This is an optimization exercise on Yosys and OpenROAD, whose aim is small area, not a production implementation. Function was checked by simulation only, so behaviour that the tests miss may differ from the original. Some runs may be left out. An edit can pass the tests and still lose a function that they never use. No activity file was given, so power comes from the tool's default toggle rates.

$ cat flow/design.v
module LMC #(parameter pipe_width_gen1 = 8,
parameter pipe_width_gen2 = 16,
parameter pipe_width_gen3 = 16,
parameter pipe_width_gen4 = 32,
parameter pipe_width_gen5 = 32,
parameter number_of_lanes= 16
) (reset_n, pclk, generation, data_valid, data, d_k_in, MUXSyncHeader, PIPEWIDTH, data_valid_out_1, data_valid_out_2, data_valid_out_3, data_valid_out_4, data_valid_out_5, data_valid_out_6, data_valid_out_7, data_valid_out_8, data_valid_out_9, data_valid_out_10, data_valid_out_11, data_valid_out_12, data_valid_out_13, data_valid_out_14, data_valid_out_15, data_valid_out_16, d_k_out_1, d_k_out_2, d_k_out_3, d_k_out_4, d_k_out_5, d_k_out_6, d_k_out_7, d_k_out_8, d_k_out_9, d_k_out_10, d_k_out_11, d_k_out_12, d_k_out_13, d_k_out_14, d_k_out_15, d_k_out_16, dataout_1, dataout_2, dataout_3, dataout_4, dataout_5, dataout_6, dataout_7, dataout_8, dataout_9, dataout_10, dataout_11, dataout_12, dataout_13, dataout_14, dataout_15, dataout_16, LMCSyncHeader_1, LMCSyncHeader_2, LMCSyncHeader_3, LMCSyncHeader_4, LMCSyncHeader_5, LMCSyncHeader_6, LMCSyncHeader_7, LMCSyncHeader_8, LMCSyncHeader_9, LMCSyncHeader_10, LMCSyncHeader_11, LMCSyncHeader_12, LMCSyncHeader_13, LMCSyncHeader_14, LMCSyncHeader_15, LMCSyncHeader_16);
input reset_n, pclk;
input [2:0] generation;
input [63:0] data_valid;
input [511 : 0] data;
input [63:0] d_k_in;
input MUXSyncHeader;
output reg data_valid_out_1, data_valid_out_2, data_valid_out_3, data_valid_out_4, data_valid_out_5, data_valid_out_6, data_valid_out_7, data_valid_out_8, data_valid_out_9, data_valid_out_10, data_valid_out_11, data_valid_out_12, data_valid_out_13, data_valid_out_14, data_valid_out_15, data_valid_out_16;
output reg [31 : 0] dataout_1, dataout_2, dataout_3, dataout_4, dataout_5, dataout_6, dataout_7, dataout_8, dataout_9, dataout_10, dataout_11, dataout_12, dataout_13, dataout_14, dataout_15, dataout_16;
output reg [3 : 0] d_k_out_1, d_k_out_2, d_k_out_3, d_k_out_4, d_k_out_5, d_k_out_6, d_k_out_7, d_k_out_8, d_k_out_9, d_k_out_10, d_k_out_11, d_k_out_12, d_k_out_13, d_k_out_14, d_k_out_15, d_k_out_16;
output reg [5:0] PIPEWIDTH;
output reg [1:0] LMCSyncHeader_1, LMCSyncHeader_2, LMCSyncHeader_3, LMCSyncHeader_4, LMCSyncHeader_5, LMCSyncHeader_6, LMCSyncHeader_7, LMCSyncHeader_8, LMCSyncHeader_9, LMCSyncHeader_10, LMCSyncHeader_11, LMCSyncHeader_12, LMCSyncHeader_13, LMCSyncHeader_14, LMCSyncHeader_15, LMCSyncHeader_16;
reg [5:0] pipe_width;
reg [4:0] count;
always@(generation) begin
    pipe_width = pipe_width_gen1;
    if(generation==1)
        pipe_width = pipe_width_gen1; 
    else if (generation==2)
        pipe_width = pipe_width_gen2; 
    else if (generation==3)
        pipe_width = pipe_width_gen3; 
    else if (generation==4)
        pipe_width = pipe_width_gen4;                 
    else if (generation==5)
        pipe_width = pipe_width_gen5;
    PIPEWIDTH= pipe_width; 
end
always @(posedge pclk or negedge reset_n) begin
  if (~reset_n) begin
    dataout_1=0;
    dataout_2=0; 
    dataout_3=0;
    dataout_4=0; 
    dataout_5=0;
    dataout_6=0;
    dataout_7=0;
    dataout_8=0;
    dataout_9=0;
    dataout_10=0;
    dataout_11=0;
    dataout_12=0;
    dataout_13=0;
    dataout_14=0;
    dataout_15=0;
    dataout_16=0;
    d_k_out_1=0;
    d_k_out_2=0;
    d_k_out_3=0;
    d_k_out_4=0;
    d_k_out_5=0;
    d_k_out_6=0;
    d_k_out_7=0;
    d_k_out_8=0;
    d_k_out_9=0;
    d_k_out_10=0;
    d_k_out_11=0;
    d_k_out_12=0;
    d_k_out_13=0;
    d_k_out_14=0;
    d_k_out_15=0;
    d_k_out_16=0;
    data_valid_out_1=0;
    data_valid_out_2=0;
    data_valid_out_3=0;
    data_valid_out_4=0;
    data_valid_out_5=0;
    data_valid_out_6=0;
    data_valid_out_7=0;
    data_valid_out_8=0;
    data_valid_out_9=0;
    data_valid_out_10=0;
    data_valid_out_11=0;
    data_valid_out_12=0;
    data_valid_out_13=0;
    data_valid_out_14=0;
    data_valid_out_15=0;
    data_valid_out_16=0;
    LMCSyncHeader_1 =0;
    LMCSyncHeader_2 =0;
    LMCSyncHeader_3 =0;
    LMCSyncHeader_4 =0;
    LMCSyncHeader_5 =0;
    LMCSyncHeader_6 =0;
    LMCSyncHeader_7 =0;
    LMCSyncHeader_8 =0;
    LMCSyncHeader_9 =0;
    LMCSyncHeader_10 =0;
    LMCSyncHeader_11 =0;
    LMCSyncHeader_12 =0;
    LMCSyncHeader_13 =0;
    LMCSyncHeader_14 =0;
    LMCSyncHeader_15 =0;
    LMCSyncHeader_16 =0;
    count =0;
    end
  else begin
  if(generation >= 3) begin
    if(MUXSyncHeader==1 && count==0) begin   
        LMCSyncHeader_1 =10;
        LMCSyncHeader_2 =10;
        LMCSyncHeader_3 =10;
        LMCSyncHeader_4 =10;
        LMCSyncHeader_5 =10;
        LMCSyncHeader_6 =10;
        LMCSyncHeader_7 =10;
        LMCSyncHeader_8 =10;
        LMCSyncHeader_9 =10;
        LMCSyncHeader_10 =10;
        LMCSyncHeader_11 =10;
        LMCSyncHeader_12 =10;
        LMCSyncHeader_13 =10;
        LMCSyncHeader_14 =10;
        LMCSyncHeader_15 =10;
        LMCSyncHeader_16 =10;
        count = count + 1;
    end
    else if(PIPEWIDTH==6'b001000 && MUXSyncHeader==1 && count>0) begin
            if(MUXSyncHeader==1 && count==16) begin
                LMCSyncHeader_1 =10;
                LMCSyncHeader_2 =10;
                LMCSyncHeader_3 =10;
                LMCSyncHeader_4 =10;
                LMCSyncHeader_5 =10;
                LMCSyncHeader_6 =10;
                LMCSyncHeader_7 =10;
                LMCSyncHeader_8 =10;
                LMCSyncHeader_9 =10;
                LMCSyncHeader_10 =10;
                LMCSyncHeader_11 =10;
                LMCSyncHeader_12 =10;
                LMCSyncHeader_13 =10;
                LMCSyncHeader_14 =10;
                LMCSyncHeader_15 =10;
                LMCSyncHeader_16 =10;
                count=1;
            end
            else begin
                LMCSyncHeader_1 =0;
                LMCSyncHeader_2 =0;
                LMCSyncHeader_3 =0;
                LMCSyncHeader_4 =0;
                LMCSyncHeader_5 =0;
                LMCSyncHeader_6 =0;
                LMCSyncHeader_7 =0;
                LMCSyncHeader_8 =0;
                LMCSyncHeader_9 =0;
                LMCSyncHeader_10 =0;
                LMCSyncHeader_11 =0;
                LMCSyncHeader_12 =0;
                LMCSyncHeader_13 =0;
                LMCSyncHeader_14 =0;
                LMCSyncHeader_15 =0;
                LMCSyncHeader_16 =0;
                count = count + 1;
            end
        end
    else if(PIPEWIDTH==6'b010000 && MUXSyncHeader==1 && count>0) begin
            if(MUXSyncHeader==1 && count==8) begin
                LMCSyncHeader_1 =10;
                LMCSyncHeader_2 =10;
                LMCSyncHeader_3 =10;
                LMCSyncHeader_4 =10;
                LMCSyncHeader_5 =10;
                LMCSyncHeader_6 =10;
                LMCSyncHeader_7 =10;
                LMCSyncHeader_8 =10;
                LMCSyncHeader_9 =10;
                LMCSyncHeader_10 =10;
                LMCSyncHeader_11 =10;
                LMCSyncHeader_12 =10;
                LMCSyncHeader_13 =10;
                LMCSyncHeader_14 =10;
                LMCSyncHeader_15 =10;
                LMCSyncHeader_16 =10;
                count=1;
            end
            else begin
                LMCSyncHeader_1 =0;
                LMCSyncHeader_2 =0;
                LMCSyncHeader_3 =0;
                LMCSyncHeader_4 =0;
                LMCSyncHeader_5 =0;
                LMCSyncHeader_6 =0;
                LMCSyncHeader_7 =0;
                LMCSyncHeader_8 =0;
                LMCSyncHeader_9 =0;
                LMCSyncHeader_10 =0;
                LMCSyncHeader_11 =0;
                LMCSyncHeader_12 =0;
                LMCSyncHeader_13 =0;
                LMCSyncHeader_14 =0;
                LMCSyncHeader_15 =0;
                LMCSyncHeader_16 =0;   
                count = count + 1;
            end
        end
    else if(PIPEWIDTH==6'b100000 && MUXSyncHeader==1 && count>0) begin
            if(MUXSyncHeader==1 && count==4) begin
                LMCSyncHeader_1 =10;
                LMCSyncHeader_2 =10;
                LMCSyncHeader_3 =10;
                LMCSyncHeader_4 =10;
                LMCSyncHeader_5 =10;
                LMCSyncHeader_6 =10;
                LMCSyncHeader_7 =10;
                LMCSyncHeader_8 =10;
                LMCSyncHeader_9 =10;
                LMCSyncHeader_10 =10;
                LMCSyncHeader_11 =10;
                LMCSyncHeader_12 =10;
                LMCSyncHeader_13 =10;
                LMCSyncHeader_14 =10;
                LMCSyncHeader_15 =10;
                LMCSyncHeader_16 =10;
                count=1;
            end
            else begin
                LMCSyncHeader_1 =0;
                LMCSyncHeader_2 =0;
                LMCSyncHeader_3 =0;
                LMCSyncHeader_4 =0;
                LMCSyncHeader_5 =0;
                LMCSyncHeader_6 =0;
                LMCSyncHeader_7 =0;
                LMCSyncHeader_8 =0;
                LMCSyncHeader_9 =0;
                LMCSyncHeader_10 =0;
                LMCSyncHeader_11 =0;
                LMCSyncHeader_12 =0;
                LMCSyncHeader_13 =0;
                LMCSyncHeader_14 =0;
                LMCSyncHeader_15 =0;
                LMCSyncHeader_16 =0;
                count = count + 1;
            end 
    end
    else if(MUXSyncHeader==0 && count==0) begin     
        LMCSyncHeader_1 =01;
        LMCSyncHeader_2 =01;
        LMCSyncHeader_3 =01;
        LMCSyncHeader_4 =01;
        LMCSyncHeader_5 =01;
        LMCSyncHeader_6 =01;
        LMCSyncHeader_7 =01;
        LMCSyncHeader_8 =01;
        LMCSyncHeader_9 =01;
        LMCSyncHeader_10 =01;
        LMCSyncHeader_11 =01;
        LMCSyncHeader_12 =01;
        LMCSyncHeader_13 =01;
        LMCSyncHeader_14 =01;
        LMCSyncHeader_15 =01;
        LMCSyncHeader_16 =01;
        count = count + 1;     
    end 
    else if(PIPEWIDTH==6'b001000 && MUXSyncHeader==0 && count>0) begin
            if(MUXSyncHeader==0 && count==16) begin
                LMCSyncHeader_1 =01;
                LMCSyncHeader_2 =01;
                LMCSyncHeader_3 =01;
                LMCSyncHeader_4 =01;
                LMCSyncHeader_5 =01;
                LMCSyncHeader_6 =01;
                LMCSyncHeader_7 =01;
                LMCSyncHeader_8 =01;
                LMCSyncHeader_9 =01;
                LMCSyncHeader_10 =01;
                LMCSyncHeader_11 =01;
                LMCSyncHeader_12 =01;
                LMCSyncHeader_13 =01;
                LMCSyncHeader_14 =01;
                LMCSyncHeader_15 =01;
                LMCSyncHeader_16 =01;
                count=1;
            end
            else begin
                LMCSyncHeader_1 =0;
                LMCSyncHeader_2 =0;
                LMCSyncHeader_3 =0;
                LMCSyncHeader_4 =0;
                LMCSyncHeader_5 =0;
                LMCSyncHeader_6 =0;
                LMCSyncHeader_7 =0;
                LMCSyncHeader_8 =0;
                LMCSyncHeader_9 =0;
                LMCSyncHeader_10 =0;
                LMCSyncHeader_11 =0;
                LMCSyncHeader_12 =0;
                LMCSyncHeader_13 =0;
                LMCSyncHeader_14 =0;
                LMCSyncHeader_15 =0;
                LMCSyncHeader_16 =0;
                count = count + 1;
            end
        end
        else if(PIPEWIDTH==6'b010000 && MUXSyncHeader==0 && count>0) begin
            if(MUXSyncHeader==0 && count==8) begin
                LMCSyncHeader_1 =01;
                LMCSyncHeader_2 =01;
                LMCSyncHeader_3 =01;
                LMCSyncHeader_4 =01;
                LMCSyncHeader_5 =01;
                LMCSyncHeader_6 =01;
                LMCSyncHeader_7 =01;
                LMCSyncHeader_8 =01;
                LMCSyncHeader_9 =01;
                LMCSyncHeader_10 =01;
                LMCSyncHeader_11 =01;
                LMCSyncHeader_12 =01;
                LMCSyncHeader_13 =01;
                LMCSyncHeader_14 =01;
                LMCSyncHeader_15 =01;
                LMCSyncHeader_16 =01;
                count=1;
            end
            else begin
                LMCSyncHeader_1 =0;
                LMCSyncHeader_2 =0;
                LMCSyncHeader_3 =0;
                LMCSyncHeader_4 =0;
                LMCSyncHeader_5 =0;
                LMCSyncHeader_6 =0;
                LMCSyncHeader_7 =0;
                LMCSyncHeader_8 =0;
                LMCSyncHeader_9 =0;
                LMCSyncHeader_10 =0;
                LMCSyncHeader_11 =0;
                LMCSyncHeader_12 =0;
                LMCSyncHeader_13 =0;
                LMCSyncHeader_14 =0;
                LMCSyncHeader_15 =0;
                LMCSyncHeader_16 =0;    
                count = count + 1;
            end
        end
        else if(PIPEWIDTH==6'b100000 && MUXSyncHeader==0 && count>0) begin
            if(MUXSyncHeader==1 && count==4) begin
                LMCSyncHeader_1 =01;
                LMCSyncHeader_2 =01;
                LMCSyncHeader_3 =01;
                LMCSyncHeader_4 =01;
                LMCSyncHeader_5 =01;
                LMCSyncHeader_6 =01;
                LMCSyncHeader_7 =01;
                LMCSyncHeader_8 =01;
                LMCSyncHeader_9 =01;
                LMCSyncHeader_10 =01;
                LMCSyncHeader_11 =01;
                LMCSyncHeader_12 =01;
                LMCSyncHeader_13 =01;
                LMCSyncHeader_14 =01;
                LMCSyncHeader_15 =01;
                LMCSyncHeader_16 =01;
                count=1;
            end
            else begin
                LMCSyncHeader_1 =0;
                LMCSyncHeader_2 =0;
                LMCSyncHeader_3 =0;
                LMCSyncHeader_4 =0;
                LMCSyncHeader_5 =0;
                LMCSyncHeader_6 =0;
                LMCSyncHeader_7 =0;
                LMCSyncHeader_8 =0;
                LMCSyncHeader_9 =0;
                LMCSyncHeader_10 =0;
                LMCSyncHeader_11 =0;
                LMCSyncHeader_12 =0;
                LMCSyncHeader_13 =0;
                LMCSyncHeader_14 =0;
                LMCSyncHeader_15 =0;
                LMCSyncHeader_16 =0;
                count = count + 1;
            end  
        end
        else
            count =0;
  end
  if (data_valid[0] == 0) begin
    dataout_1=0;
    dataout_2=0; 
    dataout_3=0;
    dataout_4=0; 
    dataout_5=0;
    dataout_6=0;
    dataout_7=0;
    dataout_8=0;
    dataout_9=0;
    dataout_10=0;
    dataout_11=0;
    dataout_12=0;
    dataout_13=0;
    dataout_14=0;
    dataout_15=0;
    dataout_16=0;
    d_k_out_1=0;
    d_k_out_2=0;
    d_k_out_3=0;
    d_k_out_4=0;
    d_k_out_5=0;
    d_k_out_6=0;
    d_k_out_7=0;
    d_k_out_8=0;
    d_k_out_9=0;
    d_k_out_10=0;
    d_k_out_11=0;
    d_k_out_12=0;
    d_k_out_13=0;
    d_k_out_14=0;
    d_k_out_15=0;
    d_k_out_16=0;
    data_valid_out_1=0;
    data_valid_out_2=0;
    data_valid_out_3=0;
    data_valid_out_4=0;
    data_valid_out_5=0;
    data_valid_out_6=0;
    data_valid_out_7=0;
    data_valid_out_8=0;
    data_valid_out_9=0;
    data_valid_out_10=0;
    data_valid_out_11=0;
    data_valid_out_12=0;
    data_valid_out_13=0;
    data_valid_out_14=0;
    data_valid_out_15=0;
    data_valid_out_16=0;
    LMCSyncHeader_1 =0;
    LMCSyncHeader_2 =0;
    LMCSyncHeader_3 =0;
    LMCSyncHeader_4 =0;
    LMCSyncHeader_5 =0;
    LMCSyncHeader_6 =0;
    LMCSyncHeader_7 =0;
    LMCSyncHeader_8 =0;
    LMCSyncHeader_9 =0;
    LMCSyncHeader_10 =0;
    LMCSyncHeader_11 =0;
    LMCSyncHeader_12 =0;
    LMCSyncHeader_13 =0;
    LMCSyncHeader_14 =0;
    LMCSyncHeader_15 =0;
    LMCSyncHeader_16 =0;
    count =0;
  end
  else if (pipe_width == 8 && number_of_lanes == 1) begin
            if (data_valid[0] == 1) begin
                dataout_1= data[7:0];
                d_k_out_1= d_k_in;
                data_valid_out_1= 1'b1;
            end
  end
  else if (pipe_width == 16 && number_of_lanes == 1) begin
            if (data_valid[1] == 1 && data_valid[0] == 1) begin
                dataout_1= {data[7:0] , data[15:8]};
                d_k_out_1= {d_k_in[0] , d_k_in[1]};
                data_valid_out_1= 1'b1;                
            end
  end
  else if (pipe_width == 32 && number_of_lanes == 1) begin
            data_valid_out_1= 1'b1; 
            if(data_valid[3] == 1 && data_valid[0] == 1) begin
                dataout_1= {data[7:0] , data[15:8] , data[23:16] , data[31:24]};
                d_k_out_1= {d_k_in[0] , d_k_in[1] , d_k_in[2] , d_k_in[3]};                               
            end
            else if (data_valid[1] == 0 && data_valid[0] == 1) begin
                 if(generation >= 3)
                     dataout_1= {data[7:0] , 24'b0};
                 else
                     dataout_1= {data[7:0] , 24'hf7f7f7};
                d_k_out_1= {d_k_in[0] , 3'b111 };
            end
            else if (data_valid[2] == 0 && data_valid[0] == 1) begin
                  if(generation >= 3)
                      dataout_1= {data[7:0] , data[15:8] , 16'b0};
                  else
                      dataout_1= {data[7:0] , data[15:8] , 16'hf7f7};
                d_k_out_1= {d_k_in[0] , d_k_in[1] , 2'b11};
            end
            else if (data_valid[3] == 0 && data_valid[0] == 1) begin
                    if(generation >= 3)
                      dataout_1= {data[7:0] , data[15:8] , data[23:16] , 8'b0};
                    else 
                      dataout_1= {data[7:0] , data[15:8] , data[23:16] , 8'hf7};
                d_k_out_1= {d_k_in[0] , d_k_in[1] , d_k_in[2] , 1'b1};
            end
  end    
  else if (pipe_width == 8 && number_of_lanes == 4) begin
                data_valid_out_1= 1'b1;
                data_valid_out_2= 1'b1;
                data_valid_out_3= 1'b1;
                data_valid_out_4= 1'b1;
            if( data_valid[3] == 1 && data_valid[0] == 1) begin
                dataout_1= data[7:0];
                dataout_2= data[15:8]; 
                dataout_3= data[23:16];
                dataout_4= data[32:24];
                d_k_out_1= d_k_in[0];
                d_k_out_2= d_k_in[1];
                d_k_out_3= d_k_in[2];
                d_k_out_4= d_k_in[3];
            end            
  end
  else if (pipe_width == 16 && number_of_lanes == 4) begin
                data_valid_out_1= 1'b1;
                data_valid_out_2= 1'b1;
                data_valid_out_3= 1'b1;
                data_valid_out_4= 1'b1;
            if( data_valid[7] == 1 && data_valid[0] == 1) begin
                dataout_1= {data[7:0] , data[39:32]};
                dataout_2= {data[15:8] , data[47:40]}; 
                dataout_3= {data[23:16] , data[55:48]};
                dataout_4= {data[31:24] , data[63:56]};
                d_k_out_1= {d_k_in[0] , d_k_in[4]};
                d_k_out_2= {d_k_in[1] , d_k_in[5]};
                d_k_out_3= {d_k_in[2] , d_k_in[6]};
                d_k_out_4= {d_k_in[3] , d_k_in[7]};
            end
            else if( data_valid[4] == 0 && data_valid[0] == 1) begin
                if (generation>=3) begin
                        dataout_1= {data[7:0] , 8'b0};
                        dataout_2= {data[15:8] , 8'b0}; 
                        dataout_3= {data[23:16] , 8'b0};
                        dataout_4= {data[31:24] , 8'b0};
                end
                else begin
                        dataout_1= {data[7:0] , 8'hf7};
                        dataout_2= {data[15:8] , 8'hf7}; 
                        dataout_3= {data[23:16] , 8'hf7};
                        dataout_4= {data[31:24] , 8'hf7};
                end
                d_k_out_1= {d_k_in[0] , 1'b1};
                d_k_out_2= {d_k_in[1] , 1'b1};
                d_k_out_3= {d_k_in[2] , 1'b1};
                d_k_out_4= {d_k_in[3] , 1'b1};
            end
  end
  else if (pipe_width == 32 && number_of_lanes == 4) begin
                data_valid_out_1= 1'b1;
                data_valid_out_2= 1'b1;
                data_valid_out_3= 1'b1;
                data_valid_out_4= 1'b1;
            if( data_valid[15] == 1 && data_valid[0] == 1) begin
                dataout_1= {data[7:0] , data[39:32] , data[71:64] , data[103:96]};
                dataout_2= {data[15:8] , data[47:40] , data[79:72] , data[111:104]}; 
                dataout_3= {data[23:16] , data[55:48] , data[87:80] , data[119:112]};
                dataout_4= {data[31:24] , data[63:56] , data[95:88] , data[127:120]};
                d_k_out_1= {d_k_in[0] , d_k_in[4] , d_k_in[8] , d_k_in[12]};
                d_k_out_2= {d_k_in[1] , d_k_in[5] , d_k_in[9] , d_k_in[13]};
                d_k_out_3= {d_k_in[2] , d_k_in[6] , d_k_in[10] , d_k_in[14]};
                d_k_out_4= {d_k_in[3] , d_k_in[7] , d_k_in[11] , d_k_in[15]};
            end      
            else if( data_valid[4] == 0 && data_valid[0] == 1) begin
                    if(generation>=3) begin
                        dataout_1= {data[7:0] , 24'b0};
                        dataout_2= {data[15:8] , 24'b0}; 
                        dataout_3= {data[23:16] , 24'b0};
                        dataout_4= {data[31:24] , 24'b0};                         
                    end
                    else begin
                        dataout_1= {data[7:0] , 24'hf7f7f7};
                        dataout_2= {data[15:8] , 24'hf7f7f7}; 
                        dataout_3= {data[23:16] , 24'hf7f7f7};
                        dataout_4= {data[31:24] , 24'hf7f7f7}; 
                    end
                d_k_out_1= {d_k_in[0] , 3'b111};
                d_k_out_2= {d_k_in[1] , 3'b111};
                d_k_out_3= {d_k_in[2] , 3'b111};
                d_k_out_4= {d_k_in[3] , 3'b111};
            end 
            else if( data_valid[8] == 0 && data_valid[0] == 1) begin
                    if(generation>=3) begin
                        dataout_1= {data[7:0] , data[39:32] , 16'b0};
                        dataout_2= {data[15:8] , data[47:40] , 16'b0}; 
                        dataout_3= {data[23:16] , data[55:48] , 16'b0};
                        dataout_4= {data[31:24] , data[63:56] , 16'b0};
                    end
                    else begin
                        dataout_1= {data[7:0] , data[39:32] , 16'hf7f7};
                        dataout_2= {data[15:8] , data[47:40] , 16'hf7f7}; 
                        dataout_3= {data[23:16] , data[55:48] , 16'hf7f7};
                        dataout_4= {data[31:24] , data[63:56] , 16'hf7f7};                        
                    end
                d_k_out_1= {d_k_in[0] , d_k_in[4] , 2'b11};
                d_k_out_2= {d_k_in[1] , d_k_in[5] , 2'b11};
                d_k_out_3= {d_k_in[2] , d_k_in[6] , 2'b11};
                d_k_out_4= {d_k_in[3] , d_k_in[7] , 2'b11};
            end 
            else if( data_valid[12] == 0 && data_valid[0] == 1) begin
                    if(generation>=3) begin
                        dataout_1= {data[7:0] , data[39:32] , data[71:64] , 8'b0};
                        dataout_2= {data[15:8] , data[47:40] , data[79:72] , 8'b0}; 
                        dataout_3= {data[23:16] , data[55:48] , data[87:80] , 8'b0};
                        dataout_4= {data[31:24] , data[63:56] , data[95:88] , 8'b0};
                    end
                    else begin
                        dataout_1= {data[7:0] , data[39:32] , data[71:64] , 8'hf7};
                        dataout_2= {data[15:8] , data[47:40] , data[79:72] , 8'hf7}; 
                        dataout_3= {data[23:16] , data[55:48] , data[87:80] , 8'hf7};
                        dataout_4= {data[31:24] , data[63:56] , data[95:88] , 8'hf7};                        
                    end
                d_k_out_1= {d_k_in[0] , d_k_in[4] , d_k_in[8] , 1'b1};
                d_k_out_2= {d_k_in[1] , d_k_in[5] , d_k_in[9] , 1'b1};
                d_k_out_3= {d_k_in[2] , d_k_in[6] , d_k_in[10] , 1'b1};
                d_k_out_4= {d_k_in[3] , d_k_in[7] , d_k_in[11] , 1'b1};
            end     
  end
  else if (pipe_width == 8 && number_of_lanes == 8) begin
                data_valid_out_1= 1'b1;
                data_valid_out_2= 1'b1;
                data_valid_out_3= 1'b1;
                data_valid_out_4= 1'b1;
                data_valid_out_5= 1'b1;
                data_valid_out_6= 1'b1;
                data_valid_out_7= 1'b1;
                data_valid_out_8= 1'b1;
            if(data_valid[7] == 1 && data_valid[0] == 1) begin
                dataout_1= data[7:0];
                dataout_2= data[15:8]; 
                dataout_3= data[23:16];
                dataout_4= data[31:24];
                dataout_5= data[39:32];
                dataout_6= data[47:40]; 
                dataout_7= data[55:48];
                dataout_8= data[63:56];
                d_k_out_1= d_k_in[0];
                d_k_out_2= d_k_in[1];
                d_k_out_3= d_k_in[2];
                d_k_out_4= d_k_in[3];
                d_k_out_5= d_k_in[4];
                d_k_out_6= d_k_in[5];
                d_k_out_7= d_k_in[6];
                d_k_out_8= d_k_in[7]; 
            end
            else if(data_valid[4] == 0 && data_valid[0] == 1) begin
                    if(generation>=3) begin
                        dataout_1= data[7:0];
                        dataout_2= data[15:8]; 
                        dataout_3= data[23:16];
                        dataout_4= data[31:24];
                        dataout_5= 8'b0;
                        dataout_6= 8'b0; 
                        dataout_7= 8'b0;
                        dataout_8= 8'b0;  
                    end
                    else begin
                        dataout_1= data[7:0];
                        dataout_2= data[15:8]; 
                        dataout_3= data[23:16];
                        dataout_4= data[31:24];
                        dataout_5= 8'hf7;
                        dataout_6= 8'hf7; 
                        dataout_7= 8'hf7;
                        dataout_8= 8'hf7;                        
                    end
                d_k_out_1= d_k_in[0];
                d_k_out_2= d_k_in[1];
                d_k_out_3= d_k_in[2];
                d_k_out_4= d_k_in[3];
                d_k_out_5= 1;
                d_k_out_6= 1;
                d_k_out_7= 1;
                d_k_out_8= 1; 
            end
  end
  else if (pipe_width == 16 && number_of_lanes == 8) begin
                data_valid_out_1= 1'b1;
                data_valid_out_2= 1'b1;
                data_valid_out_3= 1'b1;
                data_valid_out_4= 1'b1;
                data_valid_out_5= 1'b1;
                data_valid_out_6= 1'b1;
                data_valid_out_7= 1'b1;
                data_valid_out_8= 1'b1;  
            if(data_valid[15] == 1 && data_valid[0] == 1) begin
                dataout_1= {data[7:0] , data[71:64]};
                dataout_2= {data[15:8] , data[79:72]}; 
                dataout_3= {data[23:16] , data[87:80]};
                dataout_4= {data[31:24] , data[95:88]};
                dataout_5= {data[39:32] , data[103:96]};
                dataout_6= {data[47:40] , data[111:104]}; 
                dataout_7= {data[55:48] , data[119:112]};
                dataout_8= {data[63:56] , data[127:120]};
                d_k_out_1= {d_k_in[0] , d_k_in[8]};
                d_k_out_2= {d_k_in[1] , d_k_in[9]};
                d_k_out_3= {d_k_in[2] , d_k_in[10]};
                d_k_out_4= {d_k_in[3] , d_k_in[11]};
                d_k_out_5= {d_k_in[4] , d_k_in[12]};
                d_k_out_6= {d_k_in[5] , d_k_in[13]};
                d_k_out_7= {d_k_in[6] , d_k_in[14]};
                d_k_out_8= {d_k_in[7] , d_k_in[15]};                
            end
            else if(data_valid[4] == 0 && data_valid[0] == 1) begin
                    if(generation>=3) begin
                        dataout_1= {data[7:0] , 8'b0};
                        dataout_2= {data[15:8] , 8'b0}; 
                        dataout_3= {data[23:16] , 8'b0};
                        dataout_4= {data[31:24] , 8'b0};
                        dataout_5= {16'b0};
                        dataout_6= {16'b0}; 
                        dataout_7= {16'b0};
                        dataout_8= {16'b0};             
                    end
                    else begin
                        dataout_1= {data[7:0] , 8'hf7};
                        dataout_2= {data[15:8] , 8'hf7}; 
                        dataout_3= {data[23:16] , 8'hf7};
                        dataout_4= {data[31:24] , 8'hf7};
                        dataout_5= {16'hf7f7};
                        dataout_6= {16'hf7f7}; 
                        dataout_7= {16'hf7f7};
                        dataout_8= {16'hf7f7};                        
                    end
                d_k_out_1= {d_k_in[0] , 1'b1};
                d_k_out_2= {d_k_in[1] , 1'b1};
                d_k_out_3= {d_k_in[2] , 1'b1};
                d_k_out_4= {d_k_in[3] , 1'b1};
                d_k_out_5= 2'b11;
                d_k_out_6= 2'b11;
                d_k_out_7= 2'b11;
                d_k_out_8= 2'b11;                
            end
            else if(data_valid[8] == 0 && data_valid[0] == 1) begin
                    if(generation>=3) begin
                        dataout_1= {data[7:0] , 8'b0};
                        dataout_2= {data[15:8] , 8'b0}; 
                        dataout_3= {data[23:16] , 8'b0};
                        dataout_4= {data[31:24] , 8'b0};
                        dataout_5= {data[39:32] , 8'b0};
                        dataout_6= {data[47:40] , 8'b0}; 
                        dataout_7= {data[55:48] , 8'b0};
                        dataout_8= {data[63:56] , 8'b0};
                    end
                    else begin
                        dataout_1= {data[7:0] , 8'hf7};
                        dataout_2= {data[15:8] , 8'hf7}; 
                        dataout_3= {data[23:16] , 8'hf7};
                        dataout_4= {data[31:24] , 8'hf7};
                        dataout_5= {data[39:32] , 8'hf7};
                        dataout_6= {data[47:40] , 8'hf7}; 
                        dataout_7= {data[55:48] , 8'hf7};
                        dataout_8= {data[63:56] , 8'hf7};                        
                    end
                d_k_out_1= {d_k_in[0] , 1'b1};
                d_k_out_2= {d_k_in[1] , 1'b1};
                d_k_out_3= {d_k_in[2] , 1'b1};
                d_k_out_4= {d_k_in[3] , 1'b1};
                d_k_out_5= {d_k_in[4] , 1'b1};
                d_k_out_6= {d_k_in[5] , 1'b1};
                d_k_out_7= {d_k_in[6] , 1'b1};
                d_k_out_8= {d_k_in[7] , 1'b1};                
            end
            else if(data_valid[12] == 0 && data_valid[0] == 1) begin
                    if(generation>=3) begin
                        dataout_1= {data[7:0] , data[71:64]};
                        dataout_2= {data[15:8] , data[79:72]}; 
                        dataout_3= {data[23:16] , data[87:80]};
                        dataout_4= {data[31:24] , data[95:88]};
                        dataout_5= {data[39:32] , 8'b0};
                        dataout_6= {data[47:40] , 8'b0}; 
                        dataout_7= {data[55:48] , 8'b0};
                        dataout_8= {data[63:56] , 8'b0};
                    end
                    else begin
                        dataout_1= {data[7:0] , data[71:64]};
                        dataout_2= {data[15:8] , data[79:72]}; 
                        dataout_3= {data[23:16] , data[87:80]};
                        dataout_4= {data[31:24] , data[95:88]};
                        dataout_5= {data[39:32] , 8'hf7};
                        dataout_6= {data[47:40] , 8'hf7}; 
                        dataout_7= {data[55:48] , 8'hf7};
                        dataout_8= {data[63:56] , 8'hf7};                        
                    end
                d_k_out_1= {d_k_in[0] , d_k_in[8]};
                d_k_out_2= {d_k_in[1] , d_k_in[9]};
                d_k_out_3= {d_k_in[2] , d_k_in[10]};
                d_k_out_4= {d_k_in[3] , d_k_in[11]};
                d_k_out_5= {d_k_in[4] , 1'b1};
                d_k_out_6= {d_k_in[5] , 1'b1};
                d_k_out_7= {d_k_in[6] , 1'b1};
                d_k_out_8= {d_k_in[7] , 1'b1};                
            end            
  end
  else if (pipe_width == 32 && number_of_lanes == 8) begin
                data_valid_out_1= 1'b1;
                data_valid_out_2= 1'b1;
                data_valid_out_3= 1'b1;
                data_valid_out_4= 1'b1;
                data_valid_out_5= 1'b1;
                data_valid_out_6= 1'b1;
                data_valid_out_7= 1'b1;
                data_valid_out_8= 1'b1;   
            if(data_valid[31] == 1 && data_valid[0] == 1) begin
                dataout_1= {data[7:0], data[71:64], data[135:128], data[199:192]};
                dataout_2= {data[15:8], data[79:72] , data[143:136] , data[207:200]}; 
                dataout_3= {data[23:16] , data[87:80] , data[151:144] , data[215:208]};
                dataout_4= {data[31:24] , data[95:88] , data[159:152] , data[223:216]};
                dataout_5= {data[39:32] , data[103:96] , data[167:160] , data[231:224]};
                dataout_6= {data[47:40] , data[111:104] , data[175:168] , data[239:232]}; 
                dataout_7= {data[55:48] , data[119:112] , data[183:176] , data[247:240]};
                dataout_8= {data[63:56] , data[127:120] , data[191:184] , data[255:248]};
                d_k_out_1= {d_k_in[0] , d_k_in[8] , d_k_in[16] , d_k_in[24]};
                d_k_out_2= {d_k_in[1] , d_k_in[9] , d_k_in[17] , d_k_in[25]};
                d_k_out_3= {d_k_in[2] , d_k_in[10] , d_k_in[18] , d_k_in[26]};
                d_k_out_4= {d_k_in[3] , d_k_in[11] , d_k_in[19] , d_k_in[27]};
                d_k_out_5= {d_k_in[4] , d_k_in[12] , d_k_in[20] , d_k_in[28]};
                d_k_out_6= {d_k_in[5] , d_k_in[13] , d_k_in[21] , d_k_in[29]};
                d_k_out_7= {d_k_in[6] , d_k_in[14] , d_k_in[22] , d_k_in[30]};
                d_k_out_8= {d_k_in[7] , d_k_in[15] , d_k_in[23] , d_k_in[31]};                 
            end
            else if(data_valid[4] == 0 && data_valid[0] == 1) begin
                    if(generation>=3) begin
                        dataout_1= {data[7:0] , 24'b0};
                        dataout_2= {data[15:8] , 24'b0}; 
                        dataout_3= {data[23:16] , 24'b0};
                        dataout_4= {data[31:24] , 24'b0};
                        dataout_5= {32'b0};
                        dataout_6= {32'b0}; 
                        dataout_7= {32'b0};
                        dataout_8= {32'b0}; 
                    end
                    else begin
                        dataout_1= {data[7:0] , 24'hf7f7f7};
                        dataout_2= {data[15:8] , 24'hf7f7f7}; 
                        dataout_3= {data[23:16] , 24'hf7f7f7};
                        dataout_4= {data[31:24] , 24'hf7f7f7};
                        dataout_5= {32'hf7f7f7f7};
                        dataout_6= {32'hf7f7f7f7}; 
                        dataout_7= {32'hf7f7f7f7};
                        dataout_8= {32'hf7f7f7f7};                        
                    end
                d_k_out_1= {d_k_in[0] , 3'b111};
                d_k_out_2= {d_k_in[1] , 3'b111};
                d_k_out_3= {d_k_in[2] , 3'b111};
                d_k_out_4= {d_k_in[3] , 3'b111};
                d_k_out_5= 4'b1111; 
                d_k_out_6= 4'b1111;
                d_k_out_7= 4'b1111;
                d_k_out_8= 4'b1111;                 
            end             
            else if(data_valid[8] == 0 && data_valid[0] == 1) begin
                    if(generation>=3) begin
                        dataout_1= {data[7:0] , 24'b0};
                        dataout_2= {data[15:8] , 24'b0}; 
                        dataout_3= {data[23:16] , 24'b0};
                        dataout_4= {data[31:24] , 24'b0};
                        dataout_5= {data[39:32] , 24'b0};
                        dataout_6= {data[47:40] , 24'b0}; 
                        dataout_7= {data[55:48] , 24'b0};
                        dataout_8= {data[63:56] , 24'b0}; 
                    end
                    else begin
                        dataout_1= {data[7:0] , 24'hf7f7f7};
                        dataout_2= {data[15:8] , 24'hf7f7f7}; 
                        dataout_3= {data[23:16] , 24'hf7f7f7};
                        dataout_4= {data[31:24] , 24'hf7f7f7};
                        dataout_5= {data[39:32] , 24'hf7f7f7};
                        dataout_6= {data[47:40] , 24'hf7f7f7}; 
                        dataout_7= {data[55:48] , 24'hf7f7f7};
                        dataout_8= {data[63:56] , 24'hf7f7f7};                        
                    end
                d_k_out_1= {d_k_in[0] , 3'b111};
                d_k_out_2= {d_k_in[1] , 3'b111};
                d_k_out_3= {d_k_in[2] , 3'b111};
                d_k_out_4= {d_k_in[3] , 3'b111};
                d_k_out_5= {d_k_in[4] , 3'b111};
                d_k_out_6= {d_k_in[5] , 3'b111};
                d_k_out_7= {d_k_in[6] , 3'b111};
                d_k_out_8= {d_k_in[7] , 3'b111};                 
            end
            else if(data_valid[12] == 0 && data_valid[0] == 1) begin
                    if(generation>=3) begin
                        dataout_1= {data[7:0] , data[71:64] , 16'b0};
                        dataout_2= {data[15:8] , data[79:72] , 16'b0}; 
                        dataout_3= {data[23:16] , data[87:80] , 16'b0};
                        dataout_4= {data[31:24] , data[95:88] , 16'b0};
                        dataout_5= {data[39:32] , 24'b0};
                        dataout_6= {data[47:40] , 24'b0}; 
                        dataout_7= {data[55:48] , 24'b0};
                        dataout_8= {data[63:56] , 24'b0};       
                    end
                    else begin
                        dataout_1= {data[7:0] , data[71:64] , 16'hf7f7};
                        dataout_2= {data[15:8] , data[79:72] , 16'hf7f7}; 
                        dataout_3= {data[23:16] , data[87:80] , 16'hf7f7};
                        dataout_4= {data[31:24] , data[95:88] , 16'hf7f7};
                        dataout_5= {data[39:32] , 24'hf7f7f7};
                        dataout_6= {data[47:40] , 24'hf7f7f7}; 
                        dataout_7= {data[55:48] , 24'hf7f7f7};
                        dataout_8= {data[63:56] , 24'hf7f7f7};                        
                    end
                d_k_out_1= {d_k_in[0] , d_k_in[8] , 2'b11};
                d_k_out_2= {d_k_in[1] , d_k_in[9] , 2'b11};
                d_k_out_3= {d_k_in[2] , d_k_in[10] , 2'b11};
                d_k_out_4= {d_k_in[3] , d_k_in[11] , 2'b11};
                d_k_out_5= {d_k_in[4] , 3'b111};
                d_k_out_6= {d_k_in[5] , 3'b111};
                d_k_out_7= {d_k_in[6] , 3'b111};
                d_k_out_8= {d_k_in[7] , 3'b111};                 
            end              
            else if(data_valid[16] == 0 && data_valid[0] == 1) begin
                        if(generation>=3) begin
                            dataout_1= {data[7:0] , data[71:64] , 16'b0};
                            dataout_2= {data[15:8] , data[79:72] , 16'b0}; 
                            dataout_3= {data[23:16] , data[87:80] , 16'b0};
                            dataout_4= {data[31:24] , data[95:88] , 16'b0};
                            dataout_5= {data[39:32] , data[103:96] , 16'b0};
                            dataout_6= {data[47:40] , data[111:104] , 16'b0}; 
                            dataout_7= {data[55:48] , data[119:112] , 16'b0};
                            dataout_8= {data[63:56] , data[127:120] , 16'b0};
                        end
                        else begin
                            dataout_1= {data[7:0] , data[71:64] , 16'hf7f7};
                            dataout_2= {data[15:8] , data[79:72] , 16'hf7f7}; 
                            dataout_3= {data[23:16] , data[87:80] , 16'hf7f7};
                            dataout_4= {data[31:24] , data[95:88] , 16'hf7f7};
                            dataout_5= {data[39:32] , data[103:96] , 16'hf7f7};
                            dataout_6= {data[47:40] , data[111:104] , 16'hf7f7}; 
                            dataout_7= {data[55:48] , data[119:112] , 16'hf7f7};
                            dataout_8= {data[63:56] , data[127:120] , 16'hf7f7};                            
                        end
                d_k_out_1= {d_k_in[0] , d_k_in[8] , 2'b11};
                d_k_out_2= {d_k_in[1] , d_k_in[9] , 2'b11};
                d_k_out_3= {d_k_in[2] , d_k_in[10] , 2'b11};
                d_k_out_4= {d_k_in[3] , d_k_in[11] , 2'b11};
                d_k_out_5= {d_k_in[4] , d_k_in[12] , 2'b11};
                d_k_out_6= {d_k_in[5] , d_k_in[13] , 2'b11};
                d_k_out_7= {d_k_in[6] , d_k_in[14] , 2'b11};
                d_k_out_8= {d_k_in[7] , d_k_in[15] , 2'b11};                 
            end
            else if(data_valid[20] == 0 && data_valid[0] == 1) begin
                    if(generation>=3) begin
                        dataout_1= {data[7:0] , data[71:64] , data[135:128] , 8'b0};
                        dataout_2= {data[15:8] , data[79:72] , data[143:136] , 8'b0}; 
                        dataout_3= {data[23:16] , data[87:80] , data[151:144] , 8'b0};
                        dataout_4= {data[31:24] , data[95:88] , data[159:152] , 8'b0};
                        dataout_5= {data[39:32] , data[103:96] , 16'b0};
                        dataout_6= {data[47:40] , data[111:104] , 16'b0}; 
                        dataout_7= {data[55:48] , data[119:112] , 16'b0};
                        dataout_8= {data[63:56] , data[127:120] , 16'b0};        
                    end
                    else begin
                        dataout_1= {data[7:0] , data[71:64] , data[135:128] , 8'hf7};
                        dataout_2= {data[15:8] , data[79:72] , data[143:136] , 8'hf7}; 
                        dataout_3= {data[23:16] , data[87:80] , data[151:144] , 8'hf7};
                        dataout_4= {data[31:24] , data[95:88] , data[159:152] , 8'hf7};
                        dataout_5= {data[39:32] , data[103:96] , 16'hf7f7};
                        dataout_6= {data[47:40] , data[111:104] , 16'hf7f7}; 
                        dataout_7= {data[55:48] , data[119:112] , 16'hf7f7};
                        dataout_8= {data[63:56] , data[127:120] , 16'hf7f7};                        
                    end
                d_k_out_1= {d_k_in[0] , d_k_in[8] , d_k_in[16] , 1'b1};
                d_k_out_2= {d_k_in[1] , d_k_in[9] , d_k_in[17] , 1'b1};
                d_k_out_3= {d_k_in[2] , d_k_in[10] , d_k_in[18] , 1'b1};
                d_k_out_4= {d_k_in[3] , d_k_in[11] , d_k_in[19] , 1'b1};
                d_k_out_5= {d_k_in[4] , d_k_in[12] , 2'b11};
                d_k_out_6= {d_k_in[5] , d_k_in[13] , 2'b11};
                d_k_out_7= {d_k_in[6] , d_k_in[14] , 2'b11};
                d_k_out_8= {d_k_in[7] , d_k_in[15] , 2'b11};                 
            end               
            else if(data_valid[24] == 0 && data_valid[0] == 1) begin
                    if(generation>=3) begin
                        dataout_1= {data[7:0] , data[71:64] , data[135:128] , 8'b0};
                        dataout_2= {data[15:8] , data[79:72] , data[143:136] , 8'b0}; 
                        dataout_3= {data[23:16] , data[87:80] , data[151:144] , 8'b0};
                        dataout_4= {data[31:24] , data[95:88] , data[159:152] , 8'b0};
                        dataout_5= {data[39:32] , data[103:96] , data[167:160] , 8'b0};
                        dataout_6= {data[47:40] , data[111:104] , data[175:168] , 8'b0}; 
                        dataout_7= {data[55:48] , data[119:112] , data[183:176] , 8'b0};
                        dataout_8= {data[63:56] , data[127:120] , data[191:184] , 8'b0};                       
                    end
                    else begin
                        dataout_1= {data[7:0] , data[71:64] , data[135:128] , 8'hf7};
                        dataout_2= {data[15:8] , data[79:72] , data[143:136] , 8'hf7}; 
                        dataout_3= {data[23:16] , data[87:80] , data[151:144] , 8'hf7};
                        dataout_4= {data[31:24] , data[95:88] , data[159:152] , 8'hf7};
                        dataout_5= {data[39:32] , data[103:96] , data[167:160] , 8'hf7};
                        dataout_6= {data[47:40] , data[111:104] , data[175:168] , 8'hf7}; 
                        dataout_7= {data[55:48] , data[119:112] , data[183:176] , 8'hf7};
                        dataout_8= {data[63:56] , data[127:120] , data[191:184] , 8'hf7};                        
                    end
                d_k_out_1= {d_k_in[0] , d_k_in[8] , d_k_in[16] , 1'b1};
                d_k_out_2= {d_k_in[1] , d_k_in[9] , d_k_in[17] , 1'b1};
                d_k_out_3= {d_k_in[2] , d_k_in[10] , d_k_in[18] , 1'b1};
                d_k_out_4= {d_k_in[3] , d_k_in[11] , d_k_in[19] , 1'b1};
                d_k_out_5= {d_k_in[4] , d_k_in[12] , d_k_in[20] , 1'b1};
                d_k_out_6= {d_k_in[5] , d_k_in[13] , d_k_in[21] , 1'b1};
                d_k_out_7= {d_k_in[6] , d_k_in[14] , d_k_in[22] , 1'b1};
                d_k_out_8= {d_k_in[7] , d_k_in[15] , d_k_in[23] , 1'b1};                 
            end 
            else if(data_valid[28] == 0 && data_valid[0] == 1) begin
                    if(generation>=3) begin
                        dataout_1= {data[7:0] , data[71:64] , data[135:128] , data[199:192]};
                        dataout_2= {data[15:8] , data[79:72] , data[143:136] , data[207:200]}; 
                        dataout_3= {data[23:16] , data[87:80] , data[151:144] , data[215:208]};
                        dataout_4= {data[31:24] , data[95:88] , data[159:152] , data[223:216]};
                        dataout_5= {data[39:32] , data[103:96] , data[167:160] , 8'b0};
                        dataout_6= {data[47:40] , data[111:104] , data[175:168] , 8'b0}; 
                        dataout_7= {data[55:48] , data[119:112] , data[183:176] , 8'b0};
                        dataout_8= {data[63:56] , data[127:120] , data[191:184] , 8'b0};             
                    end
                    else begin
                        dataout_1= {data[7:0] , data[71:64] , data[135:128] , data[199:192]};
                        dataout_2= {data[15:8] , data[79:72] , data[143:136] , data[207:200]}; 
                        dataout_3= {data[23:16] , data[87:80] , data[151:144] , data[215:208]};
                        dataout_4= {data[31:24] , data[95:88] , data[159:152] , data[223:216]};
                        dataout_5= {data[39:32] , data[103:96] , data[167:160] , 8'hf7};
                        dataout_6= {data[47:40] , data[111:104] , data[175:168] , 8'hf7}; 
                        dataout_7= {data[55:48] , data[119:112] , data[183:176] , 8'hf7};
                        dataout_8= {data[63:56] , data[127:120] , data[191:184] , 8'hf7};                        
                    end
                d_k_out_1= {d_k_in[0] , d_k_in[8] , d_k_in[16] , d_k_in[24]};
                d_k_out_2= {d_k_in[1] , d_k_in[9] , d_k_in[17] , d_k_in[25]};
                d_k_out_3= {d_k_in[2] , d_k_in[10] , d_k_in[18] , d_k_in[26]};
                d_k_out_4= {d_k_in[3] , d_k_in[11] , d_k_in[19] , d_k_in[27]};
                d_k_out_5= {d_k_in[4] , d_k_in[12] , d_k_in[20] , 1'b1};
                d_k_out_6= {d_k_in[5] , d_k_in[13] , d_k_in[21] , 1'b1};
                d_k_out_7= {d_k_in[6] , d_k_in[14] , d_k_in[22] , 1'b1};
                d_k_out_8= {d_k_in[7] , d_k_in[15] , d_k_in[23] , 1'b1};                 
            end 
  end
  else if (pipe_width == 8 && number_of_lanes == 16) begin
                data_valid_out_1= 1'b1;
                data_valid_out_2= 1'b1;
                data_valid_out_3= 1'b1;
                data_valid_out_4= 1'b1;
                data_valid_out_5= 1'b1;
                data_valid_out_6= 1'b1;
                data_valid_out_7= 1'b1;
                data_valid_out_8= 1'b1;
                data_valid_out_9= 1'b1;
                data_valid_out_10= 1'b1;
                data_valid_out_11= 1'b1;
                data_valid_out_12= 1'b1;
                data_valid_out_13= 1'b1;
                data_valid_out_14= 1'b1;
                data_valid_out_15= 1'b1;
                data_valid_out_16= 1'b1;
            if(data_valid[15] == 1 && data_valid[0] == 1) begin
                dataout_1= data[7:0];
                dataout_2= data[15:8]; 
                dataout_3= data[23:16];
                dataout_4= data[31:24];
                dataout_5= data[39:32];
                dataout_6= data[47:40]; 
                dataout_7= data[55:48];
                dataout_8= data[63:56];
                dataout_9= data[71:64];
                dataout_10= data[79:72]; 
                dataout_11= data[87:80];
                dataout_12= data[95:88];
                dataout_13= data[103:96];
                dataout_14= data[111:104]; 
                dataout_15= data[119:112];
                dataout_16= data[127:120];
                d_k_out_1= d_k_in[0];
                d_k_out_2= d_k_in[1];
                d_k_out_3= d_k_in[2];
                d_k_out_4= d_k_in[3];
                d_k_out_5= d_k_in[4];
                d_k_out_6= d_k_in[5];
                d_k_out_7= d_k_in[6];
                d_k_out_8= d_k_in[7];
                d_k_out_9= d_k_in[8];
                d_k_out_10= d_k_in[9];
                d_k_out_11= d_k_in[10];
                d_k_out_12= d_k_in[11];
                d_k_out_13= d_k_in[12];
                d_k_out_14= d_k_in[13];
                d_k_out_15= d_k_in[14];
                d_k_out_16= d_k_in[15];   
            end
            else if(data_valid[4] == 0 && data_valid[0] == 1) begin
                    if(generation>=3) begin
                        dataout_1= data[7:0];
                        dataout_2= data[15:8]; 
                        dataout_3= data[23:16];
                        dataout_4= data[31:24];
                        dataout_5= 8'b0;
                        dataout_6= 8'b0; 
                        dataout_7= 8'b0;
                        dataout_8= 8'b0;
                        dataout_9= 8'b0;
                        dataout_10= 8'b0; 
                        dataout_11= 8'b0;
                        dataout_12= 8'b0;
                        dataout_13= 8'b0;
                        dataout_14= 8'b0; 
                        dataout_15= 8'b0;
                        dataout_16= 8'b0;     
                    end
                    else begin
                        dataout_1= data[7:0];
                        dataout_2= data[15:8]; 
                        dataout_3= data[23:16];
                        dataout_4= data[31:24];
                        dataout_5= 8'hf7;
                        dataout_6= 8'hf7; 
                        dataout_7= 8'hf7;
                        dataout_8= 8'hf7;
                        dataout_9= 8'hf7;
                        dataout_10= 8'hf7; 
                        dataout_11= 8'hf7;
                        dataout_12= 8'hf7;
                        dataout_13= 8'hf7;
                        dataout_14= 8'hf7; 
                        dataout_15= 8'hf7;
                        dataout_16= 8'hf7;                        
                    end
                d_k_out_1= d_k_in[0];
                d_k_out_2= d_k_in[1];
                d_k_out_3= d_k_in[2];
                d_k_out_4= d_k_in[3];
                d_k_out_5= 1;
                d_k_out_6= 1;
                d_k_out_7= 1;
                d_k_out_8= 1;
                d_k_out_9= 1;
                d_k_out_10= 1;
                d_k_out_11= 1;
                d_k_out_12= 1;
                d_k_out_13= 1;
                d_k_out_14= 1;
                d_k_out_15= 1;
                d_k_out_16= 1;   
            end            
            else if(data_valid[8] == 0 && data_valid[0] == 1) begin
                    if(generation>=3) begin
                        dataout_1= data[7:0];
                        dataout_2= data[15:8]; 
                        dataout_3= data[23:16];
                        dataout_4= data[31:24];
                        dataout_5= data[39:32];
                        dataout_6= data[47:40]; 
                        dataout_7= data[55:48];
                        dataout_8= data[63:56];
                        dataout_9= 8'b0;
                        dataout_10= 8'b0; 
                        dataout_11= 8'b0;
                        dataout_12= 8'b0;
                        dataout_13= 8'b0;
                        dataout_14= 8'b0; 
                        dataout_15= 8'b0;
                        dataout_16= 8'b0;          
                    end
                    else begin
                        dataout_1= data[7:0];
                        dataout_2= data[15:8]; 
                        dataout_3= data[23:16];
                        dataout_4= data[31:24];
                        dataout_5= data[39:32];
                        dataout_6= data[47:40]; 
                        dataout_7= data[55:48];
                        dataout_8= data[63:56];
                        dataout_9= 8'hf7;
                        dataout_10= 8'hf7; 
                        dataout_11= 8'hf7;
                        dataout_12= 8'hf7;
                        dataout_13= 8'hf7;
                        dataout_14= 8'hf7; 
                        dataout_15= 8'hf7;
                        dataout_16= 8'hf7;                        
                    end
                d_k_out_1= d_k_in[0];
                d_k_out_2= d_k_in[1];
                d_k_out_3= d_k_in[2];
                d_k_out_4= d_k_in[3];
                d_k_out_5= d_k_in[4];
                d_k_out_6= d_k_in[5];
                d_k_out_7= d_k_in[6];
                d_k_out_8= d_k_in[7];
                d_k_out_9= 1;
                d_k_out_10= 1;
                d_k_out_11= 1;
                d_k_out_12= 1;
                d_k_out_13= 1;
                d_k_out_14= 1;
                d_k_out_15= 1;
                d_k_out_16= 1;   
            end
            else if(data_valid[12] == 0 && data_valid[0] == 1) begin
                    if(generation>=3) begin
                        dataout_1= data[7:0];
                        dataout_2= data[15:8]; 
                        dataout_3= data[23:16];
                        dataout_4= data[31:24];
                        dataout_5= data[39:32];
                        dataout_6= data[47:40]; 
                        dataout_7= data[55:48];
                        dataout_8= data[63:56];
                        dataout_9= data[71:64];
                        dataout_10= data[79:72]; 
                        dataout_11= data[87:80];
                        dataout_12= data[95:88];
                        dataout_13= 8'b0;
                        dataout_14= 8'b0; 
                        dataout_15= 8'b0;
                        dataout_16= 8'b0;       
                    end
                    else begin
                        dataout_1= data[7:0];
                        dataout_2= data[15:8]; 
                        dataout_3= data[23:16];
                        dataout_4= data[31:24];
                        dataout_5= data[39:32];
                        dataout_6= data[47:40]; 
                        dataout_7= data[55:48];
                        dataout_8= data[63:56];
                        dataout_9= data[71:64];
                        dataout_10= data[79:72]; 
                        dataout_11= data[87:80];
                        dataout_12= data[95:88];
                        dataout_13= 8'hf7;
                        dataout_14= 8'hf7; 
                        dataout_15= 8'hf7;
                        dataout_16= 8'hf7;                        
                    end
                d_k_out_1= d_k_in[0];
                d_k_out_2= d_k_in[1];
                d_k_out_3= d_k_in[2];
                d_k_out_4= d_k_in[3];
                d_k_out_5= d_k_in[4];
                d_k_out_6= d_k_in[5];
                d_k_out_7= d_k_in[6];
                d_k_out_8= d_k_in[7];
                d_k_out_9= d_k_in[8];
                d_k_out_10= d_k_in[9];
                d_k_out_11= d_k_in[10];
                d_k_out_12= d_k_in[11];
                d_k_out_13= 1;
                d_k_out_14= 1;
                d_k_out_15= 1;
                d_k_out_16= 1;   
            end
  end
  else if (pipe_width == 16 && number_of_lanes == 16) begin
                data_valid_out_1= 1'b1;
                data_valid_out_2= 1'b1;
                data_valid_out_3= 1'b1;
                data_valid_out_4= 1'b1;
                data_valid_out_5= 1'b1;
                data_valid_out_6= 1'b1;
                data_valid_out_7= 1'b1;
                data_valid_out_8= 1'b1;
                data_valid_out_9= 1'b1;
                data_valid_out_10= 1'b1;
                data_valid_out_11= 1'b1;
                data_valid_out_12= 1'b1;
                data_valid_out_13= 1'b1;
                data_valid_out_14= 1'b1;
                data_valid_out_15= 1'b1;
                data_valid_out_16= 1'b1; 
            if(data_valid[31] == 1 && data_valid[0] == 1) begin
                dataout_1= {data[7:0] , data[135:128]};
                dataout_2= {data[15:8] , data[143:136]}; 
                dataout_3= {data[23:16] , data[151:144]};
                dataout_4= {data[31:24] , data[159:152]};
                dataout_5= {data[39:32] , data[167:160]};
                dataout_6= {data[47:40] , data[175:168]}; 
                dataout_7= {data[55:48] , data[183:176]};
                dataout_8= {data[63:56] , data[191:184]};
                dataout_9= {data[71:64] , data[199:192]};
                dataout_10= {data[79:72] , data[207:200]}; 
                dataout_11= {data[87:80] , data[215:208]};
                dataout_12= {data[95:88] , data[223:216]};
                dataout_13= {data[103:96] , data[231:224]};
                dataout_14= {data[111:104] , data[239:232]};
                dataout_15= {data[119:112] , data[247:240]};
                dataout_16= {data[127:120] , data[255:248]};
                d_k_out_1= {d_k_in[0] , d_k_in[16]};
                d_k_out_2= {d_k_in[1] , d_k_in[17]};
                d_k_out_3= {d_k_in[2] , d_k_in[18]};
                d_k_out_4= {d_k_in[3] , d_k_in[19]};
                d_k_out_5= {d_k_in[4] , d_k_in[20]};
                d_k_out_6= {d_k_in[5] , d_k_in[21]};
                d_k_out_7= {d_k_in[6] , d_k_in[22]};
                d_k_out_8= {d_k_in[7] , d_k_in[23]};
                d_k_out_9= {d_k_in[8] , d_k_in[24]};
                d_k_out_10= {d_k_in[9] , d_k_in[25]};
                d_k_out_11= {d_k_in[10] , d_k_in[26]};
                d_k_out_12= {d_k_in[11] , d_k_in[27]};
                d_k_out_13= {d_k_in[12] , d_k_in[28]};
                d_k_out_14= {d_k_in[13] , d_k_in[29]};
                d_k_out_15= {d_k_in[14] , d_k_in[30]};
                d_k_out_16= {d_k_in[15] , d_k_in[31]};                
            end
           else if(data_valid[4] == 0 && data_valid[0] == 1) begin
                if(generation>=3) begin
                        dataout_1= {data[7:0] , 8'b0};
                        dataout_2= {data[15:8] , 8'b0}; 
                        dataout_3= {data[23:16] , 8'b0};
                        dataout_4= {data[31:24] , 8'b0};
                        dataout_5= {16'b0};
                        dataout_6= {16'b0}; 
                        dataout_7= {16'b0};
                        dataout_8= {16'b0};
                        dataout_9= {16'b0};
                        dataout_10= {16'b0}; 
                        dataout_11= {16'b0};
                        dataout_12= {16'b0};
                        dataout_13= {16'b0};
                        dataout_14= {16'b0};
                        dataout_15= {16'b0};
                        dataout_16= {16'b0};               
                end
                else begin
                        dataout_1= {data[7:0] , 8'hf7};
                        dataout_2= {data[15:8] , 8'hf7}; 
                        dataout_3= {data[23:16] , 8'hf7};
                        dataout_4= {data[31:24] , 8'hf7};
                        dataout_5= {16'hf7f7};
                        dataout_6= {16'hf7f7}; 
                        dataout_7= {16'hf7f7};
                        dataout_8= {16'hf7f7};
                        dataout_9= {16'hf7f7};
                        dataout_10= {16'hf7f7}; 
                        dataout_11= {16'hf7f7};
                        dataout_12= {16'hf7f7};
                        dataout_13= {16'hf7f7};
                        dataout_14= {16'hf7f7};
                        dataout_15= {16'hf7f7};
                        dataout_16= {16'hf7f7};                    
                end
                d_k_out_1= {d_k_in[0] , 1'b1};
                d_k_out_2= {d_k_in[1] , 1'b1};
                d_k_out_3= {d_k_in[2] , 1'b1};
                d_k_out_4= {d_k_in[3] , 1'b1};
                d_k_out_5= 2'b11;
                d_k_out_6= 2'b11;
                d_k_out_7= 2'b11;
                d_k_out_8= 2'b11;
                d_k_out_9= 2'b11;
                d_k_out_10= 2'b11;
                d_k_out_11= 2'b11;
                d_k_out_12= 2'b11;
                d_k_out_13= 2'b11;
                d_k_out_14= 2'b11;
                d_k_out_15= 2'b11;
                d_k_out_16= 2'b11;                
            end             
            else if(data_valid[8] == 0 && data_valid[0] == 1) begin
                    if(generation>=3) begin
                        dataout_1= {data[7:0] , 8'b0};
                        dataout_2= {data[15:8] , 8'b0}; 
                        dataout_3= {data[23:16] , 8'b0};
                        dataout_4= {data[31:24] , 8'b0};
                        dataout_5= {data[39:32] , 8'b0};
                        dataout_6= {data[47:40] , 8'b0}; 
                        dataout_7= {data[55:48] , 8'b0};
                        dataout_8= {data[63:56] , 8'b0};
                        dataout_9= {16'b0};
                        dataout_10=  {16'b0}; 
                        dataout_11=  {16'b0};
                        dataout_12=  {16'b0};
                        dataout_13=  {16'b0};
                        dataout_14=  {16'b0};
                        dataout_15=  {16'b0};
                        dataout_16=  {16'b0};     
                    end
                    else begin
                        dataout_1= {data[7:0] , 8'hf7};
                        dataout_2= {data[15:8] , 8'hf7}; 
                        dataout_3= {data[23:16] , 8'hf7};
                        dataout_4= {data[31:24] , 8'hf7};
                        dataout_5= {data[39:32] , 8'hf7};
                        dataout_6= {data[47:40] , 8'hf7}; 
                        dataout_7= {data[55:48] , 8'hf7};
                        dataout_8= {data[63:56] , 8'hf7};
                        dataout_9= {16'hf7f7};
                        dataout_10=  {16'hf7f7}; 
                        dataout_11=  {16'hf7f7};
                        dataout_12=  {16'hf7f7};
                        dataout_13=  {16'hf7f7};
                        dataout_14=  {16'hf7f7};
                        dataout_15=  {16'hf7f7};
                        dataout_16=  {16'hf7f7};                        
                    end
                d_k_out_1= {d_k_in[0] , 1'b1};
                d_k_out_2= {d_k_in[1] , 1'b1};
                d_k_out_3= {d_k_in[2] , 1'b1};
                d_k_out_4= {d_k_in[3] , 1'b1};
                d_k_out_5= {d_k_in[4] , 1'b1};
                d_k_out_6= {d_k_in[5] , 1'b1};
                d_k_out_7= {d_k_in[6] , 1'b1};
                d_k_out_8= {d_k_in[7] , 1'b1};
                d_k_out_9=  2'b11;
                d_k_out_10=  2'b11;
                d_k_out_11=  2'b11;
                d_k_out_12=  2'b11;
                d_k_out_13=  2'b11;
                d_k_out_14=  2'b11;
                d_k_out_15=  2'b11;
                d_k_out_16=  2'b11;                
            end             
            else if(data_valid[12] == 0 && data_valid[0] == 1) begin
                    if(generation>=3) begin
                        dataout_1= {data[7:0] , 8'b0};
                        dataout_2= {data[15:8] , 8'b0}; 
                        dataout_3= {data[23:16] , 8'b0};
                        dataout_4= {data[31:24] , 8'b0};
                        dataout_5= {data[39:32] , 8'b0};
                        dataout_6= {data[47:40] , 8'b0}; 
                        dataout_7= {data[55:48] , 8'b0};
                        dataout_8= {data[63:56] , 8'b0};
                        dataout_9= {data[71:64] , 8'b0};
                        dataout_10= {data[79:72] , 8'b0}; 
                        dataout_11= {data[87:80] , 8'b0};
                        dataout_12= {data[95:88] , 8'b0};
                        dataout_13=  {16'b0};
                        dataout_14=  {16'b0};
                        dataout_15=  {16'b0};
                        dataout_16=  {16'b0};   
                    end
                    else begin
                        dataout_1= {data[7:0] , 8'hf7};
                        dataout_2= {data[15:8] , 8'hf7}; 
                        dataout_3= {data[23:16] , 8'hf7};
                        dataout_4= {data[31:24] , 8'hf7};
                        dataout_5= {data[39:32] , 8'hf7};
                        dataout_6= {data[47:40] , 8'hf7}; 
                        dataout_7= {data[55:48] , 8'hf7};
                        dataout_8= {data[63:56] , 8'hf7};
                        dataout_9= {data[71:64] , 8'hf7};
                        dataout_10= {data[79:72] , 8'hf7}; 
                        dataout_11= {data[87:80] , 8'hf7};
                        dataout_12= {data[95:88] , 8'hf7};
                        dataout_13=  {16'hf7f7};
                        dataout_14=  {16'hf7f7};
                        dataout_15=  {16'hf7f7};
                        dataout_16=  {16'hf7f7};                        
                    end
                d_k_out_1= {d_k_in[0] , 1'b1};
                d_k_out_2= {d_k_in[1] , 1'b1};
                d_k_out_3= {d_k_in[2] , 1'b1};
                d_k_out_4= {d_k_in[3] , 1'b1};
                d_k_out_5= {d_k_in[4] , 1'b1};
                d_k_out_6= {d_k_in[5] , 1'b1};
                d_k_out_7= {d_k_in[6] , 1'b1};
                d_k_out_8= {d_k_in[7] , 1'b1};
                d_k_out_9= {d_k_in[8] , 1'b1};
                d_k_out_10= {d_k_in[9] , 1'b1};
                d_k_out_11= {d_k_in[10] , 1'b1};
                d_k_out_12= {d_k_in[11] , 1'b1};
                d_k_out_13=  2'b11;
                d_k_out_14=  2'b11;
                d_k_out_15=  2'b11;
                d_k_out_16=  2'b11;                
            end                        
            else if(data_valid[16] == 0 && data_valid[0] == 1) begin
                    if(generation>=3) begin
                        dataout_1= {data[7:0] , 8'b0};
                        dataout_2= {data[15:8] , 8'b0}; 
                        dataout_3= {data[23:16] ,8'b0};
                        dataout_4= {data[31:24] , 8'b0};
                        dataout_5= {data[39:32] , 8'b0};
                        dataout_6= {data[47:40] , 8'b0}; 
                        dataout_7= {data[55:48] , 8'b0};
                        dataout_8= {data[63:56] , 8'b0};
                        dataout_9= {data[71:64] , 8'b0};
                        dataout_10= {data[79:72] , 8'b0}; 
                        dataout_11= {data[87:80] , 8'b0};
                        dataout_12= {data[95:88] , 8'b0};
                        dataout_13= {data[103:96] , 8'b0};
                        dataout_14= {data[111:104] , 8'b0};
                        dataout_15= {data[119:112] , 8'b0};
                        dataout_16= {data[127:120] , 8'b0};
                    end
                    else begin
                        dataout_1= {data[7:0] , 8'hf7};
                        dataout_2= {data[15:8] , 8'hf7}; 
                        dataout_3= {data[23:16] ,8'hf7};
                        dataout_4= {data[31:24] , 8'hf7};
                        dataout_5= {data[39:32] , 8'hf7};
                        dataout_6= {data[47:40] , 8'hf7}; 
                        dataout_7= {data[55:48] , 8'hf7};
                        dataout_8= {data[63:56] , 8'hf7};
                        dataout_9= {data[71:64] , 8'hf7};
                        dataout_10= {data[79:72] , 8'hf7}; 
                        dataout_11= {data[87:80] , 8'hf7};
                        dataout_12= {data[95:88] , 8'hf7};
                        dataout_13= {data[103:96] , 8'hf7};
                        dataout_14= {data[111:104] , 8'hf7};
                        dataout_15= {data[119:112] , 8'hf7};
                        dataout_16= {data[127:120] , 8'hf7};                        
                    end
                d_k_out_1= {d_k_in[0] , 1'b1};
                d_k_out_2= {d_k_in[1] , 1'b1};
                d_k_out_3= {d_k_in[2] , 1'b1};
                d_k_out_4= {d_k_in[3] , 1'b1};
                d_k_out_5= {d_k_in[4] , 1'b1};
                d_k_out_6= {d_k_in[5] , 1'b1};
                d_k_out_7= {d_k_in[6] , 1'b1};
                d_k_out_8= {d_k_in[7] , 1'b1};
                d_k_out_9= {d_k_in[8] , 1'b1};
                d_k_out_10= {d_k_in[9] , 1'b1};
                d_k_out_11= {d_k_in[10] , 1'b1};
                d_k_out_12= {d_k_in[11] , 1'b1};
                d_k_out_13= {d_k_in[12] , 1'b1};
                d_k_out_14= {d_k_in[13] , 1'b1};
                d_k_out_15= {d_k_in[14] , 1'b1};
                d_k_out_16= {d_k_in[15] , 1'b1};                
            end            
            else if(data_valid[20] == 0 && data_valid[0] == 1) begin
                    if(generation>=3) begin
                        dataout_1= {data[7:0] , data[135:128]};
                        dataout_2= {data[15:8] , data[143:136]}; 
                        dataout_3= {data[23:16] , data[151:144]};
                        dataout_4= {data[31:24] , data[159:152]};
                        dataout_5= {data[39:32] , 8'b0};
                        dataout_6= {data[47:40] , 8'b0}; 
                        dataout_7= {data[55:48] , 8'b0};
                        dataout_8= {data[63:56] , 8'b0};
                        dataout_9= {data[71:64] , 8'b0};
                        dataout_10= {data[79:72] , 8'b0}; 
                        dataout_11= {data[87:80] , 8'b0};
                        dataout_12= {data[95:88] , 8'b0};
                        dataout_13= {data[103:96] , 8'b0};
                        dataout_14= {data[111:104] , 8'b0};
                        dataout_15= {data[119:112] , 8'b0};
                        dataout_16= {data[127:120] , 8'b0};         
                    end
                    else begin
                        dataout_1= {data[7:0] , data[135:128]};
                        dataout_2= {data[15:8] , data[143:136]}; 
                        dataout_3= {data[23:16] , data[151:144]};
                        dataout_4= {data[31:24] , data[159:152]};
                        dataout_5= {data[39:32] , 8'hf7};
                        dataout_6= {data[47:40] , 8'hf7}; 
                        dataout_7= {data[55:48] , 8'hf7};
                        dataout_8= {data[63:56] , 8'hf7};
                        dataout_9= {data[71:64] , 8'hf7};
                        dataout_10= {data[79:72] , 8'hf7}; 
                        dataout_11= {data[87:80] , 8'hf7};
                        dataout_12= {data[95:88] , 8'hf7};
                        dataout_13= {data[103:96] , 8'hf7};
                        dataout_14= {data[111:104] , 8'hf7};
                        dataout_15= {data[119:112] , 8'hf7};
                        dataout_16= {data[127:120] , 8'hf7};                        
                    end
                d_k_out_1= {d_k_in[0] , d_k_in[16]};
                d_k_out_2= {d_k_in[1] , d_k_in[17]};
                d_k_out_3= {d_k_in[2] , d_k_in[18]};
                d_k_out_4= {d_k_in[3] , d_k_in[19]};
                d_k_out_5= {d_k_in[4] , 1'b1};
                d_k_out_6= {d_k_in[5] , 1'b1};
                d_k_out_7= {d_k_in[6] , 1'b1};
                d_k_out_8= {d_k_in[7] , 1'b1};
                d_k_out_9= {d_k_in[8] , 1'b1};
                d_k_out_10= {d_k_in[9] , 1'b1};
                d_k_out_11= {d_k_in[10] , 1'b1};
                d_k_out_12= {d_k_in[11] , 1'b1};
                d_k_out_13= {d_k_in[12] , 1'b1};
                d_k_out_14= {d_k_in[13] , 1'b1};
                d_k_out_15= {d_k_in[14] , 1'b1};
                d_k_out_16= {d_k_in[15] , 1'b1};                
            end                        
            else if(data_valid[24] == 0 && data_valid[0] == 1) begin
                    if(generation>=3) begin
                        dataout_1= {data[7:0] , data[135:128]};
                        dataout_2= {data[15:8] , data[143:136]}; 
                        dataout_3= {data[23:16] , data[151:144]};
                        dataout_4= {data[31:24] , data[159:152]};
                        dataout_5= {data[39:32] , data[167:160]};
                        dataout_6= {data[47:40] , data[175:168]}; 
                        dataout_7= {data[55:48] , data[183:176]};
                        dataout_8= {data[63:56] , data[191:184]};
                        dataout_9= {data[71:64] , 8'b0};
                        dataout_10= {data[79:72] , 8'b0}; 
                        dataout_11= {data[87:80] , 8'b0};
                        dataout_12= {data[95:88] , 8'b0};
                        dataout_13= {data[103:96] , 8'b0};
                        dataout_14= {data[111:104] , 8'b0};
                        dataout_15= {data[119:112] , 8'b0};
                        dataout_16= {data[127:120] , 8'b0};
                    end
                    else begin
                        dataout_1= {data[7:0] , data[135:128]};
                        dataout_2= {data[15:8] , data[143:136]}; 
                        dataout_3= {data[23:16] , data[151:144]};
                        dataout_4= {data[31:24] , data[159:152]};
                        dataout_5= {data[39:32] , data[167:160]};
                        dataout_6= {data[47:40] , data[175:168]}; 
                        dataout_7= {data[55:48] , data[183:176]};
                        dataout_8= {data[63:56] , data[191:184]};
                        dataout_9= {data[71:64] , 8'hf7};
                        dataout_10= {data[79:72] , 8'hf7}; 
                        dataout_11= {data[87:80] , 8'hf7};
                        dataout_12= {data[95:88] , 8'hf7};
                        dataout_13= {data[103:96] , 8'hf7};
                        dataout_14= {data[111:104] , 8'hf7};
                        dataout_15= {data[119:112] , 8'hf7};
                        dataout_16= {data[127:120] , 8'hf7};                        
                    end
                d_k_out_1= {d_k_in[0] , d_k_in[16]};
                d_k_out_2= {d_k_in[1] , d_k_in[17]};
                d_k_out_3= {d_k_in[2] , d_k_in[18]};
                d_k_out_4= {d_k_in[3] , d_k_in[19]};
                d_k_out_5= {d_k_in[4] , d_k_in[20]};
                d_k_out_6= {d_k_in[5] , d_k_in[21]};
                d_k_out_7= {d_k_in[6] , d_k_in[22]};
                d_k_out_8= {d_k_in[7] , d_k_in[23]};
                d_k_out_9= {d_k_in[8] , 1'b1};
                d_k_out_10= {d_k_in[9] , 1'b1};
                d_k_out_11= {d_k_in[10] , 1'b1};
                d_k_out_12= {d_k_in[11] , 1'b1};
                d_k_out_13= {d_k_in[12] , 1'b1};
                d_k_out_14= {d_k_in[13] , 1'b1};
                d_k_out_15= {d_k_in[14] , 1'b1};
                d_k_out_16= {d_k_in[15] , 1'b1};                
            end            
            else if(data_valid[28] == 0 && data_valid[0] == 1) begin
                    if(generation>=3) begin
                        dataout_1= {data[7:0] , data[135:128]};
                        dataout_2= {data[15:8] , data[143:136]}; 
                        dataout_3= {data[23:16] , data[151:144]};
                        dataout_4= {data[31:24] , data[159:152]};
                        dataout_5= {data[39:32] , data[167:160]};
                        dataout_6= {data[47:40] , data[175:168]}; 
                        dataout_7= {data[55:48] , data[183:176]};
                        dataout_8= {data[63:56] , data[191:184]};
                        dataout_9= {data[71:64] , data[199:192]};
                        dataout_10= {data[79:72] , data[207:200]}; 
                        dataout_11= {data[87:80] , data[215:208]};
                        dataout_12= {data[95:88] , data[223:216]};
                        dataout_13= {data[103:96] , 8'b0};
                        dataout_14= {data[111:104] , 8'b0};
                        dataout_15= {data[119:112] , 8'b0};
                        dataout_16= {data[127:120] , 8'b0};
                    end
                    else begin
                        dataout_1= {data[7:0] , data[135:128]};
                        dataout_2= {data[15:8] , data[143:136]}; 
                        dataout_3= {data[23:16] , data[151:144]};
                        dataout_4= {data[31:24] , data[159:152]};
                        dataout_5= {data[39:32] , data[167:160]};
                        dataout_6= {data[47:40] , data[175:168]}; 
                        dataout_7= {data[55:48] , data[183:176]};
                        dataout_8= {data[63:56] , data[191:184]};
                        dataout_9= {data[71:64] , data[199:192]};
                        dataout_10= {data[79:72] , data[207:200]}; 
                        dataout_11= {data[87:80] , data[215:208]};
                        dataout_12= {data[95:88] , data[223:216]};
                        dataout_13= {data[103:96] , 8'hf7};
                        dataout_14= {data[111:104] , 8'hf7};
                        dataout_15= {data[119:112] , 8'hf7};
                        dataout_16= {data[127:120] , 8'hf7};                        
                    end
                d_k_out_1= {d_k_in[0] , d_k_in[16]};
                d_k_out_2= {d_k_in[1] , d_k_in[17]};
                d_k_out_3= {d_k_in[2] , d_k_in[18]};
                d_k_out_4= {d_k_in[3] , d_k_in[19]};
                d_k_out_5= {d_k_in[4] , d_k_in[20]};
                d_k_out_6= {d_k_in[5] , d_k_in[21]};
                d_k_out_7= {d_k_in[6] , d_k_in[22]};
                d_k_out_8= {d_k_in[7] , d_k_in[23]};
                d_k_out_9= {d_k_in[8] , d_k_in[24]};
                d_k_out_10= {d_k_in[9] , d_k_in[25]};
                d_k_out_11= {d_k_in[10] , d_k_in[26]};
                d_k_out_12= {d_k_in[11] , d_k_in[27]};
                d_k_out_13= {d_k_in[12] , 1'b1};
                d_k_out_14= {d_k_in[13] , 1'b1};
                d_k_out_15= {d_k_in[14] , 1'b1};
                d_k_out_16= {d_k_in[15] , 1'b1};                
            end
  end
  else if (pipe_width == 32 && number_of_lanes == 16) begin
                data_valid_out_1= 1'b1;
                data_valid_out_2= 1'b1;
                data_valid_out_3= 1'b1;
                data_valid_out_4= 1'b1;
                data_valid_out_5= 1'b1;
                data_valid_out_6= 1'b1;
                data_valid_out_7= 1'b1;
                data_valid_out_8= 1'b1;
                data_valid_out_9= 1'b1;
                data_valid_out_10= 1'b1;
                data_valid_out_11= 1'b1;
                data_valid_out_12= 1'b1;
                data_valid_out_13= 1'b1;
                data_valid_out_14= 1'b1;
                data_valid_out_15= 1'b1;
                data_valid_out_16= 1'b1;
            if(data_valid[63] == 1 && data_valid[0] == 1) begin
                dataout_1= {data[7:0] , data[135:128] , data[263:256] , data[391:384]};
                dataout_2= {data[15:8] , data[143:136] , data[271:264] , data[399:392]}; 
                dataout_3= {data[23:16] , data[151:144] , data[279:272] , data[407:400]};
                dataout_4= {data[31:24] , data[159:152] , data[287:280] , data[415:408]};
                dataout_5= {data[39:32] , data[167:160] , data[295:288] , data[423:416]};
                dataout_6= {data[47:40] , data[175:168] , data[303:296] , data[431:424]}; 
                dataout_7= {data[55:48] , data[183:176] , data[311:304] , data[439:432]};
                dataout_8= {data[63:56] , data[191:184] , data[319:312] , data[447:440]};
                dataout_9= {data[71:64] , data[199:192] , data[327:320] , data[455:448]};
                dataout_10= {data[79:72] , data[207:200] , data[335:328] , data[463:456]}; 
                dataout_11= {data[87:80] , data[215:208] , data[343:336] , data[471:464]};
                dataout_12= {data[95:88] , data[223:216] , data[351:344] , data[479:472]};
                dataout_13= {data[103:96] , data[231:224] , data[359:352] , data[487:480]};
                dataout_14= {data[111:104] , data[239:232] , data[367:360] , data[495:488]}; 
                dataout_15= {data[119:112] , data[247:240] , data[375:368] , data[503:496]};
                dataout_16= {data[127:120] , data[255:248] , data[383:376] , data[511:504]};
                d_k_out_1= {d_k_in[0] , d_k_in[16] , d_k_in[32] , d_k_in[48]};
                d_k_out_2= {d_k_in[1] , d_k_in[17] , d_k_in[33] , d_k_in[49]};
                d_k_out_3= {d_k_in[2] , d_k_in[18] , d_k_in[34] , d_k_in[50]};
                d_k_out_4= {d_k_in[3] , d_k_in[19] , d_k_in[35] , d_k_in[51]};
                d_k_out_5= {d_k_in[4] , d_k_in[20] , d_k_in[36] , d_k_in[52]};
                d_k_out_6= {d_k_in[5] , d_k_in[21] , d_k_in[37] , d_k_in[53]};
                d_k_out_7= {d_k_in[6] , d_k_in[22] , d_k_in[38] , d_k_in[54]};
                d_k_out_8= {d_k_in[7] , d_k_in[23] , d_k_in[39] , d_k_in[55]};
                d_k_out_9= {d_k_in[8] , d_k_in[24] , d_k_in[40] , d_k_in[56]};
                d_k_out_10= {d_k_in[9] , d_k_in[25] , d_k_in[41] , d_k_in[57]};
                d_k_out_11= {d_k_in[10] , d_k_in[26] , d_k_in[42] , d_k_in[58]};
                d_k_out_12= {d_k_in[11] , d_k_in[27] , d_k_in[43] , d_k_in[59]};
                d_k_out_13= {d_k_in[12] , d_k_in[28] , d_k_in[44] , d_k_in[60]};
                d_k_out_14= {d_k_in[13] , d_k_in[29] , d_k_in[45] , d_k_in[61]};
                d_k_out_15= {d_k_in[14] , d_k_in[30] , d_k_in[46] , d_k_in[62]};
                d_k_out_16= {d_k_in[15] , d_k_in[31] , d_k_in[47] , d_k_in[63]};
            end
            else if(data_valid[4] == 0 && data_valid[0] == 1) begin
                    if(generation>=3) begin
                        dataout_1= {data[7:0] , 24'b0};
                        dataout_2= {data[15:8] , 24'b0}; 
                        dataout_3= {data[23:16] , 24'b0};
                        dataout_4= {data[31:24] , 24'b0};
                        dataout_5= {32'b0};
                        dataout_6= {32'b0}; 
                        dataout_7= {32'b0};
                        dataout_8= {32'b0};
                        dataout_9= {32'b0};
                        dataout_10= {32'b0};
                        dataout_11= {32'b0};
                        dataout_12= {32'b0};
                        dataout_13= {32'b0};
                        dataout_14= {32'b0};
                        dataout_15= {32'b0};
                        dataout_16= {32'b0};
                    end
                    else begin
                        dataout_1= {data[7:0] , 24'hf7f7f7};
                        dataout_2= {data[15:8] , 24'hf7f7f7}; 
                        dataout_3= {data[23:16] , 24'hf7f7f7};
                        dataout_4= {data[31:24] , 24'hf7f7f7};
                        dataout_5= {32'hf7f7f7f7};
                        dataout_6= {32'hf7f7f7f7}; 
                        dataout_7= {32'hf7f7f7f7};
                        dataout_8= {32'hf7f7f7f7};
                        dataout_9= {32'hf7f7f7f7};
                        dataout_10= {32'hf7f7f7f7};
                        dataout_11= {32'hf7f7f7f7};
                        dataout_12= {32'hf7f7f7f7};
                        dataout_13= {32'hf7f7f7f7};
                        dataout_14= {32'hf7f7f7f7};
                        dataout_15= {32'hf7f7f7f7};
                        dataout_16= {32'hf7f7f7f7};                        
                    end
                d_k_out_1= {d_k_in[0] , 3'b111};
                d_k_out_2= {d_k_in[1] , 3'b111};
                d_k_out_3= {d_k_in[2] , 3'b111};
                d_k_out_4= {d_k_in[3] , 3'b111};
                d_k_out_5=  4'b1111;
                d_k_out_6=  4'b1111;
                d_k_out_7=  4'b1111;
                d_k_out_8=  4'b1111;
                d_k_out_9=  4'b1111;
                d_k_out_10=  4'b1111;
                d_k_out_11=  4'b1111;
                d_k_out_12=  4'b1111;
                d_k_out_13=  4'b1111;
                d_k_out_14=  4'b1111;
                d_k_out_15=  4'b1111;
                d_k_out_16=  4'b1111;
            end
            else if(data_valid[8] == 0 && data_valid[0] == 1) begin
                    if(generation>=3) begin
                        dataout_1= {data[7:0] , 24'b0};
                        dataout_2= {data[15:8] , 24'b0}; 
                        dataout_3= {data[23:16] , 24'b0};
                        dataout_4= {data[31:24] , 24'b0};
                        dataout_5= {data[39:32] , 24'b0};
                        dataout_6= {data[47:40] , 24'b0}; 
                        dataout_7= {data[55:48] , 24'b0};
                        dataout_8= {data[63:56] , 24'b0};
                        dataout_9= {32'b0};
                        dataout_10=  {32'b0}; 
                        dataout_11=  {32'b0};
                        dataout_12=  {32'b0};
                        dataout_13=  {32'b0};
                        dataout_14=  {32'b0}; 
                        dataout_15=  {32'b0};
                        dataout_16=  {32'b0};            
                    end
                    else begin
                        dataout_1= {data[7:0] , 24'hf7f7f7};
                        dataout_2= {data[15:8] , 24'hf7f7f7}; 
                        dataout_3= {data[23:16] , 24'hf7f7f7};
                        dataout_4= {data[31:24] , 24'hf7f7f7};
                        dataout_5= {data[39:32] , 24'hf7f7f7};
                        dataout_6= {data[47:40] , 24'hf7f7f7}; 
                        dataout_7= {data[55:48] , 24'hf7f7f7};
                        dataout_8= {data[63:56] , 24'hf7f7f7};
                        dataout_9= {32'hf7f7f7f7};
                        dataout_10=  {32'hf7f7f7f7}; 
                        dataout_11=  {32'hf7f7f7f7};
                        dataout_12=  {32'hf7f7f7f7};
                        dataout_13=  {32'hf7f7f7f7};
                        dataout_14=  {32'hf7f7f7f7}; 
                        dataout_15=  {32'hf7f7f7f7};
                        dataout_16=  {32'hf7f7f7f7};                        
                    end
                d_k_out_1= {d_k_in[0] , 3'b111};
                d_k_out_2= {d_k_in[1] , 3'b111};
                d_k_out_3= {d_k_in[2] , 3'b111};
                d_k_out_4= {d_k_in[3] , 3'b111};
                d_k_out_5= {d_k_in[4] , 3'b111};
                d_k_out_6= {d_k_in[5] , 3'b111};
                d_k_out_7= {d_k_in[6] , 3'b111};
                d_k_out_8= {d_k_in[7] , 3'b111};
                d_k_out_9=  4'b1111;
                d_k_out_10=  4'b1111;
                d_k_out_11=  4'b1111;
                d_k_out_12=  4'b1111;
                d_k_out_13=  4'b1111;
                d_k_out_14=  4'b1111;
                d_k_out_15=  4'b1111;
                d_k_out_16=  4'b1111;
            end
            else if(data_valid[12] == 0 && data_valid[0] == 1) begin
                    if(generation>=3) begin
                        dataout_1= {data[7:0] , 24'b0};
                        dataout_2= {data[15:8] , 24'b0}; 
                        dataout_3= {data[23:16] , 24'b0};
                        dataout_4= {data[31:24] , 24'b0};
                        dataout_5= {data[39:32] , 24'b0};
                        dataout_6= {data[47:40] , 24'b0}; 
                        dataout_7= {data[55:48] , 24'b0};
                        dataout_8= {data[63:56] , 24'b0};
                        dataout_9= {data[71:64] , 24'b0};
                        dataout_10= {data[79:72] , 24'b0}; 
                        dataout_11= {data[87:80] , 24'b0};
                        dataout_12= {data[95:88] , 24'b0};
                        dataout_13= {32'b0};
                        dataout_14= {32'b0}; 
                        dataout_15= {32'b0};
                        dataout_16= {32'b0}; 
                    end
                    else begin
                        dataout_1= {data[7:0] , 24'hf7f7f7};
                        dataout_2= {data[15:8] , 24'hf7f7f7}; 
                        dataout_3= {data[23:16] , 24'hf7f7f7};
                        dataout_4= {data[31:24] , 24'hf7f7f7};
                        dataout_5= {data[39:32] , 24'hf7f7f7};
                        dataout_6= {data[47:40] , 24'hf7f7f7}; 
                        dataout_7= {data[55:48] , 24'hf7f7f7};
                        dataout_8= {data[63:56] , 24'hf7f7f7};
                        dataout_9= {data[71:64] , 24'hf7f7f7};
                        dataout_10= {data[79:72] , 24'hf7f7f7}; 
                        dataout_11= {data[87:80] , 24'hf7f7f7};
                        dataout_12= {data[95:88] , 24'hf7f7f7};
                        dataout_13= {32'hf7f7f7f7};
                        dataout_14= {32'hf7f7f7f7}; 
                        dataout_15= {32'hf7f7f7f7};
                        dataout_16= {32'hf7f7f7f7};                        
                    end
                d_k_out_1= {d_k_in[0] , 3'b111};
                d_k_out_2= {d_k_in[1] , 3'b111};
                d_k_out_3= {d_k_in[2] , 3'b111};
                d_k_out_4= {d_k_in[3] , 3'b111};
                d_k_out_5= {d_k_in[4] , 3'b111};
                d_k_out_6= {d_k_in[5] , 3'b111};
                d_k_out_7= {d_k_in[6] , 3'b111};
                d_k_out_8= {d_k_in[7] , 3'b111};
                d_k_out_9= {d_k_in[8] , 3'b111};
                d_k_out_10= {d_k_in[9] , 3'b111};
                d_k_out_11= {d_k_in[10] , 3'b111};
                d_k_out_12= {d_k_in[11] , 3'b111};
                d_k_out_13=  4'b1111;
                d_k_out_14=  4'b1111;
                d_k_out_15=  4'b1111;
                d_k_out_16=  4'b1111;
            end
            else if(data_valid[16] == 0 && data_valid[0] == 1) begin
                    if(generation>=3) begin
                        dataout_1= {data[7:0] , 24'b0};
                        dataout_2= {data[15:8] , 24'b0}; 
                        dataout_3= {data[23:16] , 24'b0};
                        dataout_4= {data[31:24] , 24'b0};
                        dataout_5= {data[39:32] , 24'b0};
                        dataout_6= {data[47:40] , 24'b0}; 
                        dataout_7= {data[55:48] , 24'b0};
                        dataout_8= {data[63:56] , 24'b0};
                        dataout_9= {data[71:64] , 24'b0};
                        dataout_10= {data[79:72] , 24'b0}; 
                        dataout_11= {data[87:80] , 24'b0};
                        dataout_12= {data[95:88] , 24'b0};
                        dataout_13= {data[103:96] , 24'b0};
                        dataout_14= {data[111:104] ,24'b0}; 
                        dataout_15= {data[119:112] , 24'b0};
                        dataout_16= {data[127:120] , 24'b0};
                    end
                    else begin
                        dataout_1= {data[7:0] , 24'hf7f7f7};
                        dataout_2= {data[15:8] , 24'hf7f7f7}; 
                        dataout_3= {data[23:16] , 24'hf7f7f7};
                        dataout_4= {data[31:24] , 24'hf7f7f7};
                        dataout_5= {data[39:32] , 24'hf7f7f7};
                        dataout_6= {data[47:40] , 24'hf7f7f7}; 
                        dataout_7= {data[55:48] , 24'hf7f7f7};
                        dataout_8= {data[63:56] , 24'hf7f7f7};
                        dataout_9= {data[71:64] , 24'hf7f7f7};
                        dataout_10= {data[79:72] , 24'hf7f7f7}; 
                        dataout_11= {data[87:80] , 24'hf7f7f7};
                        dataout_12= {data[95:88] , 24'hf7f7f7};
                        dataout_13= {data[103:96] , 24'hf7f7f7};
                        dataout_14= {data[111:104] , 24'hf7f7f7}; 
                        dataout_15= {data[119:112] , 24'hf7f7f7};
                        dataout_16= {data[127:120] , 24'hf7f7f7};                        
                    end
                d_k_out_1= {d_k_in[0] , 3'b111};
                d_k_out_2= {d_k_in[1] , 3'b111};
                d_k_out_3= {d_k_in[2] , 3'b111};
                d_k_out_4= {d_k_in[3] , 3'b111};
                d_k_out_5= {d_k_in[4] , 3'b111};
                d_k_out_6= {d_k_in[5] , 3'b111};
                d_k_out_7= {d_k_in[6] , 3'b111};
                d_k_out_8= {d_k_in[7] , 3'b111};
                d_k_out_9= {d_k_in[8] , 3'b111};
                d_k_out_10= {d_k_in[9] , 3'b111};
                d_k_out_11= {d_k_in[10] , 3'b111};
                d_k_out_12= {d_k_in[11] , 3'b111};
                d_k_out_13= {d_k_in[12] , 3'b111};
                d_k_out_14= {d_k_in[13] , 3'b111};
                d_k_out_15= {d_k_in[14] , 3'b111};
                d_k_out_16= {d_k_in[15] , 3'b111};
            end
            else if(data_valid[20] == 0 && data_valid[0] == 1) begin
                    if(generation>=3) begin
                        dataout_1= {data[7:0] , data[135:128] , 16'b0};
                        dataout_2= {data[15:8] , data[143:136] ,16'b0}; 
                        dataout_3= {data[23:16] , data[151:144] , 16'b0};
                        dataout_4= {data[31:24] , data[159:152] , 16'b0};
                        dataout_5= {data[39:32] , 24'b0};
                        dataout_6= {data[47:40] , 24'b0}; 
                        dataout_7= {data[55:48] , 24'b0};
                        dataout_8= {data[63:56] , 24'b0};
                        dataout_9= {data[71:64] , 24'b0};
                        dataout_10= {data[79:72] , 24'b0}; 
                        dataout_11= {data[87:80] , 24'b0};
                        dataout_12= {data[95:88] , 24'b0};
                        dataout_13= {data[103:96] , 24'b0};
                        dataout_14= {data[111:104] , 24'b0}; 
                        dataout_15= {data[119:112] , 24'b0};
                        dataout_16= {data[127:120] , 24'b0};
                    end
                    else begin
                        dataout_1= {data[7:0] , data[135:128] , 16'hf7f7};
                        dataout_2= {data[15:8] , data[143:136] ,16'hf7f7}; 
                        dataout_3= {data[23:16] , data[151:144] , 16'hf7f7};
                        dataout_4= {data[31:24] , data[159:152] , 16'hf7f7};
                        dataout_5= {data[39:32] , 24'hf7f7f7};
                        dataout_6= {data[47:40] , 24'hf7f7f7}; 
                        dataout_7= {data[55:48] , 24'hf7f7f7};
                        dataout_8= {data[63:56] , 24'hf7f7f7};
                        dataout_9= {data[71:64] , 24'hf7f7f7};
                        dataout_10= {data[79:72] , 24'hf7f7f7}; 
                        dataout_11= {data[87:80] , 24'hf7f7f7};
                        dataout_12= {data[95:88] , 24'hf7f7f7};
                        dataout_13= {data[103:96] , 24'hf7f7f7};
                        dataout_14= {data[111:104] , 24'hf7f7f7}; 
                        dataout_15= {data[119:112] , 24'hf7f7f7};
                        dataout_16= {data[127:120] , 24'hf7f7f7};                        
                    end
                d_k_out_1= {d_k_in[0] , d_k_in[16] , 2'b11};
                d_k_out_2= {d_k_in[1] , d_k_in[17] , 2'b11};
                d_k_out_3= {d_k_in[2] , d_k_in[18] , 2'b11};
                d_k_out_4= {d_k_in[3] , d_k_in[19] , 2'b11};
                d_k_out_5= {d_k_in[4] , 3'b111};
                d_k_out_6= {d_k_in[5] , 3'b111};
                d_k_out_7= {d_k_in[6] , 3'b111};
                d_k_out_8= {d_k_in[7] , 3'b111};
                d_k_out_9= {d_k_in[8] , 3'b111};
                d_k_out_10= {d_k_in[9] , 3'b111};
                d_k_out_11= {d_k_in[10] , 3'b111};
                d_k_out_12= {d_k_in[11] , 3'b111};
                d_k_out_13= {d_k_in[12] , 3'b111};
                d_k_out_14= {d_k_in[13] , 3'b111};
                d_k_out_15= {d_k_in[14] , 3'b111};
                d_k_out_16= {d_k_in[15] , 3'b111};
            end
            else if(data_valid[24] == 0 && data_valid[0] == 1) begin
                    if(generation>=3) begin
                        dataout_1= {data[7:0] , data[135:128] , 16'b0};
                        dataout_2= {data[15:8] , data[143:136] , 16'b0}; 
                        dataout_3= {data[23:16] , data[151:144] , 16'b0};
                        dataout_4= {data[31:24] , data[159:152] , 16'b0};
                        dataout_5= {data[39:32] , data[167:160] , 16'b0};
                        dataout_6= {data[47:40] , data[175:168] , 16'b0}; 
                        dataout_7= {data[55:48] , data[183:176] , 16'b0};
                        dataout_8= {data[63:56] , data[191:184] , 16'b0};
                        dataout_9= {data[71:64] , 24'b0};
                        dataout_10= {data[79:72] , 24'b0}; 
                        dataout_11= {data[87:80] , 24'b0};
                        dataout_12= {data[95:88] , 24'b0};
                        dataout_13= {data[103:96] , 24'b0};
                        dataout_14= {data[111:104] , 24'b0}; 
                        dataout_15= {data[119:112] , 24'b0};
                        dataout_16= {data[127:120] , 24'b0};
                    end
                    else begin
                        dataout_1= {data[7:0] , data[135:128] , 16'hf7f7};
                        dataout_2= {data[15:8] , data[143:136] , 16'hf7f7}; 
                        dataout_3= {data[23:16] , data[151:144] , 16'hf7f7};
                        dataout_4= {data[31:24] , data[159:152] , 16'hf7f7};
                        dataout_5= {data[39:32] , data[167:160] , 16'hf7f7};
                        dataout_6= {data[47:40] , data[175:168] , 16'hf7f7}; 
                        dataout_7= {data[55:48] , data[183:176] , 16'hf7f7};
                        dataout_8= {data[63:56] , data[191:184] , 16'hf7f7};
                        dataout_9= {data[71:64] , 24'hf7f7f7};
                        dataout_10= {data[79:72] , 24'hf7f7f7}; 
                        dataout_11= {data[87:80] , 24'hf7f7f7};
                        dataout_12= {data[95:88] , 24'hf7f7f7};
                        dataout_13= {data[103:96] , 24'hf7f7f7};
                        dataout_14= {data[111:104] , 24'hf7f7f7}; 
                        dataout_15= {data[119:112] , 24'hf7f7f7};
                        dataout_16= {data[127:120] , 24'hf7f7f7};                        
                    end
                d_k_out_1= {d_k_in[0] , d_k_in[16] , 2'b11};
                d_k_out_2= {d_k_in[1] , d_k_in[17] , 2'b11};
                d_k_out_3= {d_k_in[2] , d_k_in[18] , 2'b11};
                d_k_out_4= {d_k_in[3] , d_k_in[19] , 2'b11};
                d_k_out_5= {d_k_in[4] , d_k_in[20] , 2'b11};
                d_k_out_6= {d_k_in[5] , d_k_in[21] , 2'b11};
                d_k_out_7= {d_k_in[6] , d_k_in[22] , 2'b11};
                d_k_out_8= {d_k_in[7] , d_k_in[23] , 2'b11};
                d_k_out_9= {d_k_in[8] , 3'b111};
                d_k_out_10= {d_k_in[9] , 3'b111};
                d_k_out_11= {d_k_in[10] , 3'b111};
                d_k_out_12= {d_k_in[11] , 3'b111};
                d_k_out_13= {d_k_in[12] , 3'b111};
                d_k_out_14= {d_k_in[13] , 3'b111};
                d_k_out_15= {d_k_in[14] , 3'b111};
                d_k_out_16= {d_k_in[15] , 3'b111};
            end
            else if(data_valid[28] == 0 && data_valid[0] == 1) begin
                    if(generation>=3) begin
                        dataout_1= {data[7:0] , data[135:128] , 16'b0};
                        dataout_2= {data[15:8] , data[143:136] , 16'b0}; 
                        dataout_3= {data[23:16] , data[151:144] , 16'b0};
                        dataout_4= {data[31:24] , data[159:152] , 16'b0};
                        dataout_5= {data[39:32] , data[167:160] , 16'b0};
                        dataout_6= {data[47:40] , data[175:168] , 16'b0}; 
                        dataout_7= {data[55:48] , data[183:176] , 16'b0};
                        dataout_8= {data[63:56] , data[191:184] , 16'b0};
                        dataout_9= {data[71:64] , data[199:192] , 16'b0};
                        dataout_10= {data[79:72] , data[207:200] , 16'b0}; 
                        dataout_11= {data[87:80] , data[215:208] , 16'b0};
                        dataout_12= {data[95:88] , data[223:216] , 16'b0};
                        dataout_13= {data[103:96] , 24'b0};
                        dataout_14= {data[111:104] , 24'b0}; 
                        dataout_15= {data[119:112] , 24'b0};
                        dataout_16= {data[127:120] , 24'b0};  
                    end
                    else begin
                        dataout_1= {data[7:0] , data[135:128] , 16'hf7f7};
                        dataout_2= {data[15:8] , data[143:136] , 16'hf7f7}; 
                        dataout_3= {data[23:16] , data[151:144] , 16'hf7f7};
                        dataout_4= {data[31:24] , data[159:152] , 16'hf7f7};
                        dataout_5= {data[39:32] , data[167:160] , 16'hf7f7};
                        dataout_6= {data[47:40] , data[175:168] , 16'hf7f7}; 
                        dataout_7= {data[55:48] , data[183:176] , 16'hf7f7};
                        dataout_8= {data[63:56] , data[191:184] , 16'hf7f7};
                        dataout_9= {data[71:64] , data[199:192] , 16'hf7f7};
                        dataout_10= {data[79:72] , data[207:200] , 16'hf7f7}; 
                        dataout_11= {data[87:80] , data[215:208] , 16'hf7f7};
                        dataout_12= {data[95:88] , data[223:216] , 16'hf7f7};
                        dataout_13= {data[103:96] , 24'hf7f7f7};
                        dataout_14= {data[111:104] , 24'hf7f7f7}; 
                        dataout_15= {data[119:112] , 24'hf7f7f7};
                        dataout_16= {data[127:120] , 24'hf7f7f7};                        
                    end
                d_k_out_1= {d_k_in[0] , d_k_in[16] , 2'b11};
                d_k_out_2= {d_k_in[1] , d_k_in[17] , 2'b11};
                d_k_out_3= {d_k_in[2] , d_k_in[18] , 2'b11};
                d_k_out_4= {d_k_in[3] , d_k_in[19] , 2'b11};
                d_k_out_5= {d_k_in[4] , d_k_in[20] , 2'b11};
                d_k_out_6= {d_k_in[5] , d_k_in[21] , 2'b11};
                d_k_out_7= {d_k_in[6] , d_k_in[22] , 2'b11};
                d_k_out_8= {d_k_in[7] , d_k_in[23] , 2'b11};
                d_k_out_9= {d_k_in[8] , d_k_in[24] , 2'b11};
                d_k_out_10= {d_k_in[9] , d_k_in[25] , 2'b11};
                d_k_out_11= {d_k_in[10] , d_k_in[26] , 2'b11};
                d_k_out_12= {d_k_in[11] , d_k_in[27] , 2'b11};
                d_k_out_13= {d_k_in[12] , 3'b111};
                d_k_out_14= {d_k_in[13] , 3'b111};
                d_k_out_15= {d_k_in[14] , 3'b111};
                d_k_out_16= {d_k_in[15] , 3'b111};
            end
            else if(data_valid[32] == 0 && data_valid[0] == 1) begin
                    if(generation>=3) begin
                        dataout_1= {data[7:0] , data[135:128] , 16'b0};
                        dataout_2= {data[15:8] , data[143:136] , 16'b0}; 
                        dataout_3= {data[23:16] , data[151:144] , 16'b0};
                        dataout_4= {data[31:24] , data[159:152] , 16'b0};
                        dataout_5= {data[39:32] , data[167:160] , 16'b0};
                        dataout_6= {data[47:40] , data[175:168] , 16'b0}; 
                        dataout_7= {data[55:48] , data[183:176] , 16'b0};
                        dataout_8= {data[63:56] , data[191:184] , 16'b0};
                        dataout_9= {data[71:64] , data[199:192] , 16'b0};
                        dataout_10= {data[79:72] , data[207:200] , 16'b0}; 
                        dataout_11= {data[87:80] , data[215:208] , 16'b0};
                        dataout_12= {data[95:88] , data[223:216] , 16'b0};
                        dataout_13= {data[103:96] , data[231:224] , 16'b0};
                        dataout_14= {data[111:104] , data[239:232] , 16'b0}; 
                        dataout_15= {data[119:112] , data[247:240] , 16'b0};
                        dataout_16= {data[127:120] , data[255:248] , 16'b0};
                    end
                    else begin
                        dataout_1= {data[7:0] , data[135:128] , 16'hf7f7};
                        dataout_2= {data[15:8] , data[143:136] , 16'hf7f7}; 
                        dataout_3= {data[23:16] , data[151:144] , 16'hf7f7};
                        dataout_4= {data[31:24] , data[159:152] , 16'hf7f7};
                        dataout_5= {data[39:32] , data[167:160] , 16'hf7f7};
                        dataout_6= {data[47:40] , data[175:168] , 16'hf7f7}; 
                        dataout_7= {data[55:48] , data[183:176] , 16'hf7f7};
                        dataout_8= {data[63:56] , data[191:184] , 16'hf7f7};
                        dataout_9= {data[71:64] , data[199:192] , 16'hf7f7};
                        dataout_10= {data[79:72] , data[207:200] , 16'hf7f7}; 
                        dataout_11= {data[87:80] , data[215:208] , 16'hf7f7};
                        dataout_12= {data[95:88] , data[223:216] , 16'hf7f7};
                        dataout_13= {data[103:96] , data[231:224] , 16'hf7f7};
                        dataout_14= {data[111:104] , data[239:232] , 16'hf7f7}; 
                        dataout_15= {data[119:112] , data[247:240] , 16'hf7f7};
                        dataout_16= {data[127:120] , data[255:248] , 16'hf7f7};                        
                    end
                d_k_out_1= {d_k_in[0] , d_k_in[16] , 2'b11};
                d_k_out_2= {d_k_in[1] , d_k_in[17] , 2'b11};
                d_k_out_3= {d_k_in[2] , d_k_in[18] , 2'b11};
                d_k_out_4= {d_k_in[3] , d_k_in[19] , 2'b11};
                d_k_out_5= {d_k_in[4] , d_k_in[20] , 2'b11};
                d_k_out_6= {d_k_in[5] , d_k_in[21] , 2'b11};
                d_k_out_7= {d_k_in[6] , d_k_in[22] , 2'b11};
                d_k_out_8= {d_k_in[7] , d_k_in[23] , 2'b11};
                d_k_out_9= {d_k_in[8] , d_k_in[24] , 2'b11};
                d_k_out_10= {d_k_in[9] , d_k_in[25] , 2'b11};
                d_k_out_11= {d_k_in[10] , d_k_in[26] , 2'b11};
                d_k_out_12= {d_k_in[11] , d_k_in[27] , 2'b11};
                d_k_out_13= {d_k_in[12] , d_k_in[28] , 2'b11};
                d_k_out_14= {d_k_in[13] , d_k_in[29] , 2'b11};
                d_k_out_15= {d_k_in[14] , d_k_in[30] , 2'b11};
                d_k_out_16= {d_k_in[15] , d_k_in[31] , 2'b11};
            end 
            else if(data_valid[36] == 0 && data_valid[0] == 1) begin
                    if(generation>=3) begin
                        dataout_1= {data[7:0] , data[135:128] , data[263:256] , 8'b0};
                        dataout_2= {data[15:8] , data[143:136] , data[271:264] , 8'b0}; 
                        dataout_3= {data[23:16] , data[151:144] , data[279:272] , 8'b0};
                        dataout_4= {data[31:24] , data[159:152] , data[287:280] , 8'b0};
                        dataout_5= {data[39:32] , data[167:160] , 16'b0};
                        dataout_6= {data[47:40] , data[175:168] , 16'b0}; 
                        dataout_7= {data[55:48] , data[183:176] , 16'b0};
                        dataout_8= {data[63:56] , data[191:184] , 16'b0};
                        dataout_9= {data[71:64] , data[199:192] , 16'b0};
                        dataout_10= {data[79:72] , data[207:200] , 16'b0}; 
                        dataout_11= {data[87:80] , data[215:208] , 16'b0};
                        dataout_12= {data[95:88] , data[223:216] , 16'b0};
                        dataout_13= {data[103:96] , data[231:224] , 16'b0};
                        dataout_14= {data[111:104] , data[239:232] , 16'b0}; 
                        dataout_15= {data[119:112] , data[247:240] , 16'b0};
                        dataout_16= {data[127:120] , data[255:248] , 16'b0};
                    end
                    else begin
                        dataout_1= {data[7:0] , data[135:128] , data[263:256] , 8'hf7};
                        dataout_2= {data[15:8] , data[143:136] , data[271:264] , 8'hf7}; 
                        dataout_3= {data[23:16] , data[151:144] , data[279:272] , 8'hf7};
                        dataout_4= {data[31:24] , data[159:152] , data[287:280] , 8'hf7};
                        dataout_5= {data[39:32] , data[167:160] , 16'hf7f7};
                        dataout_6= {data[47:40] , data[175:168] , 16'hf7f7}; 
                        dataout_7= {data[55:48] , data[183:176] , 16'hf7f7};
                        dataout_8= {data[63:56] , data[191:184] , 16'hf7f7};
                        dataout_9= {data[71:64] , data[199:192] , 16'hf7f7};
                        dataout_10= {data[79:72] , data[207:200] , 16'hf7f7}; 
                        dataout_11= {data[87:80] , data[215:208] , 16'hf7f7};
                        dataout_12= {data[95:88] , data[223:216] , 16'hf7f7};
                        dataout_13= {data[103:96] , data[231:224] , 16'hf7f7};
                        dataout_14= {data[111:104] , data[239:232] , 16'hf7f7}; 
                        dataout_15= {data[119:112] , data[247:240] , 16'hf7f7};
                        dataout_16= {data[127:120] , data[255:248] , 16'hf7f7};                        
                    end
                d_k_out_1= {d_k_in[0] , d_k_in[16] , d_k_in[32] , 1'b1};
                d_k_out_2= {d_k_in[1] , d_k_in[17] , d_k_in[33] , 1'b1};
                d_k_out_3= {d_k_in[2] , d_k_in[18] , d_k_in[34] , 1'b1};
                d_k_out_4= {d_k_in[3] , d_k_in[19] , d_k_in[35] , 1'b1};
                d_k_out_5= {d_k_in[4] , d_k_in[20] , 2'b11};
                d_k_out_6= {d_k_in[5] , d_k_in[21] , 2'b11};
                d_k_out_7= {d_k_in[6] , d_k_in[22] , 2'b11};
                d_k_out_8= {d_k_in[7] , d_k_in[23] , 2'b11};
                d_k_out_9= {d_k_in[8] , d_k_in[24] , 2'b11};
                d_k_out_10= {d_k_in[9] , d_k_in[25] , 2'b11};
                d_k_out_11= {d_k_in[10] , d_k_in[26] , 2'b11};
                d_k_out_12= {d_k_in[11] , d_k_in[27] , 2'b11};
                d_k_out_13= {d_k_in[12] , d_k_in[28] , 2'b11};
                d_k_out_14= {d_k_in[13] , d_k_in[29] , 2'b11};
                d_k_out_15= {d_k_in[14] , d_k_in[30] , 2'b11};
                d_k_out_16= {d_k_in[15] , d_k_in[31] , 2'b11};
            end            
            else if(data_valid[40] == 0 && data_valid[0] == 1) begin
                    if(generation>=3) begin
                        dataout_1= {data[7:0] , data[135:128] , data[263:256] , 8'b0};
                        dataout_2= {data[15:8] , data[143:136] , data[271:264] , 8'b0}; 
                        dataout_3= {data[23:16] , data[151:144] , data[279:272] , 8'b0};
                        dataout_4= {data[31:24] , data[159:152] , data[287:280] , 8'b0};
                        dataout_5= {data[39:32] , data[167:160] , data[295:288] , 8'b0};
                        dataout_6= {data[47:40] , data[175:168] , data[303:296] , 8'b0}; 
                        dataout_7= {data[55:48] , data[183:176] , data[311:304] , 8'b0};
                        dataout_8= {data[63:56] , data[191:184] , data[319:312] , 8'b0};
                        dataout_9= {data[71:64] , data[199:192] , 16'b0};
                        dataout_10= {data[79:72] , data[207:200] , 16'b0}; 
                        dataout_11= {data[87:80] , data[215:208] , 16'b0};
                        dataout_12= {data[95:88] , data[223:216] , 16'b0};
                        dataout_13= {data[103:96] , data[231:224] , 16'b0};
                        dataout_14= {data[111:104] , data[239:232] , 16'b0}; 
                        dataout_15= {data[119:112] , data[247:240] , 16'b0};
                        dataout_16= {data[127:120] , data[255:248] , 16'b0};
                    end
                    else begin
                        dataout_1= {data[7:0] , data[135:128] , data[263:256] , 8'hf7};
                        dataout_2= {data[15:8] , data[143:136] , data[271:264] , 8'hf7}; 
                        dataout_3= {data[23:16] , data[151:144] , data[279:272] , 8'hf7};
                        dataout_4= {data[31:24] , data[159:152] , data[287:280] , 8'hf7};
                        dataout_5= {data[39:32] , data[167:160] , data[295:288] , 8'hf7};
                        dataout_6= {data[47:40] , data[175:168] , data[303:296] , 8'hf7}; 
                        dataout_7= {data[55:48] , data[183:176] , data[311:304] , 8'hf7};
                        dataout_8= {data[63:56] , data[191:184] , data[319:312] , 8'hf7};
                        dataout_9= {data[71:64] , data[199:192] , 16'hf7f7};
                        dataout_10= {data[79:72] , data[207:200] , 16'hf7f7}; 
                        dataout_11= {data[87:80] , data[215:208] , 16'hf7f7};
                        dataout_12= {data[95:88] , data[223:216] , 16'hf7f7};
                        dataout_13= {data[103:96] , data[231:224] , 16'hf7f7};
                        dataout_14= {data[111:104] , data[239:232] , 16'hf7f7}; 
                        dataout_15= {data[119:112] , data[247:240] , 16'hf7f7};
                        dataout_16= {data[127:120] , data[255:248] , 16'hf7f7};                        
                    end
                d_k_out_1= {d_k_in[0] , d_k_in[16] , d_k_in[32] , 1'b1};
                d_k_out_2= {d_k_in[1] , d_k_in[17] , d_k_in[33] , 1'b1};
                d_k_out_3= {d_k_in[2] , d_k_in[18] , d_k_in[34] , 1'b1};
                d_k_out_4= {d_k_in[3] , d_k_in[19] , d_k_in[35] , 1'b1};
                d_k_out_5= {d_k_in[4] , d_k_in[20] , d_k_in[36] , 1'b1};
                d_k_out_6= {d_k_in[5] , d_k_in[21] , d_k_in[37] , 1'b1};
                d_k_out_7= {d_k_in[6] , d_k_in[22] , d_k_in[38] , 1'b1};
                d_k_out_8= {d_k_in[7] , d_k_in[23] , d_k_in[39] , 1'b1};
                d_k_out_9= {d_k_in[8] , d_k_in[24] , 2'b11};
                d_k_out_10= {d_k_in[9] , d_k_in[25] , 2'b11};
                d_k_out_11= {d_k_in[10] , d_k_in[26] , 2'b11};
                d_k_out_12= {d_k_in[11] , d_k_in[27] , 2'b11};
                d_k_out_13= {d_k_in[12] , d_k_in[28] , 2'b11};
                d_k_out_14= {d_k_in[13] , d_k_in[29] , 2'b11};
                d_k_out_15= {d_k_in[14] , d_k_in[30] , 2'b11};
                d_k_out_16= {d_k_in[15] , d_k_in[31] , 2'b11};
            end
            else if(data_valid[44] == 0 && data_valid[0] == 1) begin
                    if(generation>=3) begin
                        dataout_1= {data[7:0] , data[135:128] , data[263:256] , 8'b0};
                        dataout_2= {data[15:8] , data[143:136] , data[271:264] , 8'b0}; 
                        dataout_3= {data[23:16] , data[151:144] , data[279:272] , 8'b0};
                        dataout_4= {data[31:24] , data[159:152] , data[287:280] , 8'b0};
                        dataout_5= {data[39:32] , data[167:160] , data[295:288] , 8'b0};
                        dataout_6= {data[47:40] , data[175:168] , data[303:296] , 8'b0}; 
                        dataout_7= {data[55:48] , data[183:176] , data[311:304] , 8'b0};
                        dataout_8= {data[63:56] , data[191:184] , data[319:312] , 8'b0};
                        dataout_9= {data[71:64] , data[199:192] , data[327:320] , 8'b0};
                        dataout_10= {data[79:72] , data[207:200] , data[335:328] , 8'b0}; 
                        dataout_11= {data[87:80] , data[215:208] , data[343:336] , 8'b0};
                        dataout_12= {data[95:88] , data[223:216] , data[351:344] , 8'b0};
                        dataout_13= {data[103:96] , data[231:224] , 16'b0};
                        dataout_14= {data[111:104] , data[239:232] , 16'b0}; 
                        dataout_15= {data[119:112] , data[247:240] , 16'b0};
                        dataout_16= {data[127:120] , data[255:248] , 16'b0};
                    end
                    else begin
                        dataout_1= {data[7:0] , data[135:128] , data[263:256] , 8'hf7};
                        dataout_2= {data[15:8] , data[143:136] , data[271:264] , 8'hf7}; 
                        dataout_3= {data[23:16] , data[151:144] , data[279:272] , 8'hf7};
                        dataout_4= {data[31:24] , data[159:152] , data[287:280] , 8'hf7};
                        dataout_5= {data[39:32] , data[167:160] , data[295:288] , 8'hf7};
                        dataout_6= {data[47:40] , data[175:168] , data[303:296] , 8'hf7}; 
                        dataout_7= {data[55:48] , data[183:176] , data[311:304] , 8'hf7};
                        dataout_8= {data[63:56] , data[191:184] , data[319:312] , 8'hf7};
                        dataout_9= {data[71:64] , data[199:192] , data[327:320] , 8'hf7};
                        dataout_10= {data[79:72] , data[207:200] , data[335:328] , 8'hf7}; 
                        dataout_11= {data[87:80] , data[215:208] , data[343:336] , 8'hf7};
                        dataout_12= {data[95:88] , data[223:216] , data[351:344] , 8'hf7};
                        dataout_13= {data[103:96] , data[231:224] , 16'hf7f7};
                        dataout_14= {data[111:104] , data[239:232] , 16'hf7f7}; 
                        dataout_15= {data[119:112] , data[247:240] , 16'hf7f7};
                        dataout_16= {data[127:120] , data[255:248] , 16'hf7f7};                        
                    end
                d_k_out_1= {d_k_in[0] , d_k_in[16] , d_k_in[32] , 1'b1};
                d_k_out_2= {d_k_in[1] , d_k_in[17] , d_k_in[33] , 1'b1};
                d_k_out_3= {d_k_in[2] , d_k_in[18] , d_k_in[34] , 1'b1};
                d_k_out_4= {d_k_in[3] , d_k_in[19] , d_k_in[35] , 1'b1};
                d_k_out_5= {d_k_in[4] , d_k_in[20] , d_k_in[36] , 1'b1};
                d_k_out_6= {d_k_in[5] , d_k_in[21] , d_k_in[37] , 1'b1};
                d_k_out_7= {d_k_in[6] , d_k_in[22] , d_k_in[38] , 1'b1};
                d_k_out_8= {d_k_in[7] , d_k_in[23] , d_k_in[39] , 1'b1};
                d_k_out_9= {d_k_in[8] , d_k_in[24] , d_k_in[40] , 1'b1};
                d_k_out_10= {d_k_in[9] , d_k_in[25] , d_k_in[41] , 1'b1};
                d_k_out_11= {d_k_in[10] , d_k_in[26] , d_k_in[42] , 1'b1};
                d_k_out_12= {d_k_in[11] , d_k_in[27] , d_k_in[43] , 1'b1};
                d_k_out_13= {d_k_in[12] , d_k_in[28] , 2'b11};
                d_k_out_14= {d_k_in[13] , d_k_in[29] , 2'b11};
                d_k_out_15= {d_k_in[14] , d_k_in[30] , 2'b11};
                d_k_out_16= {d_k_in[15] , d_k_in[31] , 2'b11};
            end
            else if(data_valid[48] == 0 && data_valid[0] == 1) begin
                    if(generation>=3) begin
                        dataout_1= {data[7:0] , data[135:128] , data[263:256] , 8'b0};
                        dataout_2= {data[15:8] , data[143:136] , data[271:264] , 8'b0}; 
                        dataout_3= {data[23:16] , data[151:144] , data[279:272] , 8'b0};
                        dataout_4= {data[31:24] , data[159:152] , data[287:280] , 8'b0};
                        dataout_5= {data[39:32] , data[167:160] , data[295:288] , 8'b0};
                        dataout_6= {data[47:40] , data[175:168] , data[303:296] , 8'b0}; 
                        dataout_7= {data[55:48] , data[183:176] , data[311:304] , 8'b0};
                        dataout_8= {data[63:56] , data[191:184] , data[319:312] , 8'b0};
                        dataout_9= {data[71:64] , data[199:192] , data[327:320] , 8'b0};
                        dataout_10= {data[79:72] , data[207:200] , data[335:328] , 8'b0}; 
                        dataout_11= {data[87:80] , data[215:208] , data[343:336] , 8'b0};
                        dataout_12= {data[95:88] , data[223:216] , data[351:344] , 8'b0};
                        dataout_13= {data[103:96] , data[231:224] , data[359:352] , 8'b0};
                        dataout_14= {data[111:104] , data[239:232] , data[367:360] , 8'b0}; 
                        dataout_15= {data[119:112] , data[247:240] , data[375:368] , 8'b0};
                        dataout_16= {data[127:120] , data[255:248] , data[383:376] , 8'b0};   
                    end
                    else begin
                        dataout_1= {data[7:0] , data[135:128] , data[263:256] , 8'hf7};
                        dataout_2= {data[15:8] , data[143:136] , data[271:264] , 8'hf7}; 
                        dataout_3= {data[23:16] , data[151:144] , data[279:272] , 8'hf7};
                        dataout_4= {data[31:24] , data[159:152] , data[287:280] , 8'hf7};
                        dataout_5= {data[39:32] , data[167:160] , data[295:288] , 8'hf7};
                        dataout_6= {data[47:40] , data[175:168] , data[303:296] , 8'hf7}; 
                        dataout_7= {data[55:48] , data[183:176] , data[311:304] , 8'hf7};
                        dataout_8= {data[63:56] , data[191:184] , data[319:312] , 8'hf7};
                        dataout_9= {data[71:64] , data[199:192] , data[327:320] , 8'hf7};
                        dataout_10= {data[79:72] , data[207:200] , data[335:328] , 8'hf7}; 
                        dataout_11= {data[87:80] , data[215:208] , data[343:336] , 8'hf7};
                        dataout_12= {data[95:88] , data[223:216] , data[351:344] , 8'hf7};
                        dataout_13= {data[103:96] , data[231:224] , data[359:352] , 8'hf7};
                        dataout_14= {data[111:104] , data[239:232] , data[367:360] , 8'hf7}; 
                        dataout_15= {data[119:112] , data[247:240] , data[375:368] , 8'hf7};
                        dataout_16= {data[127:120] , data[255:248] , data[383:376] , 8'hf7};                        
                    end
                d_k_out_1= {d_k_in[0] , d_k_in[16] , d_k_in[32] , 1'b1};
                d_k_out_2= {d_k_in[1] , d_k_in[17] , d_k_in[33] , 1'b1};
                d_k_out_3= {d_k_in[2] , d_k_in[18] , d_k_in[34] , 1'b1};
                d_k_out_4= {d_k_in[3] , d_k_in[19] , d_k_in[35] , 1'b1};
                d_k_out_5= {d_k_in[4] , d_k_in[20] , d_k_in[36] , 1'b1};
                d_k_out_6= {d_k_in[5] , d_k_in[21] , d_k_in[37] , 1'b1};
                d_k_out_7= {d_k_in[6] , d_k_in[22] , d_k_in[38] , 1'b1};
                d_k_out_8= {d_k_in[7] , d_k_in[23] , d_k_in[39] , 1'b1};
                d_k_out_9= {d_k_in[8] , d_k_in[24] , d_k_in[40] , 1'b1};
                d_k_out_10= {d_k_in[9] , d_k_in[25] , d_k_in[41] , 1'b1};
                d_k_out_11= {d_k_in[10] , d_k_in[26] , d_k_in[42] , 1'b1};
                d_k_out_12= {d_k_in[11] , d_k_in[27] , d_k_in[43] , 1'b1};
                d_k_out_13= {d_k_in[12] , d_k_in[28] , d_k_in[44] , 1'b1};
                d_k_out_14= {d_k_in[13] , d_k_in[29] , d_k_in[45] , 1'b1};
                d_k_out_15= {d_k_in[14] , d_k_in[30] , d_k_in[46] , 1'b1};
                d_k_out_16= {d_k_in[15] , d_k_in[31] , d_k_in[47] , 1'b1};
            end            
            else if(data_valid[52] == 0 && data_valid[0] == 1) begin
                    if(generation>=3) begin
                        dataout_1= {data[7:0] , data[135:128] , data[263:256] , data[391:384]};
                        dataout_2= {data[15:8] , data[143:136] , data[271:264] , data[399:392]}; 
                        dataout_3= {data[23:16] , data[151:144] , data[279:272] , data[407:400]};
                        dataout_4= {data[31:24] , data[159:152] , data[287:280] , data[415:408]};
                        dataout_5= {data[39:32] , data[167:160] , data[295:288] , 8'b0};
                        dataout_6= {data[47:40] , data[175:168] , data[303:296] , 8'b0}; 
                        dataout_7= {data[55:48] , data[183:176] , data[311:304] , 8'b0};
                        dataout_8= {data[63:56] , data[191:184] , data[319:312] , 8'b0};
                        dataout_9= {data[71:64] , data[199:192] , data[327:320] , 8'b0};
                        dataout_10= {data[79:72] , data[207:200] , data[335:328] , 8'b0}; 
                        dataout_11= {data[87:80] , data[215:208] , data[343:336] , 8'b0};
                        dataout_12= {data[95:88] , data[223:216] , data[351:344] , 8'b0};
                        dataout_13= {data[103:96] , data[231:224] , data[359:352] , 8'b0};
                        dataout_14= {data[111:104] , data[239:232] , data[367:360] , 8'b0}; 
                        dataout_15= {data[119:112] , data[247:240] , data[375:368] , 8'b0};
                        dataout_16= {data[127:120] , data[255:248] , data[383:376] , 8'b0};
                    end
                    else begin
                        dataout_1= {data[7:0] , data[135:128] , data[263:256] , data[391:384]};
                        dataout_2= {data[15:8] , data[143:136] , data[271:264] , data[399:392]}; 
                        dataout_3= {data[23:16] , data[151:144] , data[279:272] , data[407:400]};
                        dataout_4= {data[31:24] , data[159:152] , data[287:280] , data[415:408]};
                        dataout_5= {data[39:32] , data[167:160] , data[295:288] , 8'hf7};
                        dataout_6= {data[47:40] , data[175:168] , data[303:296] , 8'hf7}; 
                        dataout_7= {data[55:48] , data[183:176] , data[311:304] , 8'hf7};
                        dataout_8= {data[63:56] , data[191:184] , data[319:312] , 8'hf7};
                        dataout_9= {data[71:64] , data[199:192] , data[327:320] , 8'hf7};
                        dataout_10= {data[79:72] , data[207:200] , data[335:328] , 8'hf7}; 
                        dataout_11= {data[87:80] , data[215:208] , data[343:336] , 8'hf7};
                        dataout_12= {data[95:88] , data[223:216] , data[351:344] , 8'hf7};
                        dataout_13= {data[103:96] , data[231:224] , data[359:352] , 8'hf7};
                        dataout_14= {data[111:104] , data[239:232] , data[367:360] , 8'hf7}; 
                        dataout_15= {data[119:112] , data[247:240] , data[375:368] , 8'hf7};
                        dataout_16= {data[127:120] , data[255:248] , data[383:376] , 8'hf7};                        
                    end
                d_k_out_1= {d_k_in[0] , d_k_in[16] , d_k_in[32] , d_k_in[48]};
                d_k_out_2= {d_k_in[1] , d_k_in[17] , d_k_in[33] , d_k_in[49]};
                d_k_out_3= {d_k_in[2] , d_k_in[18] , d_k_in[34] , d_k_in[50]};
                d_k_out_4= {d_k_in[3] , d_k_in[19] , d_k_in[35] , d_k_in[51]};
                d_k_out_5= {d_k_in[4] , d_k_in[20] , d_k_in[36] , 1'b1};
                d_k_out_6= {d_k_in[5] , d_k_in[21] , d_k_in[37] , 1'b1};
                d_k_out_7= {d_k_in[6] , d_k_in[22] , d_k_in[38] , 1'b1};
                d_k_out_8= {d_k_in[7] , d_k_in[23] , d_k_in[39] , 1'b1};
                d_k_out_9= {d_k_in[8] , d_k_in[24] , d_k_in[40] , 1'b1};
                d_k_out_10= {d_k_in[9] , d_k_in[25] , d_k_in[41] , 1'b1};
                d_k_out_11= {d_k_in[10] , d_k_in[26] , d_k_in[42] , 1'b1};
                d_k_out_12= {d_k_in[11] , d_k_in[27] , d_k_in[43] , 1'b1};
                d_k_out_13= {d_k_in[12] , d_k_in[28] , d_k_in[44] , 1'b1};
                d_k_out_14= {d_k_in[13] , d_k_in[29] , d_k_in[45] , 1'b1};
                d_k_out_15= {d_k_in[14] , d_k_in[30] , d_k_in[46] , 1'b1};
                d_k_out_16= {d_k_in[15] , d_k_in[31] , d_k_in[47] , 1'b1};
            end                          
            else if(data_valid[56] == 0 && data_valid[0] == 1) begin
                    if(generation>=3) begin
                        dataout_1= {data[7:0] , data[135:128] , data[263:256] , data[391:384]};
                        dataout_2= {data[15:8] , data[143:136] , data[271:264] , data[399:392]}; 
                        dataout_3= {data[23:16] , data[151:144] , data[279:272] , data[407:400]};
                        dataout_4= {data[31:24] , data[159:152] , data[287:280] , data[415:408]};
                        dataout_5= {data[39:32] , data[167:160] , data[295:288] , data[423:416]};
                        dataout_6= {data[47:40] , data[175:168] , data[303:296] , data[431:424]}; 
                        dataout_7= {data[55:48] , data[183:176] , data[311:304] , data[439:432]};
                        dataout_8= {data[63:56] , data[191:184] , data[319:312] , data[447:440]};
                        dataout_9= {data[71:64] , data[199:192] , data[327:320] , 8'b0};
                        dataout_10= {data[79:72] , data[207:200] , data[335:328] , 8'b0}; 
                        dataout_11= {data[87:80] , data[215:208] , data[343:336] , 8'b0};
                        dataout_12= {data[95:88] , data[223:216] , data[351:344] , 8'b0};
                        dataout_13= {data[103:96] , data[231:224] , data[359:352] , 8'b0};
                        dataout_14= {data[111:104] , data[239:232] , data[367:360] , 8'b0}; 
                        dataout_15= {data[119:112] , data[247:240] , data[375:368] , 8'b0};
                        dataout_16= {data[127:120] , data[255:248] , data[383:376] , 8'b0}; 
                    end
                    else begin
                        dataout_1= {data[7:0] , data[135:128] , data[263:256] , data[391:384]};
                        dataout_2= {data[15:8] , data[143:136] , data[271:264] , data[399:392]}; 
                        dataout_3= {data[23:16] , data[151:144] , data[279:272] , data[407:400]};
                        dataout_4= {data[31:24] , data[159:152] , data[287:280] , data[415:408]};
                        dataout_5= {data[39:32] , data[167:160] , data[295:288] , data[423:416]};
                        dataout_6= {data[47:40] , data[175:168] , data[303:296] , data[431:424]}; 
                        dataout_7= {data[55:48] , data[183:176] , data[311:304] , data[439:432]};
                        dataout_8= {data[63:56] , data[191:184] , data[319:312] , data[447:440]};
                        dataout_9= {data[71:64] , data[199:192] , data[327:320] , 8'hf7};
                        dataout_10= {data[79:72] , data[207:200] , data[335:328] , 8'hf7}; 
                        dataout_11= {data[87:80] , data[215:208] , data[343:336] , 8'hf7};
                        dataout_12= {data[95:88] , data[223:216] , data[351:344] , 8'hf7};
                        dataout_13= {data[103:96] , data[231:224] , data[359:352] , 8'hf7};
                        dataout_14= {data[111:104] , data[239:232] , data[367:360] , 8'hf7}; 
                        dataout_15= {data[119:112] , data[247:240] , data[375:368] , 8'hf7};
                        dataout_16= {data[127:120] , data[255:248] , data[383:376] , 8'hf7};                        
                    end
                d_k_out_1= {d_k_in[0] , d_k_in[16] , d_k_in[32] , d_k_in[48]};
                d_k_out_2= {d_k_in[1] , d_k_in[17] , d_k_in[33] , d_k_in[49]};
                d_k_out_3= {d_k_in[2] , d_k_in[18] , d_k_in[34] , d_k_in[50]};
                d_k_out_4= {d_k_in[3] , d_k_in[19] , d_k_in[35] , d_k_in[51]};
                d_k_out_5= {d_k_in[4] , d_k_in[20] , d_k_in[36] , d_k_in[52]};
                d_k_out_6= {d_k_in[5] , d_k_in[21] , d_k_in[37] , d_k_in[53]};
                d_k_out_7= {d_k_in[6] , d_k_in[22] , d_k_in[38] , d_k_in[54]};
                d_k_out_8= {d_k_in[7] , d_k_in[23] , d_k_in[39] , d_k_in[55]};
                d_k_out_9= {d_k_in[8] , d_k_in[24] , d_k_in[40] , 1'b1};
                d_k_out_10= {d_k_in[9] , d_k_in[25] , d_k_in[41] , 1'b1};
                d_k_out_11= {d_k_in[10] , d_k_in[26] , d_k_in[42] , 1'b1};
                d_k_out_12= {d_k_in[11] , d_k_in[27] , d_k_in[43] , 1'b1};
                d_k_out_13= {d_k_in[12] , d_k_in[28] , d_k_in[44] , 1'b1};
                d_k_out_14= {d_k_in[13] , d_k_in[29] , d_k_in[45] , 1'b1};
                d_k_out_15= {d_k_in[14] , d_k_in[30] , d_k_in[46] , 1'b1};
                d_k_out_16= {d_k_in[15] , d_k_in[31] , d_k_in[47] , 1'b1};
            end              
            else if(data_valid[60] == 0 && data_valid[0] == 1) begin
                    if(generation>=3) begin
                        dataout_1= {data[7:0] , data[135:128] , data[263:256] , data[391:384]};
                        dataout_2= {data[15:8] , data[143:136] , data[271:264] , data[399:392]}; 
                        dataout_3= {data[23:16] , data[151:144] , data[279:272] , data[407:400]};
                        dataout_4= {data[31:24] , data[159:152] , data[287:280] , data[415:408]};
                        dataout_5= {data[39:32] , data[167:160] , data[295:288] , data[423:416]};
                        dataout_6= {data[47:40] , data[175:168] , data[303:296] , data[431:424]}; 
                        dataout_7= {data[55:48] , data[183:176] , data[311:304] , data[439:432]};
                        dataout_8= {data[63:56] , data[191:184] , data[319:312] , data[447:440]};
                        dataout_9= {data[71:64] , data[199:192] , data[327:320] , data[455:448]};
                        dataout_10= {data[79:72] , data[207:200] , data[335:328] , data[463:456]}; 
                        dataout_11= {data[87:80] , data[215:208] , data[343:336] , data[471:464]};
                        dataout_12= {data[95:88] , data[223:216] , data[351:344] , data[479:472]};
                        dataout_13= {data[103:96] , data[231:224] , data[359:352] , 8'b0};
                        dataout_14= {data[111:104] , data[239:232] , data[367:360] , 8'b0}; 
                        dataout_15= {data[119:112] , data[247:240] , data[375:368] , 8'b0};
                        dataout_16= {data[127:120] , data[255:248] , data[383:376] , 8'b0};
                    end
                    else begin
                        dataout_1= {data[7:0] , data[135:128] , data[263:256] , data[391:384]};
                        dataout_2= {data[15:8] , data[143:136] , data[271:264] , data[399:392]}; 
                        dataout_3= {data[23:16] , data[151:144] , data[279:272] , data[407:400]};
                        dataout_4= {data[31:24] , data[159:152] , data[287:280] , data[415:408]};
                        dataout_5= {data[39:32] , data[167:160] , data[295:288] , data[423:416]};
                        dataout_6= {data[47:40] , data[175:168] , data[303:296] , data[431:424]}; 
                        dataout_7= {data[55:48] , data[183:176] , data[311:304] , data[439:432]};
                        dataout_8= {data[63:56] , data[191:184] , data[319:312] , data[447:440]};
                        dataout_9= {data[71:64] , data[199:192] , data[327:320] , data[455:448]};
                        dataout_10= {data[79:72] , data[207:200] , data[335:328] , data[463:456]}; 
                        dataout_11= {data[87:80] , data[215:208] , data[343:336] , data[471:464]};
                        dataout_12= {data[95:88] , data[223:216] , data[351:344] , data[479:472]};
                        dataout_13= {data[103:96] , data[231:224] , data[359:352] , 8'hf7};
                        dataout_14= {data[111:104] , data[239:232] , data[367:360] , 8'hf7}; 
                        dataout_15= {data[119:112] , data[247:240] , data[375:368] , 8'hf7};
                        dataout_16= {data[127:120] , data[255:248] , data[383:376] , 8'hf7};                        
                    end
                d_k_out_1= {d_k_in[0] , d_k_in[16] , d_k_in[32] , d_k_in[48]};
                d_k_out_2= {d_k_in[1] , d_k_in[17] , d_k_in[33] , d_k_in[49]};
                d_k_out_3= {d_k_in[2] , d_k_in[18] , d_k_in[34] , d_k_in[50]};
                d_k_out_4= {d_k_in[3] , d_k_in[19] , d_k_in[35] , d_k_in[51]};
                d_k_out_5= {d_k_in[4] , d_k_in[20] , d_k_in[36] , d_k_in[52]};
                d_k_out_6= {d_k_in[5] , d_k_in[21] , d_k_in[37] , d_k_in[53]};
                d_k_out_7= {d_k_in[6] , d_k_in[22] , d_k_in[38] , d_k_in[54]};
                d_k_out_8= {d_k_in[7] , d_k_in[23] , d_k_in[39] , d_k_in[55]};
                d_k_out_9= {d_k_in[8] , d_k_in[24] , d_k_in[40] , d_k_in[56]};
                d_k_out_10= {d_k_in[9] , d_k_in[25] , d_k_in[41] , d_k_in[57]};
                d_k_out_11= {d_k_in[10] , d_k_in[26] , d_k_in[42] , d_k_in[58]};
                d_k_out_12= {d_k_in[11] , d_k_in[27] , d_k_in[43] , d_k_in[59]};
                d_k_out_13= {d_k_in[12] , d_k_in[28] , d_k_in[44] , 1'b1};
                d_k_out_14= {d_k_in[13] , d_k_in[29] , d_k_in[45] , 1'b1};
                d_k_out_15= {d_k_in[14] , d_k_in[30] , d_k_in[46] , 1'b1};
                d_k_out_16= {d_k_in[15] , d_k_in[31] , d_k_in[47] , 1'b1};
            end            
  end
  end
end
endmodule
$ cat flow/run.sh
#!/bin/bash
# synth_recipe.tcl (not shown) runs the flow's synth.tcl, then flattens the netlist and writes it again
# the make line also repeats each setting of config.mk as NAME=value (left out here)
make -C /OpenROAD-flow-scripts/flow DESIGN_CONFIG=/design/flow/config.mk WORK_HOME=/design/flow/orfs CLKGATE_MAP_FILE= SYNTH_SCRIPT=/design/flow/synth_recipe.tcl finish
$ cat flow/config.mk
export PLATFORM = sky130hd
export DESIGN_NAME = LMC
export DESIGN_NICKNAME = LMC
export VERILOG_FILES = /design/flow/design.v
export SDC_FILE = /design/flow/constraint.sdc
export NUM_CORES = 4
export LEC_CHECK = 0
export CAP_MARGIN = 20
export CORE_AREA = 10 10 440 440
export DIE_AREA = 0 0 450 450
export SLEW_MARGIN = 20
$ cat flow/constraint.sdc
create_clock -name core_clock -period 5.0 [get_ports {pclk}]
set_input_delay 1.0000 -clock core_clock [delete_from_list [all_inputs] [get_ports {pclk}]]
set_output_delay 1.0000 -clock core_clock [all_outputs]
set_load 0.01 [all_outputs]
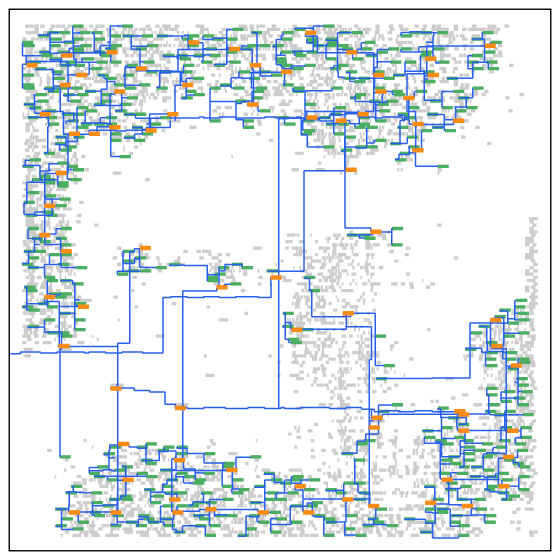
run_1/clock_wires.png
green -> flip-flops  # count 584
blue -> clock wires  # length 11000 um
orange -> clock-net drivers  # count 77
flops lie = widely spread
routed clock nets = 78

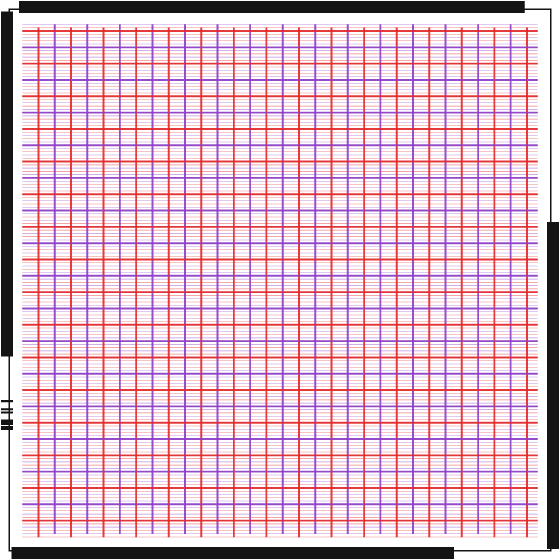
run_1/floorplan.png
Pins as bars on the die edge.
purple -> VDD
red -> VSS
signal pins = 1276
met4 straps = 31
rows = 157
met5 straps = 31

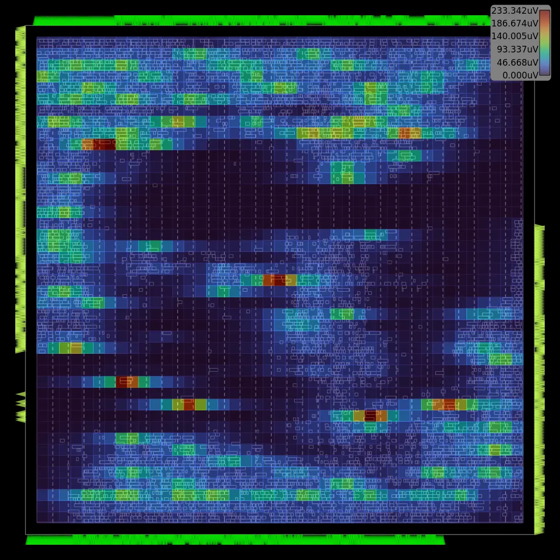
run_1/ir_map.png
Pwr Total: 14480 uW
Cell Int Power: 9820 uW
Psw: 4655 uW
power per standard cell area: 295.8 nW/um^2

==> metrics.md, run 1 <==
| Metric | Value |
|---|---|
| Simple-gate share of the synthesized area | between 15 and 20% |
| Register area share after synthesis | between 40% and 50% |
| Post-synthesis mux area share | 0.03273% |
| Critical R2R Launch | count[4] |
| Min Tclk post-route | around 3.9 ns |
| Num rows | 157 |
| DPL Wire Length | slightly above 200 mm |
| Ys Warns | 1 |
| Met3 Track Usage GR | just under 8% |
| Largest cell class | registers |
| Met2 WL | ~120 mm |
| Final setup viols | 0 |
| Reg2reg setup slack | around 3 ns |
| DRT iter0 DRCs | 4061 |
| Final Wtd Congestion | 0.9647 |
| Metal3 WL | 24.10 mm |
| Comb_multi_in | 2676 |
| Most common cell after layout, fill and taps aside | clkdlybuf4s50_1 |
| Most numerous cell in the Yosys netlist | nand2_1 |
| Largest cells by area after synthesis | dfrtp_1 48%, nand2_1 8.3%, a21oi_1 7.7%, o21ai_0 7.1%, nor2_1 3.5% |
| Final Routed Wirelength | approximately 260 mm |
| Fraction of area in registers | around 30% |
| Cells after Synth | 3640 |
| Multi-input combinational area share | between 20% and 30% |
| Final hold violations | 0 |
| FF-to-FF End | count[4] |
| Fillers | between 15000 and 20000 |
| CP Capture Type | output pin |
| Critical path's top delay family | buffers and inverters |
| First-pass GRT wire length | 336.3 mm |
| Non-clk buf share | between 20% and 30% |
| DRC Markers | 0 |
| Total CTS buffers | between 70 and 80 |
| Most frequent cells in the layout | 1221 x clkdlybuf4s50_1, 668 x nand2_1, 584 x dfrtp_1, 466 x a21oi_1, 430 x o21ai_0 |
| CP startpoint | generation[2] |
| Drt wl/cell | 34.87 um |
| H-Tree Depth | 3 |
| Seq. cell area | 14610 sq um |
| CTS tree | yes |
| Initial antenna violation count | 73 |
| Top power group | the clock network |
| Post-synthesis xor/xnor area fraction | 0% |
| I/O Buffers | roughly 1200 |
| Dpl cell area | 46130 sq um |
| Status | finished clean |
| Setup ws final | 1.132 ns |
| Post-route ant nets | 0 |
| Commonest cells in the netlist | 676 x nand2_1, 584 x dfrtp_1, 471 x a21oi_1 |
| Clock Power Share | between 40% and 50% |
| Max VDD drop | 0.2739 mV |
| Clock Path Buffers | 3 |
| Power Clock | 6090 uW |
| Final Cycle Share | between 70 and 80% |
| #FFs+latches synth | 584 |
| Dpl cells | roughly 7000 |
| CTS sink cnt | a little under 600 |
| Top sig layer | met5 |
| Crit path max-delay cell type | clkdlybuf4s50_1 |
| Final instance area | just under 50000 sq um |
| FF+latch count | about 580 |
| Max-Cap Viols | 0 |
| Worst-Skew Late Latency | about 0.71 ns |
| Multi-input logic area | around 14000 sq um |
| Worst Path Buf+Inv | 4 |
| Drt first pass iters | 6 |
| Inverters | 15 |
| Synth Area in Adders | less than 1% |
| Chip width | about 450 um |
| Slew @ Worst Pin | approximately 1.1 ns |
| Yosys top cell by area | dfrtp_1 |
| HP Class | in -> async |
| Top_reg_cell synth | dfrtp_1 |
| # resized after CTS | 0 |
| Critical path destination | PIPEWIDTH[5] |
| Synth Area per Inst | 8.402 sq um |
| Setup TNS | 0 ns |
| Share of the synthesized area in the top cell type | 47.78% |
| Post-synth EDFFs | 0 |
| Setup bufs post-CTS | 0 |
| Register-to-Register Path Depth | 6 |
| Seq pwr share | between 30% and 40% |
| Root Buffer Master | clkbuf_16 |
| ClkCell Share | approximately 5.6% |
| WL met1 | between 90 and 100 mm |
| Clock Skews | roughly 0.013 ns |
| Final Util | 26.67% |
| Non-Clock Buffer Count | about 1400 |
| Yosys cell types | between 70 and 80 |
| Post-DR vias/cell | ~5 |
| FFs w/ async S/R, synth | 100.0% |
| Layout Nets | ~5400 |
| Worst slew margin relative to its limit | between 20% and 30% |
| P_seq | about 5200 uW |
| Dpl ws | between 0.5 and 0.6 ns |
| Largest net degree at the start of global routing | 110 |
| Clkbuf count | between 100 and 150 |
| Cell area after synthesis | approximately 31000 sq um |
| # IOs | roughly 1300 |
| Max Slew Vio Count | 0 |
| P_leak | around 0.020 uW |
| Met2 Use GR | roughly 39% |
| CP Depth | 5 |
| RSZ-0062 raised after global routing | no |
| Sw frac | about a third |
| Combinational power | between 3000 and 4000 uW |
| Startpoint types | input pin |
| Grt peak-use layer | met2 |
| CTS hold repair buffers | 0 |
--- run 2 (changed files replaced; the others as in run 1) ---
==> flow/design.v <==
module LMC (reset_n, pclk, generation, data_valid, data, d_k_in, MUXSyncHeader, PIPEWIDTH, data_valid_out_1, data_valid_out_2, data_valid_out_3, data_valid_out_4, data_valid_out_5, data_valid_out_6, data_valid_out_7, data_valid_out_8, data_valid_out_9, data_valid_out_10, data_valid_out_11, data_valid_out_12, data_valid_out_13, data_valid_out_14, data_valid_out_15, data_valid_out_16, d_k_out_1, d_k_out_2, d_k_out_3, d_k_out_4, d_k_out_5, d_k_out_6, d_k_out_7, d_k_out_8, d_k_out_9, d_k_out_10, d_k_out_11, d_k_out_12, d_k_out_13, d_k_out_14, d_k_out_15, d_k_out_16, dataout_1, dataout_2, dataout_3, dataout_4, dataout_5, dataout_6, dataout_7, dataout_8, dataout_9, dataout_10, dataout_11, dataout_12, dataout_13, dataout_14, dataout_15, dataout_16, LMCSyncHeader_1, LMCSyncHeader_2, LMCSyncHeader_3, LMCSyncHeader_4, LMCSyncHeader_5, LMCSyncHeader_6, LMCSyncHeader_7, LMCSyncHeader_8, LMCSyncHeader_9, LMCSyncHeader_10, LMCSyncHeader_11, LMCSyncHeader_12, LMCSyncHeader_13, LMCSyncHeader_14, LMCSyncHeader_15, LMCSyncHeader_16);
input reset_n, pclk;
input [2:0] generation;
input [63:0] data_valid;
input [511:0] data;
input [63:0] d_k_in;
input MUXSyncHeader;
output data_valid_out_1, data_valid_out_2, data_valid_out_3, data_valid_out_4, data_valid_out_5, data_valid_out_6, data_valid_out_7, data_valid_out_8, data_valid_out_9, data_valid_out_10, data_valid_out_11, data_valid_out_12, data_valid_out_13, data_valid_out_14, data_valid_out_15, data_valid_out_16;
output [31:0] dataout_1, dataout_2, dataout_3, dataout_4, dataout_5, dataout_6, dataout_7, dataout_8, dataout_9, dataout_10, dataout_11, dataout_12, dataout_13, dataout_14, dataout_15, dataout_16;
output [3:0] d_k_out_1, d_k_out_2, d_k_out_3, d_k_out_4, d_k_out_5, d_k_out_6, d_k_out_7, d_k_out_8, d_k_out_9, d_k_out_10, d_k_out_11, d_k_out_12, d_k_out_13, d_k_out_14, d_k_out_15, d_k_out_16;
output [5:0] PIPEWIDTH;
output [1:0] LMCSyncHeader_1, LMCSyncHeader_2, LMCSyncHeader_3, LMCSyncHeader_4, LMCSyncHeader_5, LMCSyncHeader_6, LMCSyncHeader_7, LMCSyncHeader_8, LMCSyncHeader_9, LMCSyncHeader_10, LMCSyncHeader_11, LMCSyncHeader_12, LMCSyncHeader_13, LMCSyncHeader_14, LMCSyncHeader_15, LMCSyncHeader_16;
wire w16 = ~generation[2] & generation[1];
wire w32 = generation[2] & ~generation[1];
wire w8  = ~w16 & ~w32;
assign PIPEWIDTH = {w32, w16, w8, 3'b000};
wire g3 = generation[2] | (generation[1] & generation[0]);
wire dv0 = data_valid[0];
wire [15:0] pre;
assign pre[0] = 1'b1;
genvar g;
generate
  for (g = 1; g < 16; g = g + 1) begin : gpre
    assign pre[g] = pre[g-1] & data_valid[4*g];
  end
endgenerate
wire full = w8 ? data_valid[15] : w16 ? data_valid[31] : data_valid[63];
wire part = w8 ? ~pre[3] : w16 ? ~pre[7] : ~pre[15];
wire load = dv0 & (full | part);
wire hold = dv0 & ~load;
wire [15:0] vg = pre | {16{full}};
reg [4:0] count;
reg [1:0] hdr;
wire [4:0] lim = w8 ? 5'd16 : w16 ? 5'd8 : 5'd4;
wire wrap = (count == 5'd0) | ((count == lim) & (MUXSyncHeader | ~w32));
always @(posedge pclk or negedge reset_n) begin
  if (~reset_n) begin
    count <= 5'd0;
    hdr <= 2'b00;
  end else if (~dv0) begin
    count <= 5'd0;
    hdr <= 2'b00;
  end else if (g3) begin
    if (wrap) begin
      count <= 5'd1;
      hdr <= {MUXSyncHeader, ~MUXSyncHeader};
    end else begin
      count <= count + 5'd1;
      hdr <= 2'b00;
    end
  end
end
reg dvo;
always @(posedge pclk or negedge reset_n) begin
  if (~reset_n) dvo <= 1'b0;
  else dvo <= dv0;
end
wire [7:0] pad = g3 ? 8'h00 : 8'hF7;
reg [511:0] dout;
reg [63:0] dk;
genvar n, p;
generate
  for (n = 0; n < 16; n = n + 1) begin : glane
    for (p = 0; p < 4; p = p + 1) begin : gpos
      localparam integer J8  = (p == 0) ? n : -1;
      localparam integer J16 = (p == 0) ? n + 16 : (p == 1) ? n : -1;
      localparam integer J32 = n + 16 * (3 - p);
      wire [7:0] nd;
      wire nk;
      if (p == 0) begin : gp0
        assign nd = w8  ? (vg[J8/4]  ? data[8*J8  +: 8] : pad) :
                    w16 ? (vg[J16/4] ? data[8*J16 +: 8] : pad) :
                          (vg[J32/4] ? data[8*J32 +: 8] : pad);
        assign nk = w8  ? (vg[J8/4]  ? d_k_in[J8]  : 1'b1) :
                    w16 ? (vg[J16/4] ? d_k_in[J16] : 1'b1) :
                          (vg[J32/4] ? d_k_in[J32] : 1'b1);
      end else if (p == 1) begin : gp1
        assign nd = w8  ? 8'h00 :
                    w16 ? (vg[J16/4] ? data[8*J16 +: 8] : pad) :
                          (vg[J32/4] ? data[8*J32 +: 8] : pad);
        assign nk = w8  ? 1'b0 :
                    w16 ? (vg[J16/4] ? d_k_in[J16] : 1'b1) :
                          (vg[J32/4] ? d_k_in[J32] : 1'b1);
      end else begin : gp23
        assign nd = ~w32 ? 8'h00 : (vg[J32/4] ? data[8*J32 +: 8] : pad);
        assign nk = ~w32 ? 1'b0 : (vg[J32/4] ? d_k_in[J32] : 1'b1);
      end
      always @(posedge pclk or negedge reset_n) begin
        if (~reset_n) begin
          dout[32*n + 8*p +: 8] <= 8'h00;
          dk[4*n + p] <= 1'b0;
        end else if (~dv0) begin
          dout[32*n + 8*p +: 8] <= 8'h00;
          dk[4*n + p] <= 1'b0;
        end else if (load) begin
          dout[32*n + 8*p +: 8] <= nd;
          dk[4*n + p] <= nk;
        end
      end
    end
  end
endgenerate
assign dataout_1 = dout[31:0];
assign dataout_2 = dout[63:32];
assign dataout_3 = dout[95:64];
assign dataout_4 = dout[127:96];
assign dataout_5 = dout[159:128];
assign dataout_6 = dout[191:160];
assign dataout_7 = dout[223:192];
assign dataout_8 = dout[255:224];
assign dataout_9 = dout[287:256];
assign dataout_10 = dout[319:288];
assign dataout_11 = dout[351:320];
assign dataout_12 = dout[383:352];
assign dataout_13 = dout[415:384];
assign dataout_14 = dout[447:416];
assign dataout_15 = dout[479:448];
assign dataout_16 = dout[511:480];
assign d_k_out_1 = dk[3:0];
assign d_k_out_2 = dk[7:4];
assign d_k_out_3 = dk[11:8];
assign d_k_out_4 = dk[15:12];
assign d_k_out_5 = dk[19:16];
assign d_k_out_6 = dk[23:20];
assign d_k_out_7 = dk[27:24];
assign d_k_out_8 = dk[31:28];
assign d_k_out_9 = dk[35:32];
assign d_k_out_10 = dk[39:36];
assign d_k_out_11 = dk[43:40];
assign d_k_out_12 = dk[47:44];
assign d_k_out_13 = dk[51:48];
assign d_k_out_14 = dk[55:52];
assign d_k_out_15 = dk[59:56];
assign d_k_out_16 = dk[63:60];
assign data_valid_out_1 = dvo;
assign data_valid_out_2 = dvo;
assign data_valid_out_3 = dvo;
assign data_valid_out_4 = dvo;
assign data_valid_out_5 = dvo;
assign data_valid_out_6 = dvo;
assign data_valid_out_7 = dvo;
assign data_valid_out_8 = dvo;
assign data_valid_out_9 = dvo;
assign data_valid_out_10 = dvo;
assign data_valid_out_11 = dvo;
assign data_valid_out_12 = dvo;
assign data_valid_out_13 = dvo;
assign data_valid_out_14 = dvo;
assign data_valid_out_15 = dvo;
assign data_valid_out_16 = dvo;
assign LMCSyncHeader_1 = hdr;
assign LMCSyncHeader_2 = hdr;
assign LMCSyncHeader_3 = hdr;
assign LMCSyncHeader_4 = hdr;
assign LMCSyncHeader_5 = hdr;
assign LMCSyncHeader_6 = hdr;
assign LMCSyncHeader_7 = hdr;
assign LMCSyncHeader_8 = hdr;
assign LMCSyncHeader_9 = hdr;
assign LMCSyncHeader_10 = hdr;
assign LMCSyncHeader_11 = hdr;
assign LMCSyncHeader_12 = hdr;
assign LMCSyncHeader_13 = hdr;
assign LMCSyncHeader_14 = hdr;
assign LMCSyncHeader_15 = hdr;
assign LMCSyncHeader_16 = hdr;
endmodule
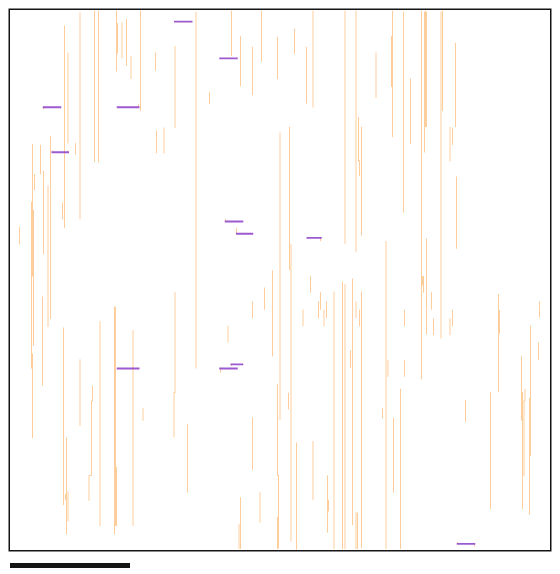
run_2/layers.png
Bar = 100 um. Two of the layers only.
purple -> M5  # wire length 164 um
orange -> M4  # wire length 9890 um

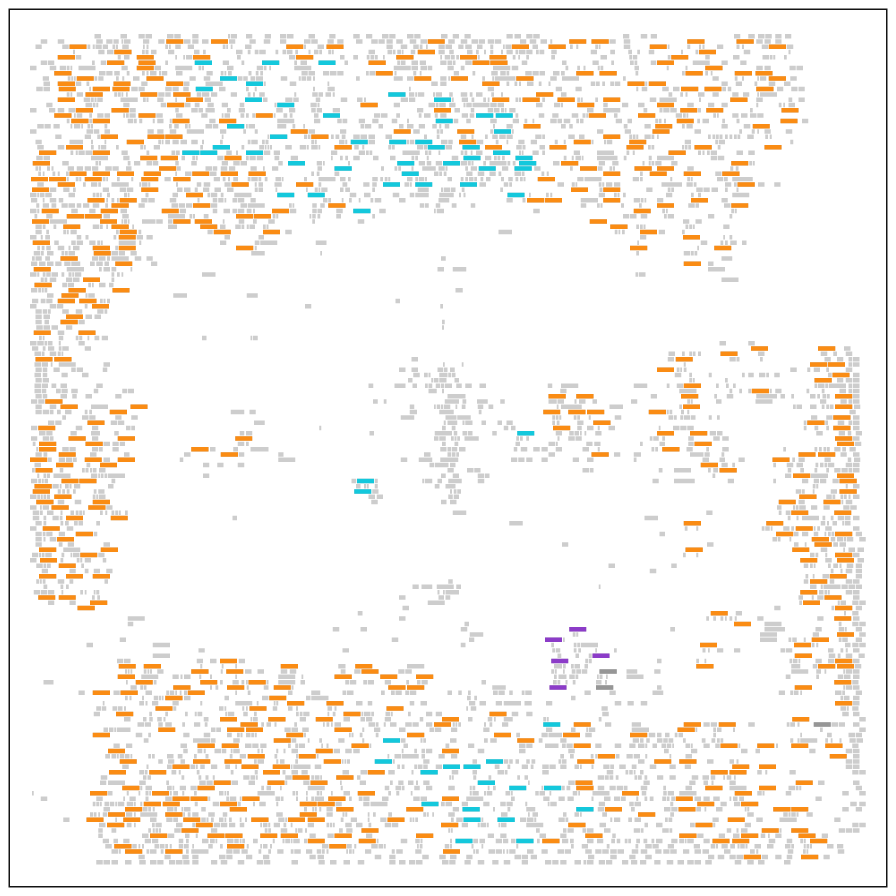
run_2/ff_map.png
orange -> dout  # sequential cells 512, where widely spread
cyan -> dk  # sequential cells 64
purple -> count  # sequential cells 5
not coloured = 3

==> run 2 against run 1 <==
Against the previous run:
- synthesized area fell by 5.9%
- clock-buffer cell count rose by 6
- critical path type unchanged
- maximum frequency fell by 7.1%
==> metrics.md, run 2 <==
| Metric | Value |
|---|---|
| HP Class | in -> async |
| Yosys top cell by area | dfrtp_1 |
| ClkCell Share | 5.796% (+0.24 points) |
| Fraction of area in registers | 31.24% (+1.4 points) |
| Final Cycle Share | 83.28% (+5.9 points) |
| Register area share after synthesis | 50.78% (+3.0 points) |
| Drt first pass iters | 6 (unchanged) |
| # IOs | 1276 (unchanged) |
| Synth Area in Adders | 0.1739% (+0.092 points) |
| Yosys cell types | 67 (-13%) |
| Clock Power Share | 39.6% (-2.4 points) |
| Setup ws final | 0.8362 ns (-0.2962 ns) |
| Final instance area | 46780 sq um (-4.4%) |
| Fillers | 19830 (-0.11%) |
| Sw frac | 33.37% (+1.2 points) |
| I/O Buffers | 1227 (unchanged) |
| Non-Clock Buffer Count | 1361 (-3.3%) |
| Status | finished clean |
| Met3 Track Usage GR | 7.572% (-0.13 points) |
| Startpoint types | input pin |
| FF+latch count | 584 (unchanged) |
| Final hold violations | 0 (unchanged) |
| Power Clock | 6140 uW (+0.8%) |
| RSZ-0062 raised after global routing | no |
| CP Capture Type | output pin |
| Grt peak-use layer | met2 |
| Comb_multi_in | 2109 (-21%) |
| Seq pwr share | 34.2% (-1.5 points) |
| Clock Path Buffers | 3 (unchanged) |
| Clkbuf count | 108 (+5.9%) |
| Layout Nets | 4813 (-11%) |
| Root Buffer Master | clkbuf_16 |
| DPL Wire Length | 199.5 mm (-1.8%) |
| Combinational power | 4060 uW (+26%) |
| Num rows | 157 (unchanged) |
| Final Routed Wirelength | 247.9 mm (-2.8%) |
| Dpl cell area | 43980 sq um (-4.7%) |
| Post-synth EDFFs | 0 (unchanged) |
| Clock Skews | 0.008769 ns (-0.004396 ns) |
| Total CTS buffers | 80 (+3.9%) |
| DRC Markers | 0 (unchanged) |
| Worst slew margin relative to its limit | 25.83% (-0.55 points) |
| Cells after Synth | 3073 (-16%) |
| CP Depth | 5 (unchanged) |
| First-pass GRT wire length | 321.6 mm (-4.4%) |
| DRT iter0 DRCs | 3275 (-19%) |
| # resized after CTS | 0 (unchanged) |
| Drt wl/cell | 36.91 um (+5.8%) |
| Commonest cells in the netlist | 584 x dfrtp_1, 525 x nand2_1, 397 x o21ai_0 |
| FF-to-FF End | hdr[0] |
| Setup TNS | 0 ns (unchanged) |
| Met2 WL | 118.7 mm (+0.25%) |
| Psw | 5172 uW (+11%) |
| Largest net degree at the start of global routing | 95 (-14%) |
| Chip width | 450 um (unchanged) |
| Largest regs | dout x512, dk x64, count x5 |
| Setup bufs post-CTS | 0 (unchanged) |
| Most numerous cell in the Yosys netlist | dfrtp_1 |
| Critical path's top delay family | buffers and inverters |
| Top_reg_cell synth | dfrtp_1 |
| Cell Int Power | 10330 uW (+5.1%) |
| Worst-Skew Late Latency | 0.70 ns (about the same) |
| Non-clk buf share | 29.07% (+0.59 points) |
| Final Wtd Congestion | 0.9633 (-0.15%) |
| Max Slew Vio Count | 0 (unchanged) |
| P_seq | 5300 uW (+3%) |
| Final setup viols | 0 (unchanged) |
| Final Util | 25.50% (-1.2 points) |
| Largest cell class | registers |
| WL met1 | 98.02 mm (+3.4%) |
| Post-DR vias/cell | 4.740 (-4.6%) |
| Share of the synthesized area in the top cell type | 50.78% (+3.0 points) |
| Most frequent cells in the layout | 1225 x clkdlybuf4s50_1, 584 x dfrtp_1, 522 x nand2_1, 397 x o21ai_0, 254 x a21oi_1 |
| P_leak | 0.01835 uW (-6.5%) |
| Ys Warns | 1 (unchanged) |
| Top sig layer | met5 |
| Post-synthesis mux area share | 1.339% (+1.3 points) |
| H-Tree Depth | 3 (unchanged) |
| CTS tree | yes |
| Crit path max-delay cell type | clkdlybuf4s50_1 |
| Largest cells by area after synthesis | dfrtp_1 51%, o21ai_0 6.9%, nand2_1 6.8%, a21oi_1 4.5%, o31ai_1 3.1% |
| Top power group | the clock network |
| Synth Area per Inst | 9.364 sq um (+11%) |
| Max VDD drop | 0.2283 mV (-17%) |
| #FFs+latches synth | 584 (unchanged) |
| Simple-gate share of the synthesized area | 11.97% (-3.8 points) |
| Initial antenna violation count | 82 (+12%) |
| Cell area after synthesis | 28780 sq um (-5.9%) |
| Register-to-Register Path Depth | 5 (-1) |
| CTS sink cnt | 584 (unchanged) |
| Slew @ Worst Pin | 1.113 ns (+0.01981 ns) |
| Reg2reg setup slack | 3.14 ns (+0.07 ns) |
| Max-Cap Viols | 0 (unchanged) |
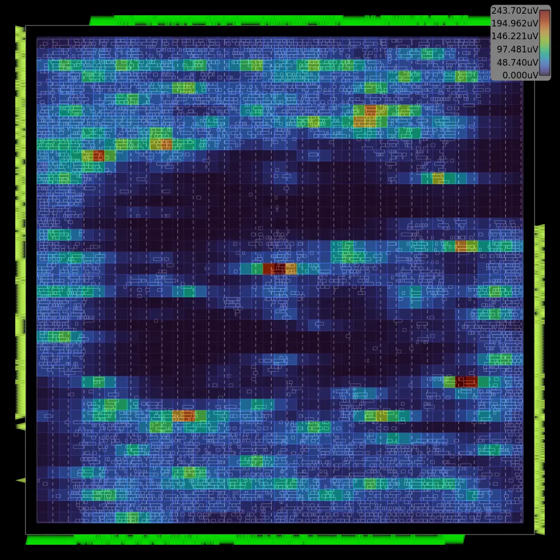
run_2/ir_map.png
power per standard cell area: 331.3 nW/um^2
Pwr Total: 15500 uW

--- run 3: outline of the changes from run 2 ---
flow/design.v: 167 -> 765 lines; modules unchanged: 0
  LMC: edited, 167 -> 723 lines
  aoi222: new, 5 lines
  nand2: new, 5 lines
  sel1: new, 5 lines
  sel1p: new, 5 lines
  sel2: new, 5 lines
  sel2p: new, 7 lines
  sel3: new, 5 lines
  sel3p: new, 5 lines
==> module sel3 as of run 3 <==
module sel3 (y, h, q, s0, d0, s1, d1, s2, d2);
output y;
input h, q, s0, d0, s1, d1, s2, d2;
assign y = (h & q) | (s0 & d0) | (s1 & d1) | (s2 & d2);
endmodule
==> module sel2 as of run 3 <==
module sel2 (y, h, q, s0, d0, s1, d1);
output y;
input h, q, s0, d0, s1, d1;
assign y = (h & q) | (s0 & d0) | (s1 & d1);
endmodule
==> module aoi222 as of run 3 <==
module aoi222 (y, a0, a1, b0, b1, c0, c1);
output y;
input a0, a1, b0, b1, c0, c1;
assign y = ~((a0 & a1) | (b0 & b1) | (c0 & c1));
endmodule
==> module sel2p as of run 3 <==
module sel2p (y, h, q, s0, d0, s1, d1, c);
output y;
input h, q, s0, d0, s1, d1, c;
wire t;
aoi222 g0 (t, h, q, s0, d0, s1, d1);
nand2 g1 (y, t, c);
endmodule
==> module sel1p as of run 3 <==
module sel1p (y, h, q, s0, d0, c);
output y;
input h, q, s0, d0, c;
assign y = (h & q) | (s0 & d0) | c;
endmodule
==> module sel3p as of run 3 <==
module sel3p (y, h, q, s0, d0, s1, d1, s2, d2, c);
output y;
input h, q, s0, d0, s1, d1, s2, d2, c;
assign y = (h & q) | (s0 & d0) | (s1 & d1) | (s2 & d2) | c;
endmodule
==> module sel1 as of run 3 <==
module sel1 (y, h, q, s0, d0);
output y;
input h, q, s0, d0;
assign y = (h & q) | (s0 & d0);
endmodule
==> module nand2 as of run 3 <==
module nand2 (y, a, b);
output y;
input a, b;
assign y = ~(a & b);
endmodule
--- a/flow/config.mk
+++ b/flow/config.mk
@@ -10,2 +10,3 @@
 export DIE_AREA = 0 0 450 450
 export SLEW_MARGIN = 20
+export SYNTH_HIERARCHICAL = 1
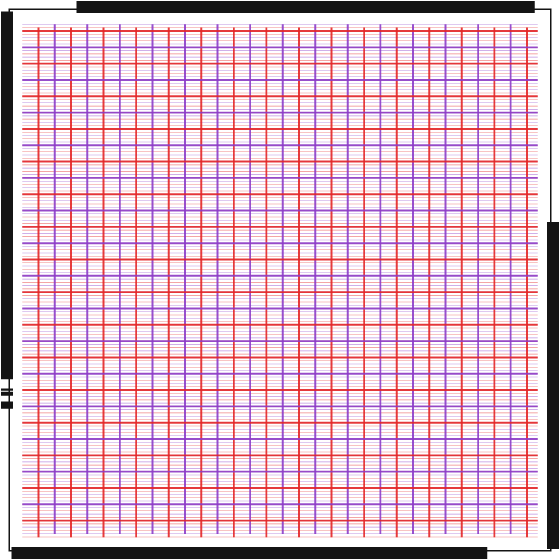
run_3/floorplan.png
Pins as bars on the die edge.
purple -> VDD
red -> VSS
met5 straps = 31
rows = 157

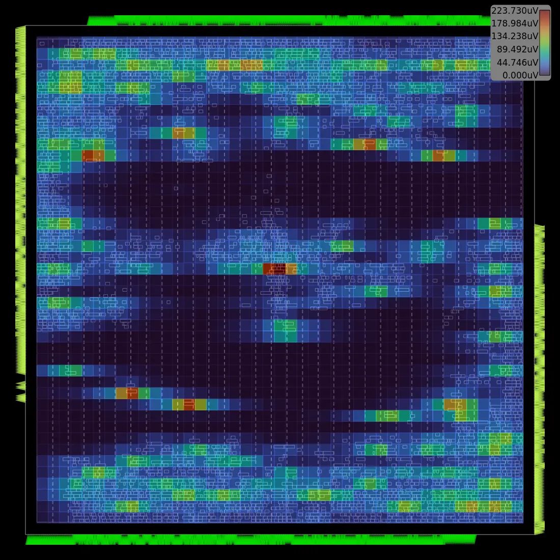
run_3/ir_map.png
Pwr Total: 15080 uW
Cell Int Power: 10310 uW
power per standard cell area: 353.4 nW/um^2

==> run 3 against run 2 <==
Against the previous run:
- synthesized area decreased by 18%
- register-to-register slack better by 0.08 ns
- flip-flop and latch count is the same
- global-route usage shrank 3.5 points
- sequential share of layout area grew 3.0 points
- sequential power is 3% higher
- worst setup slack got worse by 0.036 ns
- clock skew is 0.015 ns higher
- die area stayed put
- first-iteration DRC count is 33% higher
- clock-buffer cell count shrank 1
- critical endpoint is now dout[484]
- highest routed layer unchanged
==> metrics.md, run 3 <==
| Metric | Value |
|---|---|
| Status | finished clean |
| Non-clk buf share | 31.23% (+2.2 points) |
| Final Cycle Share | 83.99% (+0.71 points) |
| Drt wl/cell | 36.83 um (-0.22%) |
| Max Slew Vio Count | 0 (unchanged) |
| Non-Clock Buffer Count | 1329 (-2.4%) |
| RSZ-0062 raised after global routing | no |
| ClkCell Share | 6.260% (+0.46 points) |
| Total CTS buffers | 78 (-2.5%) |
| DPL Wire Length | 167.5 mm (-16%) |
| Top_reg_cell synth | dfrtp_1 |
| Post-DR vias/cell | 4.590 (-3.2%) |
| Fraction of area in registers | 34.24% (+3.0 points) |
| Power Clock | 6040 uW (-2%) |
| Layout Nets | 3855 (-20%) |
| CTS tree | yes |
| Cells after Synth | 1825 (-41%) |
| P_seq | 5480 uW (+3%) |
| DRT iter0 DRCs | 4367 (+33%) |
| FF-to-FF End | hdr[0] |
| Most numerous cell in the Yosys netlist | dfrtp_1 |
| Sw frac | 31.67% (-1.7 points) |
| CP Capture Type | flop |
| Top power group | the clock network |
| H-Tree Depth | 3 (unchanged) |
| Largest regs | dout x512, dk x64, count x5 |
| Worst slew margin relative to its limit | 24.26% (-1.6 points) |
| Final Routed Wirelength | 211.7 mm (-15%) |
| Final Wtd Congestion | 0.9796 (+1.7%) |
| Combinational power | 3560 uW (-12%) |
| Clock Power Share | 40.1% (+0.5 points) |
| I/O Buffers | 1227 (unchanged) |
| Slew @ Worst Pin | 1.136 ns (+0.02348 ns) |
| HP Class | in -> async |
| Register-to-Register Path Depth | 5 (unchanged) |
| Final Util | 23.26% (-2.2 points) |
| Chip width | 450 um (unchanged) |
| Yosys top cell by area | dfrtp_1 |
| Setup bufs post-CTS | 0 (unchanged) |
| Met3 Track Usage GR | 8.908% (+1.3 points) |
| Clock Path Buffers | 3 (unchanged) |
| Yosys cell types | 47 (-30%) |
| FF+latch count | 584 (unchanged) |
| Synth Area per Inst | 12.89 sq um (+38%) |
| Largest cell class | registers |
| Grt peak-use layer | met2 |
| Startpoint types | input pin |
| Worst-Skew Late Latency | 0.71 ns (about the same) |
| Most frequent cells in the layout | 1226 x clkdlybuf4s50_1, 584 x dfrtp_1, 296 x nand2_1, 272 x a222oi_1, 257 x a221o_1 |
| Fillers | 19680 (-0.74%) |
| Cell area after synthesis | 23520 sq um (-18%) |
| Final setup viols | 0 (unchanged) |
| Psw | 4777 uW (-7.6%) |
| Root Buffer Master | clkbuf_16 |
| # IOs | 1276 (unchanged) |
| CP Depth | 10 (+5) |
| Initial antenna violation count | 94 (+15%) |
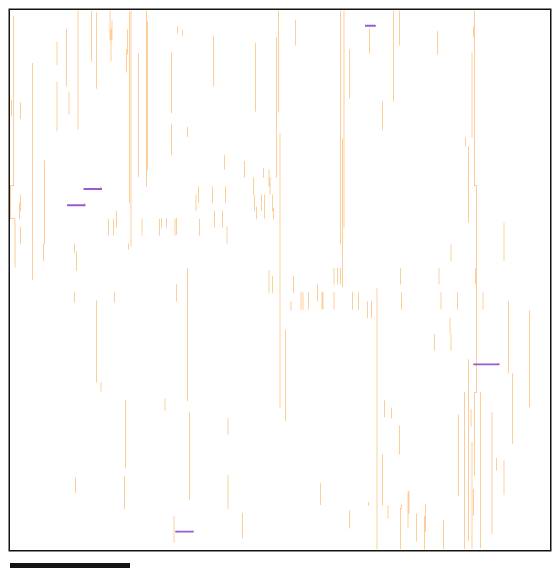
run_3/layers.png
Bar = 100 um. Two of the layers only.
purple -> M5  # wire length 69.0 um
orange -> M4  # wire length 6490 um

==> run 3 -> run 4 <==
==> flow/flow/run.sh (new file) <==
#!/bin/bash
# Layout: the standard flow (standard synthesis included), with smaller port
# buffers, a clock tree without dummy loads, and power (area) recovery after routing.
set -euo pipefail
export BUFFER_PORTS_ARGS="-buffer_cell sky130_fd_sc_hd__buf_1"
export CTS_ARGS="-sink_clustering_enable -repair_clock_nets -dont_use_dummy_load"
export RECOVER_POWER=100
bash standard.sh > standard_flow.log 2>&1
==> flow/standard.sh (new file) <==
#!/bin/bash
# synth_recipe.tcl (not shown) runs the flow's synth.tcl, then flattens the netlist and writes it again
# the make line also repeats each setting of config.mk as NAME=value (left out here)
make -C /OpenROAD-flow-scripts/flow DESIGN_CONFIG=/design/flow/config.mk WORK_HOME=/design/flow/orfs CLKGATE_MAP_FILE= SYNTH_SCRIPT=/design/flow/synth_recipe.tcl "${@:-finish}"
removed: flow/run.sh
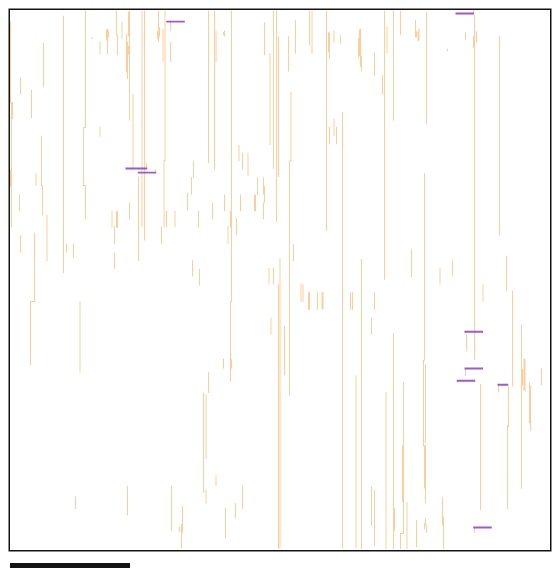
run_4/layers.png
Bar = 100 um. Two of the layers only.
purple -> M5  # wire length 121 um
orange -> M4  # wire length 8980 um

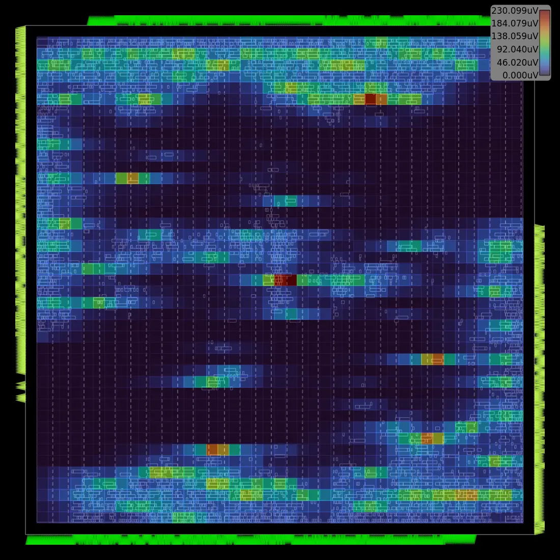
run_4/ir_map.png
Cell Int Power: 8443 uW
power per standard cell area: 379.1 nW/um^2
Pwr Total: 12820 uW
Psw: 4373 uW

==> run 4 against run 3 <==
Against the previous run:
- the layout now fails its checks (max-capacitance violations, max-slew violations)
- core utilization down 4.8 points
- maximum frequency down 7.7%
- clock-buffer cell count down 33
- wire length down 3.8%
- clock power down 22%
- via count up 0.74%
- global-route usage down 0.85 points
- largest power group is now sequential cells
==> metrics.md, run 4 <==
| Metric | Value |
|---|---|
| Commonest cells in the netlist | 584 x dfrtp_1, 296 x nand2_1, 272 x a222oi_1 |
| Crit path max-delay cell type | clkbuf_1 |
| # resized after CTS | 0 |
| Largest cell class | registers |
| Fraction of area in registers | 43.23% (+9.0 points) |
| Final Util | 18.43% (-4.8 points) |
| Largest regs | dout x512, dk x64, count x5 |
| Yosys top cell by area | dfrtp_1 |
| Yosys cell types | 47 (unchanged) |
| Non-clk buf share | 15.66% (-16 points) |
| RSZ-0062 raised after global routing | no |
| Met2 WL | around 94 mm |
| Final Wtd Congestion | 1.004 (+2.5%) |
| Clock Path Buffers | 3 (unchanged) |
| Final Routed Wirelength | 203.7 mm (-3.8%) |
| Cells after Synth | 1825 (unchanged) |
| Setup bufs post-CTS | 0 (unchanged) |
| Sw frac | 34.12% (+2.5 points) |
| Drt wl/cell | 35.91 um (-2.5%) |
| Final setup viols | 0 (unchanged) |
| CP Capture Type | flop |
| Root Buffer Master | clkbuf_16 |
| Most numerous cell in the Yosys netlist | dfrtp_1 |
| Comb_multi_in | 1187 |
| Cell area after synthesis | 23520 sq um (unchanged) |
| Clock Power Share | 36.8% (-3.3 points) |
| Max reg flops | a little over 500 |
| Final Cycle Share | 90.97% (+7.0 points) |
| DR vias | about 27000 |
| FF+latch count | 584 (unchanged) |
| Post-route ant nets | 0 |
| FF-to-FF End | hdr[0] |
| I/O Buffers | 1227 (unchanged) |
| Max-Cap Viols | 5 |
| Metal3 WL | 28.36 mm |
| Initial antenna violation count | 94 (unchanged) |
| Status | failed layout checks |
| Worst path max stage delay | around 0.65 ns |
| CP Depth | 12 (+2) |
| Total CTS buffers | 74 (-5.1%) |
| Max Slew Vio Count | 194 (+194) |
| Top power group | sequential cells |
| SO Faults | max-capacitance violations, max-slew violations |
| ClkCell Share | 5.477% (-0.78 points) |
| Synth Area per Inst | 12.89 sq um (unchanged) |
| H-Tree Depth | 3 (unchanged) |
| Overall routing resource usage | about a fifth |
| P_seq | 5470 uW (about the same) |
| # IOs | 1276 (unchanged) |
| Non-Clock Buffer Count | 1309 (-1.5%) |
| Combinational power | 2630 uW (-26%) |
| Slew @ Worst Pin | 2.814 ns (+1.678 ns) |
| Power Clock | 4710 uW (-22%) |
| Met3 Track Usage GR | 9.536% (+0.63 points) |
| Layout Nets | 3831 (-0.62%) |
| Startpoint types | input pin |
| Chip width | 450 um (unchanged) |
| DRT iter0 DRCs | 5143 (+18%) |
| Most frequent cells in the layout | 983 x buf_1, 584 x dfrtp_1, 296 x nand2_1, 272 x a222oi_1, 257 x a221o_1 |
| Register-to-Register Path Depth | 5 (unchanged) |
| Worst slew margin relative to its limit | -87.60% (-110 points) |
| Post-DR vias/cell | 4.687 (+2.1%) |
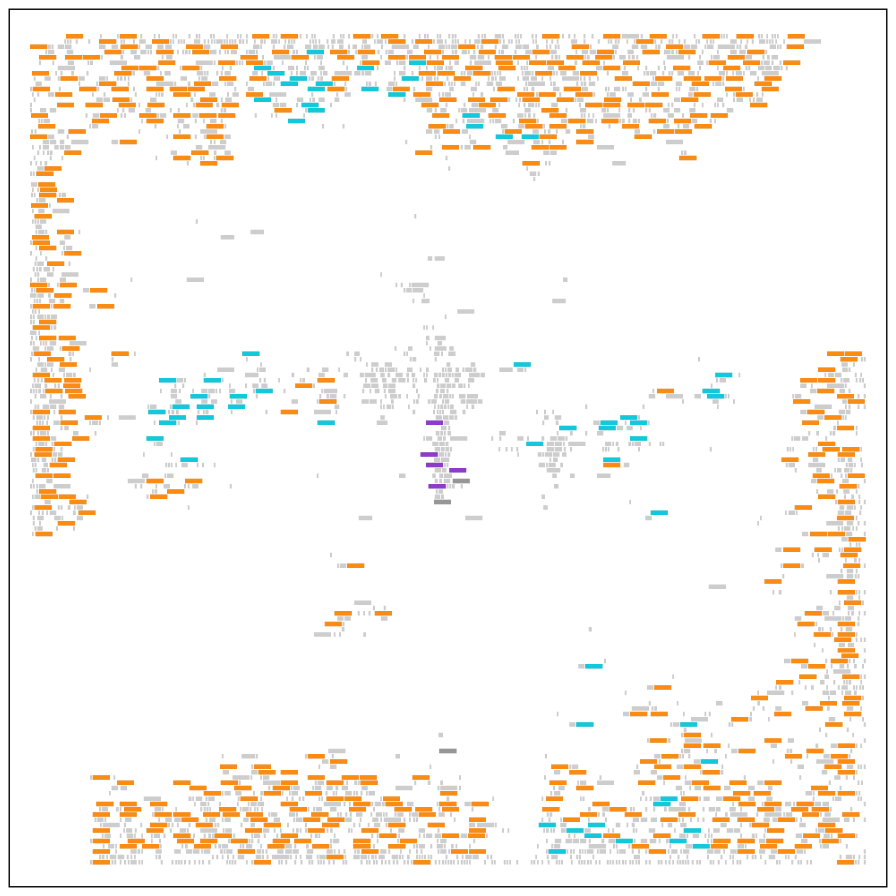
run_4/ff_map.png
orange -> dout  # sequential cells 512, where widely spread
purple -> count  # sequential cells 5, where centre
cyan -> dk  # sequential cells 64
not coloured = 3

==> run 4 -> run 5 <==
--- a/flow/design.v
+++ b/flow/design.v
@@ -82,20 +82,20 @@
 end
-sel3p u0_0_0 (dout_n[0], hold, dout[0], iv8[0], data[0], iv16[4], data[128], iv32[12], data[384], (dp8[0] | dp16[4] | dp32[12]));
-sel3p u0_0_1 (dout_n[1], hold, dout[1], iv8[0], data[1], iv16[4], data[129], iv32[12], data[385], (dp8[0] | dp16[4] | dp32[12]));
-sel3p u0_0_2 (dout_n[2], hold, dout[2], iv8[0], data[2], iv16[4], data[130], iv32[12], data[386], (dp8[0] | dp16[4] | dp32[12]));
+sel3p u0_0_0 (dout_n[0], hold, dout[0], iv8[0], data[0], iv16[4], data[128], iv32[12], data[384], (dp16[4] | dp32[12]));
+sel3p u0_0_1 (dout_n[1], hold, dout[1], iv8[0], data[1], iv16[4], data[129], iv32[12], data[385], (dp16[4] | dp32[12]));
+sel3p u0_0_2 (dout_n[2], hold, dout[2], iv8[0], data[2], iv16[4], data[130], iv32[12], data[386], (dp16[4] | dp32[12]));
 sel3 u0_0_3 (dout_n[3], hold, dout[3], iv8[0], data[3], iv16[4], data[131], iv32[12], data[387]);
-sel3p u0_0_4 (dout_n[4], hold, dout[4], iv8[0], data[4], iv16[4], data[132], iv32[12], data[388], (dp8[0] | dp16[4] | dp32[12]));
-sel3p u0_0_5 (dout_n[5], hold, dout[5], iv8[0], data[5], iv16[4], data[133], iv32[12], data[389], (dp8[0] | dp16[4] | dp32[12]));
-sel3p u0_0_6 (dout_n[6], hold, dout[6], iv8[0], data[6], iv16[4], data[134], iv32[12], data[390], (dp8[0] | dp16[4] | dp32[12]));
-sel3p u0_0_7 (dout_n[7], hold, dout[7], iv8[0], data[7], iv16[4], data[135], iv32[12], data[391], (dp8[0] | dp16[4] | dp32[12]));
-sel3p u0_0_8 (dk_n[0], hold, dk[0], iv8[0], d_k_in[0], iv16[4], d_k_in[16], iv32[12], d_k_in[48], (ip8[0] | ip16[4] | ip32[12]));
-sel2p u0_1_0 (dout_n[8], hold, dout[8], iv16[0], data[0], iv32[8], data[256], ~(dp16[0] | dp32[8]));
-sel2p u0_1_1 (dout_n[9], hold, dout[9], iv16[0], data[1], iv32[8], data[257], ~(dp16[0] | dp32[8]));
-sel2p u0_1_2 (dout_n[10], hold, dout[10], iv16[0], data[2], iv32[8], data[258], ~(dp16[0] | dp32[8]));
+sel3p u0_0_4 (dout_n[4], hold, dout[4], iv8[0], data[4], iv16[4], data[132], iv32[12], data[388], (dp16[4] | dp32[12]));
+sel3p u0_0_5 (dout_n[5], hold, dout[5], iv8[0], data[5], iv16[4], data[133], iv32[12], data[389], (dp16[4] | dp32[12]));
+sel3p u0_0_6 (dout_n[6], hold, dout[6], iv8[0], data[6], iv16[4], data[134], iv32[12], data[390], (dp16[4] | dp32[12]));
+sel3p u0_0_7 (dout_n[7], hold, dout[7], iv8[0], data[7], iv16[4], data[135], iv32[12], data[391], (dp16[4] | dp32[12]));
+sel3p u0_0_8 (dk_n[0], hold, dk[0], iv8[0], d_k_in[0], iv16[4], d_k_in[16], iv32[12], d_k_in[48], (ip16[4] | ip32[12]));
+sel2p u0_1_0 (dout_n[8], hold, dout[8], iv16[0], data[0], iv32[8], data[256], ~dp32[8]);
+sel2p u0_1_1 (dout_n[9], hold, dout[9], iv16[0], data[1], iv32[8], data[257], ~dp32[8]);
+sel2p u0_1_2 (dout_n[10], hold, dout[10], iv16[0], data[2], iv32[8], data[258], ~dp32[8]);
 sel2 u0_1_3 (dout_n[11], hold, dout[11], iv16[0], data[3], iv32[8], data[259]);
-sel2p u0_1_4 (dout_n[12], hold, dout[12], iv16[0], data[4], iv32[8], data[260], ~(dp16[0] | dp32[8]));
-sel2p u0_1_5 (dout_n[13], hold, dout[13], iv16[0], data[5], iv32[8], data[261], ~(dp16[0] | dp32[8]));
-sel2p u0_1_6 (dout_n[14], hold, dout[14], iv16[0], data[6], iv32[8], data[262], ~(dp16[0] | dp32[8]));
-sel2p u0_1_7 (dout_n[15], hold, dout[15], iv16[0], data[7], iv32[8], data[263], ~(dp16[0] | dp32[8]));
-sel2p u0_1_8 (dk_n[1], hold, dk[1], iv16[0], d_k_in[0], iv32[8], d_k_in[32], ~(ip16[0] | ip32[8]));
+sel2p u0_1_4 (dout_n[12], hold, dout[12], iv16[0], data[4], iv32[8], data[260], ~dp32[8]);
+sel2p u0_1_5 (dout_n[13], hold, dout[13], iv16[0], data[5], iv32[8], data[261], ~dp32[8]);
+sel2p u0_1_6 (dout_n[14], hold, dout[14], iv16[0], data[6], iv32[8], data[262], ~dp32[8]);
+sel2p u0_1_7 (dout_n[15], hold, dout[15], iv16[0], data[7], iv32[8], data[263], ~dp32[8]);
+sel2p u0_1_8 (dk_n[1], hold, dk[1], iv16[0], d_k_in[0], iv32[8], d_k_in[32], ~ip32[8]);
 sel1p u0_2_0 (dout_n[16], hold, dout[16], iv32[4], data[128], dp32[4]);
@@ -109,29 +109,29 @@
 sel1p u0_2_8 (dk_n[2], hold, dk[2], iv32[4], d_k_in[16], ip32[4]);
-sel1p u0_3_0 (dout_n[24], hold, dout[24], iv32[0], data[0], dp32[0]);
-sel1p u0_3_1 (dout_n[25], hold, dout[25], iv32[0], data[1], dp32[0]);
-sel1p u0_3_2 (dout_n[26], hold, dout[26], iv32[0], data[2], dp32[0]);
+sel1 u0_3_0 (dout_n[24], hold, dout[24], iv32[0], data[0]);
+sel1 u0_3_1 (dout_n[25], hold, dout[25], iv32[0], data[1]);
+sel1 u0_3_2 (dout_n[26], hold, dout[26], iv32[0], data[2]);
 sel1 u0_3_3 (dout_n[27], hold, dout[27], iv32[0], data[3]);
-sel1p u0_3_4 (dout_n[28], hold, dout[28], iv32[0], data[4], dp32[0]);
-sel1p u0_3_5 (dout_n[29], hold, dout[29], iv32[0], data[5], dp32[0]);
-sel1p u0_3_6 (dout_n[30], hold, dout[30], iv32[0], data[6], dp32[0]);
-sel1p u0_3_7 (dout_n[31], hold, dout[31], iv32[0], data[7], dp32[0]);
-sel1p u0_3_8 (dk_n[3], hold, dk[3], iv32[0], d_k_in[0], ip32[0]);
-sel3p u1_0_0 (dout_n[32], hold, dout[32], iv8[0], data[8], iv16[4], data[136], iv32[12], data[392], (dp8[0] | dp16[4] | dp32[12]));
-sel3p u1_0_1 (dout_n[33], hold, dout[33], iv8[0], data[9], iv16[4], data[137], iv32[12], data[393], (dp8[0] | dp16[4] | dp32[12]));
-sel3p u1_0_2 (dout_n[34], hold, dout[34], iv8[0], data[10], iv16[4], data[138], iv32[12], data[394], (dp8[0] | dp16[4] | dp32[12]));
+sel1 u0_3_4 (dout_n[28], hold, dout[28], iv32[0], data[4]);
+sel1 u0_3_5 (dout_n[29], hold, dout[29], iv32[0], data[5]);
+sel1 u0_3_6 (dout_n[30], hold, dout[30], iv32[0], data[6]);
+sel1 u0_3_7 (dout_n[31], hold, dout[31], iv32[0], data[7]);
+sel1 u0_3_8 (dk_n[3], hold, dk[3], iv32[0], d_k_in[0]);
+sel3p u1_0_0 (dout_n[32], hold, dout[32], iv8[0], data[8], iv16[4], data[136], iv32[12], data[392], (dp16[4] | dp32[12]));
+sel3p u1_0_1 (dout_n[33], hold, dout[33], iv8[0], data[9], iv16[4], data[137], iv32[12], data[393], (dp16[4] | dp32[12]));
+sel3p u1_0_2 (dout_n[34], hold, dout[34], iv8[0], data[10], iv16[4], data[138], iv32[12], data[394], (dp16[4] | dp32[12]));
 sel3 u1_0_3 (dout_n[35], hold, dout[35], iv8[0], data[11], iv16[4], data[139], iv32[12], data[395]);
-sel3p u1_0_4 (dout_n[36], hold, dout[36], iv8[0], data[12], iv16[4], data[140], iv32[12], data[396], (dp8[0] | dp16[4] | dp32[12]));
-sel3p u1_0_5 (dout_n[37], hold, dout[37], iv8[0], data[13], iv16[4], data[141], iv32[12], data[397], (dp8[0] | dp16[4] | dp32[12]));
-sel3p u1_0_6 (dout_n[38], hold, dout[38], iv8[0], data[14], iv16[4], data[142], iv32[12], data[398], (dp8[0] | dp16[4] | dp32[12]));
-sel3p u1_0_7 (dout_n[39], hold, dout[39], iv8[0], data[15], iv16[4], data[143], iv32[12], data[399], (dp8[0] | dp16[4] | dp32[12]));
-sel3p u1_0_8 (dk_n[4], hold, dk[4], iv8[0], d_k_in[1], iv16[4], d_k_in[17], iv32[12], d_k_in[49], (ip8[0] | ip16[4] | ip32[12]));
-sel2p u1_1_0 (dout_n[40], hold, dout[40], iv16[0], data[8], iv32[8], data[264], ~(dp16[0] | dp32[8]));
-sel2p u1_1_1 (dout_n[41], hold, dout[41], iv16[0], data[9], iv32[8], data[265], ~(dp16[0] | dp32[8]));
-sel2p u1_1_2 (dout_n[42], hold, dout[42], iv16[0], data[10], iv32[8], data[266], ~(dp16[0] | dp32[8]));
+sel3p u1_0_4 (dout_n[36], hold, dout[36], iv8[0], data[12], iv16[4], data[140], iv32[12], data[396], (dp16[4] | dp32[12]));
+sel3p u1_0_5 (dout_n[37], hold, dout[37], iv8[0], data[13], iv16[4], data[141], iv32[12], data[397], (dp16[4] | dp32[12]));
+sel3p u1_0_6 (dout_n[38], hold, dout[38], iv8[0], data[14], iv16[4], data[142], iv32[12], data[398], (dp16[4] | dp32[12]));
+sel3p u1_0_7 (dout_n[39], hold, dout[39], iv8[0], data[15], iv16[4], data[143], iv32[12], data[399], (dp16[4] | dp32[12]));
+sel3p u1_0_8 (dk_n[4], hold, dk[4], iv8[0], d_k_in[1], iv16[4], d_k_in[17], iv32[12], d_k_in[49], (ip16[4] | ip32[12]));
+sel2p u1_1_0 (dout_n[40], hold, dout[40], iv16[0], data[8], iv32[8], data[264], ~dp32[8]);
+sel2p u1_1_1 (dout_n[41], hold, dout[41], iv16[0], data[9], iv32[8], data[265], ~dp32[8]);
+sel2p u1_1_2 (dout_n[42], hold, dout[42], iv16[0], data[10], iv32[8], data[266], ~dp32[8]);
 sel2 u1_1_3 (dout_n[43], hold, dout[43], iv16[0], data[11], iv32[8], data[267]);
-sel2p u1_1_4 (dout_n[44], hold, dout[44], iv16[0], data[12], iv32[8], data[268], ~(dp16[0] | dp32[8]));
-sel2p u1_1_5 (dout_n[45], hold, dout[45], iv16[0], data[13], iv32[8], data[269], ~(dp16[0] | dp32[8]));
-sel2p u1_1_6 (dout_n[46], hold, dout[46], iv16[0], data[14], iv32[8], data[270], ~(dp16[0] | dp32[8]));
-sel2p u1_1_7 (dout_n[47], hold, dout[47], iv16[0], data[15], iv32[8], data[271], ~(dp16[0] | dp32[8]));
-sel2p u1_1_8 (dk_n[5], hold, dk[5], iv16[0], d_k_in[1], iv32[8], d_k_in[33], ~(ip16[0] | ip32[8]));
+sel2p u1_1_4 (dout_n[44], hold, dout[44], iv16[0], data[12], iv32[8], data[268], ~dp32[8]);
+sel2p u1_1_5 (dout_n[45], hold, dout[45], iv16[0], data[13], iv32[8], data[269], ~dp32[8]);
+sel2p u1_1_6 (dout_n[46], hold, dout[46], iv16[0], data[14], iv32[8], data[270], ~dp32[8]);
+sel2p u1_1_7 (dout_n[47], hold, dout[47], iv16[0], data[15], iv32[8], data[271], ~dp32[8]);
+sel2p u1_1_8 (dk_n[5], hold, dk[5], iv16[0], d_k_in[1], iv32[8], d_k_in[33], ~ip32[8]);
 sel1p u1_2_0 (dout_n[48], hold, dout[48], iv32[4], data[136], dp32[4]);
@@ -145,29 +145,29 @@
 sel1p u1_2_8 (dk_n[6], hold, dk[6], iv32[4], d_k_in[17], ip32[4]);
-sel1p u1_3_0 (dout_n[56], hold, dout[56], iv32[0], data[8], dp32[0]);
-sel1p u1_3_1 (dout_n[57], hold, dout[57], iv32[0], data[9], dp32[0]);
-sel1p u1_3_2 (dout_n[58], hold, dout[58], iv32[0], data[10], dp32[0]);
+sel1 u1_3_0 (dout_n[56], hold, dout[56], iv32[0], data[8]);
+sel1 u1_3_1 (dout_n[57], hold, dout[57], iv32[0], data[9]);
+sel1 u1_3_2 (dout_n[58], hold, dout[58], iv32[0], data[10]);
 sel1 u1_3_3 (dout_n[59], hold, dout[59], iv32[0], data[11]);
-sel1p u1_3_4 (dout_n[60], hold, dout[60], iv32[0], data[12], dp32[0]);
-sel1p u1_3_5 (dout_n[61], hold, dout[61], iv32[0], data[13], dp32[0]);
-sel1p u1_3_6 (dout_n[62], hold, dout[62], iv32[0], data[14], dp32[0]);
-sel1p u1_3_7 (dout_n[63], hold, dout[63], iv32[0], data[15], dp32[0]);
-sel1p u1_3_8 (dk_n[7], hold, dk[7], iv32[0], d_k_in[1], ip32[0]);
-sel3p u2_0_0 (dout_n[64], hold, dout[64], iv8[0], data[16], iv16[4], data[144], iv32[12], data[400], (dp8[0] | dp16[4] | dp32[12]));
-sel3p u2_0_1 (dout_n[65], hold, dout[65], iv8[0], data[17], iv16[4], data[145], iv32[12], data[401], (dp8[0] | dp16[4] | dp32[12]));
-sel3p u2_0_2 (dout_n[66], hold, dout[66], iv8[0], data[18], iv16[4], data[146], iv32[12], data[402], (dp8[0] | dp16[4] | dp32[12]));
+sel1 u1_3_4 (dout_n[60], hold, dout[60], iv32[0], data[12]);
+sel1 u1_3_5 (dout_n[61], hold, dout[61], iv32[0], data[13]);
+sel1 u1_3_6 (dout_n[62], hold, dout[62], iv32[0], data[14]);
+sel1 u1_3_7 (dout_n[63], hold, dout[63], iv32[0], data[15]);
+sel1 u1_3_8 (dk_n[7], hold, dk[7], iv32[0], d_k_in[1]);
+sel3p u2_0_0 (dout_n[64], hold, dout[64], iv8[0], data[16], iv16[4], data[144], iv32[12], data[400], (dp16[4] | dp32[12]));
+sel3p u2_0_1 (dout_n[65], hold, dout[65], iv8[0], data[17], iv16[4], data[145], iv32[12], data[401], (dp16[4] | dp32[12]));
+sel3p u2_0_2 (dout_n[66], hold, dout[66], iv8[0], data[18], iv16[4], data[146], iv32[12], data[402], (dp16[4] | dp32[12]));
 sel3 u2_0_3 (dout_n[67], hold, dout[67], iv8[0], data[19], iv16[4], data[147], iv32[12], data[403]);
-sel3p u2_0_4 (dout_n[68], hold, dout[68], iv8[0], data[20], iv16[4], data[148], iv32[12], data[404], (dp8[0] | dp16[4] | dp32[12]));
-sel3p u2_0_5 (dout_n[69], hold, dout[69], iv8[0], data[21], iv16[4], data[149], iv32[12], data[405], (dp8[0] | dp16[4] | dp32[12]));
-sel3p u2_0_6 (dout_n[70], hold, dout[70], iv8[0], data[22], iv16[4], data[150], iv32[12], data[406], (dp8[0] | dp16[4] | dp32[12]));
-sel3p u2_0_7 (dout_n[71], hold, dout[71], iv8[0], data[23], iv16[4], data[151], iv32[12], data[407], (dp8[0] | dp16[4] | dp32[12]));
-sel3p u2_0_8 (dk_n[8], hold, dk[8], iv8[0], d_k_in[2], iv16[4], d_k_in[18], iv32[12], d_k_in[50], (ip8[0] | ip16[4] | ip32[12]));
-sel2p u2_1_0 (dout_n[72], hold, dout[72], iv16[0], data[16], iv32[8], data[272], ~(dp16[0] | dp32[8]));
-sel2p u2_1_1 (dout_n[73], hold, dout[73], iv16[0], data[17], iv32[8], data[273], ~(dp16[0] | dp32[8]));
-sel2p u2_1_2 (dout_n[74], hold, dout[74], iv16[0], data[18], iv32[8], data[274], ~(dp16[0] | dp32[8]));
+sel3p u2_0_4 (dout_n[68], hold, dout[68], iv8[0], data[20], iv16[4], data[148], iv32[12], data[404], (dp16[4] | dp32[12]));
+sel3p u2_0_5 (dout_n[69], hold, dout[69], iv8[0], data[21], iv16[4], data[149], iv32[12], data[405], (dp16[4] | dp32[12]));
+sel3p u2_0_6 (dout_n[70], hold, dout[70], iv8[0], data[22], iv16[4], data[150], iv32[12], data[406], (dp16[4] | dp32[12]));
+sel3p u2_0_7 (dout_n[71], hold, dout[71], iv8[0], data[23], iv16[4], data[151], iv32[12], data[407], (dp16[4] | dp32[12]));
+sel3p u2_0_8 (dk_n[8], hold, dk[8], iv8[0], d_k_in[2], iv16[4], d_k_in[18], iv32[12], d_k_in[50], (ip16[4] | ip32[12]));
+sel2p u2_1_0 (dout_n[72], hold, dout[72], iv16[0], data[16], iv32[8], data[272], ~dp32[8]);
+sel2p u2_1_1 (dout_n[73], hold, dout[73], iv16[0], data[17], iv32[8], data[273], ~dp32[8]);
+sel2p u2_1_2 (dout_n[74], hold, dout[74], iv16[0], data[18], iv32[8], data[274], ~dp32[8]);
 sel2 u2_1_3 (dout_n[75], hold, dout[75], iv16[0], data[19], iv32[8], data[275]);
-sel2p u2_1_4 (dout_n[76], hold, dout[76], iv16[0], data[20], iv32[8], data[276], ~(dp16[0] | dp32[8]));
-sel2p u2_1_5 (dout_n[77], hold, dout[77], iv16[0], data[21], iv32[8], data[277], ~(dp16[0] | dp32[8]));
-sel2p u2_1_6 (dout_n[78], hold, dout[78], iv16[0], data[22], iv32[8], data[278], ~(dp16[0] | dp32[8]));
-sel2p u2_1_7 (dout_n[79], hold, dout[79], iv16[0], data[23], iv32[8], data[279], ~(dp16[0] | dp32[8]));
-sel2p u2_1_8 (dk_n[9], hold, dk[9], iv16[0], d_k_in[2], iv32[8], d_k_in[34], ~(ip16[0] | ip32[8]));
+sel2p u2_1_4 (dout_n[76], hold, dout[76], iv16[0], data[20], iv32[8], data[276], ~dp32[8]);
+sel2p u2_1_5 (dout_n[77], hold, dout[77], iv16[0], data[21], iv32[8], data[277], ~dp32[8]);
+sel2p u2_1_6 (dout_n[78], hold, dout[78], iv16[0], data[22], iv32[8], data[278], ~dp32[8]);
+sel2p u2_1_7 (dout_n[79], hold, dout[79], iv16[0], data[23], iv32[8], data[279], ~dp32[8]);
+sel2p u2_1_8 (dk_n[9], hold, dk[9], iv16[0], d_k_in[2], iv32[8], d_k_in[34], ~ip32[8]);
 sel1p u2_2_0 (dout_n[80], hold, dout[80], iv32[4], data[144], dp32[4]);
@@ -181,29 +181,29 @@
 sel1p u2_2_8 (dk_n[10], hold, dk[10], iv32[4], d_k_in[18], ip32[4]);
-sel1p u2_3_0 (dout_n[88], hold, dout[88], iv32[0], data[16], dp32[0]);
-sel1p u2_3_1 (dout_n[89], hold, dout[89], iv32[0], data[17], dp32[0]);
-sel1p u2_3_2 (dout_n[90], hold, dout[90], iv32[0], data[18], dp32[0]);
+sel1 u2_3_0 (dout_n[88], hold, dout[88], iv32[0], data[16]);
+sel1 u2_3_1 (dout_n[89], hold, dout[89], iv32[0], data[17]);
+sel1 u2_3_2 (dout_n[90], hold, dout[90], iv32[0], data[18]);
 sel1 u2_3_3 (dout_n[91], hold, dout[91], iv32[0], data[19]);
-sel1p u2_3_4 (dout_n[92], hold, dout[92], iv32[0], data[20], dp32[0]);
-sel1p u2_3_5 (dout_n[93], hold, dout[93], iv32[0], data[21], dp32[0]);
-sel1p u2_3_6 (dout_n[94], hold, dout[94], iv32[0], data[22], dp32[0]);
-sel1p u2_3_7 (dout_n[95], hold, dout[95], iv32[0], data[23], dp32[0]);
-sel1p u2_3_8 (dk_n[11], hold, dk[11], iv32[0], d_k_in[2], ip32[0]);
-sel3p u3_0_0 (dout_n[96], hold, dout[96], iv8[0], data[24], iv16[4], data[152], iv32[12], data[408], (dp8[0] | dp16[4] | dp32[12]));
-sel3p u3_0_1 (dout_n[97], hold, dout[97], iv8[0], data[25], iv16[4], data[153], iv32[12], data[409], (dp8[0] | dp16[4] | dp32[12]));
-sel3p u3_0_2 (dout_n[98], hold, dout[98], iv8[0], data[26], iv16[4], data[154], iv32[12], data[410], (dp8[0] | dp16[4] | dp32[12]));
+sel1 u2_3_4 (dout_n[92], hold, dout[92], iv32[0], data[20]);
+sel1 u2_3_5 (dout_n[93], hold, dout[93], iv32[0], data[21]);
+sel1 u2_3_6 (dout_n[94], hold, dout[94], iv32[0], data[22]);
+sel1 u2_3_7 (dout_n[95], hold, dout[95], iv32[0], data[23]);
+sel1 u2_3_8 (dk_n[11], hold, dk[11], iv32[0], d_k_in[2]);
+sel3p u3_0_0 (dout_n[96], hold, dout[96], iv8[0], data[24], iv16[4], data[152], iv32[12], data[408], (dp16[4] | dp32[12]));
+sel3p u3_0_1 (dout_n[97], hold, dout[97], iv8[0], data[25], iv16[4], data[153], iv32[12], data[409], (dp16[4] | dp32[12]));
+sel3p u3_0_2 (dout_n[98], hold, dout[98], iv8[0], data[26], iv16[4], data[154], iv32[12], data[410], (dp16[4] | dp32[12]));
 sel3 u3_0_3 (dout_n[99], hold, dout[99], iv8[0], data[27], iv16[4], data[155], iv32[12], data[411]);
-sel3p u3_0_4 (dout_n[100], hold, dout[100], iv8[0], data[28], iv16[4], data[156], iv32[12], data[412], (dp8[0] | dp16[4] | dp32[12]));
-sel3p u3_0_5 (dout_n[101], hold, dout[101], iv8[0], data[29], iv16[4], data[157], iv32[12], data[413], (dp8[0] | dp16[4] | dp32[12]));
-sel3p u3_0_6 (dout_n[102], hold, dout[102], iv8[0], data[30], iv16[4], data[158], iv32[12], data[414], (dp8[0] | dp16[4] | dp32[12]));
-sel3p u3_0_7 (dout_n[103], hold, dout[103], iv8[0], data[31], iv16[4], data[159], iv32[12], data[415], (dp8[0] | dp16[4] | dp32[12]));
-sel3p u3_0_8 (dk_n[12], hold, dk[12], iv8[0], d_k_in[3], iv16[4], d_k_in[19], iv32[12], d_k_in[51], (ip8[0] | ip16[4] | ip32[12]));
-sel2p u3_1_0 (dout_n[104], hold, dout[104], iv16[0], data[24], iv32[8], data[280], ~(dp16[0] | dp32[8]));
-sel2p u3_1_1 (dout_n[105], hold, dout[105], iv16[0], data[25], iv32[8], data[281], ~(dp16[0] | dp32[8]));
-sel2p u3_1_2 (dout_n[106], hold, dout[106], iv16[0], data[26], iv32[8], data[282], ~(dp16[0] | dp32[8]));
+sel3p u3_0_4 (dout_n[100], hold, dout[100], iv8[0], data[28], iv16[4], data[156], iv32[12], data[412], (dp16[4] | dp32[12]));
+sel3p u3_0_5 (dout_n[101], hold, dout[101], iv8[0], data[29], iv16[4], data[157], iv32[12], data[413], (dp16[4] | dp32[12]));
+sel3p u3_0_6 (dout_n[102], hold, dout[102], iv8[0], data[30], iv16[4], data[158], iv32[12], data[414], (dp16[4] | dp32[12]));
+sel3p u3_0_7 (dout_n[103], hold, dout[103], iv8[0], data[31], iv16[4], data[159], iv32[12], data[415], (dp16[4] | dp32[12]));
+sel3p u3_0_8 (dk_n[12], hold, dk[12], iv8[0], d_k_in[3], iv16[4], d_k_in[19], iv32[12], d_k_in[51], (ip16[4] | ip32[12]));
+sel2p u3_1_0 (dout_n[104], hold, dout[104], iv16[0], data[24], iv32[8], data[280], ~dp32[8]);
+sel2p u3_1_1 (dout_n[105], hold, dout[105], iv16[0], data[25], iv32[8], data[281], ~dp32[8]);
+sel2p u3_1_2 (dout_n[106], hold, dout[106], iv16[0], data[26], iv32[8], data[282], ~dp32[8]);
 sel2 u3_1_3 (dout_n[107], hold, dout[107], iv16[0], data[27], iv32[8], data[283]);
-sel2p u3_1_4 (dout_n[108], hold, dout[108], iv16[0], data[28], iv32[8], data[284], ~(dp16[0] | dp32[8]));
-sel2p u3_1_5 (dout_n[109], hold, dout[109], iv16[0], data[29], iv32[8], data[285], ~(dp16[0] | dp32[8]));
-sel2p u3_1_6 (dout_n[110], hold, dout[110], iv16[0], data[30], iv32[8], data[286], ~(dp16[0] | dp32[8]));
-sel2p u3_1_7 (dout_n[111], hold, dout[111], iv16[0], data[31], iv32[8], data[287], ~(dp16[0] | dp32[8]));
-sel2p u3_1_8 (dk_n[13], hold, dk[13], iv16[0], d_k_in[3], iv32[8], d_k_in[35], ~(ip16[0] | ip32[8]));
+sel2p u3_1_4 (dout_n[108], hold, dout[108], iv16[0], data[28], iv32[8], data[284], ~dp32[8]);
+sel2p u3_1_5 (dout_n[109], hold, dout[109], iv16[0], data[29], iv32[8], data[285], ~dp32[8]);
+sel2p u3_1_6 (dout_n[110], hold, dout[110], iv16[0], data[30], iv32[8], data[286], ~dp32[8]);
+sel2p u3_1_7 (dout_n[111], hold, dout[111], iv16[0], data[31], iv32[8], data[287], ~dp32[8]);
+sel2p u3_1_8 (dk_n[13], hold, dk[13], iv16[0], d_k_in[3], iv32[8], d_k_in[35], ~ip32[8]);
 sel1p u3_2_0 (dout_n[112], hold, dout[112], iv32[4], data[152], dp32[4]);
@@ -217,11 +217,11 @@
 sel1p u3_2_8 (dk_n[14], hold, dk[14], iv32[4], d_k_in[19], ip32[4]);
-sel1p u3_3_0 (dout_n[120], hold, dout[120], iv32[0], data[24], dp32[0]);
-sel1p u3_3_1 (dout_n[121], hold, dout[121], iv32[0], data[25], dp32[0]);
-sel1p u3_3_2 (dout_n[122], hold, dout[122], iv32[0], data[26], dp32[0]);
+sel1 u3_3_0 (dout_n[120], hold, dout[120], iv32[0], data[24]);
+sel1 u3_3_1 (dout_n[121], hold, dout[121], iv32[0], data[25]);
+sel1 u3_3_2 (dout_n[122], hold, dout[122], iv32[0], data[26]);
 sel1 u3_3_3 (dout_n[123], hold, dout[123], iv32[0], data[27]);
-sel1p u3_3_4 (dout_n[124], hold, dout[124], iv32[0], data[28], dp32[0]);
-sel1p u3_3_5 (dout_n[125], hold, dout[125], iv32[0], data[29], dp32[0]);
-sel1p u3_3_6 (dout_n[126], hold, dout[126], iv32[0], data[30], dp32[0]);
-sel1p u3_3_7 (dout_n[127], hold, dout[127], iv32[0], data[31], dp32[0]);
-sel1p u3_3_8 (dk_n[15], hold, dk[15], iv32[0], d_k_in[3], ip32[0]);
+sel1 u3_3_4 (dout_n[124], hold, dout[124], iv32[0], data[28]);
+sel1 u3_3_5 (dout_n[125], hold, dout[125], iv32[0], data[29]);
+sel1 u3_3_6 (dout_n[126], hold, dout[126], iv32[0], data[30]);
+sel1 u3_3_7 (dout_n[127], hold, dout[127], iv32[0], data[31]);
+sel1 u3_3_8 (dk_n[15], hold, dk[15], iv32[0], d_k_in[3]);
 sel3p u4_0_0 (dout_n[128], hold, dout[128], iv8[1], data[32], iv16[5], data[160], iv32[13], data[416], (dp8[1] | dp16[5] | dp32[13]));
==> flow/flow/run.sh (replaced) <==
#!/bin/bash
# Layout: the standard flow (standard synthesis included), with the smallest
# buffer on each port and a clock tree without dummy loads.
set -euo pipefail
export BUFFER_PORTS_ARGS="-buffer_cell sky130_fd_sc_hd__buf_1"
export CTS_ARGS="-sink_clustering_enable -repair_clock_nets -dont_use_dummy_load"
bash standard.sh > standard_flow.log 2>&1
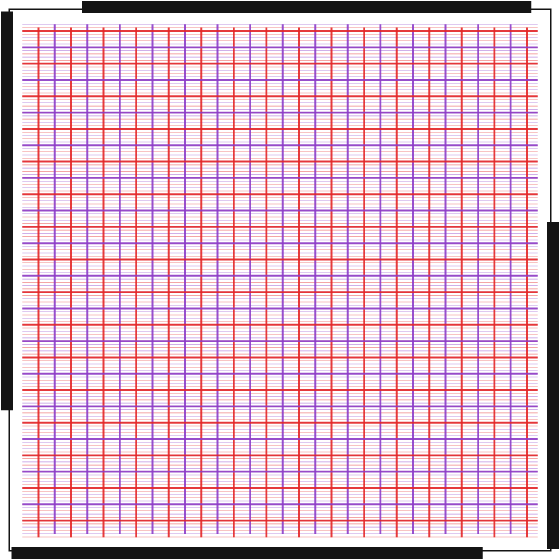
run_5/floorplan.png
Pins as bars on the die edge.
red -> VSS
purple -> VDD
signal pins = 1276
met1 rails = 158
rows = 157
met5 straps = 31

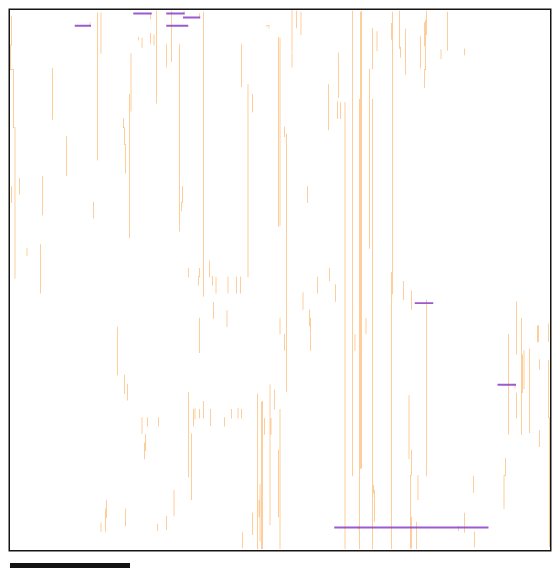
run_5/layers.png
Bar = 100 um. Two of the layers only.
orange -> M4  # wire length 8180 um
purple -> M5  # wire length 224 um

==> run 5 against run 4 <==
Against the previous run:
- synthesized area shrank 0.17%
- power grew 0.11%
- combinational power is essentially flat
- now clean on timing, DRC and antenna
- maximum frequency grew 17%
- first-iteration DRC count grew 3.6%
- largest cell class unchanged
- synthesized cell count is the same
- sequential share of layout area shrank 0.20 points
- global-route usage shrank 0.25 points
- die area is the same
- critical endpoint is now dout[453]
- register-to-register slack lost 0.08 ns
==> metrics.md, run 5 <==
| Metric | Value |
|---|---|
| Critical path's top delay family | simple AND/OR/NAND/NOR gates |
| Crit path max fanout | 36 |
| DR vias | 26390 (-0.74%) |
| Metal3 WL | 25.39 mm (-10%) |
| Psw | 4316 uW (-1.3%) |
| Sw frac | 33.64% (-0.48 points) |
| Antenna Diode Count | 43 |
| Vias in the first global route | 25880 |
| Synth Area per Inst | 12.86 sq um (-0.17%) |
| CP Depth | 9 (-3) |
| #FFs+latches synth | 584 |
| Setup bufs post-CTS | 0 (unchanged) |
| Largest Register | dout |
| WHS | between 0.3 and 0.4 ns |
| Chip width | 450 um (unchanged) |
| Largest regs | dout x512, dk x64, count x5 |
| Clock Path Buffers | 3 (unchanged) |
| Seq. cell area | between 10000 and 15000 sq um |
| Largest family of logic cells by synthesized area | compound AO/OA/AOI/OAI gates |
| Most numerous cell in the Yosys netlist | dfrtp_1 |
| Power Clock | 4750 uW (+0.8%) |
| Simple-gate share of the synthesized area | about 6.4% |
| Met3 Track Usage GR | 8.634% (-0.90 points) |
| Max reg flops | 512 (unchanged) |
| CTS sink cnt | 584 |
| Top power group | sequential cells |
| FFs w/ async S/R, synth | 100.0% |
| Top sig layer | met5 |
| Worst path cell trace | buf_1 -> ha_1 -> nand2b_1 -> o21a_1 -> buf_4 -> nor2_1 -> nor2_4 -> a222oi_1 -> nand2_1 |
| Max-Cap Viols | 0 (-5) |
| Power per standard cell area | 377.7 nW/um^2 (-0.36%) |
| Post-synthesis xor/xnor area fraction | less than 1% |
| HP Class | in -> async |
| Crit path DAT | between 4 and 5 ns |
| CP startpoint | generation[2] |
| Layout Nets | 3808 (-0.60%) |
| Post-synth EDFFs | 0 |
| Setup TNS | 0 ns |
| Dpl cell area | about 32000 sq um |
| Fmax achieved | around 260 MHz |
| Clk slew on worst S/H paths | 0.05 ns |
| Max Slew Vio Count | 0 (-100%) |
| Clkbuf count | 76 |
| Commonest cells in the netlist | 584 x dfrtp_1, 296 x nand2_1, 272 x a222oi_1 |
| Final Routed Wirelength | 200.6 mm (-1.5%) |
| I/O Buffers | 1227 (unchanged) |
| ClkCell Share | 5.599% (+0.12 points) |
| Initial antenna violation count | 96 (+2.1%) |
| First-pass GRT wire length | approximately 260 mm |
| Register-to-Register Path Depth | 4 (-1) |
| Fraction of area in registers | 43.02% (-0.20 points) |
| Crit path max-delay cell type | nor2_4 |
| Met2 WL | 93.21 mm (-0.32%) |
| Final setup viols | 0 (unchanged) |
| Drt wl/cell | 35.43 um (-1.3%) |
| Critical path destination | dout[453] |
| Most common cell after layout, fill and taps aside | buf_1 |
| Root Buffer Master | clkbuf_16 |
| Worst Path Buf+Inv | 2 |
| P_seq | 5470 uW (about the same) |
| Ratio of cells with drive above 1 in the final layout | roughly 7% |
| Non-clk buf share | 16.18% (+0.53 points) |
| Final Wtd Congestion | 1.046 (+4.2%) |
| Total CTS buffers | 76 (+2.7%) |
| Most frequent cells in the layout | 1226 x buf_1, 584 x dfrtp_1, 296 x nand2_1, 272 x a222oi_1, 225 x a221o_1 |
| Comb_multi_in | 1155 (-2.7%) |
| Non-Clock Buffer Count | 1316 (+0.53%) |
| H-Tree Depth | 3 (unchanged) |
| Largest cell class | registers |
| Critical R2R Launch | count[3] |
| Post-DR vias/cell | 4.660 (-0.58%) |
| Slew @ Worst Pin | 1.213 ns (-1.601 ns) |
| Crit path kind | in -> reg |
| Cell area after synthesis | 23480 sq um (-0.17%) |
| Worst path max stage delay | 0.89 ns (+0.24 ns) |
| RSZ-0062 raised after global routing | no |
| Combinational power | 2620 uW (about the same) |
| Final Util | 18.51% (+0.087 points) |
| # IOs | 1276 (unchanged) |
| Worst slew margin relative to its limit | 19.15% (+110 points) |
| FF-to-FF End | hdr[1] |
| Max VDD drop | between 0.2 and 0.25 mV |
| CP Capture Type | flop |
| Clock Skews | ~0.023 ns |
| Overall routing resource usage | 18.69% (-0.25 points) |
| Final Cycle Share | 77.86% (-13 points) |
| Cells after Synth | 1825 (unchanged) |
| Yosys top cell by area | dfrtp_1 |
| Multi-input logic area | about 8700 sq um |
| Core ar. | ~180000 sq um |
| P_leak | ~0.015 uW |
| DRT iter0 DRCs | 5326 (+3.6%) |
| Status | finished clean |
| # resized after CTS | 0 (unchanged) |
| Yosys cell types | 47 (unchanged) |
| FF+latch count | 584 (unchanged) |
| Clock Power Share | 37.0% (+0.2 points) |
| DPL Wire Length | roughly 160 mm |
| Startpoint types | input pin |
| Post-route ant nets | 0 (unchanged) |
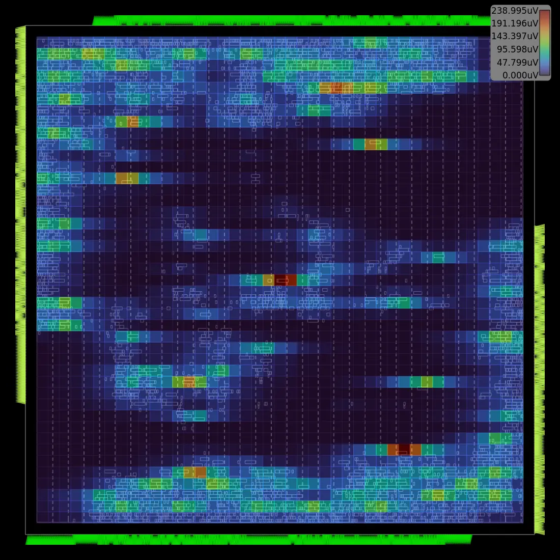
run_5/ir_map.png
Cell Int Power: 8514 uW
Pwr Total: 12830 uW

==> run 5 -> run 6 <==
==> flow/flow/run.sh (replaced) <==
#!/bin/bash
# Layout: the standard flow (standard synthesis included), with the smallest
# buffer on each port and a clock tree of smaller buffers without dummy loads.
set -euo pipefail
export BUFFER_PORTS_ARGS="-buffer_cell sky130_fd_sc_hd__buf_1"
export CTS_ARGS="-sink_clustering_enable -repair_clock_nets -dont_use_dummy_load -buf_list {sky130_fd_sc_hd__clkbuf_4 sky130_fd_sc_hd__clkbuf_8}"
bash standard.sh > standard_flow.log 2>&1
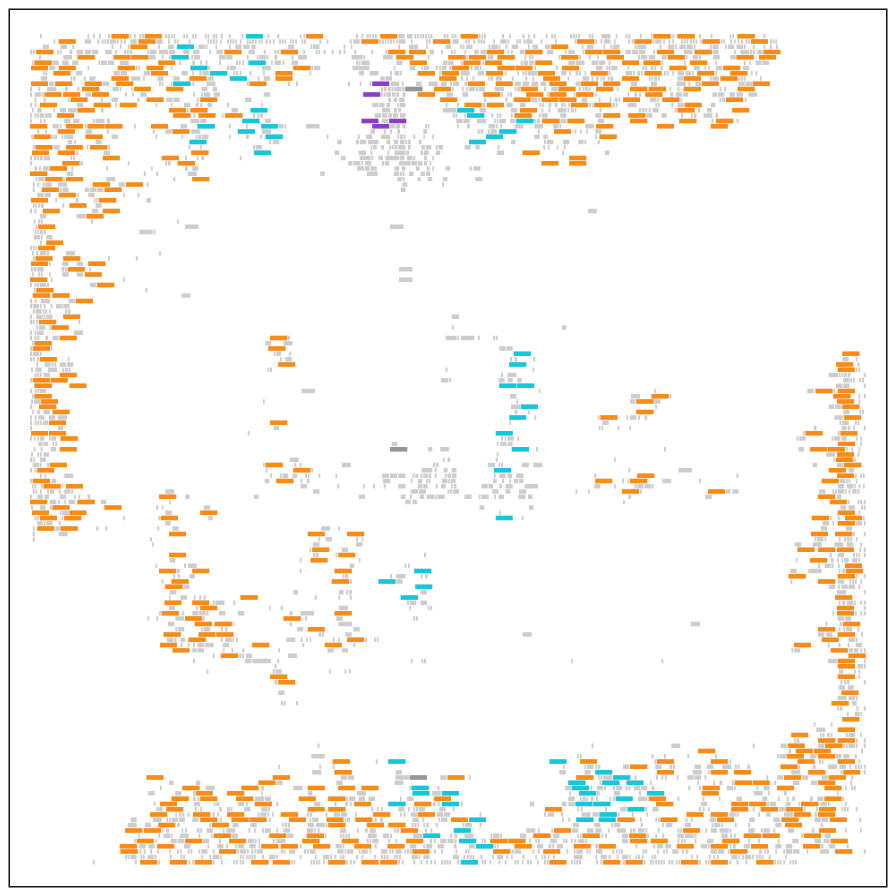
run_6/ff_map.png
orange -> dout  # sequential cells 512, where widely spread
cyan -> dk  # sequential cells 64
purple -> count  # sequential cells 5, where top centre
not coloured = 3

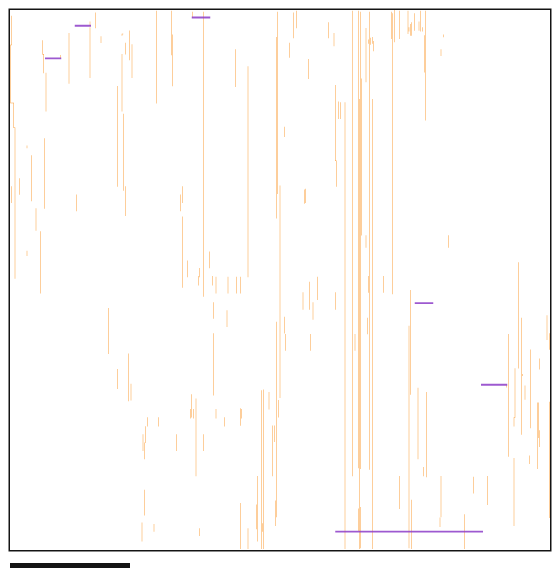
run_6/layers.png
Bar = 100 um. Two of the layers only.
orange -> M4  # wire length 8450 um
purple -> M5  # wire length 193 um

==> run 6 against run 5 <==
Against the previous run:
- via count rose by 0.89%
- clock-buffer cell count up 34
- sequential power about the same
- clock skew increased by 0.0082 ns
- register-to-register slack got worse by 0.05 ns
- first-iteration DRC count decreased by 7.7%
- critical path depth did not move
- critical path type unchanged
- design area shrank 1.1%
==> metrics.md, run 6 <==
| Metric | Value |
|---|---|
| Crit path max-delay cell type | nor2_4 |
| # resized after CTS | 0 (unchanged) |
| Layout Nets | 3842 (+0.89%) |
| Root Buffer Master | clkbuf_8 |
| Max VDD drop | 0.1897 mV (-7.1%) |
| Drt wl/cell | 35.26 um (-0.47%) |
| Clock Power Share | 32.9% (-4.1 points) |
| P_leak | 0.01442 uW (-1.0%) |
| Fmax achieved | 271.2 MHz (+5.6%) |
| Worst slew margin relative to its limit | 20.39% (+1.2 points) |
| Max Slew Vio Count | 0 (unchanged) |
| Critical path destination | dout[453] |
| Most numerous cell in the Yosys netlist | dfrtp_1 |
| FF+latch count | 584 (unchanged) |
| Core ar. | 183500 sq um (unchanged) |
| Post-DR vias/cell | 4.673 (+0.27%) |
| Top power group | sequential cells |
| Status | finished clean |
| Largest regs | dout x512, dk x64, count x5 |
| P_seq | 5470 uW (about the same) |
| Setup bufs post-CTS | 0 (unchanged) |
| Ratio of cells with drive above 1 in the final layout | 7.994% (+0.99 points) |
| Simple-gate share of the synthesized area | 6.412% (unchanged) |
| Dpl cell area | 31940 sq um (unchanged) |
| Crit path kind | in -> reg |
| Met3 Track Usage GR | 8.890% (+0.26 points) |
| RSZ-0062 raised after global routing | no |
| Fraction of area in registers | 43.52% (+0.49 points) |
| WHS | 0.2235 ns (-0.1695 ns) |
| Cells after Synth | 1825 (unchanged) |
| Setup TNS | 0 ns (unchanged) |
| Multi-input logic area | 8658 sq um (unchanged) |
| Seq. cell area | 14610 sq um (unchanged) |
| Commonest cells in the netlist | 584 x dfrtp_1, 296 x nand2_1, 272 x a222oi_1 |
| Yosys top cell by area | dfrtp_1 |
| Clock Skews | 0.03143 ns (+0.008241 ns) |
| FF-to-FF End | hdr[1] |
| CP Depth | 9 (unchanged) |
| Comb_multi_in | 1155 (unchanged) |
| Chip width | 450 um (unchanged) |
| # IOs | 1276 (unchanged) |
| CP startpoint | generation[2] |
| Startpoint types | input pin |
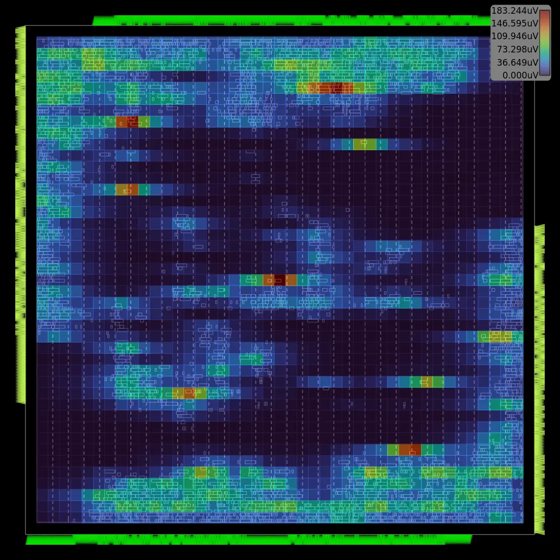
run_6/ir_map.png
Cell Int Power: 7777 uW
Psw: 4267 uW
power per standard cell area: 358.6 nW/um^2

==> run 6 -> run 7 <==
--- a/flow/config.mk
+++ b/flow/config.mk
@@ -8,4 +8,4 @@
 export CAP_MARGIN = 20
-export CORE_AREA = 10 10 440 440
-export DIE_AREA = 0 0 450 450
+export CORE_AREA = 5 5 375 375
+export DIE_AREA = 0 0 380 380
 export SLEW_MARGIN = 20
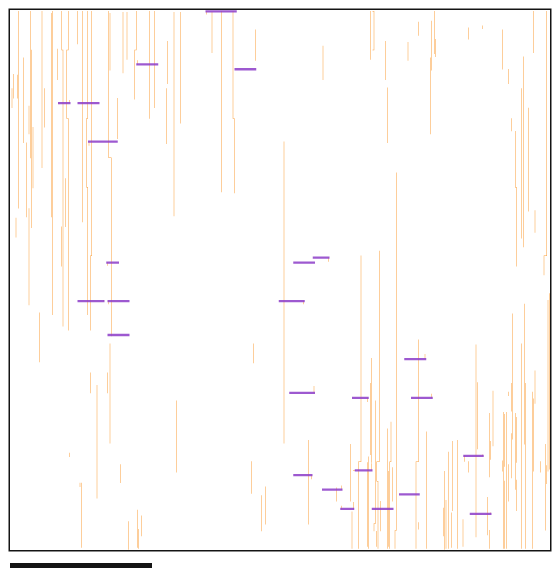
run_7/layers.png
Bar = 100 um. Two of the layers only.
purple -> M5  # wire length 333 um
orange -> M4  # wire length 9030 um

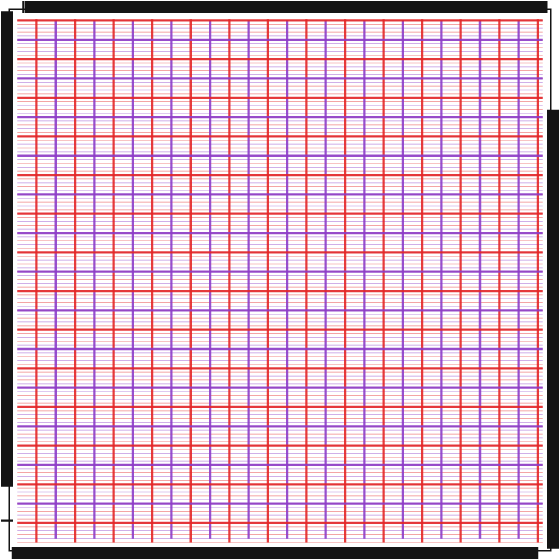
run_7/floorplan.png
Pins as bars on the die edge.
purple -> VDD
red -> VSS
met5 straps = 27
rows = 135
met1 rails = 136
met4 straps = 27

==> run 7 against run 6 <==
Against the previous run:
- combinational power shrank 8.4%
- first-iteration DRC count fell by 13%
- still clean
- global-route usage up 2.6 points
- cell count is 12% lower
- highest routed layer unchanged
- largest cell class unchanged
==> metrics.md, run 7 <==
| Metric | Value |
|---|---|
| Pwr Total | around 12000 uW |
| Dpl cell area | 31170 sq um (-2.4%) |
| Final Wtd Congestion | approximately 1 |
| Chip width | 380 um (-16%) |
| Drt wl/cell | 32.58 um (-7.6%) |
| # IOs | 1276 (unchanged) |
| Worst slew margin relative to its limit | 29.05% (+8.7 points) |
| Ratio of cells with drive above 1 in the final layout | 8.109% (+0.12 points) |
| FF-to-FF End | hdr[0] |
| Met3 Track Usage GR | 10.33% (+1.4 points) |
| Post-DR vias/cell | 5.221 (+12%) |
| Synth Area in Adders | 0.2132% |
| Psw | 3895 uW (-8.7%) |
| Fillers | ~15000 |
| Final Routed Wirelength | 162.8 mm |
| Layout Nets | 3846 (+0.10%) |
| CP Depth | 9 (unchanged) |
| Largest regs | dout x512, dk x64, count x5 |
| RSZ-0062 raised after global routing | no |
| Root Buffer Master | clkbuf_8 |
| P_seq | 5460 uW (about the same) |
| WHS | 0.3944 ns (+0.1709 ns) |
| Clock Power Share | 31.9% (-1.0 points) |
| Crit path kind | in -> reg |
| Most common cell after layout, fill and taps aside | buf_1 |
| FF+latch count | 584 (unchanged) |
| CP startpoint | generation[2] |
| Commonest cells in the netlist | 584 x dfrtp_1, 296 x nand2_1, 272 x a222oi_1 |
| Core ar. | 135800 sq um (-26%) |
| Dpl ws | 0.3619 ns |
| Fraction of area in registers | 44.78% (+1.3 points) |
| Most numerous cell in the Yosys netlist | dfrtp_1 |
| P_leak | 0.01442 uW (about the same) |
| Simple-gate share of the synthesized area | 6.412% (unchanged) |
| Clock Skews | 0.007196 ns (-0.02423 ns) |
| Setup bufs post-CTS | 0 (unchanged) |
| Setup TNS | 0 ns (unchanged) |
| DPL Wire Length | approximately 130 mm |
| Crit path max-delay cell type | a221o_1 |
| Register-to-Register Path Depth | 5 |
| Combinational power | 2400 uW |
| Non-Clock Buffer Count | roughly 1300 |
| Fmax achieved | 253.1 MHz (-6.7%) |
| Cell Int Power | 7653 uW (-1.6%) |
| Ys Warns | 7 |
| Comb_multi_in | 1155 (unchanged) |
| Status | finished clean |
| Yosys top cell by area | dfrtp_1 |
| Num rows | roughly 140 |
| # resized after CTS | 0 (unchanged) |
| Power per standard cell area | 353.9 nW/um^2 (-1.3%) |
| Max VDD drop | 0.2181 mV (+15%) |
| Startpoint types | input pin |
| Seq. cell area | 14610 sq um (unchanged) |
| Top power group | sequential cells |
| Multi-input logic area | 8658 sq um (unchanged) |
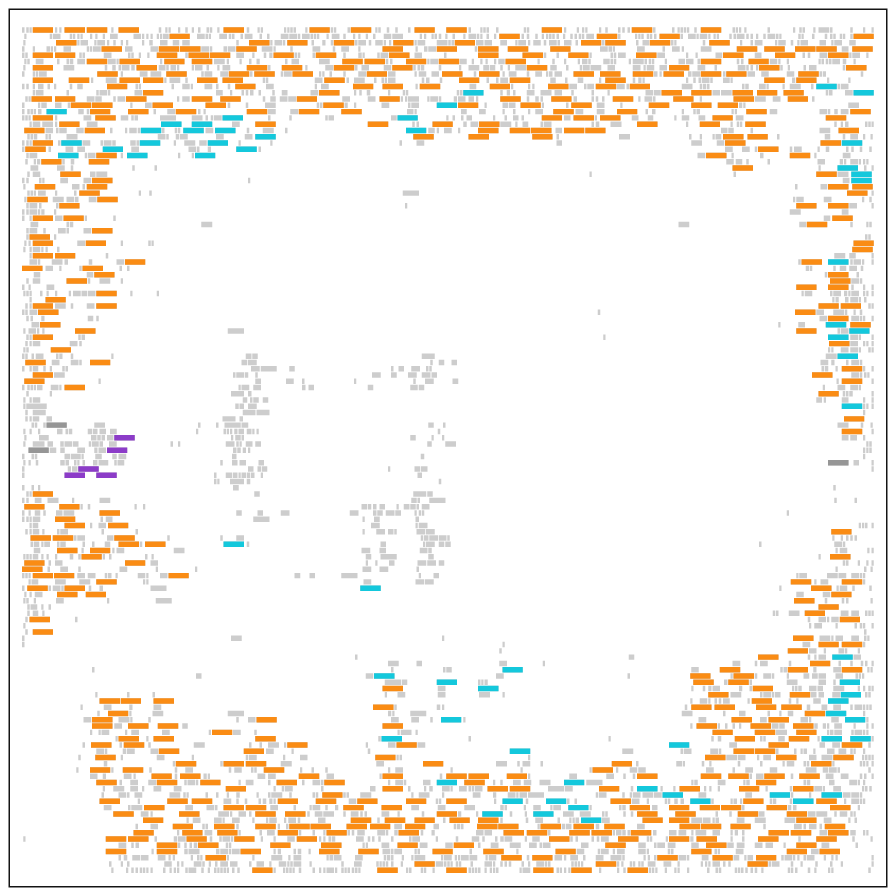
run_7/ff_map.png
purple -> count  # sequential cells 5, where middle left
orange -> dout  # sequential cells 512, where widely spread
cyan -> dk  # sequential cells 64, where widely spread
not coloured = 3

==> run 7 -> run 8 <==
==> flow/flow/run.sh (replaced) <==
#!/bin/bash
# Layout: the standard flow (standard synthesis included), with the smallest
# buffer on each port and a clock tree of smaller buffers without dummy loads.
set -euo pipefail
export BUFFER_PORTS_ARGS="-buffer_cell sky130_fd_sc_hd__buf_1"
export CTS_ARGS="-sink_clustering_enable -repair_clock_nets -dont_use_dummy_load -sink_clustering_size 12 -sink_clustering_max_diameter 80 -buf_list {sky130_fd_sc_hd__clkbuf_8}"
bash standard.sh > standard_flow.log 2>&1
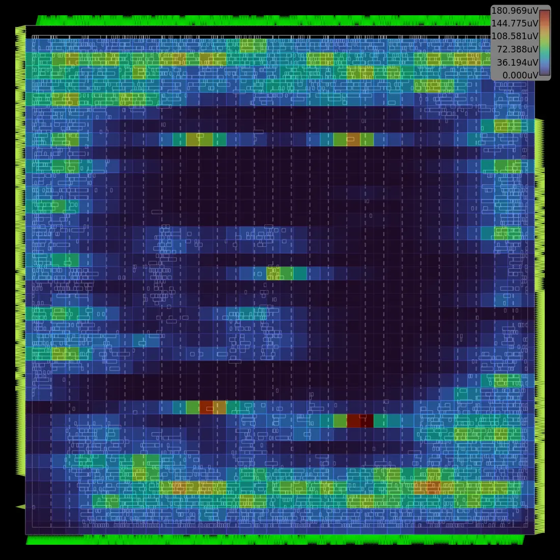
run_8/ir_map.png
Cell Int Power: 6932 uW
Pwr Total: 10660 uW
power per standard cell area: 332.6 nW/um^2

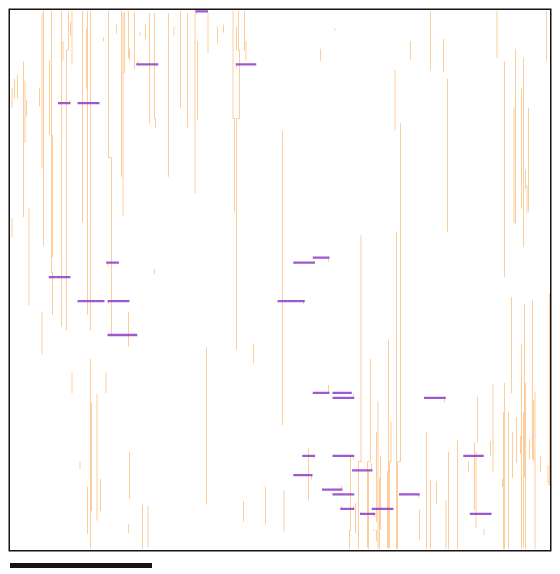
run_8/layers.png
Bar = 100 um. Two of the layers only.
purple -> M5  # wire length 362 um
orange -> M4  # wire length 9340 um

==> run 8 against run 7 <==
Against the previous run:
- worst setup slack better by 0.054 ns
- largest cell class unchanged
- core utilization fell by 0.43 points
- maximum frequency grew 1.4%
- cell count fell by 0.94%
- clock skew grew 0.014 ns
- design area shrank 1.8%
- combinational power hardly changed
- die area stayed put
- largest power group unchanged
- wire length is essentially flat
- flip-flop and latch count is the same
- synthesized cell count is the same
- register-to-register slack got worse by 0.03 ns
==> metrics.md, run 8 <==
| Metric | Value |
|---|---|
| Status | finished clean |
| CP startpoint | generation[2] |
| Crit path kind | in -> reg |
| Setup bufs post-CTS | 0 (unchanged) |
| Clock Power Share | 26.4% (-5.5 points) |
| FFs w/ async S/R, synth | 100.0% |
| CP Depth | 9 (unchanged) |
| Root Buffer Master | clkbuf_8 |
| Ratio of cells with drive above 1 in the final layout | 6.914% (-1.2 points) |
| Seq. cell area | 14610 sq um (unchanged) |
| Clock Skews | 0.02156 ns (+0.01436 ns) |
| # IOs | 1276 (unchanged) |
| RSZ-0062 raised after global routing | no |
| First-pass GRT wire length | between 200 and 250 mm |
| Crit path max fanout | 28 |
| DPL Wire Length | 126.7 mm (unchanged) |
| Max VDD drop | 0.1652 mV (-24%) |
| Initial antenna violation count | 73 |
| FF+latch count | 584 (unchanged) |
| Chip width | 380 um (unchanged) |
| Layout Nets | 3805 (-1.1%) |
| Grt peak-use layer | met2 |
| Top power group | sequential cells |
| Multi-input logic area | 8658 sq um (unchanged) |
| Fraction of area in registers | 45.59% (+0.81 points) |
| Setup TNS | 0 ns (unchanged) |
| Yosys top cell by area | dfrtp_1 |
| Final Wtd Congestion | 1.000 (unchanged) |
| FF-to-FF End | hdr[0] |
| Largest family of logic cells by synthesized area | compound AO/OA/AOI/OAI gates |
| Post-synthesis compound-gate area fraction | 28.61% |
| Largest regs | dout x512, dk x64, count x5 |
| Most numerous cell in the Yosys netlist | dfrtp_1 |
| Startpoint types | input pin |
| N_taps | 1781 |
| Non-Clock Buffer Count | 1328 (unchanged) |
| Inverters | 25 |
| WHS | 0.4240 ns (+0.02962 ns) |
| Vias in the first global route | 25250 |
| Fillers | 14870 (+0.36%) |
| Total CTS buffers | 61 |
| Psw | 3730 uW (-4.2%) |
| Simple-gate share of the synthesized area | 6.412% (unchanged) |
| Comb_multi_in | 1155 (unchanged) |
| Clock Path Buffers | 3 |
| Dpl ws | 0.3619 ns (unchanged) |
| Ys Warns | 7 (unchanged) |
| Register-to-Register Path Depth | 5 (unchanged) |
| Synth Area in Adders | 0.2132% (unchanged) |
| Setup ws final | between 1 and 1.5 ns |
| Met3 Track Usage GR | 9.698% (-0.63 points) |
| Dpl cell area | 31170 sq um (unchanged) |
| Most common cell after layout, fill and taps aside | buf_1 |
| Combinational power | 2400 uW (about the same) |
| Commonest cells in the netlist | 584 x dfrtp_1, 296 x nand2_1, 272 x a222oi_1 |
| Fmax achieved | 256.6 MHz (+1.4%) |
| Post-DR vias/cell | 5.259 (+0.74%) |
| P_leak | 0.01413 uW (-2.0%) |
| Multi-input combinational area share | a little over a quarter |
| CTS sink cnt | 584 |
| Crit path max-delay cell type | a221o_1 |
| P_seq | 5450 uW (about the same) |
| Final Routed Wirelength | 162.6 mm (about the same) |
| Max Slew Vio Count | 0 |
| Num rows | 135 (unchanged) |
| Core ar. | 135800 sq um (unchanged) |
| Drt wl/cell | 32.85 um (+0.85%) |
| # resized after CTS | 0 (unchanged) |
| Worst slew margin relative to its limit | 28.15% (-0.90 points) |
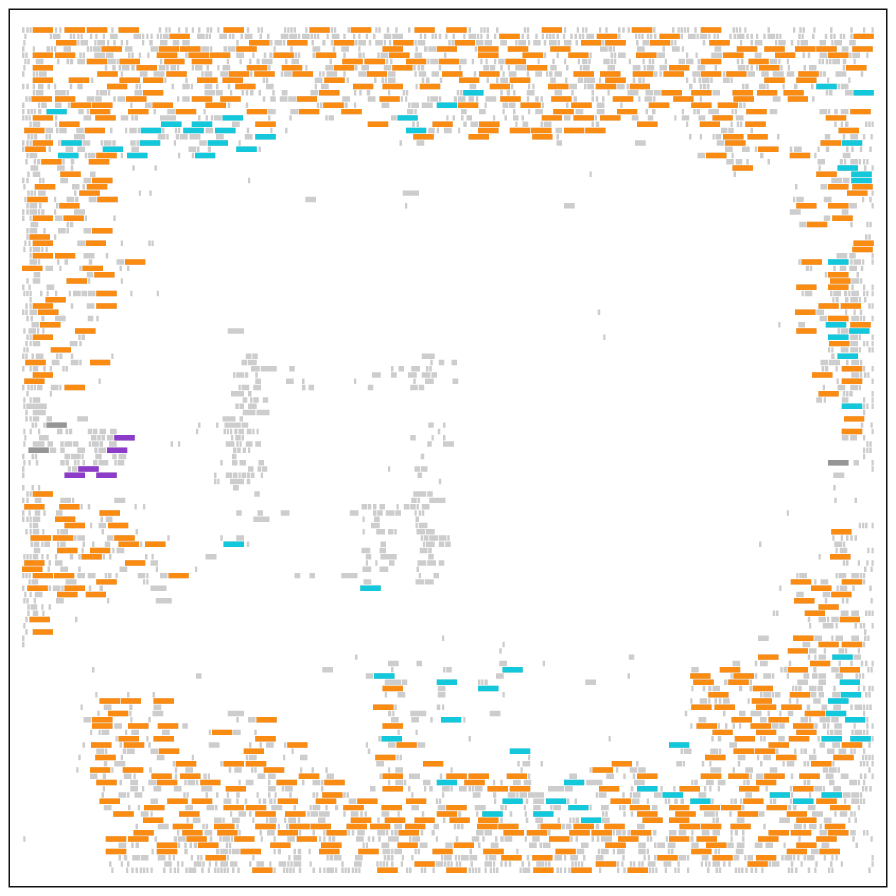
run_8/ff_map.png
orange -> dout  # sequential cells 512, where widely spread
purple -> count  # sequential cells 5, where middle left
cyan -> dk  # sequential cells 64, where widely spread
not coloured = 3

==> run 8 -> run 9 <==
==> flow/flow/run.sh (replaced) <==
#!/bin/bash
# Layout: the standard flow (standard synthesis included), with the smallest
# buffer on each port and a clock tree of smaller buffers without dummy loads.
set -euo pipefail
export BUFFER_PORTS_ARGS="-buffer_cell sky130_fd_sc_hd__buf_1"
export CTS_ARGS="-sink_clustering_enable -repair_clock_nets -dont_use_dummy_load -sink_clustering_size 20 -sink_clustering_max_diameter 100 -buf_list {sky130_fd_sc_hd__clkbuf_16}"
bash standard.sh > standard_flow.log 2>&1
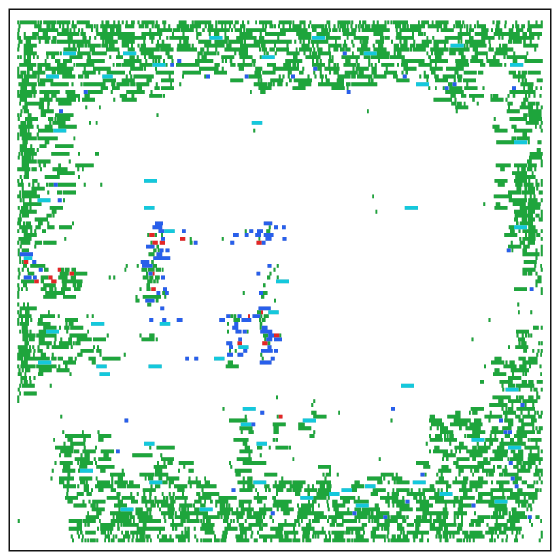
run_9/sizing.png
red -> x2  # cells 19, share 0.61%
green -> x1 and smaller  # cells 2935, share 94%
cyan -> x6 and larger  # cells 55, share 1.8%
blue -> x3 and x4  # cells 121, share 3.9%

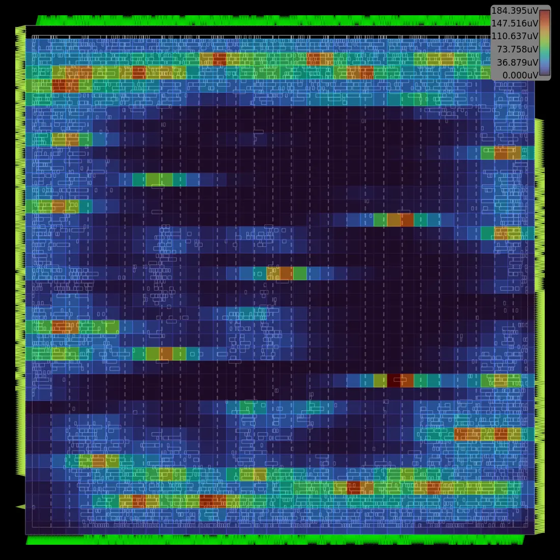
run_9/ir_map.png
Pwr Total: 10920 uW
Cell Int Power: 7209 uW
Psw: 3709 uW

==> run 9 against run 8 <==
Against the previous run:
- still clean
- sequential share of layout area decreased by 0.17 points
- synthesized area unchanged
- die area unchanged
- clock power increased by 9.3%
- global-route usage decreased by 0.052 points
- design area increased by 0.38%
- worst setup slack got worse by 0.17 ns
- first-iteration DRC count increased by 1.2%
- critical path depth unchanged
- critical path type unchanged
- critical endpoint unchanged
- largest cell class unchanged
==> metrics.md, run 9 <==
| Metric | Value |
|---|---|
| Commonest cells in the netlist | 584 x dfrtp_1, 296 x nand2_1, 272 x a222oi_1 |
| Crit path max-delay cell type | a221o_1 |
| Final Wtd Congestion | 1.000 (unchanged) |
| Yosys top cell by area | dfrtp_1 |
| CTS sink cnt | 584 (unchanged) |
| Most common cell after layout, fill and taps aside | buf_1 |
| Crit path max fanout | 28 (unchanged) |
| Simple-gate share of the synthesized area | 6.412% (unchanged) |
| FFs w/ async S/R, synth | 100.0% (unchanged) |
| FF-to-FF End | hdr[0] |
| CP startpoint | generation[2] |
| Synth Area in Adders | 0.2132% (unchanged) |
| Seq. cell area | 14610 sq um (unchanged) |
| Layout Nets | 3782 (-0.60%) |
| FF+latch count | 584 (unchanged) |
| Inverters | 25 (unchanged) |
| Startpoint types | input pin |
| Post-synthesis compound-gate area fraction | 28.61% (unchanged) |
| P_seq | 5450 uW (about the same) |
| N_taps | 1781 (unchanged) |
| Crit path kind | in -> reg |
| Vias in the first global route | 25050 (-0.80%) |
| Register-to-Register Path Depth | 5 (unchanged) |
| Fmax achieved | 246.1 MHz (-4.1%) |
| Grt peak-use layer | met2 |
| Max VDD drop | 0.2235 mV (+35%) |
| Clock Power Share | 28.1% (+1.7 points) |
| # resized after CTS | 0 (unchanged) |
| Status | finished clean |
| Most numerous cell in the Yosys netlist | dfrtp_1 |
| Comb_multi_in | 1155 (unchanged) |
| Final Routed Wirelength | 162.2 mm (-0.28%) |
| Setup ws final | 0.9369 ns (-0.1661 ns) |
| Setup TNS | 0 ns (unchanged) |
| Fraction of area in registers | 45.42% (-0.17 points) |
| Non-Clock Buffer Count | 1328 (unchanged) |
| Drt wl/cell | 32.89 um (about the same) |
| Multi-input combinational area share | 26.91% (-0.10 points) |
| Post-DR vias/cell | 5.230 (-0.55%) |
| CP Depth | 9 (unchanged) |
| Chip width | 380 um (unchanged) |
| Met3 Track Usage GR | 9.636% (-0.062 points) |
| RSZ-0062 raised after global routing | no |
| Largest regs | dout x512, dk x64, count x5 |
| Num rows | 135 (unchanged) |
| Dpl ws | 0.3619 ns (unchanged) |
| Dpl cell area | 31170 sq um (unchanged) |
| DPL Wire Length | 126.7 mm (unchanged) |
| Ys Warns | 7 (unchanged) |
| Combinational power | 2400 uW (about the same) |
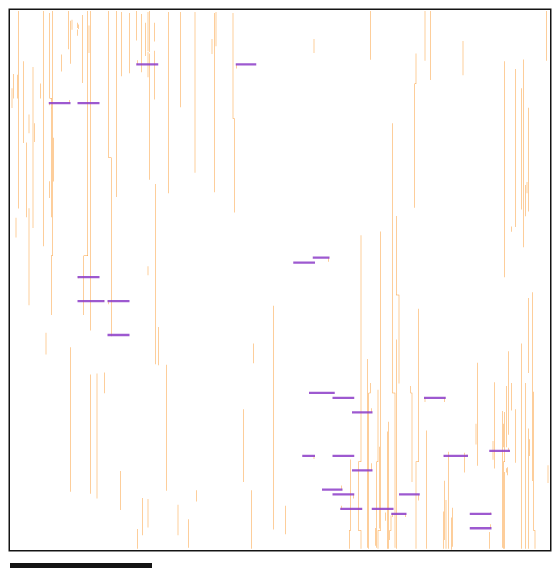
run_9/layers.png
Bar = 100 um. Two of the layers only.
orange -> M4  # wire length 8450 um
purple -> M5  # wire length 361 um

==> run 9 -> run 10 <==
==> flow/flow/run.sh (replaced) <==
#!/bin/bash
# Layout: the standard flow (standard synthesis included), with the smallest
# buffer on each port and a clock tree of smaller buffers without dummy loads.
set -euo pipefail
export BUFFER_PORTS_ARGS="-buffer_cell sky130_fd_sc_hd__buf_1"
export CTS_ARGS="-sink_clustering_enable -repair_clock_nets -dont_use_dummy_load -buf_list {sky130_fd_sc_hd__clkbuf_2 sky130_fd_sc_hd__clkbuf_4}"
bash standard.sh > standard_flow.log 2>&1
--- a/flow/config.mk
+++ b/flow/config.mk
@@ -8,4 +8,4 @@
 export CAP_MARGIN = 20
-export CORE_AREA = 5 5 375 375
-export DIE_AREA = 0 0 380 380
+export CORE_AREA = 10 10 440 440
+export DIE_AREA = 0 0 450 450
 export SLEW_MARGIN = 20
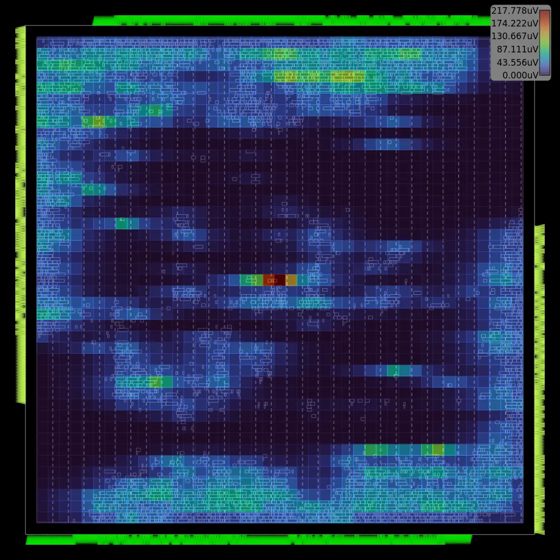
run_10/ir_map.png
Pwr Total: 12260 uW
power per standard cell area: 310.7 nW/um^2

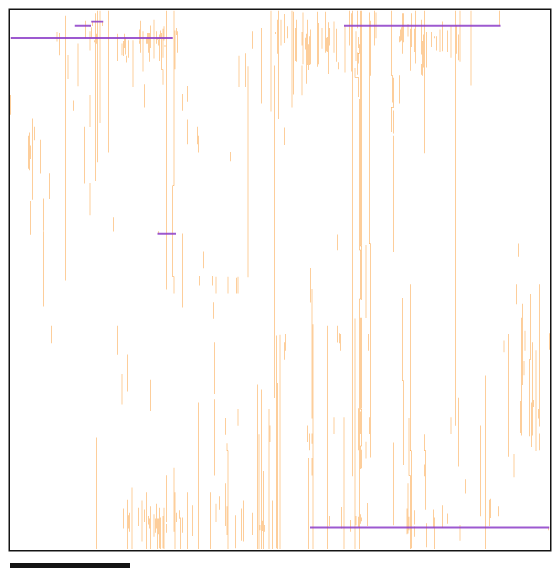
run_10/layers.png
Bar = 100 um. Two of the layers only.
purple -> M5  # wire length 494 um
orange -> M4  # wire length 13500 um

==> run 10 against run 9 <==
Against the previous run:
- largest power group unchanged
- synthesized area did not move
- hold slack got worse by 0.29 ns
- highest routed layer unchanged
- sequential power barely moved
==> metrics.md, run 10 <==
| Metric | Value |
|---|---|
| Max reg flops | around 510 |
| Fmax achieved | 231.7 MHz (-5.9%) |
| Cell Int Power | 7769 uW (+7.8%) |
| FF+latch count | 584 (unchanged) |
| Clk slew on worst S/H paths | around 0.060 ns |
| Comb_multi_in | 1155 (unchanged) |
| HP Start | data[108] |
| Initial antenna violation count | 94 |
| Min Tclk post-route | 4.316 ns |
| Post-synthesis compound-gate area fraction | 28.61% (unchanged) |
| Crit path DAT | 5.41 ns |
| Status | finished clean |
| Final Routed Wirelength | 209.7 mm (+29%) |
| Logic pwr share | between 20% and 30% |
| Dpl ws | 0.4965 ns (+0.1346 ns) |
| Crit path max-delay cell type | nor2_4 |
| Starting Density | ~13% |
| Max-Cap Viols | 0 |
| Dpl cells | roughly 5500 |
| Synth-to-Final Area Change | 68.12% |
| Non-Filler Instances | about 6400 |
| CP startpoint | data_valid[0] |
| Layout Nets | 4507 (+19%) |
| Combinational power | 3140 uW (+31%) |
| Multi-input combinational area share | 21.94% (-5.0 points) |
| # IOs | about 1300 |
| Yosys cell types | 47 |
| Chip width | 450 um (+18%) |
| Inverters | 25 (unchanged) |
| Setup bufs post-CTS | 0 |
| Seq. cell area | 14610 sq um (unchanged) |
| Most common cell after layout, fill and taps aside | buf_1 |
| Synth Area in Adders | 0.2132% (unchanged) |
| Most numerous cell in the Yosys netlist | dfrtp_1 |
| WHS | 0.2001 ns |
| Final Wtd Congestion | 1.046 (+4.5%) |
| Metal3 WL | about 29 mm |
| Final hold violations | 0 |
| Startpoint types | input pin |
| Cell area after synthesis | 23480 sq um |
| P_seq | 5470 uW (about the same) |
| CTS sink cnt | 584 (unchanged) |
| Crit path max fanout | 36 (+29%) |
| Clock Skews | 0.04599 ns |
| Total CTS buffers | approximately 170 |
| Dpl cell area | 31940 sq um (+2.5%) |
| Setup TNS | 0 ns (unchanged) |
| DPL Wire Length | 162.5 mm (+28%) |
| Final setup viols | 0 |
| Multi-input logic area | just under 9000 sq um |
| Max VDD drop | 0.2023 mV (-9.5%) |
| Ratio of cells with drive above 1 in the final layout | around 8% |
| Final Util | ~22% |
| FF-to-FF End | hdr[1] |
| Non-clk buf share | 29.24% |
| Synth Area per Inst | approximately 13 sq um |
| Fraction of area in registers | 37.03% (-8.4 points) |
| Crit path kind | in -> reg |
| Most frequent cells in the layout | 1226 x buf_1, 603 x dlygate4sd3_1, 584 x dfrtp_1, 296 x nand2_1, 272 x a222oi_1 |
| Register-to-Register Path Depth | 4 (-1) |
| RSZ-0062 raised after global routing | no |
| Slew @ Worst Pin | ~1.2 ns |
| Drt wl/cell | 32.82 um (-0.20%) |
| CTS hold repair buffers | 603 |
| Grt peak-use layer | met2 |
| Non-Clock Buffer Count | 1919 (+45%) |
| #FFs+latches synth | about 600 |
| FFs w/ async S/R, synth | 100.0% (unchanged) |
| # resized after CTS | 0 (unchanged) |
| Top sig layer | met5 |
| Setup ws final | 0.6837 ns (-0.2532 ns) |
| DR vias | approximately 30000 |
| Most common cell on crit path | dlygate4sd3_1 |
| N_taps | 2464 (+38%) |
| Met3 Track Usage GR | 9.970% (+0.33 points) |
| Post-DR vias/cell | 4.734 (-9.5%) |
| Worst Path Buf+Inv | 6 |
| Vias in the first global route | 30520 (+22%) |
| Num rows | 157 (+16%) |
| DRT iter0 DRCs | between 5000 and 6000 |
| Largest regs | dout x512, dk x64, count x5 |
| Commonest cells in the netlist | 584 x dfrtp_1, 296 x nand2_1, 272 x a222oi_1 |
| Largest net degree at the start of global routing | 130 |
| Psw | 4493 uW (+21%) |
| CP Depth | 11 (+2) |
| Largest cell class | registers |
| Clkbuf count | 172 |
| Clock Power Share | 29.8% (+1.7 points) |
| Worst path max stage delay | approximately 0.9 ns |
| Ys Warns | 7 (unchanged) |
| Yosys top cell by area | dfrtp_1 |
| Simple-gate share of the synthesized area | 6.412% (unchanged) |
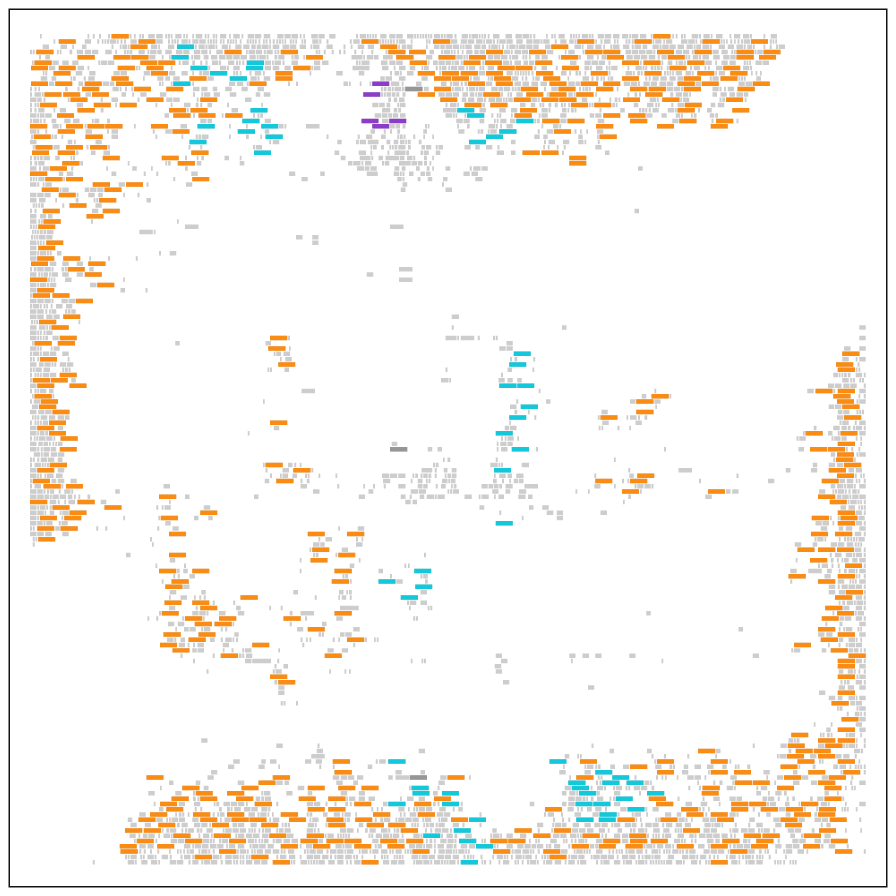
run_10/ff_map.png
cyan -> dk  # sequential cells 64
purple -> count  # sequential cells 5, where top centre
orange -> dout  # sequential cells 512, where widely spread

==> run 11: too many edits to list; what changed since run 10 <==
flow/design.v: 765 -> 764 lines; modules unchanged: 8
  LMC: edited, 723 -> 722 lines
==> flow/flow/run.sh (replaced) <==
#!/bin/bash
# Layout: the standard flow (standard synthesis included), with the smallest
# buffer on each port and a clock tree of smaller buffers without dummy loads.
set -euo pipefail
export BUFFER_PORTS_ARGS="-buffer_cell sky130_fd_sc_hd__buf_1"
export CTS_ARGS="-sink_clustering_enable -repair_clock_nets -dont_use_dummy_load -sink_clustering_size 12 -sink_clustering_max_diameter 80 -buf_list {sky130_fd_sc_hd__clkbuf_8}"
bash standard.sh > standard_flow.log 2>&1
--- a/flow/config.mk
+++ b/flow/config.mk
@@ -7,6 +7,6 @@
 export LEC_CHECK = 0
 export CAP_MARGIN = 20
-export CORE_AREA = 10 10 440 440
-export DIE_AREA = 0 0 450 450
+export CORE_AREA = 5 5 375 375
+export DIE_AREA = 0 0 380 380
 export SLEW_MARGIN = 20
 export SYNTH_HIERARCHICAL = 1
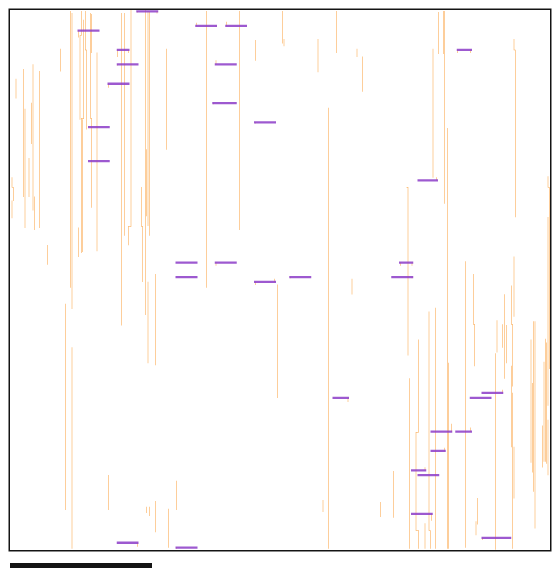
run_11/layers.png
Bar = 100 um. Two of the layers only.
purple -> M5  # wire length 429 um
orange -> M4  # wire length 7890 um

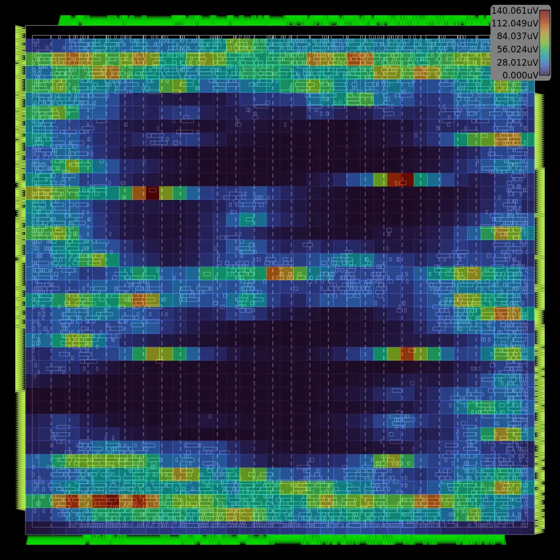
run_11/ir_map.png
Cell Int Power: 6789 uW
Psw: 3658 uW

==> run 11 against run 10 <==
Against the previous run:
- critical path type unchanged
- cell count down 23%
- clock power down 25%
- critical path depth down 2
- combinational power down 26%
- design area down 19%
- still clean
- synthesized area down 0.91%
- hold slack better by 0.22 ns
- power down 15%
- clock-buffer cell count down 115
- sequential power down 2%
==> metrics.md, run 11 <==
| Metric | Value |
|---|---|
| Non-Filler Instances | 4944 (-23%) |
| Met3 Track Usage GR | 9.640% (-0.33 points) |
| Clk slew on worst S/H paths | 0.10 ns (+0.04 ns) |
| Post-DR vias/cell | 5.052 (+6.7%) |
| Clock Skews | 0.002259 ns (-0.04374 ns) |
| Crit path max-delay cell type | nor2_4 |
| Most frequent cells in the layout | 1226 x buf_1, 583 x dfrtp_1, 272 x a222oi_1, 260 x a22o_1, 254 x nand2_1 |
| Grt peak-use layer | met2 |
| Multi-input logic area | 8285 sq um (-4.3%) |
| Pwr Total | 10450 uW (-15%) |
| Final Wtd Congestion | 0.9346 (-11%) |
| Top sig layer | met5 |
| Fmax achieved | 267.1 MHz (+15%) |
| Num rows | 135 (-14%) |
| FF-to-FF End | count[4] |
| Yosys top cell by area | dfrtp_1 |
| CTS sink cnt | 584 (unchanged) |
| Multi-input combinational area share | 26.05% (+4.1 points) |
| Seq. cell area | 14620 sq um (about the same) |
| Starting Density | 17.13% (+4.3 points) |
| RSZ-0062 raised after global routing | no |
| Post-route ant nets | 0 |
| Critical path destination | dout[262] |
| CP Depth | 9 (-2) |
| Final setup viols | 0 (unchanged) |
| N_taps | 1781 (-28%) |
| Status | finished clean |
| Post-synthesis mux area share | less than 1% |
| Worst Path Buf+Inv | 2 (-4) |
| Worst path max stage delay | 0.70 ns (-0.20 ns) |
| Setup ws final | 1.256 ns (+0.5722 ns) |
| CTS hold repair buffers | 0 (-100%) |
| Yosys cell types | 47 (unchanged) |
| Slew @ Worst Pin | 1.059 ns (-0.1744 ns) |
| Crit path kind | in -> reg |
| Clock Power Share | 26.3% (-3.5 points) |
| FFs w/ async S/R, synth | 100.0% (unchanged) |
| Commonest cells in the netlist | 584 x dfrtp_1, 272 x a222oi_1, 260 x a22o_1 |
| Inverters | 54 (+120%) |
| # resized after CTS | 0 (unchanged) |
| # IOs | 1276 (unchanged) |
| Final Routed Wirelength | 166.4 mm (-21%) |
| Ratio of cells with drive above 1 in the final layout | 6.783% (-1.4 points) |
| Vias in the first global route | 24310 (-20%) |
| #FFs+latches synth | 584 (unchanged) |
| DPL Wire Length | 132.6 mm (-18%) |
| Synth Area per Inst | 12.83 sq um (-0.25%) |
| WHS | 0.4208 ns (+0.2207 ns) |
| Non-Clock Buffer Count | 1329 (-31%) |
| Layout Nets | 3792 (-16%) |
| Register-to-Register Path Depth | 4 (unchanged) |
| Chip width | 380 um (-16%) |
| Drt wl/cell | 33.66 um (+2.5%) |
| Setup bufs post-CTS | 0 (unchanged) |
| Total CTS buffers | 57 (-67%) |
| Ys Warns | 7 (unchanged) |
| Worst path cell trace | buf_1 -> ha_1 -> nand2b_1 -> o21a_1 -> a21oi_1 -> nor2_4 -> buf_4 -> a222oi_1 -> nand2_1 |
| CP startpoint | generation[2] |
| Most numerous cell in the Yosys netlist | dfrtp_1 |
| Non-clk buf share | 17.68% (-12 points) |
| Most common cell after layout, fill and taps aside | buf_1 |
| Setup TNS | 0 ns (unchanged) |
| Logic pwr share | 22.3% (-3.3 points) |
| Min Tclk post-route | 3.744 ns (-0.5722 ns) |
| DRT iter0 DRCs | 3865 (-31%) |
| Die height | roughly 380 um |
| Dpl cells | 4864 (-12%) |
| Final hold violations | 0 (unchanged) |
| Post-synthesis compound-gate area fraction | 28.14% (-0.48 points) |
| Crit path max fanout | 22 (-39%) |
| Metal3 WL | 20.90 mm (-27%) |
| Largest cell class | registers |
| Power per standard cell area | 328.4 nW/um^2 (+5.7%) |
| DR vias | 24980 (-17%) |
| Synth Area in Adders | 0.2151% (+0.0019 points) |
| Final Cycle Share | 74.88% |
| Initial antenna violation count | 63 (-33%) |
| Dpl cell area | 30970 sq um (-3.0%) |
| P_seq | 5370 uW (-2%) |
| Synth-to-Final Area Change | 36.75% |
| Comb_multi_in | 1116 (-3.4%) |
| Max-Cap Viols | 0 (unchanged) |
| Clkbuf count | 57 (-67%) |
| Startpoint types | input pin |
| Crit path DAT | 4.39 ns (-1.02 ns) |
| Combinational power | 2330 uW (-26%) |
| Max VDD drop | 0.2077 mV (+2.6%) |
| FF+latch count | 584 (unchanged) |
| Max reg flops | 512 (unchanged) |
| Dpl ws | 0.4732 ns (-0.02328 ns) |
| Largest regs | dout x512, dk x64, count x5 |
| Fraction of area in registers | 45.94% (+8.9 points) |
| Final Util | 23.42% (+1.9 points) |
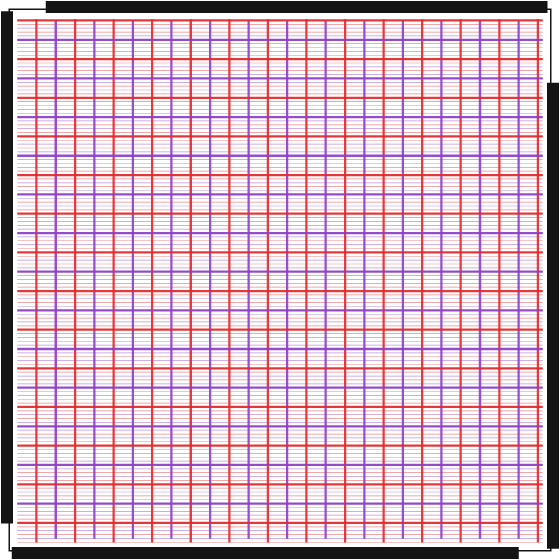
run_11/floorplan.png
Pins as bars on the die edge.
red -> VSS
purple -> VDD
met1 rails = 136
rows = 135
signal pins = 1276
met4 straps = 27
met5 straps = 27

==> run 11 -> run 12 <==
==> flow/flow/run.sh (replaced) <==
#!/bin/bash
# Layout: the standard flow (standard synthesis included), with the smallest
# buffer on each port and a clock tree of smaller buffers without dummy loads.
set -euo pipefail
export BUFFER_PORTS_ARGS="-buffer_cell sky130_fd_sc_hd__buf_1"
export CTS_ARGS="-sink_clustering_enable -repair_clock_nets -dont_use_dummy_load -sink_clustering_size 15 -sink_clustering_max_diameter 80 -buf_list {sky130_fd_sc_hd__clkbuf_8}"
bash standard.sh > standard_flow.log 2>&1
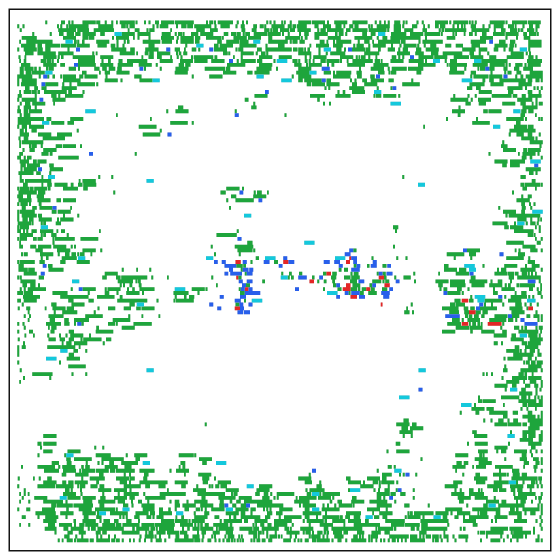
run_12/sizing.png
blue -> x3 and x4  # cells 114, share 3.6%
cyan -> x6 and larger  # cells 72, share 2.3%
red -> x2  # cells 21, share 0.67%
green -> x1 and smaller  # cells 2927, share 93%

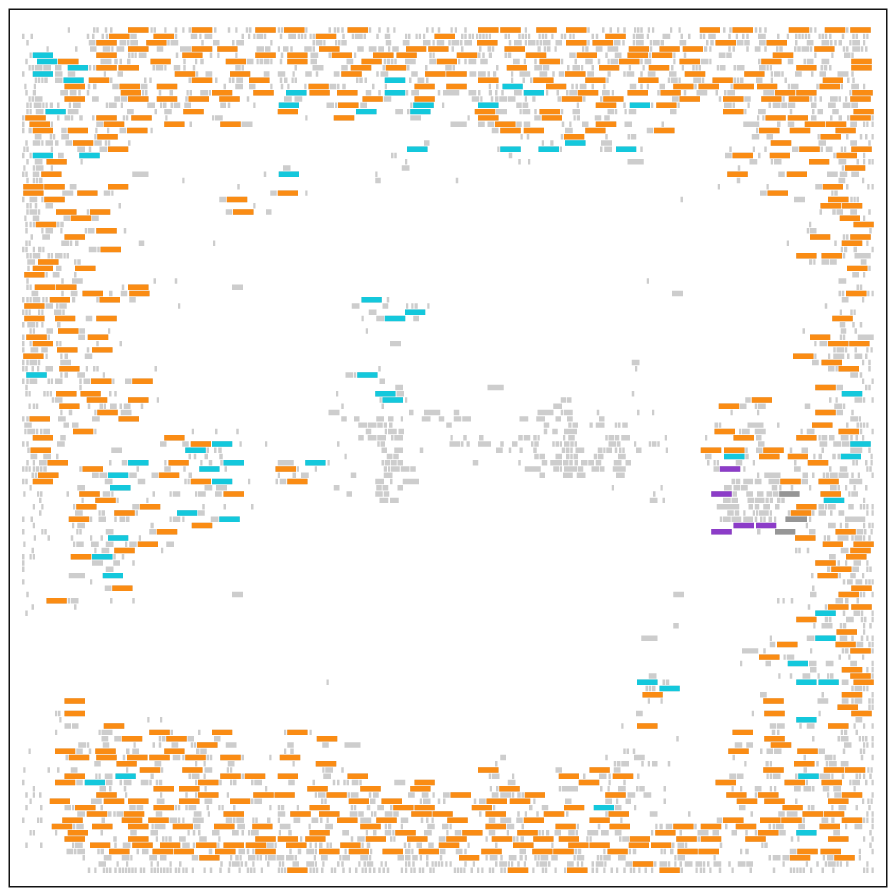
run_12/ff_map.png
orange -> dout  # sequential cells 512, where widely spread
purple -> count  # sequential cells 5, where middle right
cyan -> dk  # sequential cells 64, where widely spread

==> run 12 against run 11 <==
Against the previous run:
- still clean on timing, DRC and antenna
- synthesized cell count did not move
- clock skew hardly changed
- power down 0.98%
- cell count about the same
- flip-flop and latch count is the same
- register-to-register slack hardly changed
- sequential share of layout area grew 0.11 points
- die area did not move
- global-route usage about the same
==> metrics.md, run 12 <==
| Metric | Value |
|---|---|
| Dpl cells | 4864 (unchanged) |
| Status | finished clean |
| DR vias | 24920 (-0.22%) |
| FF+latch count | 584 (unchanged) |
| N_taps | 1781 (unchanged) |
| Clock Skews | 0.002232 ns (-0.00002676 ns) |
| Vias in the first global route | 24230 (-0.31%) |
| DPL Wire Length | 132.6 mm (unchanged) |
| Drt wl/cell | 33.67 um (about the same) |
| Largest cell class | registers |
| Starting Density | 17.13% (unchanged) |
| Multi-input combinational area share | 26.11% (+0.062 points) |
| Fraction of area in registers | 46.05% (+0.11 points) |
| Largest regs | dout x512, dk x64, count x5 |
| Most frequent cells in the layout | 1226 x buf_1, 583 x dfrtp_1, 272 x a222oi_1, 260 x a22o_1, 254 x nand2_1 |
| Min Tclk post-route | 3.778 ns (+0.03361 ns) |
| Yosys top cell by area | dfrtp_1 |
| Inverters | 54 (unchanged) |
| Yosys cell types | 47 (unchanged) |
| Post-DR vias/cell | 5.044 (-0.16%) |
| P_seq | 5370 uW (about the same) |
| Final setup viols | 0 (unchanged) |
| Non-Clock Buffer Count | 1329 (unchanged) |
| # resized after CTS | 0 (unchanged) |
| DRT iter0 DRCs | 3740 (-3.2%) |
| Dpl ws | 0.4732 ns (unchanged) |
| Max-Cap Viols | 0 (unchanged) |
| Clock Power Share | 25.5% (-0.8 points) |
| Layout Nets | 3786 (-0.16%) |
| Synth Area per Inst | 12.83 sq um (unchanged) |
| Final Cycle Share | 75.56% (+0.67 points) |
| CP startpoint | generation[1] |
| Worst path cell trace | buf_1 -> inv_1 -> ha_1 -> nand2b_1 -> o221ai_1 -> and3_2 -> buf_4 -> nor2_4 -> buf_4 -> a222oi_1 -> nand2_1 |
| Worst path max stage delay | 0.68 ns (-0.02 ns) |
| Setup TNS | 0 ns (unchanged) |
| Max reg flops | 512 (unchanged) |
| Final Routed Wirelength | 166.4 mm (about the same) |
| Most numerous cell in the Yosys netlist | dfrtp_1 |
| Post-route ant nets | 0 (unchanged) |
| Num rows | 135 (unchanged) |
| # IOs | 1276 (unchanged) |
| Post-synthesis compound-gate area fraction | 28.14% (unchanged) |
| FFs w/ async S/R, synth | 100.0% (unchanged) |
| Setup ws final | 1.222 ns (-0.03361 ns) |
| Crit path kind | in -> reg |
| Ratio of cells with drive above 1 in the final layout | 6.605% (-0.18 points) |
| Die height | 380 um (unchanged) |
| Max VDD drop | 0.1946 mV (-6.3%) |
| Post-synthesis mux area share | 0.06454% (unchanged) |
| WHS | 0.4143 ns (-0.006532 ns) |
| Clkbuf count | 51 (-11%) |
| CTS sink cnt | 584 (unchanged) |
| Comb_multi_in | 1116 (unchanged) |
| Crit path max fanout | 36 (+64%) |
| Startpoint types | input pin |
| Grt peak-use layer | met2 |
| Setup bufs post-CTS | 0 (unchanged) |
| Commonest cells in the netlist | 584 x dfrtp_1, 272 x a222oi_1, 260 x a22o_1 |
| Fmax achieved | 264.7 MHz (-0.89%) |
| Cells after Synth | ~1800 |
| Met3 Track Usage GR | 9.569% (-0.071 points) |
| Synth Area in Adders | 0.2151% (unchanged) |
| Power per standard cell area | 325.9 nW/um^2 (-0.75%) |
| Worst-Skew Late Latency | slightly above 0.7 ns |
| Non-Filler Instances | 4941 (-0.061%) |
| Logic pwr share | 22.6% (+0.3 points) |
| Non-clk buf share | 17.73% (+0.042 points) |
| RSZ-0062 raised after global routing | no |
| Final Wtd Congestion | 0.9346 (unchanged) |
| CP Depth | 11 (+2) |
| Critical path destination | dk[16] |
| Multi-input logic area | 8285 sq um (unchanged) |
| Top sig layer | met5 |
| FF-to-FF End | count[4] |
| Metal3 WL | 20.78 mm (-0.57%) |
| CTS hold repair buffers | 0 (unchanged) |
| Pwr Total | 10340 uW (-0.98%) |
| Clk slew on worst S/H paths | 0.10 ns (about the same) |
| Crit path max-delay cell type | a222oi_1 |
| Most common cell after layout, fill and taps aside | buf_1 |
| Dpl cell area | 30970 sq um (unchanged) |
| Initial antenna violation count | 65 (+3.2%) |
| Slew @ Worst Pin | 1.086 ns (+0.02686 ns) |
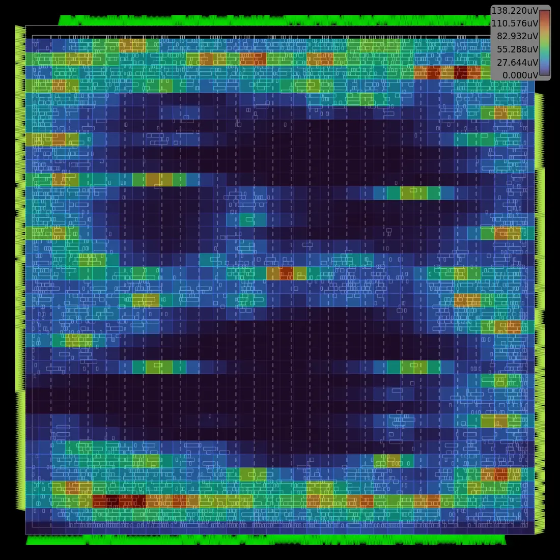
run_12/ir_map.png
Psw: 3655 uW
Cell Int Power: 6689 uW

[port drivers added, routing unchanged]
No port has a modelled driver above. Below, the same layouts with a new extraction and two added sets of constraints. Step 1 sets driving cells, clkbuf_16 on the clock port and buf_2 on the other inputs (assumed; they add their load-dependent delay and slew). Step 2 moves the port delays by t, midway between the first and last clock arrival at a register: inputs arrive t later, outputs are due t later. That takes back most of the time a late clock gives input paths. Three values: ideal, step 1, step 2; two values: the first two.
run	t, ns	setup slack, ns	worst setup path after step 2	clock arrival spread, ns	worst register clock-pin slew, ns
run 1	0.746	1.132 / 0.984 / 0.402	input to register	0.071 / 0.071	0.08 / 0.08
run 2	0.779	0.836 / 0.651 / 0.239	input to register	0.031 / 0.030	0.06 / 0.06
run 3	0.782	0.801 / 0.759 / -0.023	input to register	0.031 / 0.032	0.07 / 0.07
run 4	0.740	0.451 / 0.423 / -0.317	input to register	0.062 / 0.062	0.06 / 0.06
run 5	0.737	1.107 / 1.103 / 0.366	input to register	0.047 / 0.046	0.06 / 0.06
run 6	0.878	1.312 / 1.272 / 0.394	input to register	0.094 / 0.094	0.06 / 0.06
run 7	0.801	1.049 / 0.979 / 0.177	input to register	0.090 / 0.089	0.07 / 0.07
run 8	0.779	1.103 / 1.105 / 0.326	input to register	0.108 / 0.108	0.09 / 0.09
run 9	0.666	0.937 / 0.955 / 0.289	input to register	0.054 / 0.054	0.09 / 0.09
run 10	1.214	0.684 / 0.682 / -0.532	input to register	0.186 / 0.186	0.07 / 0.07
run 11	0.769	1.256 / 1.162 / 0.393	input to register	0.111 / 0.112	0.10 / 0.10
run 12	0.781	1.222 / 1.105 / 0.324	input to register	0.112 / 0.112	0.11 / 0.11
For run 10, which loses most, drivers alone change the setup slack by -0.002 ns; drivers and shift together by -1.216 ns.
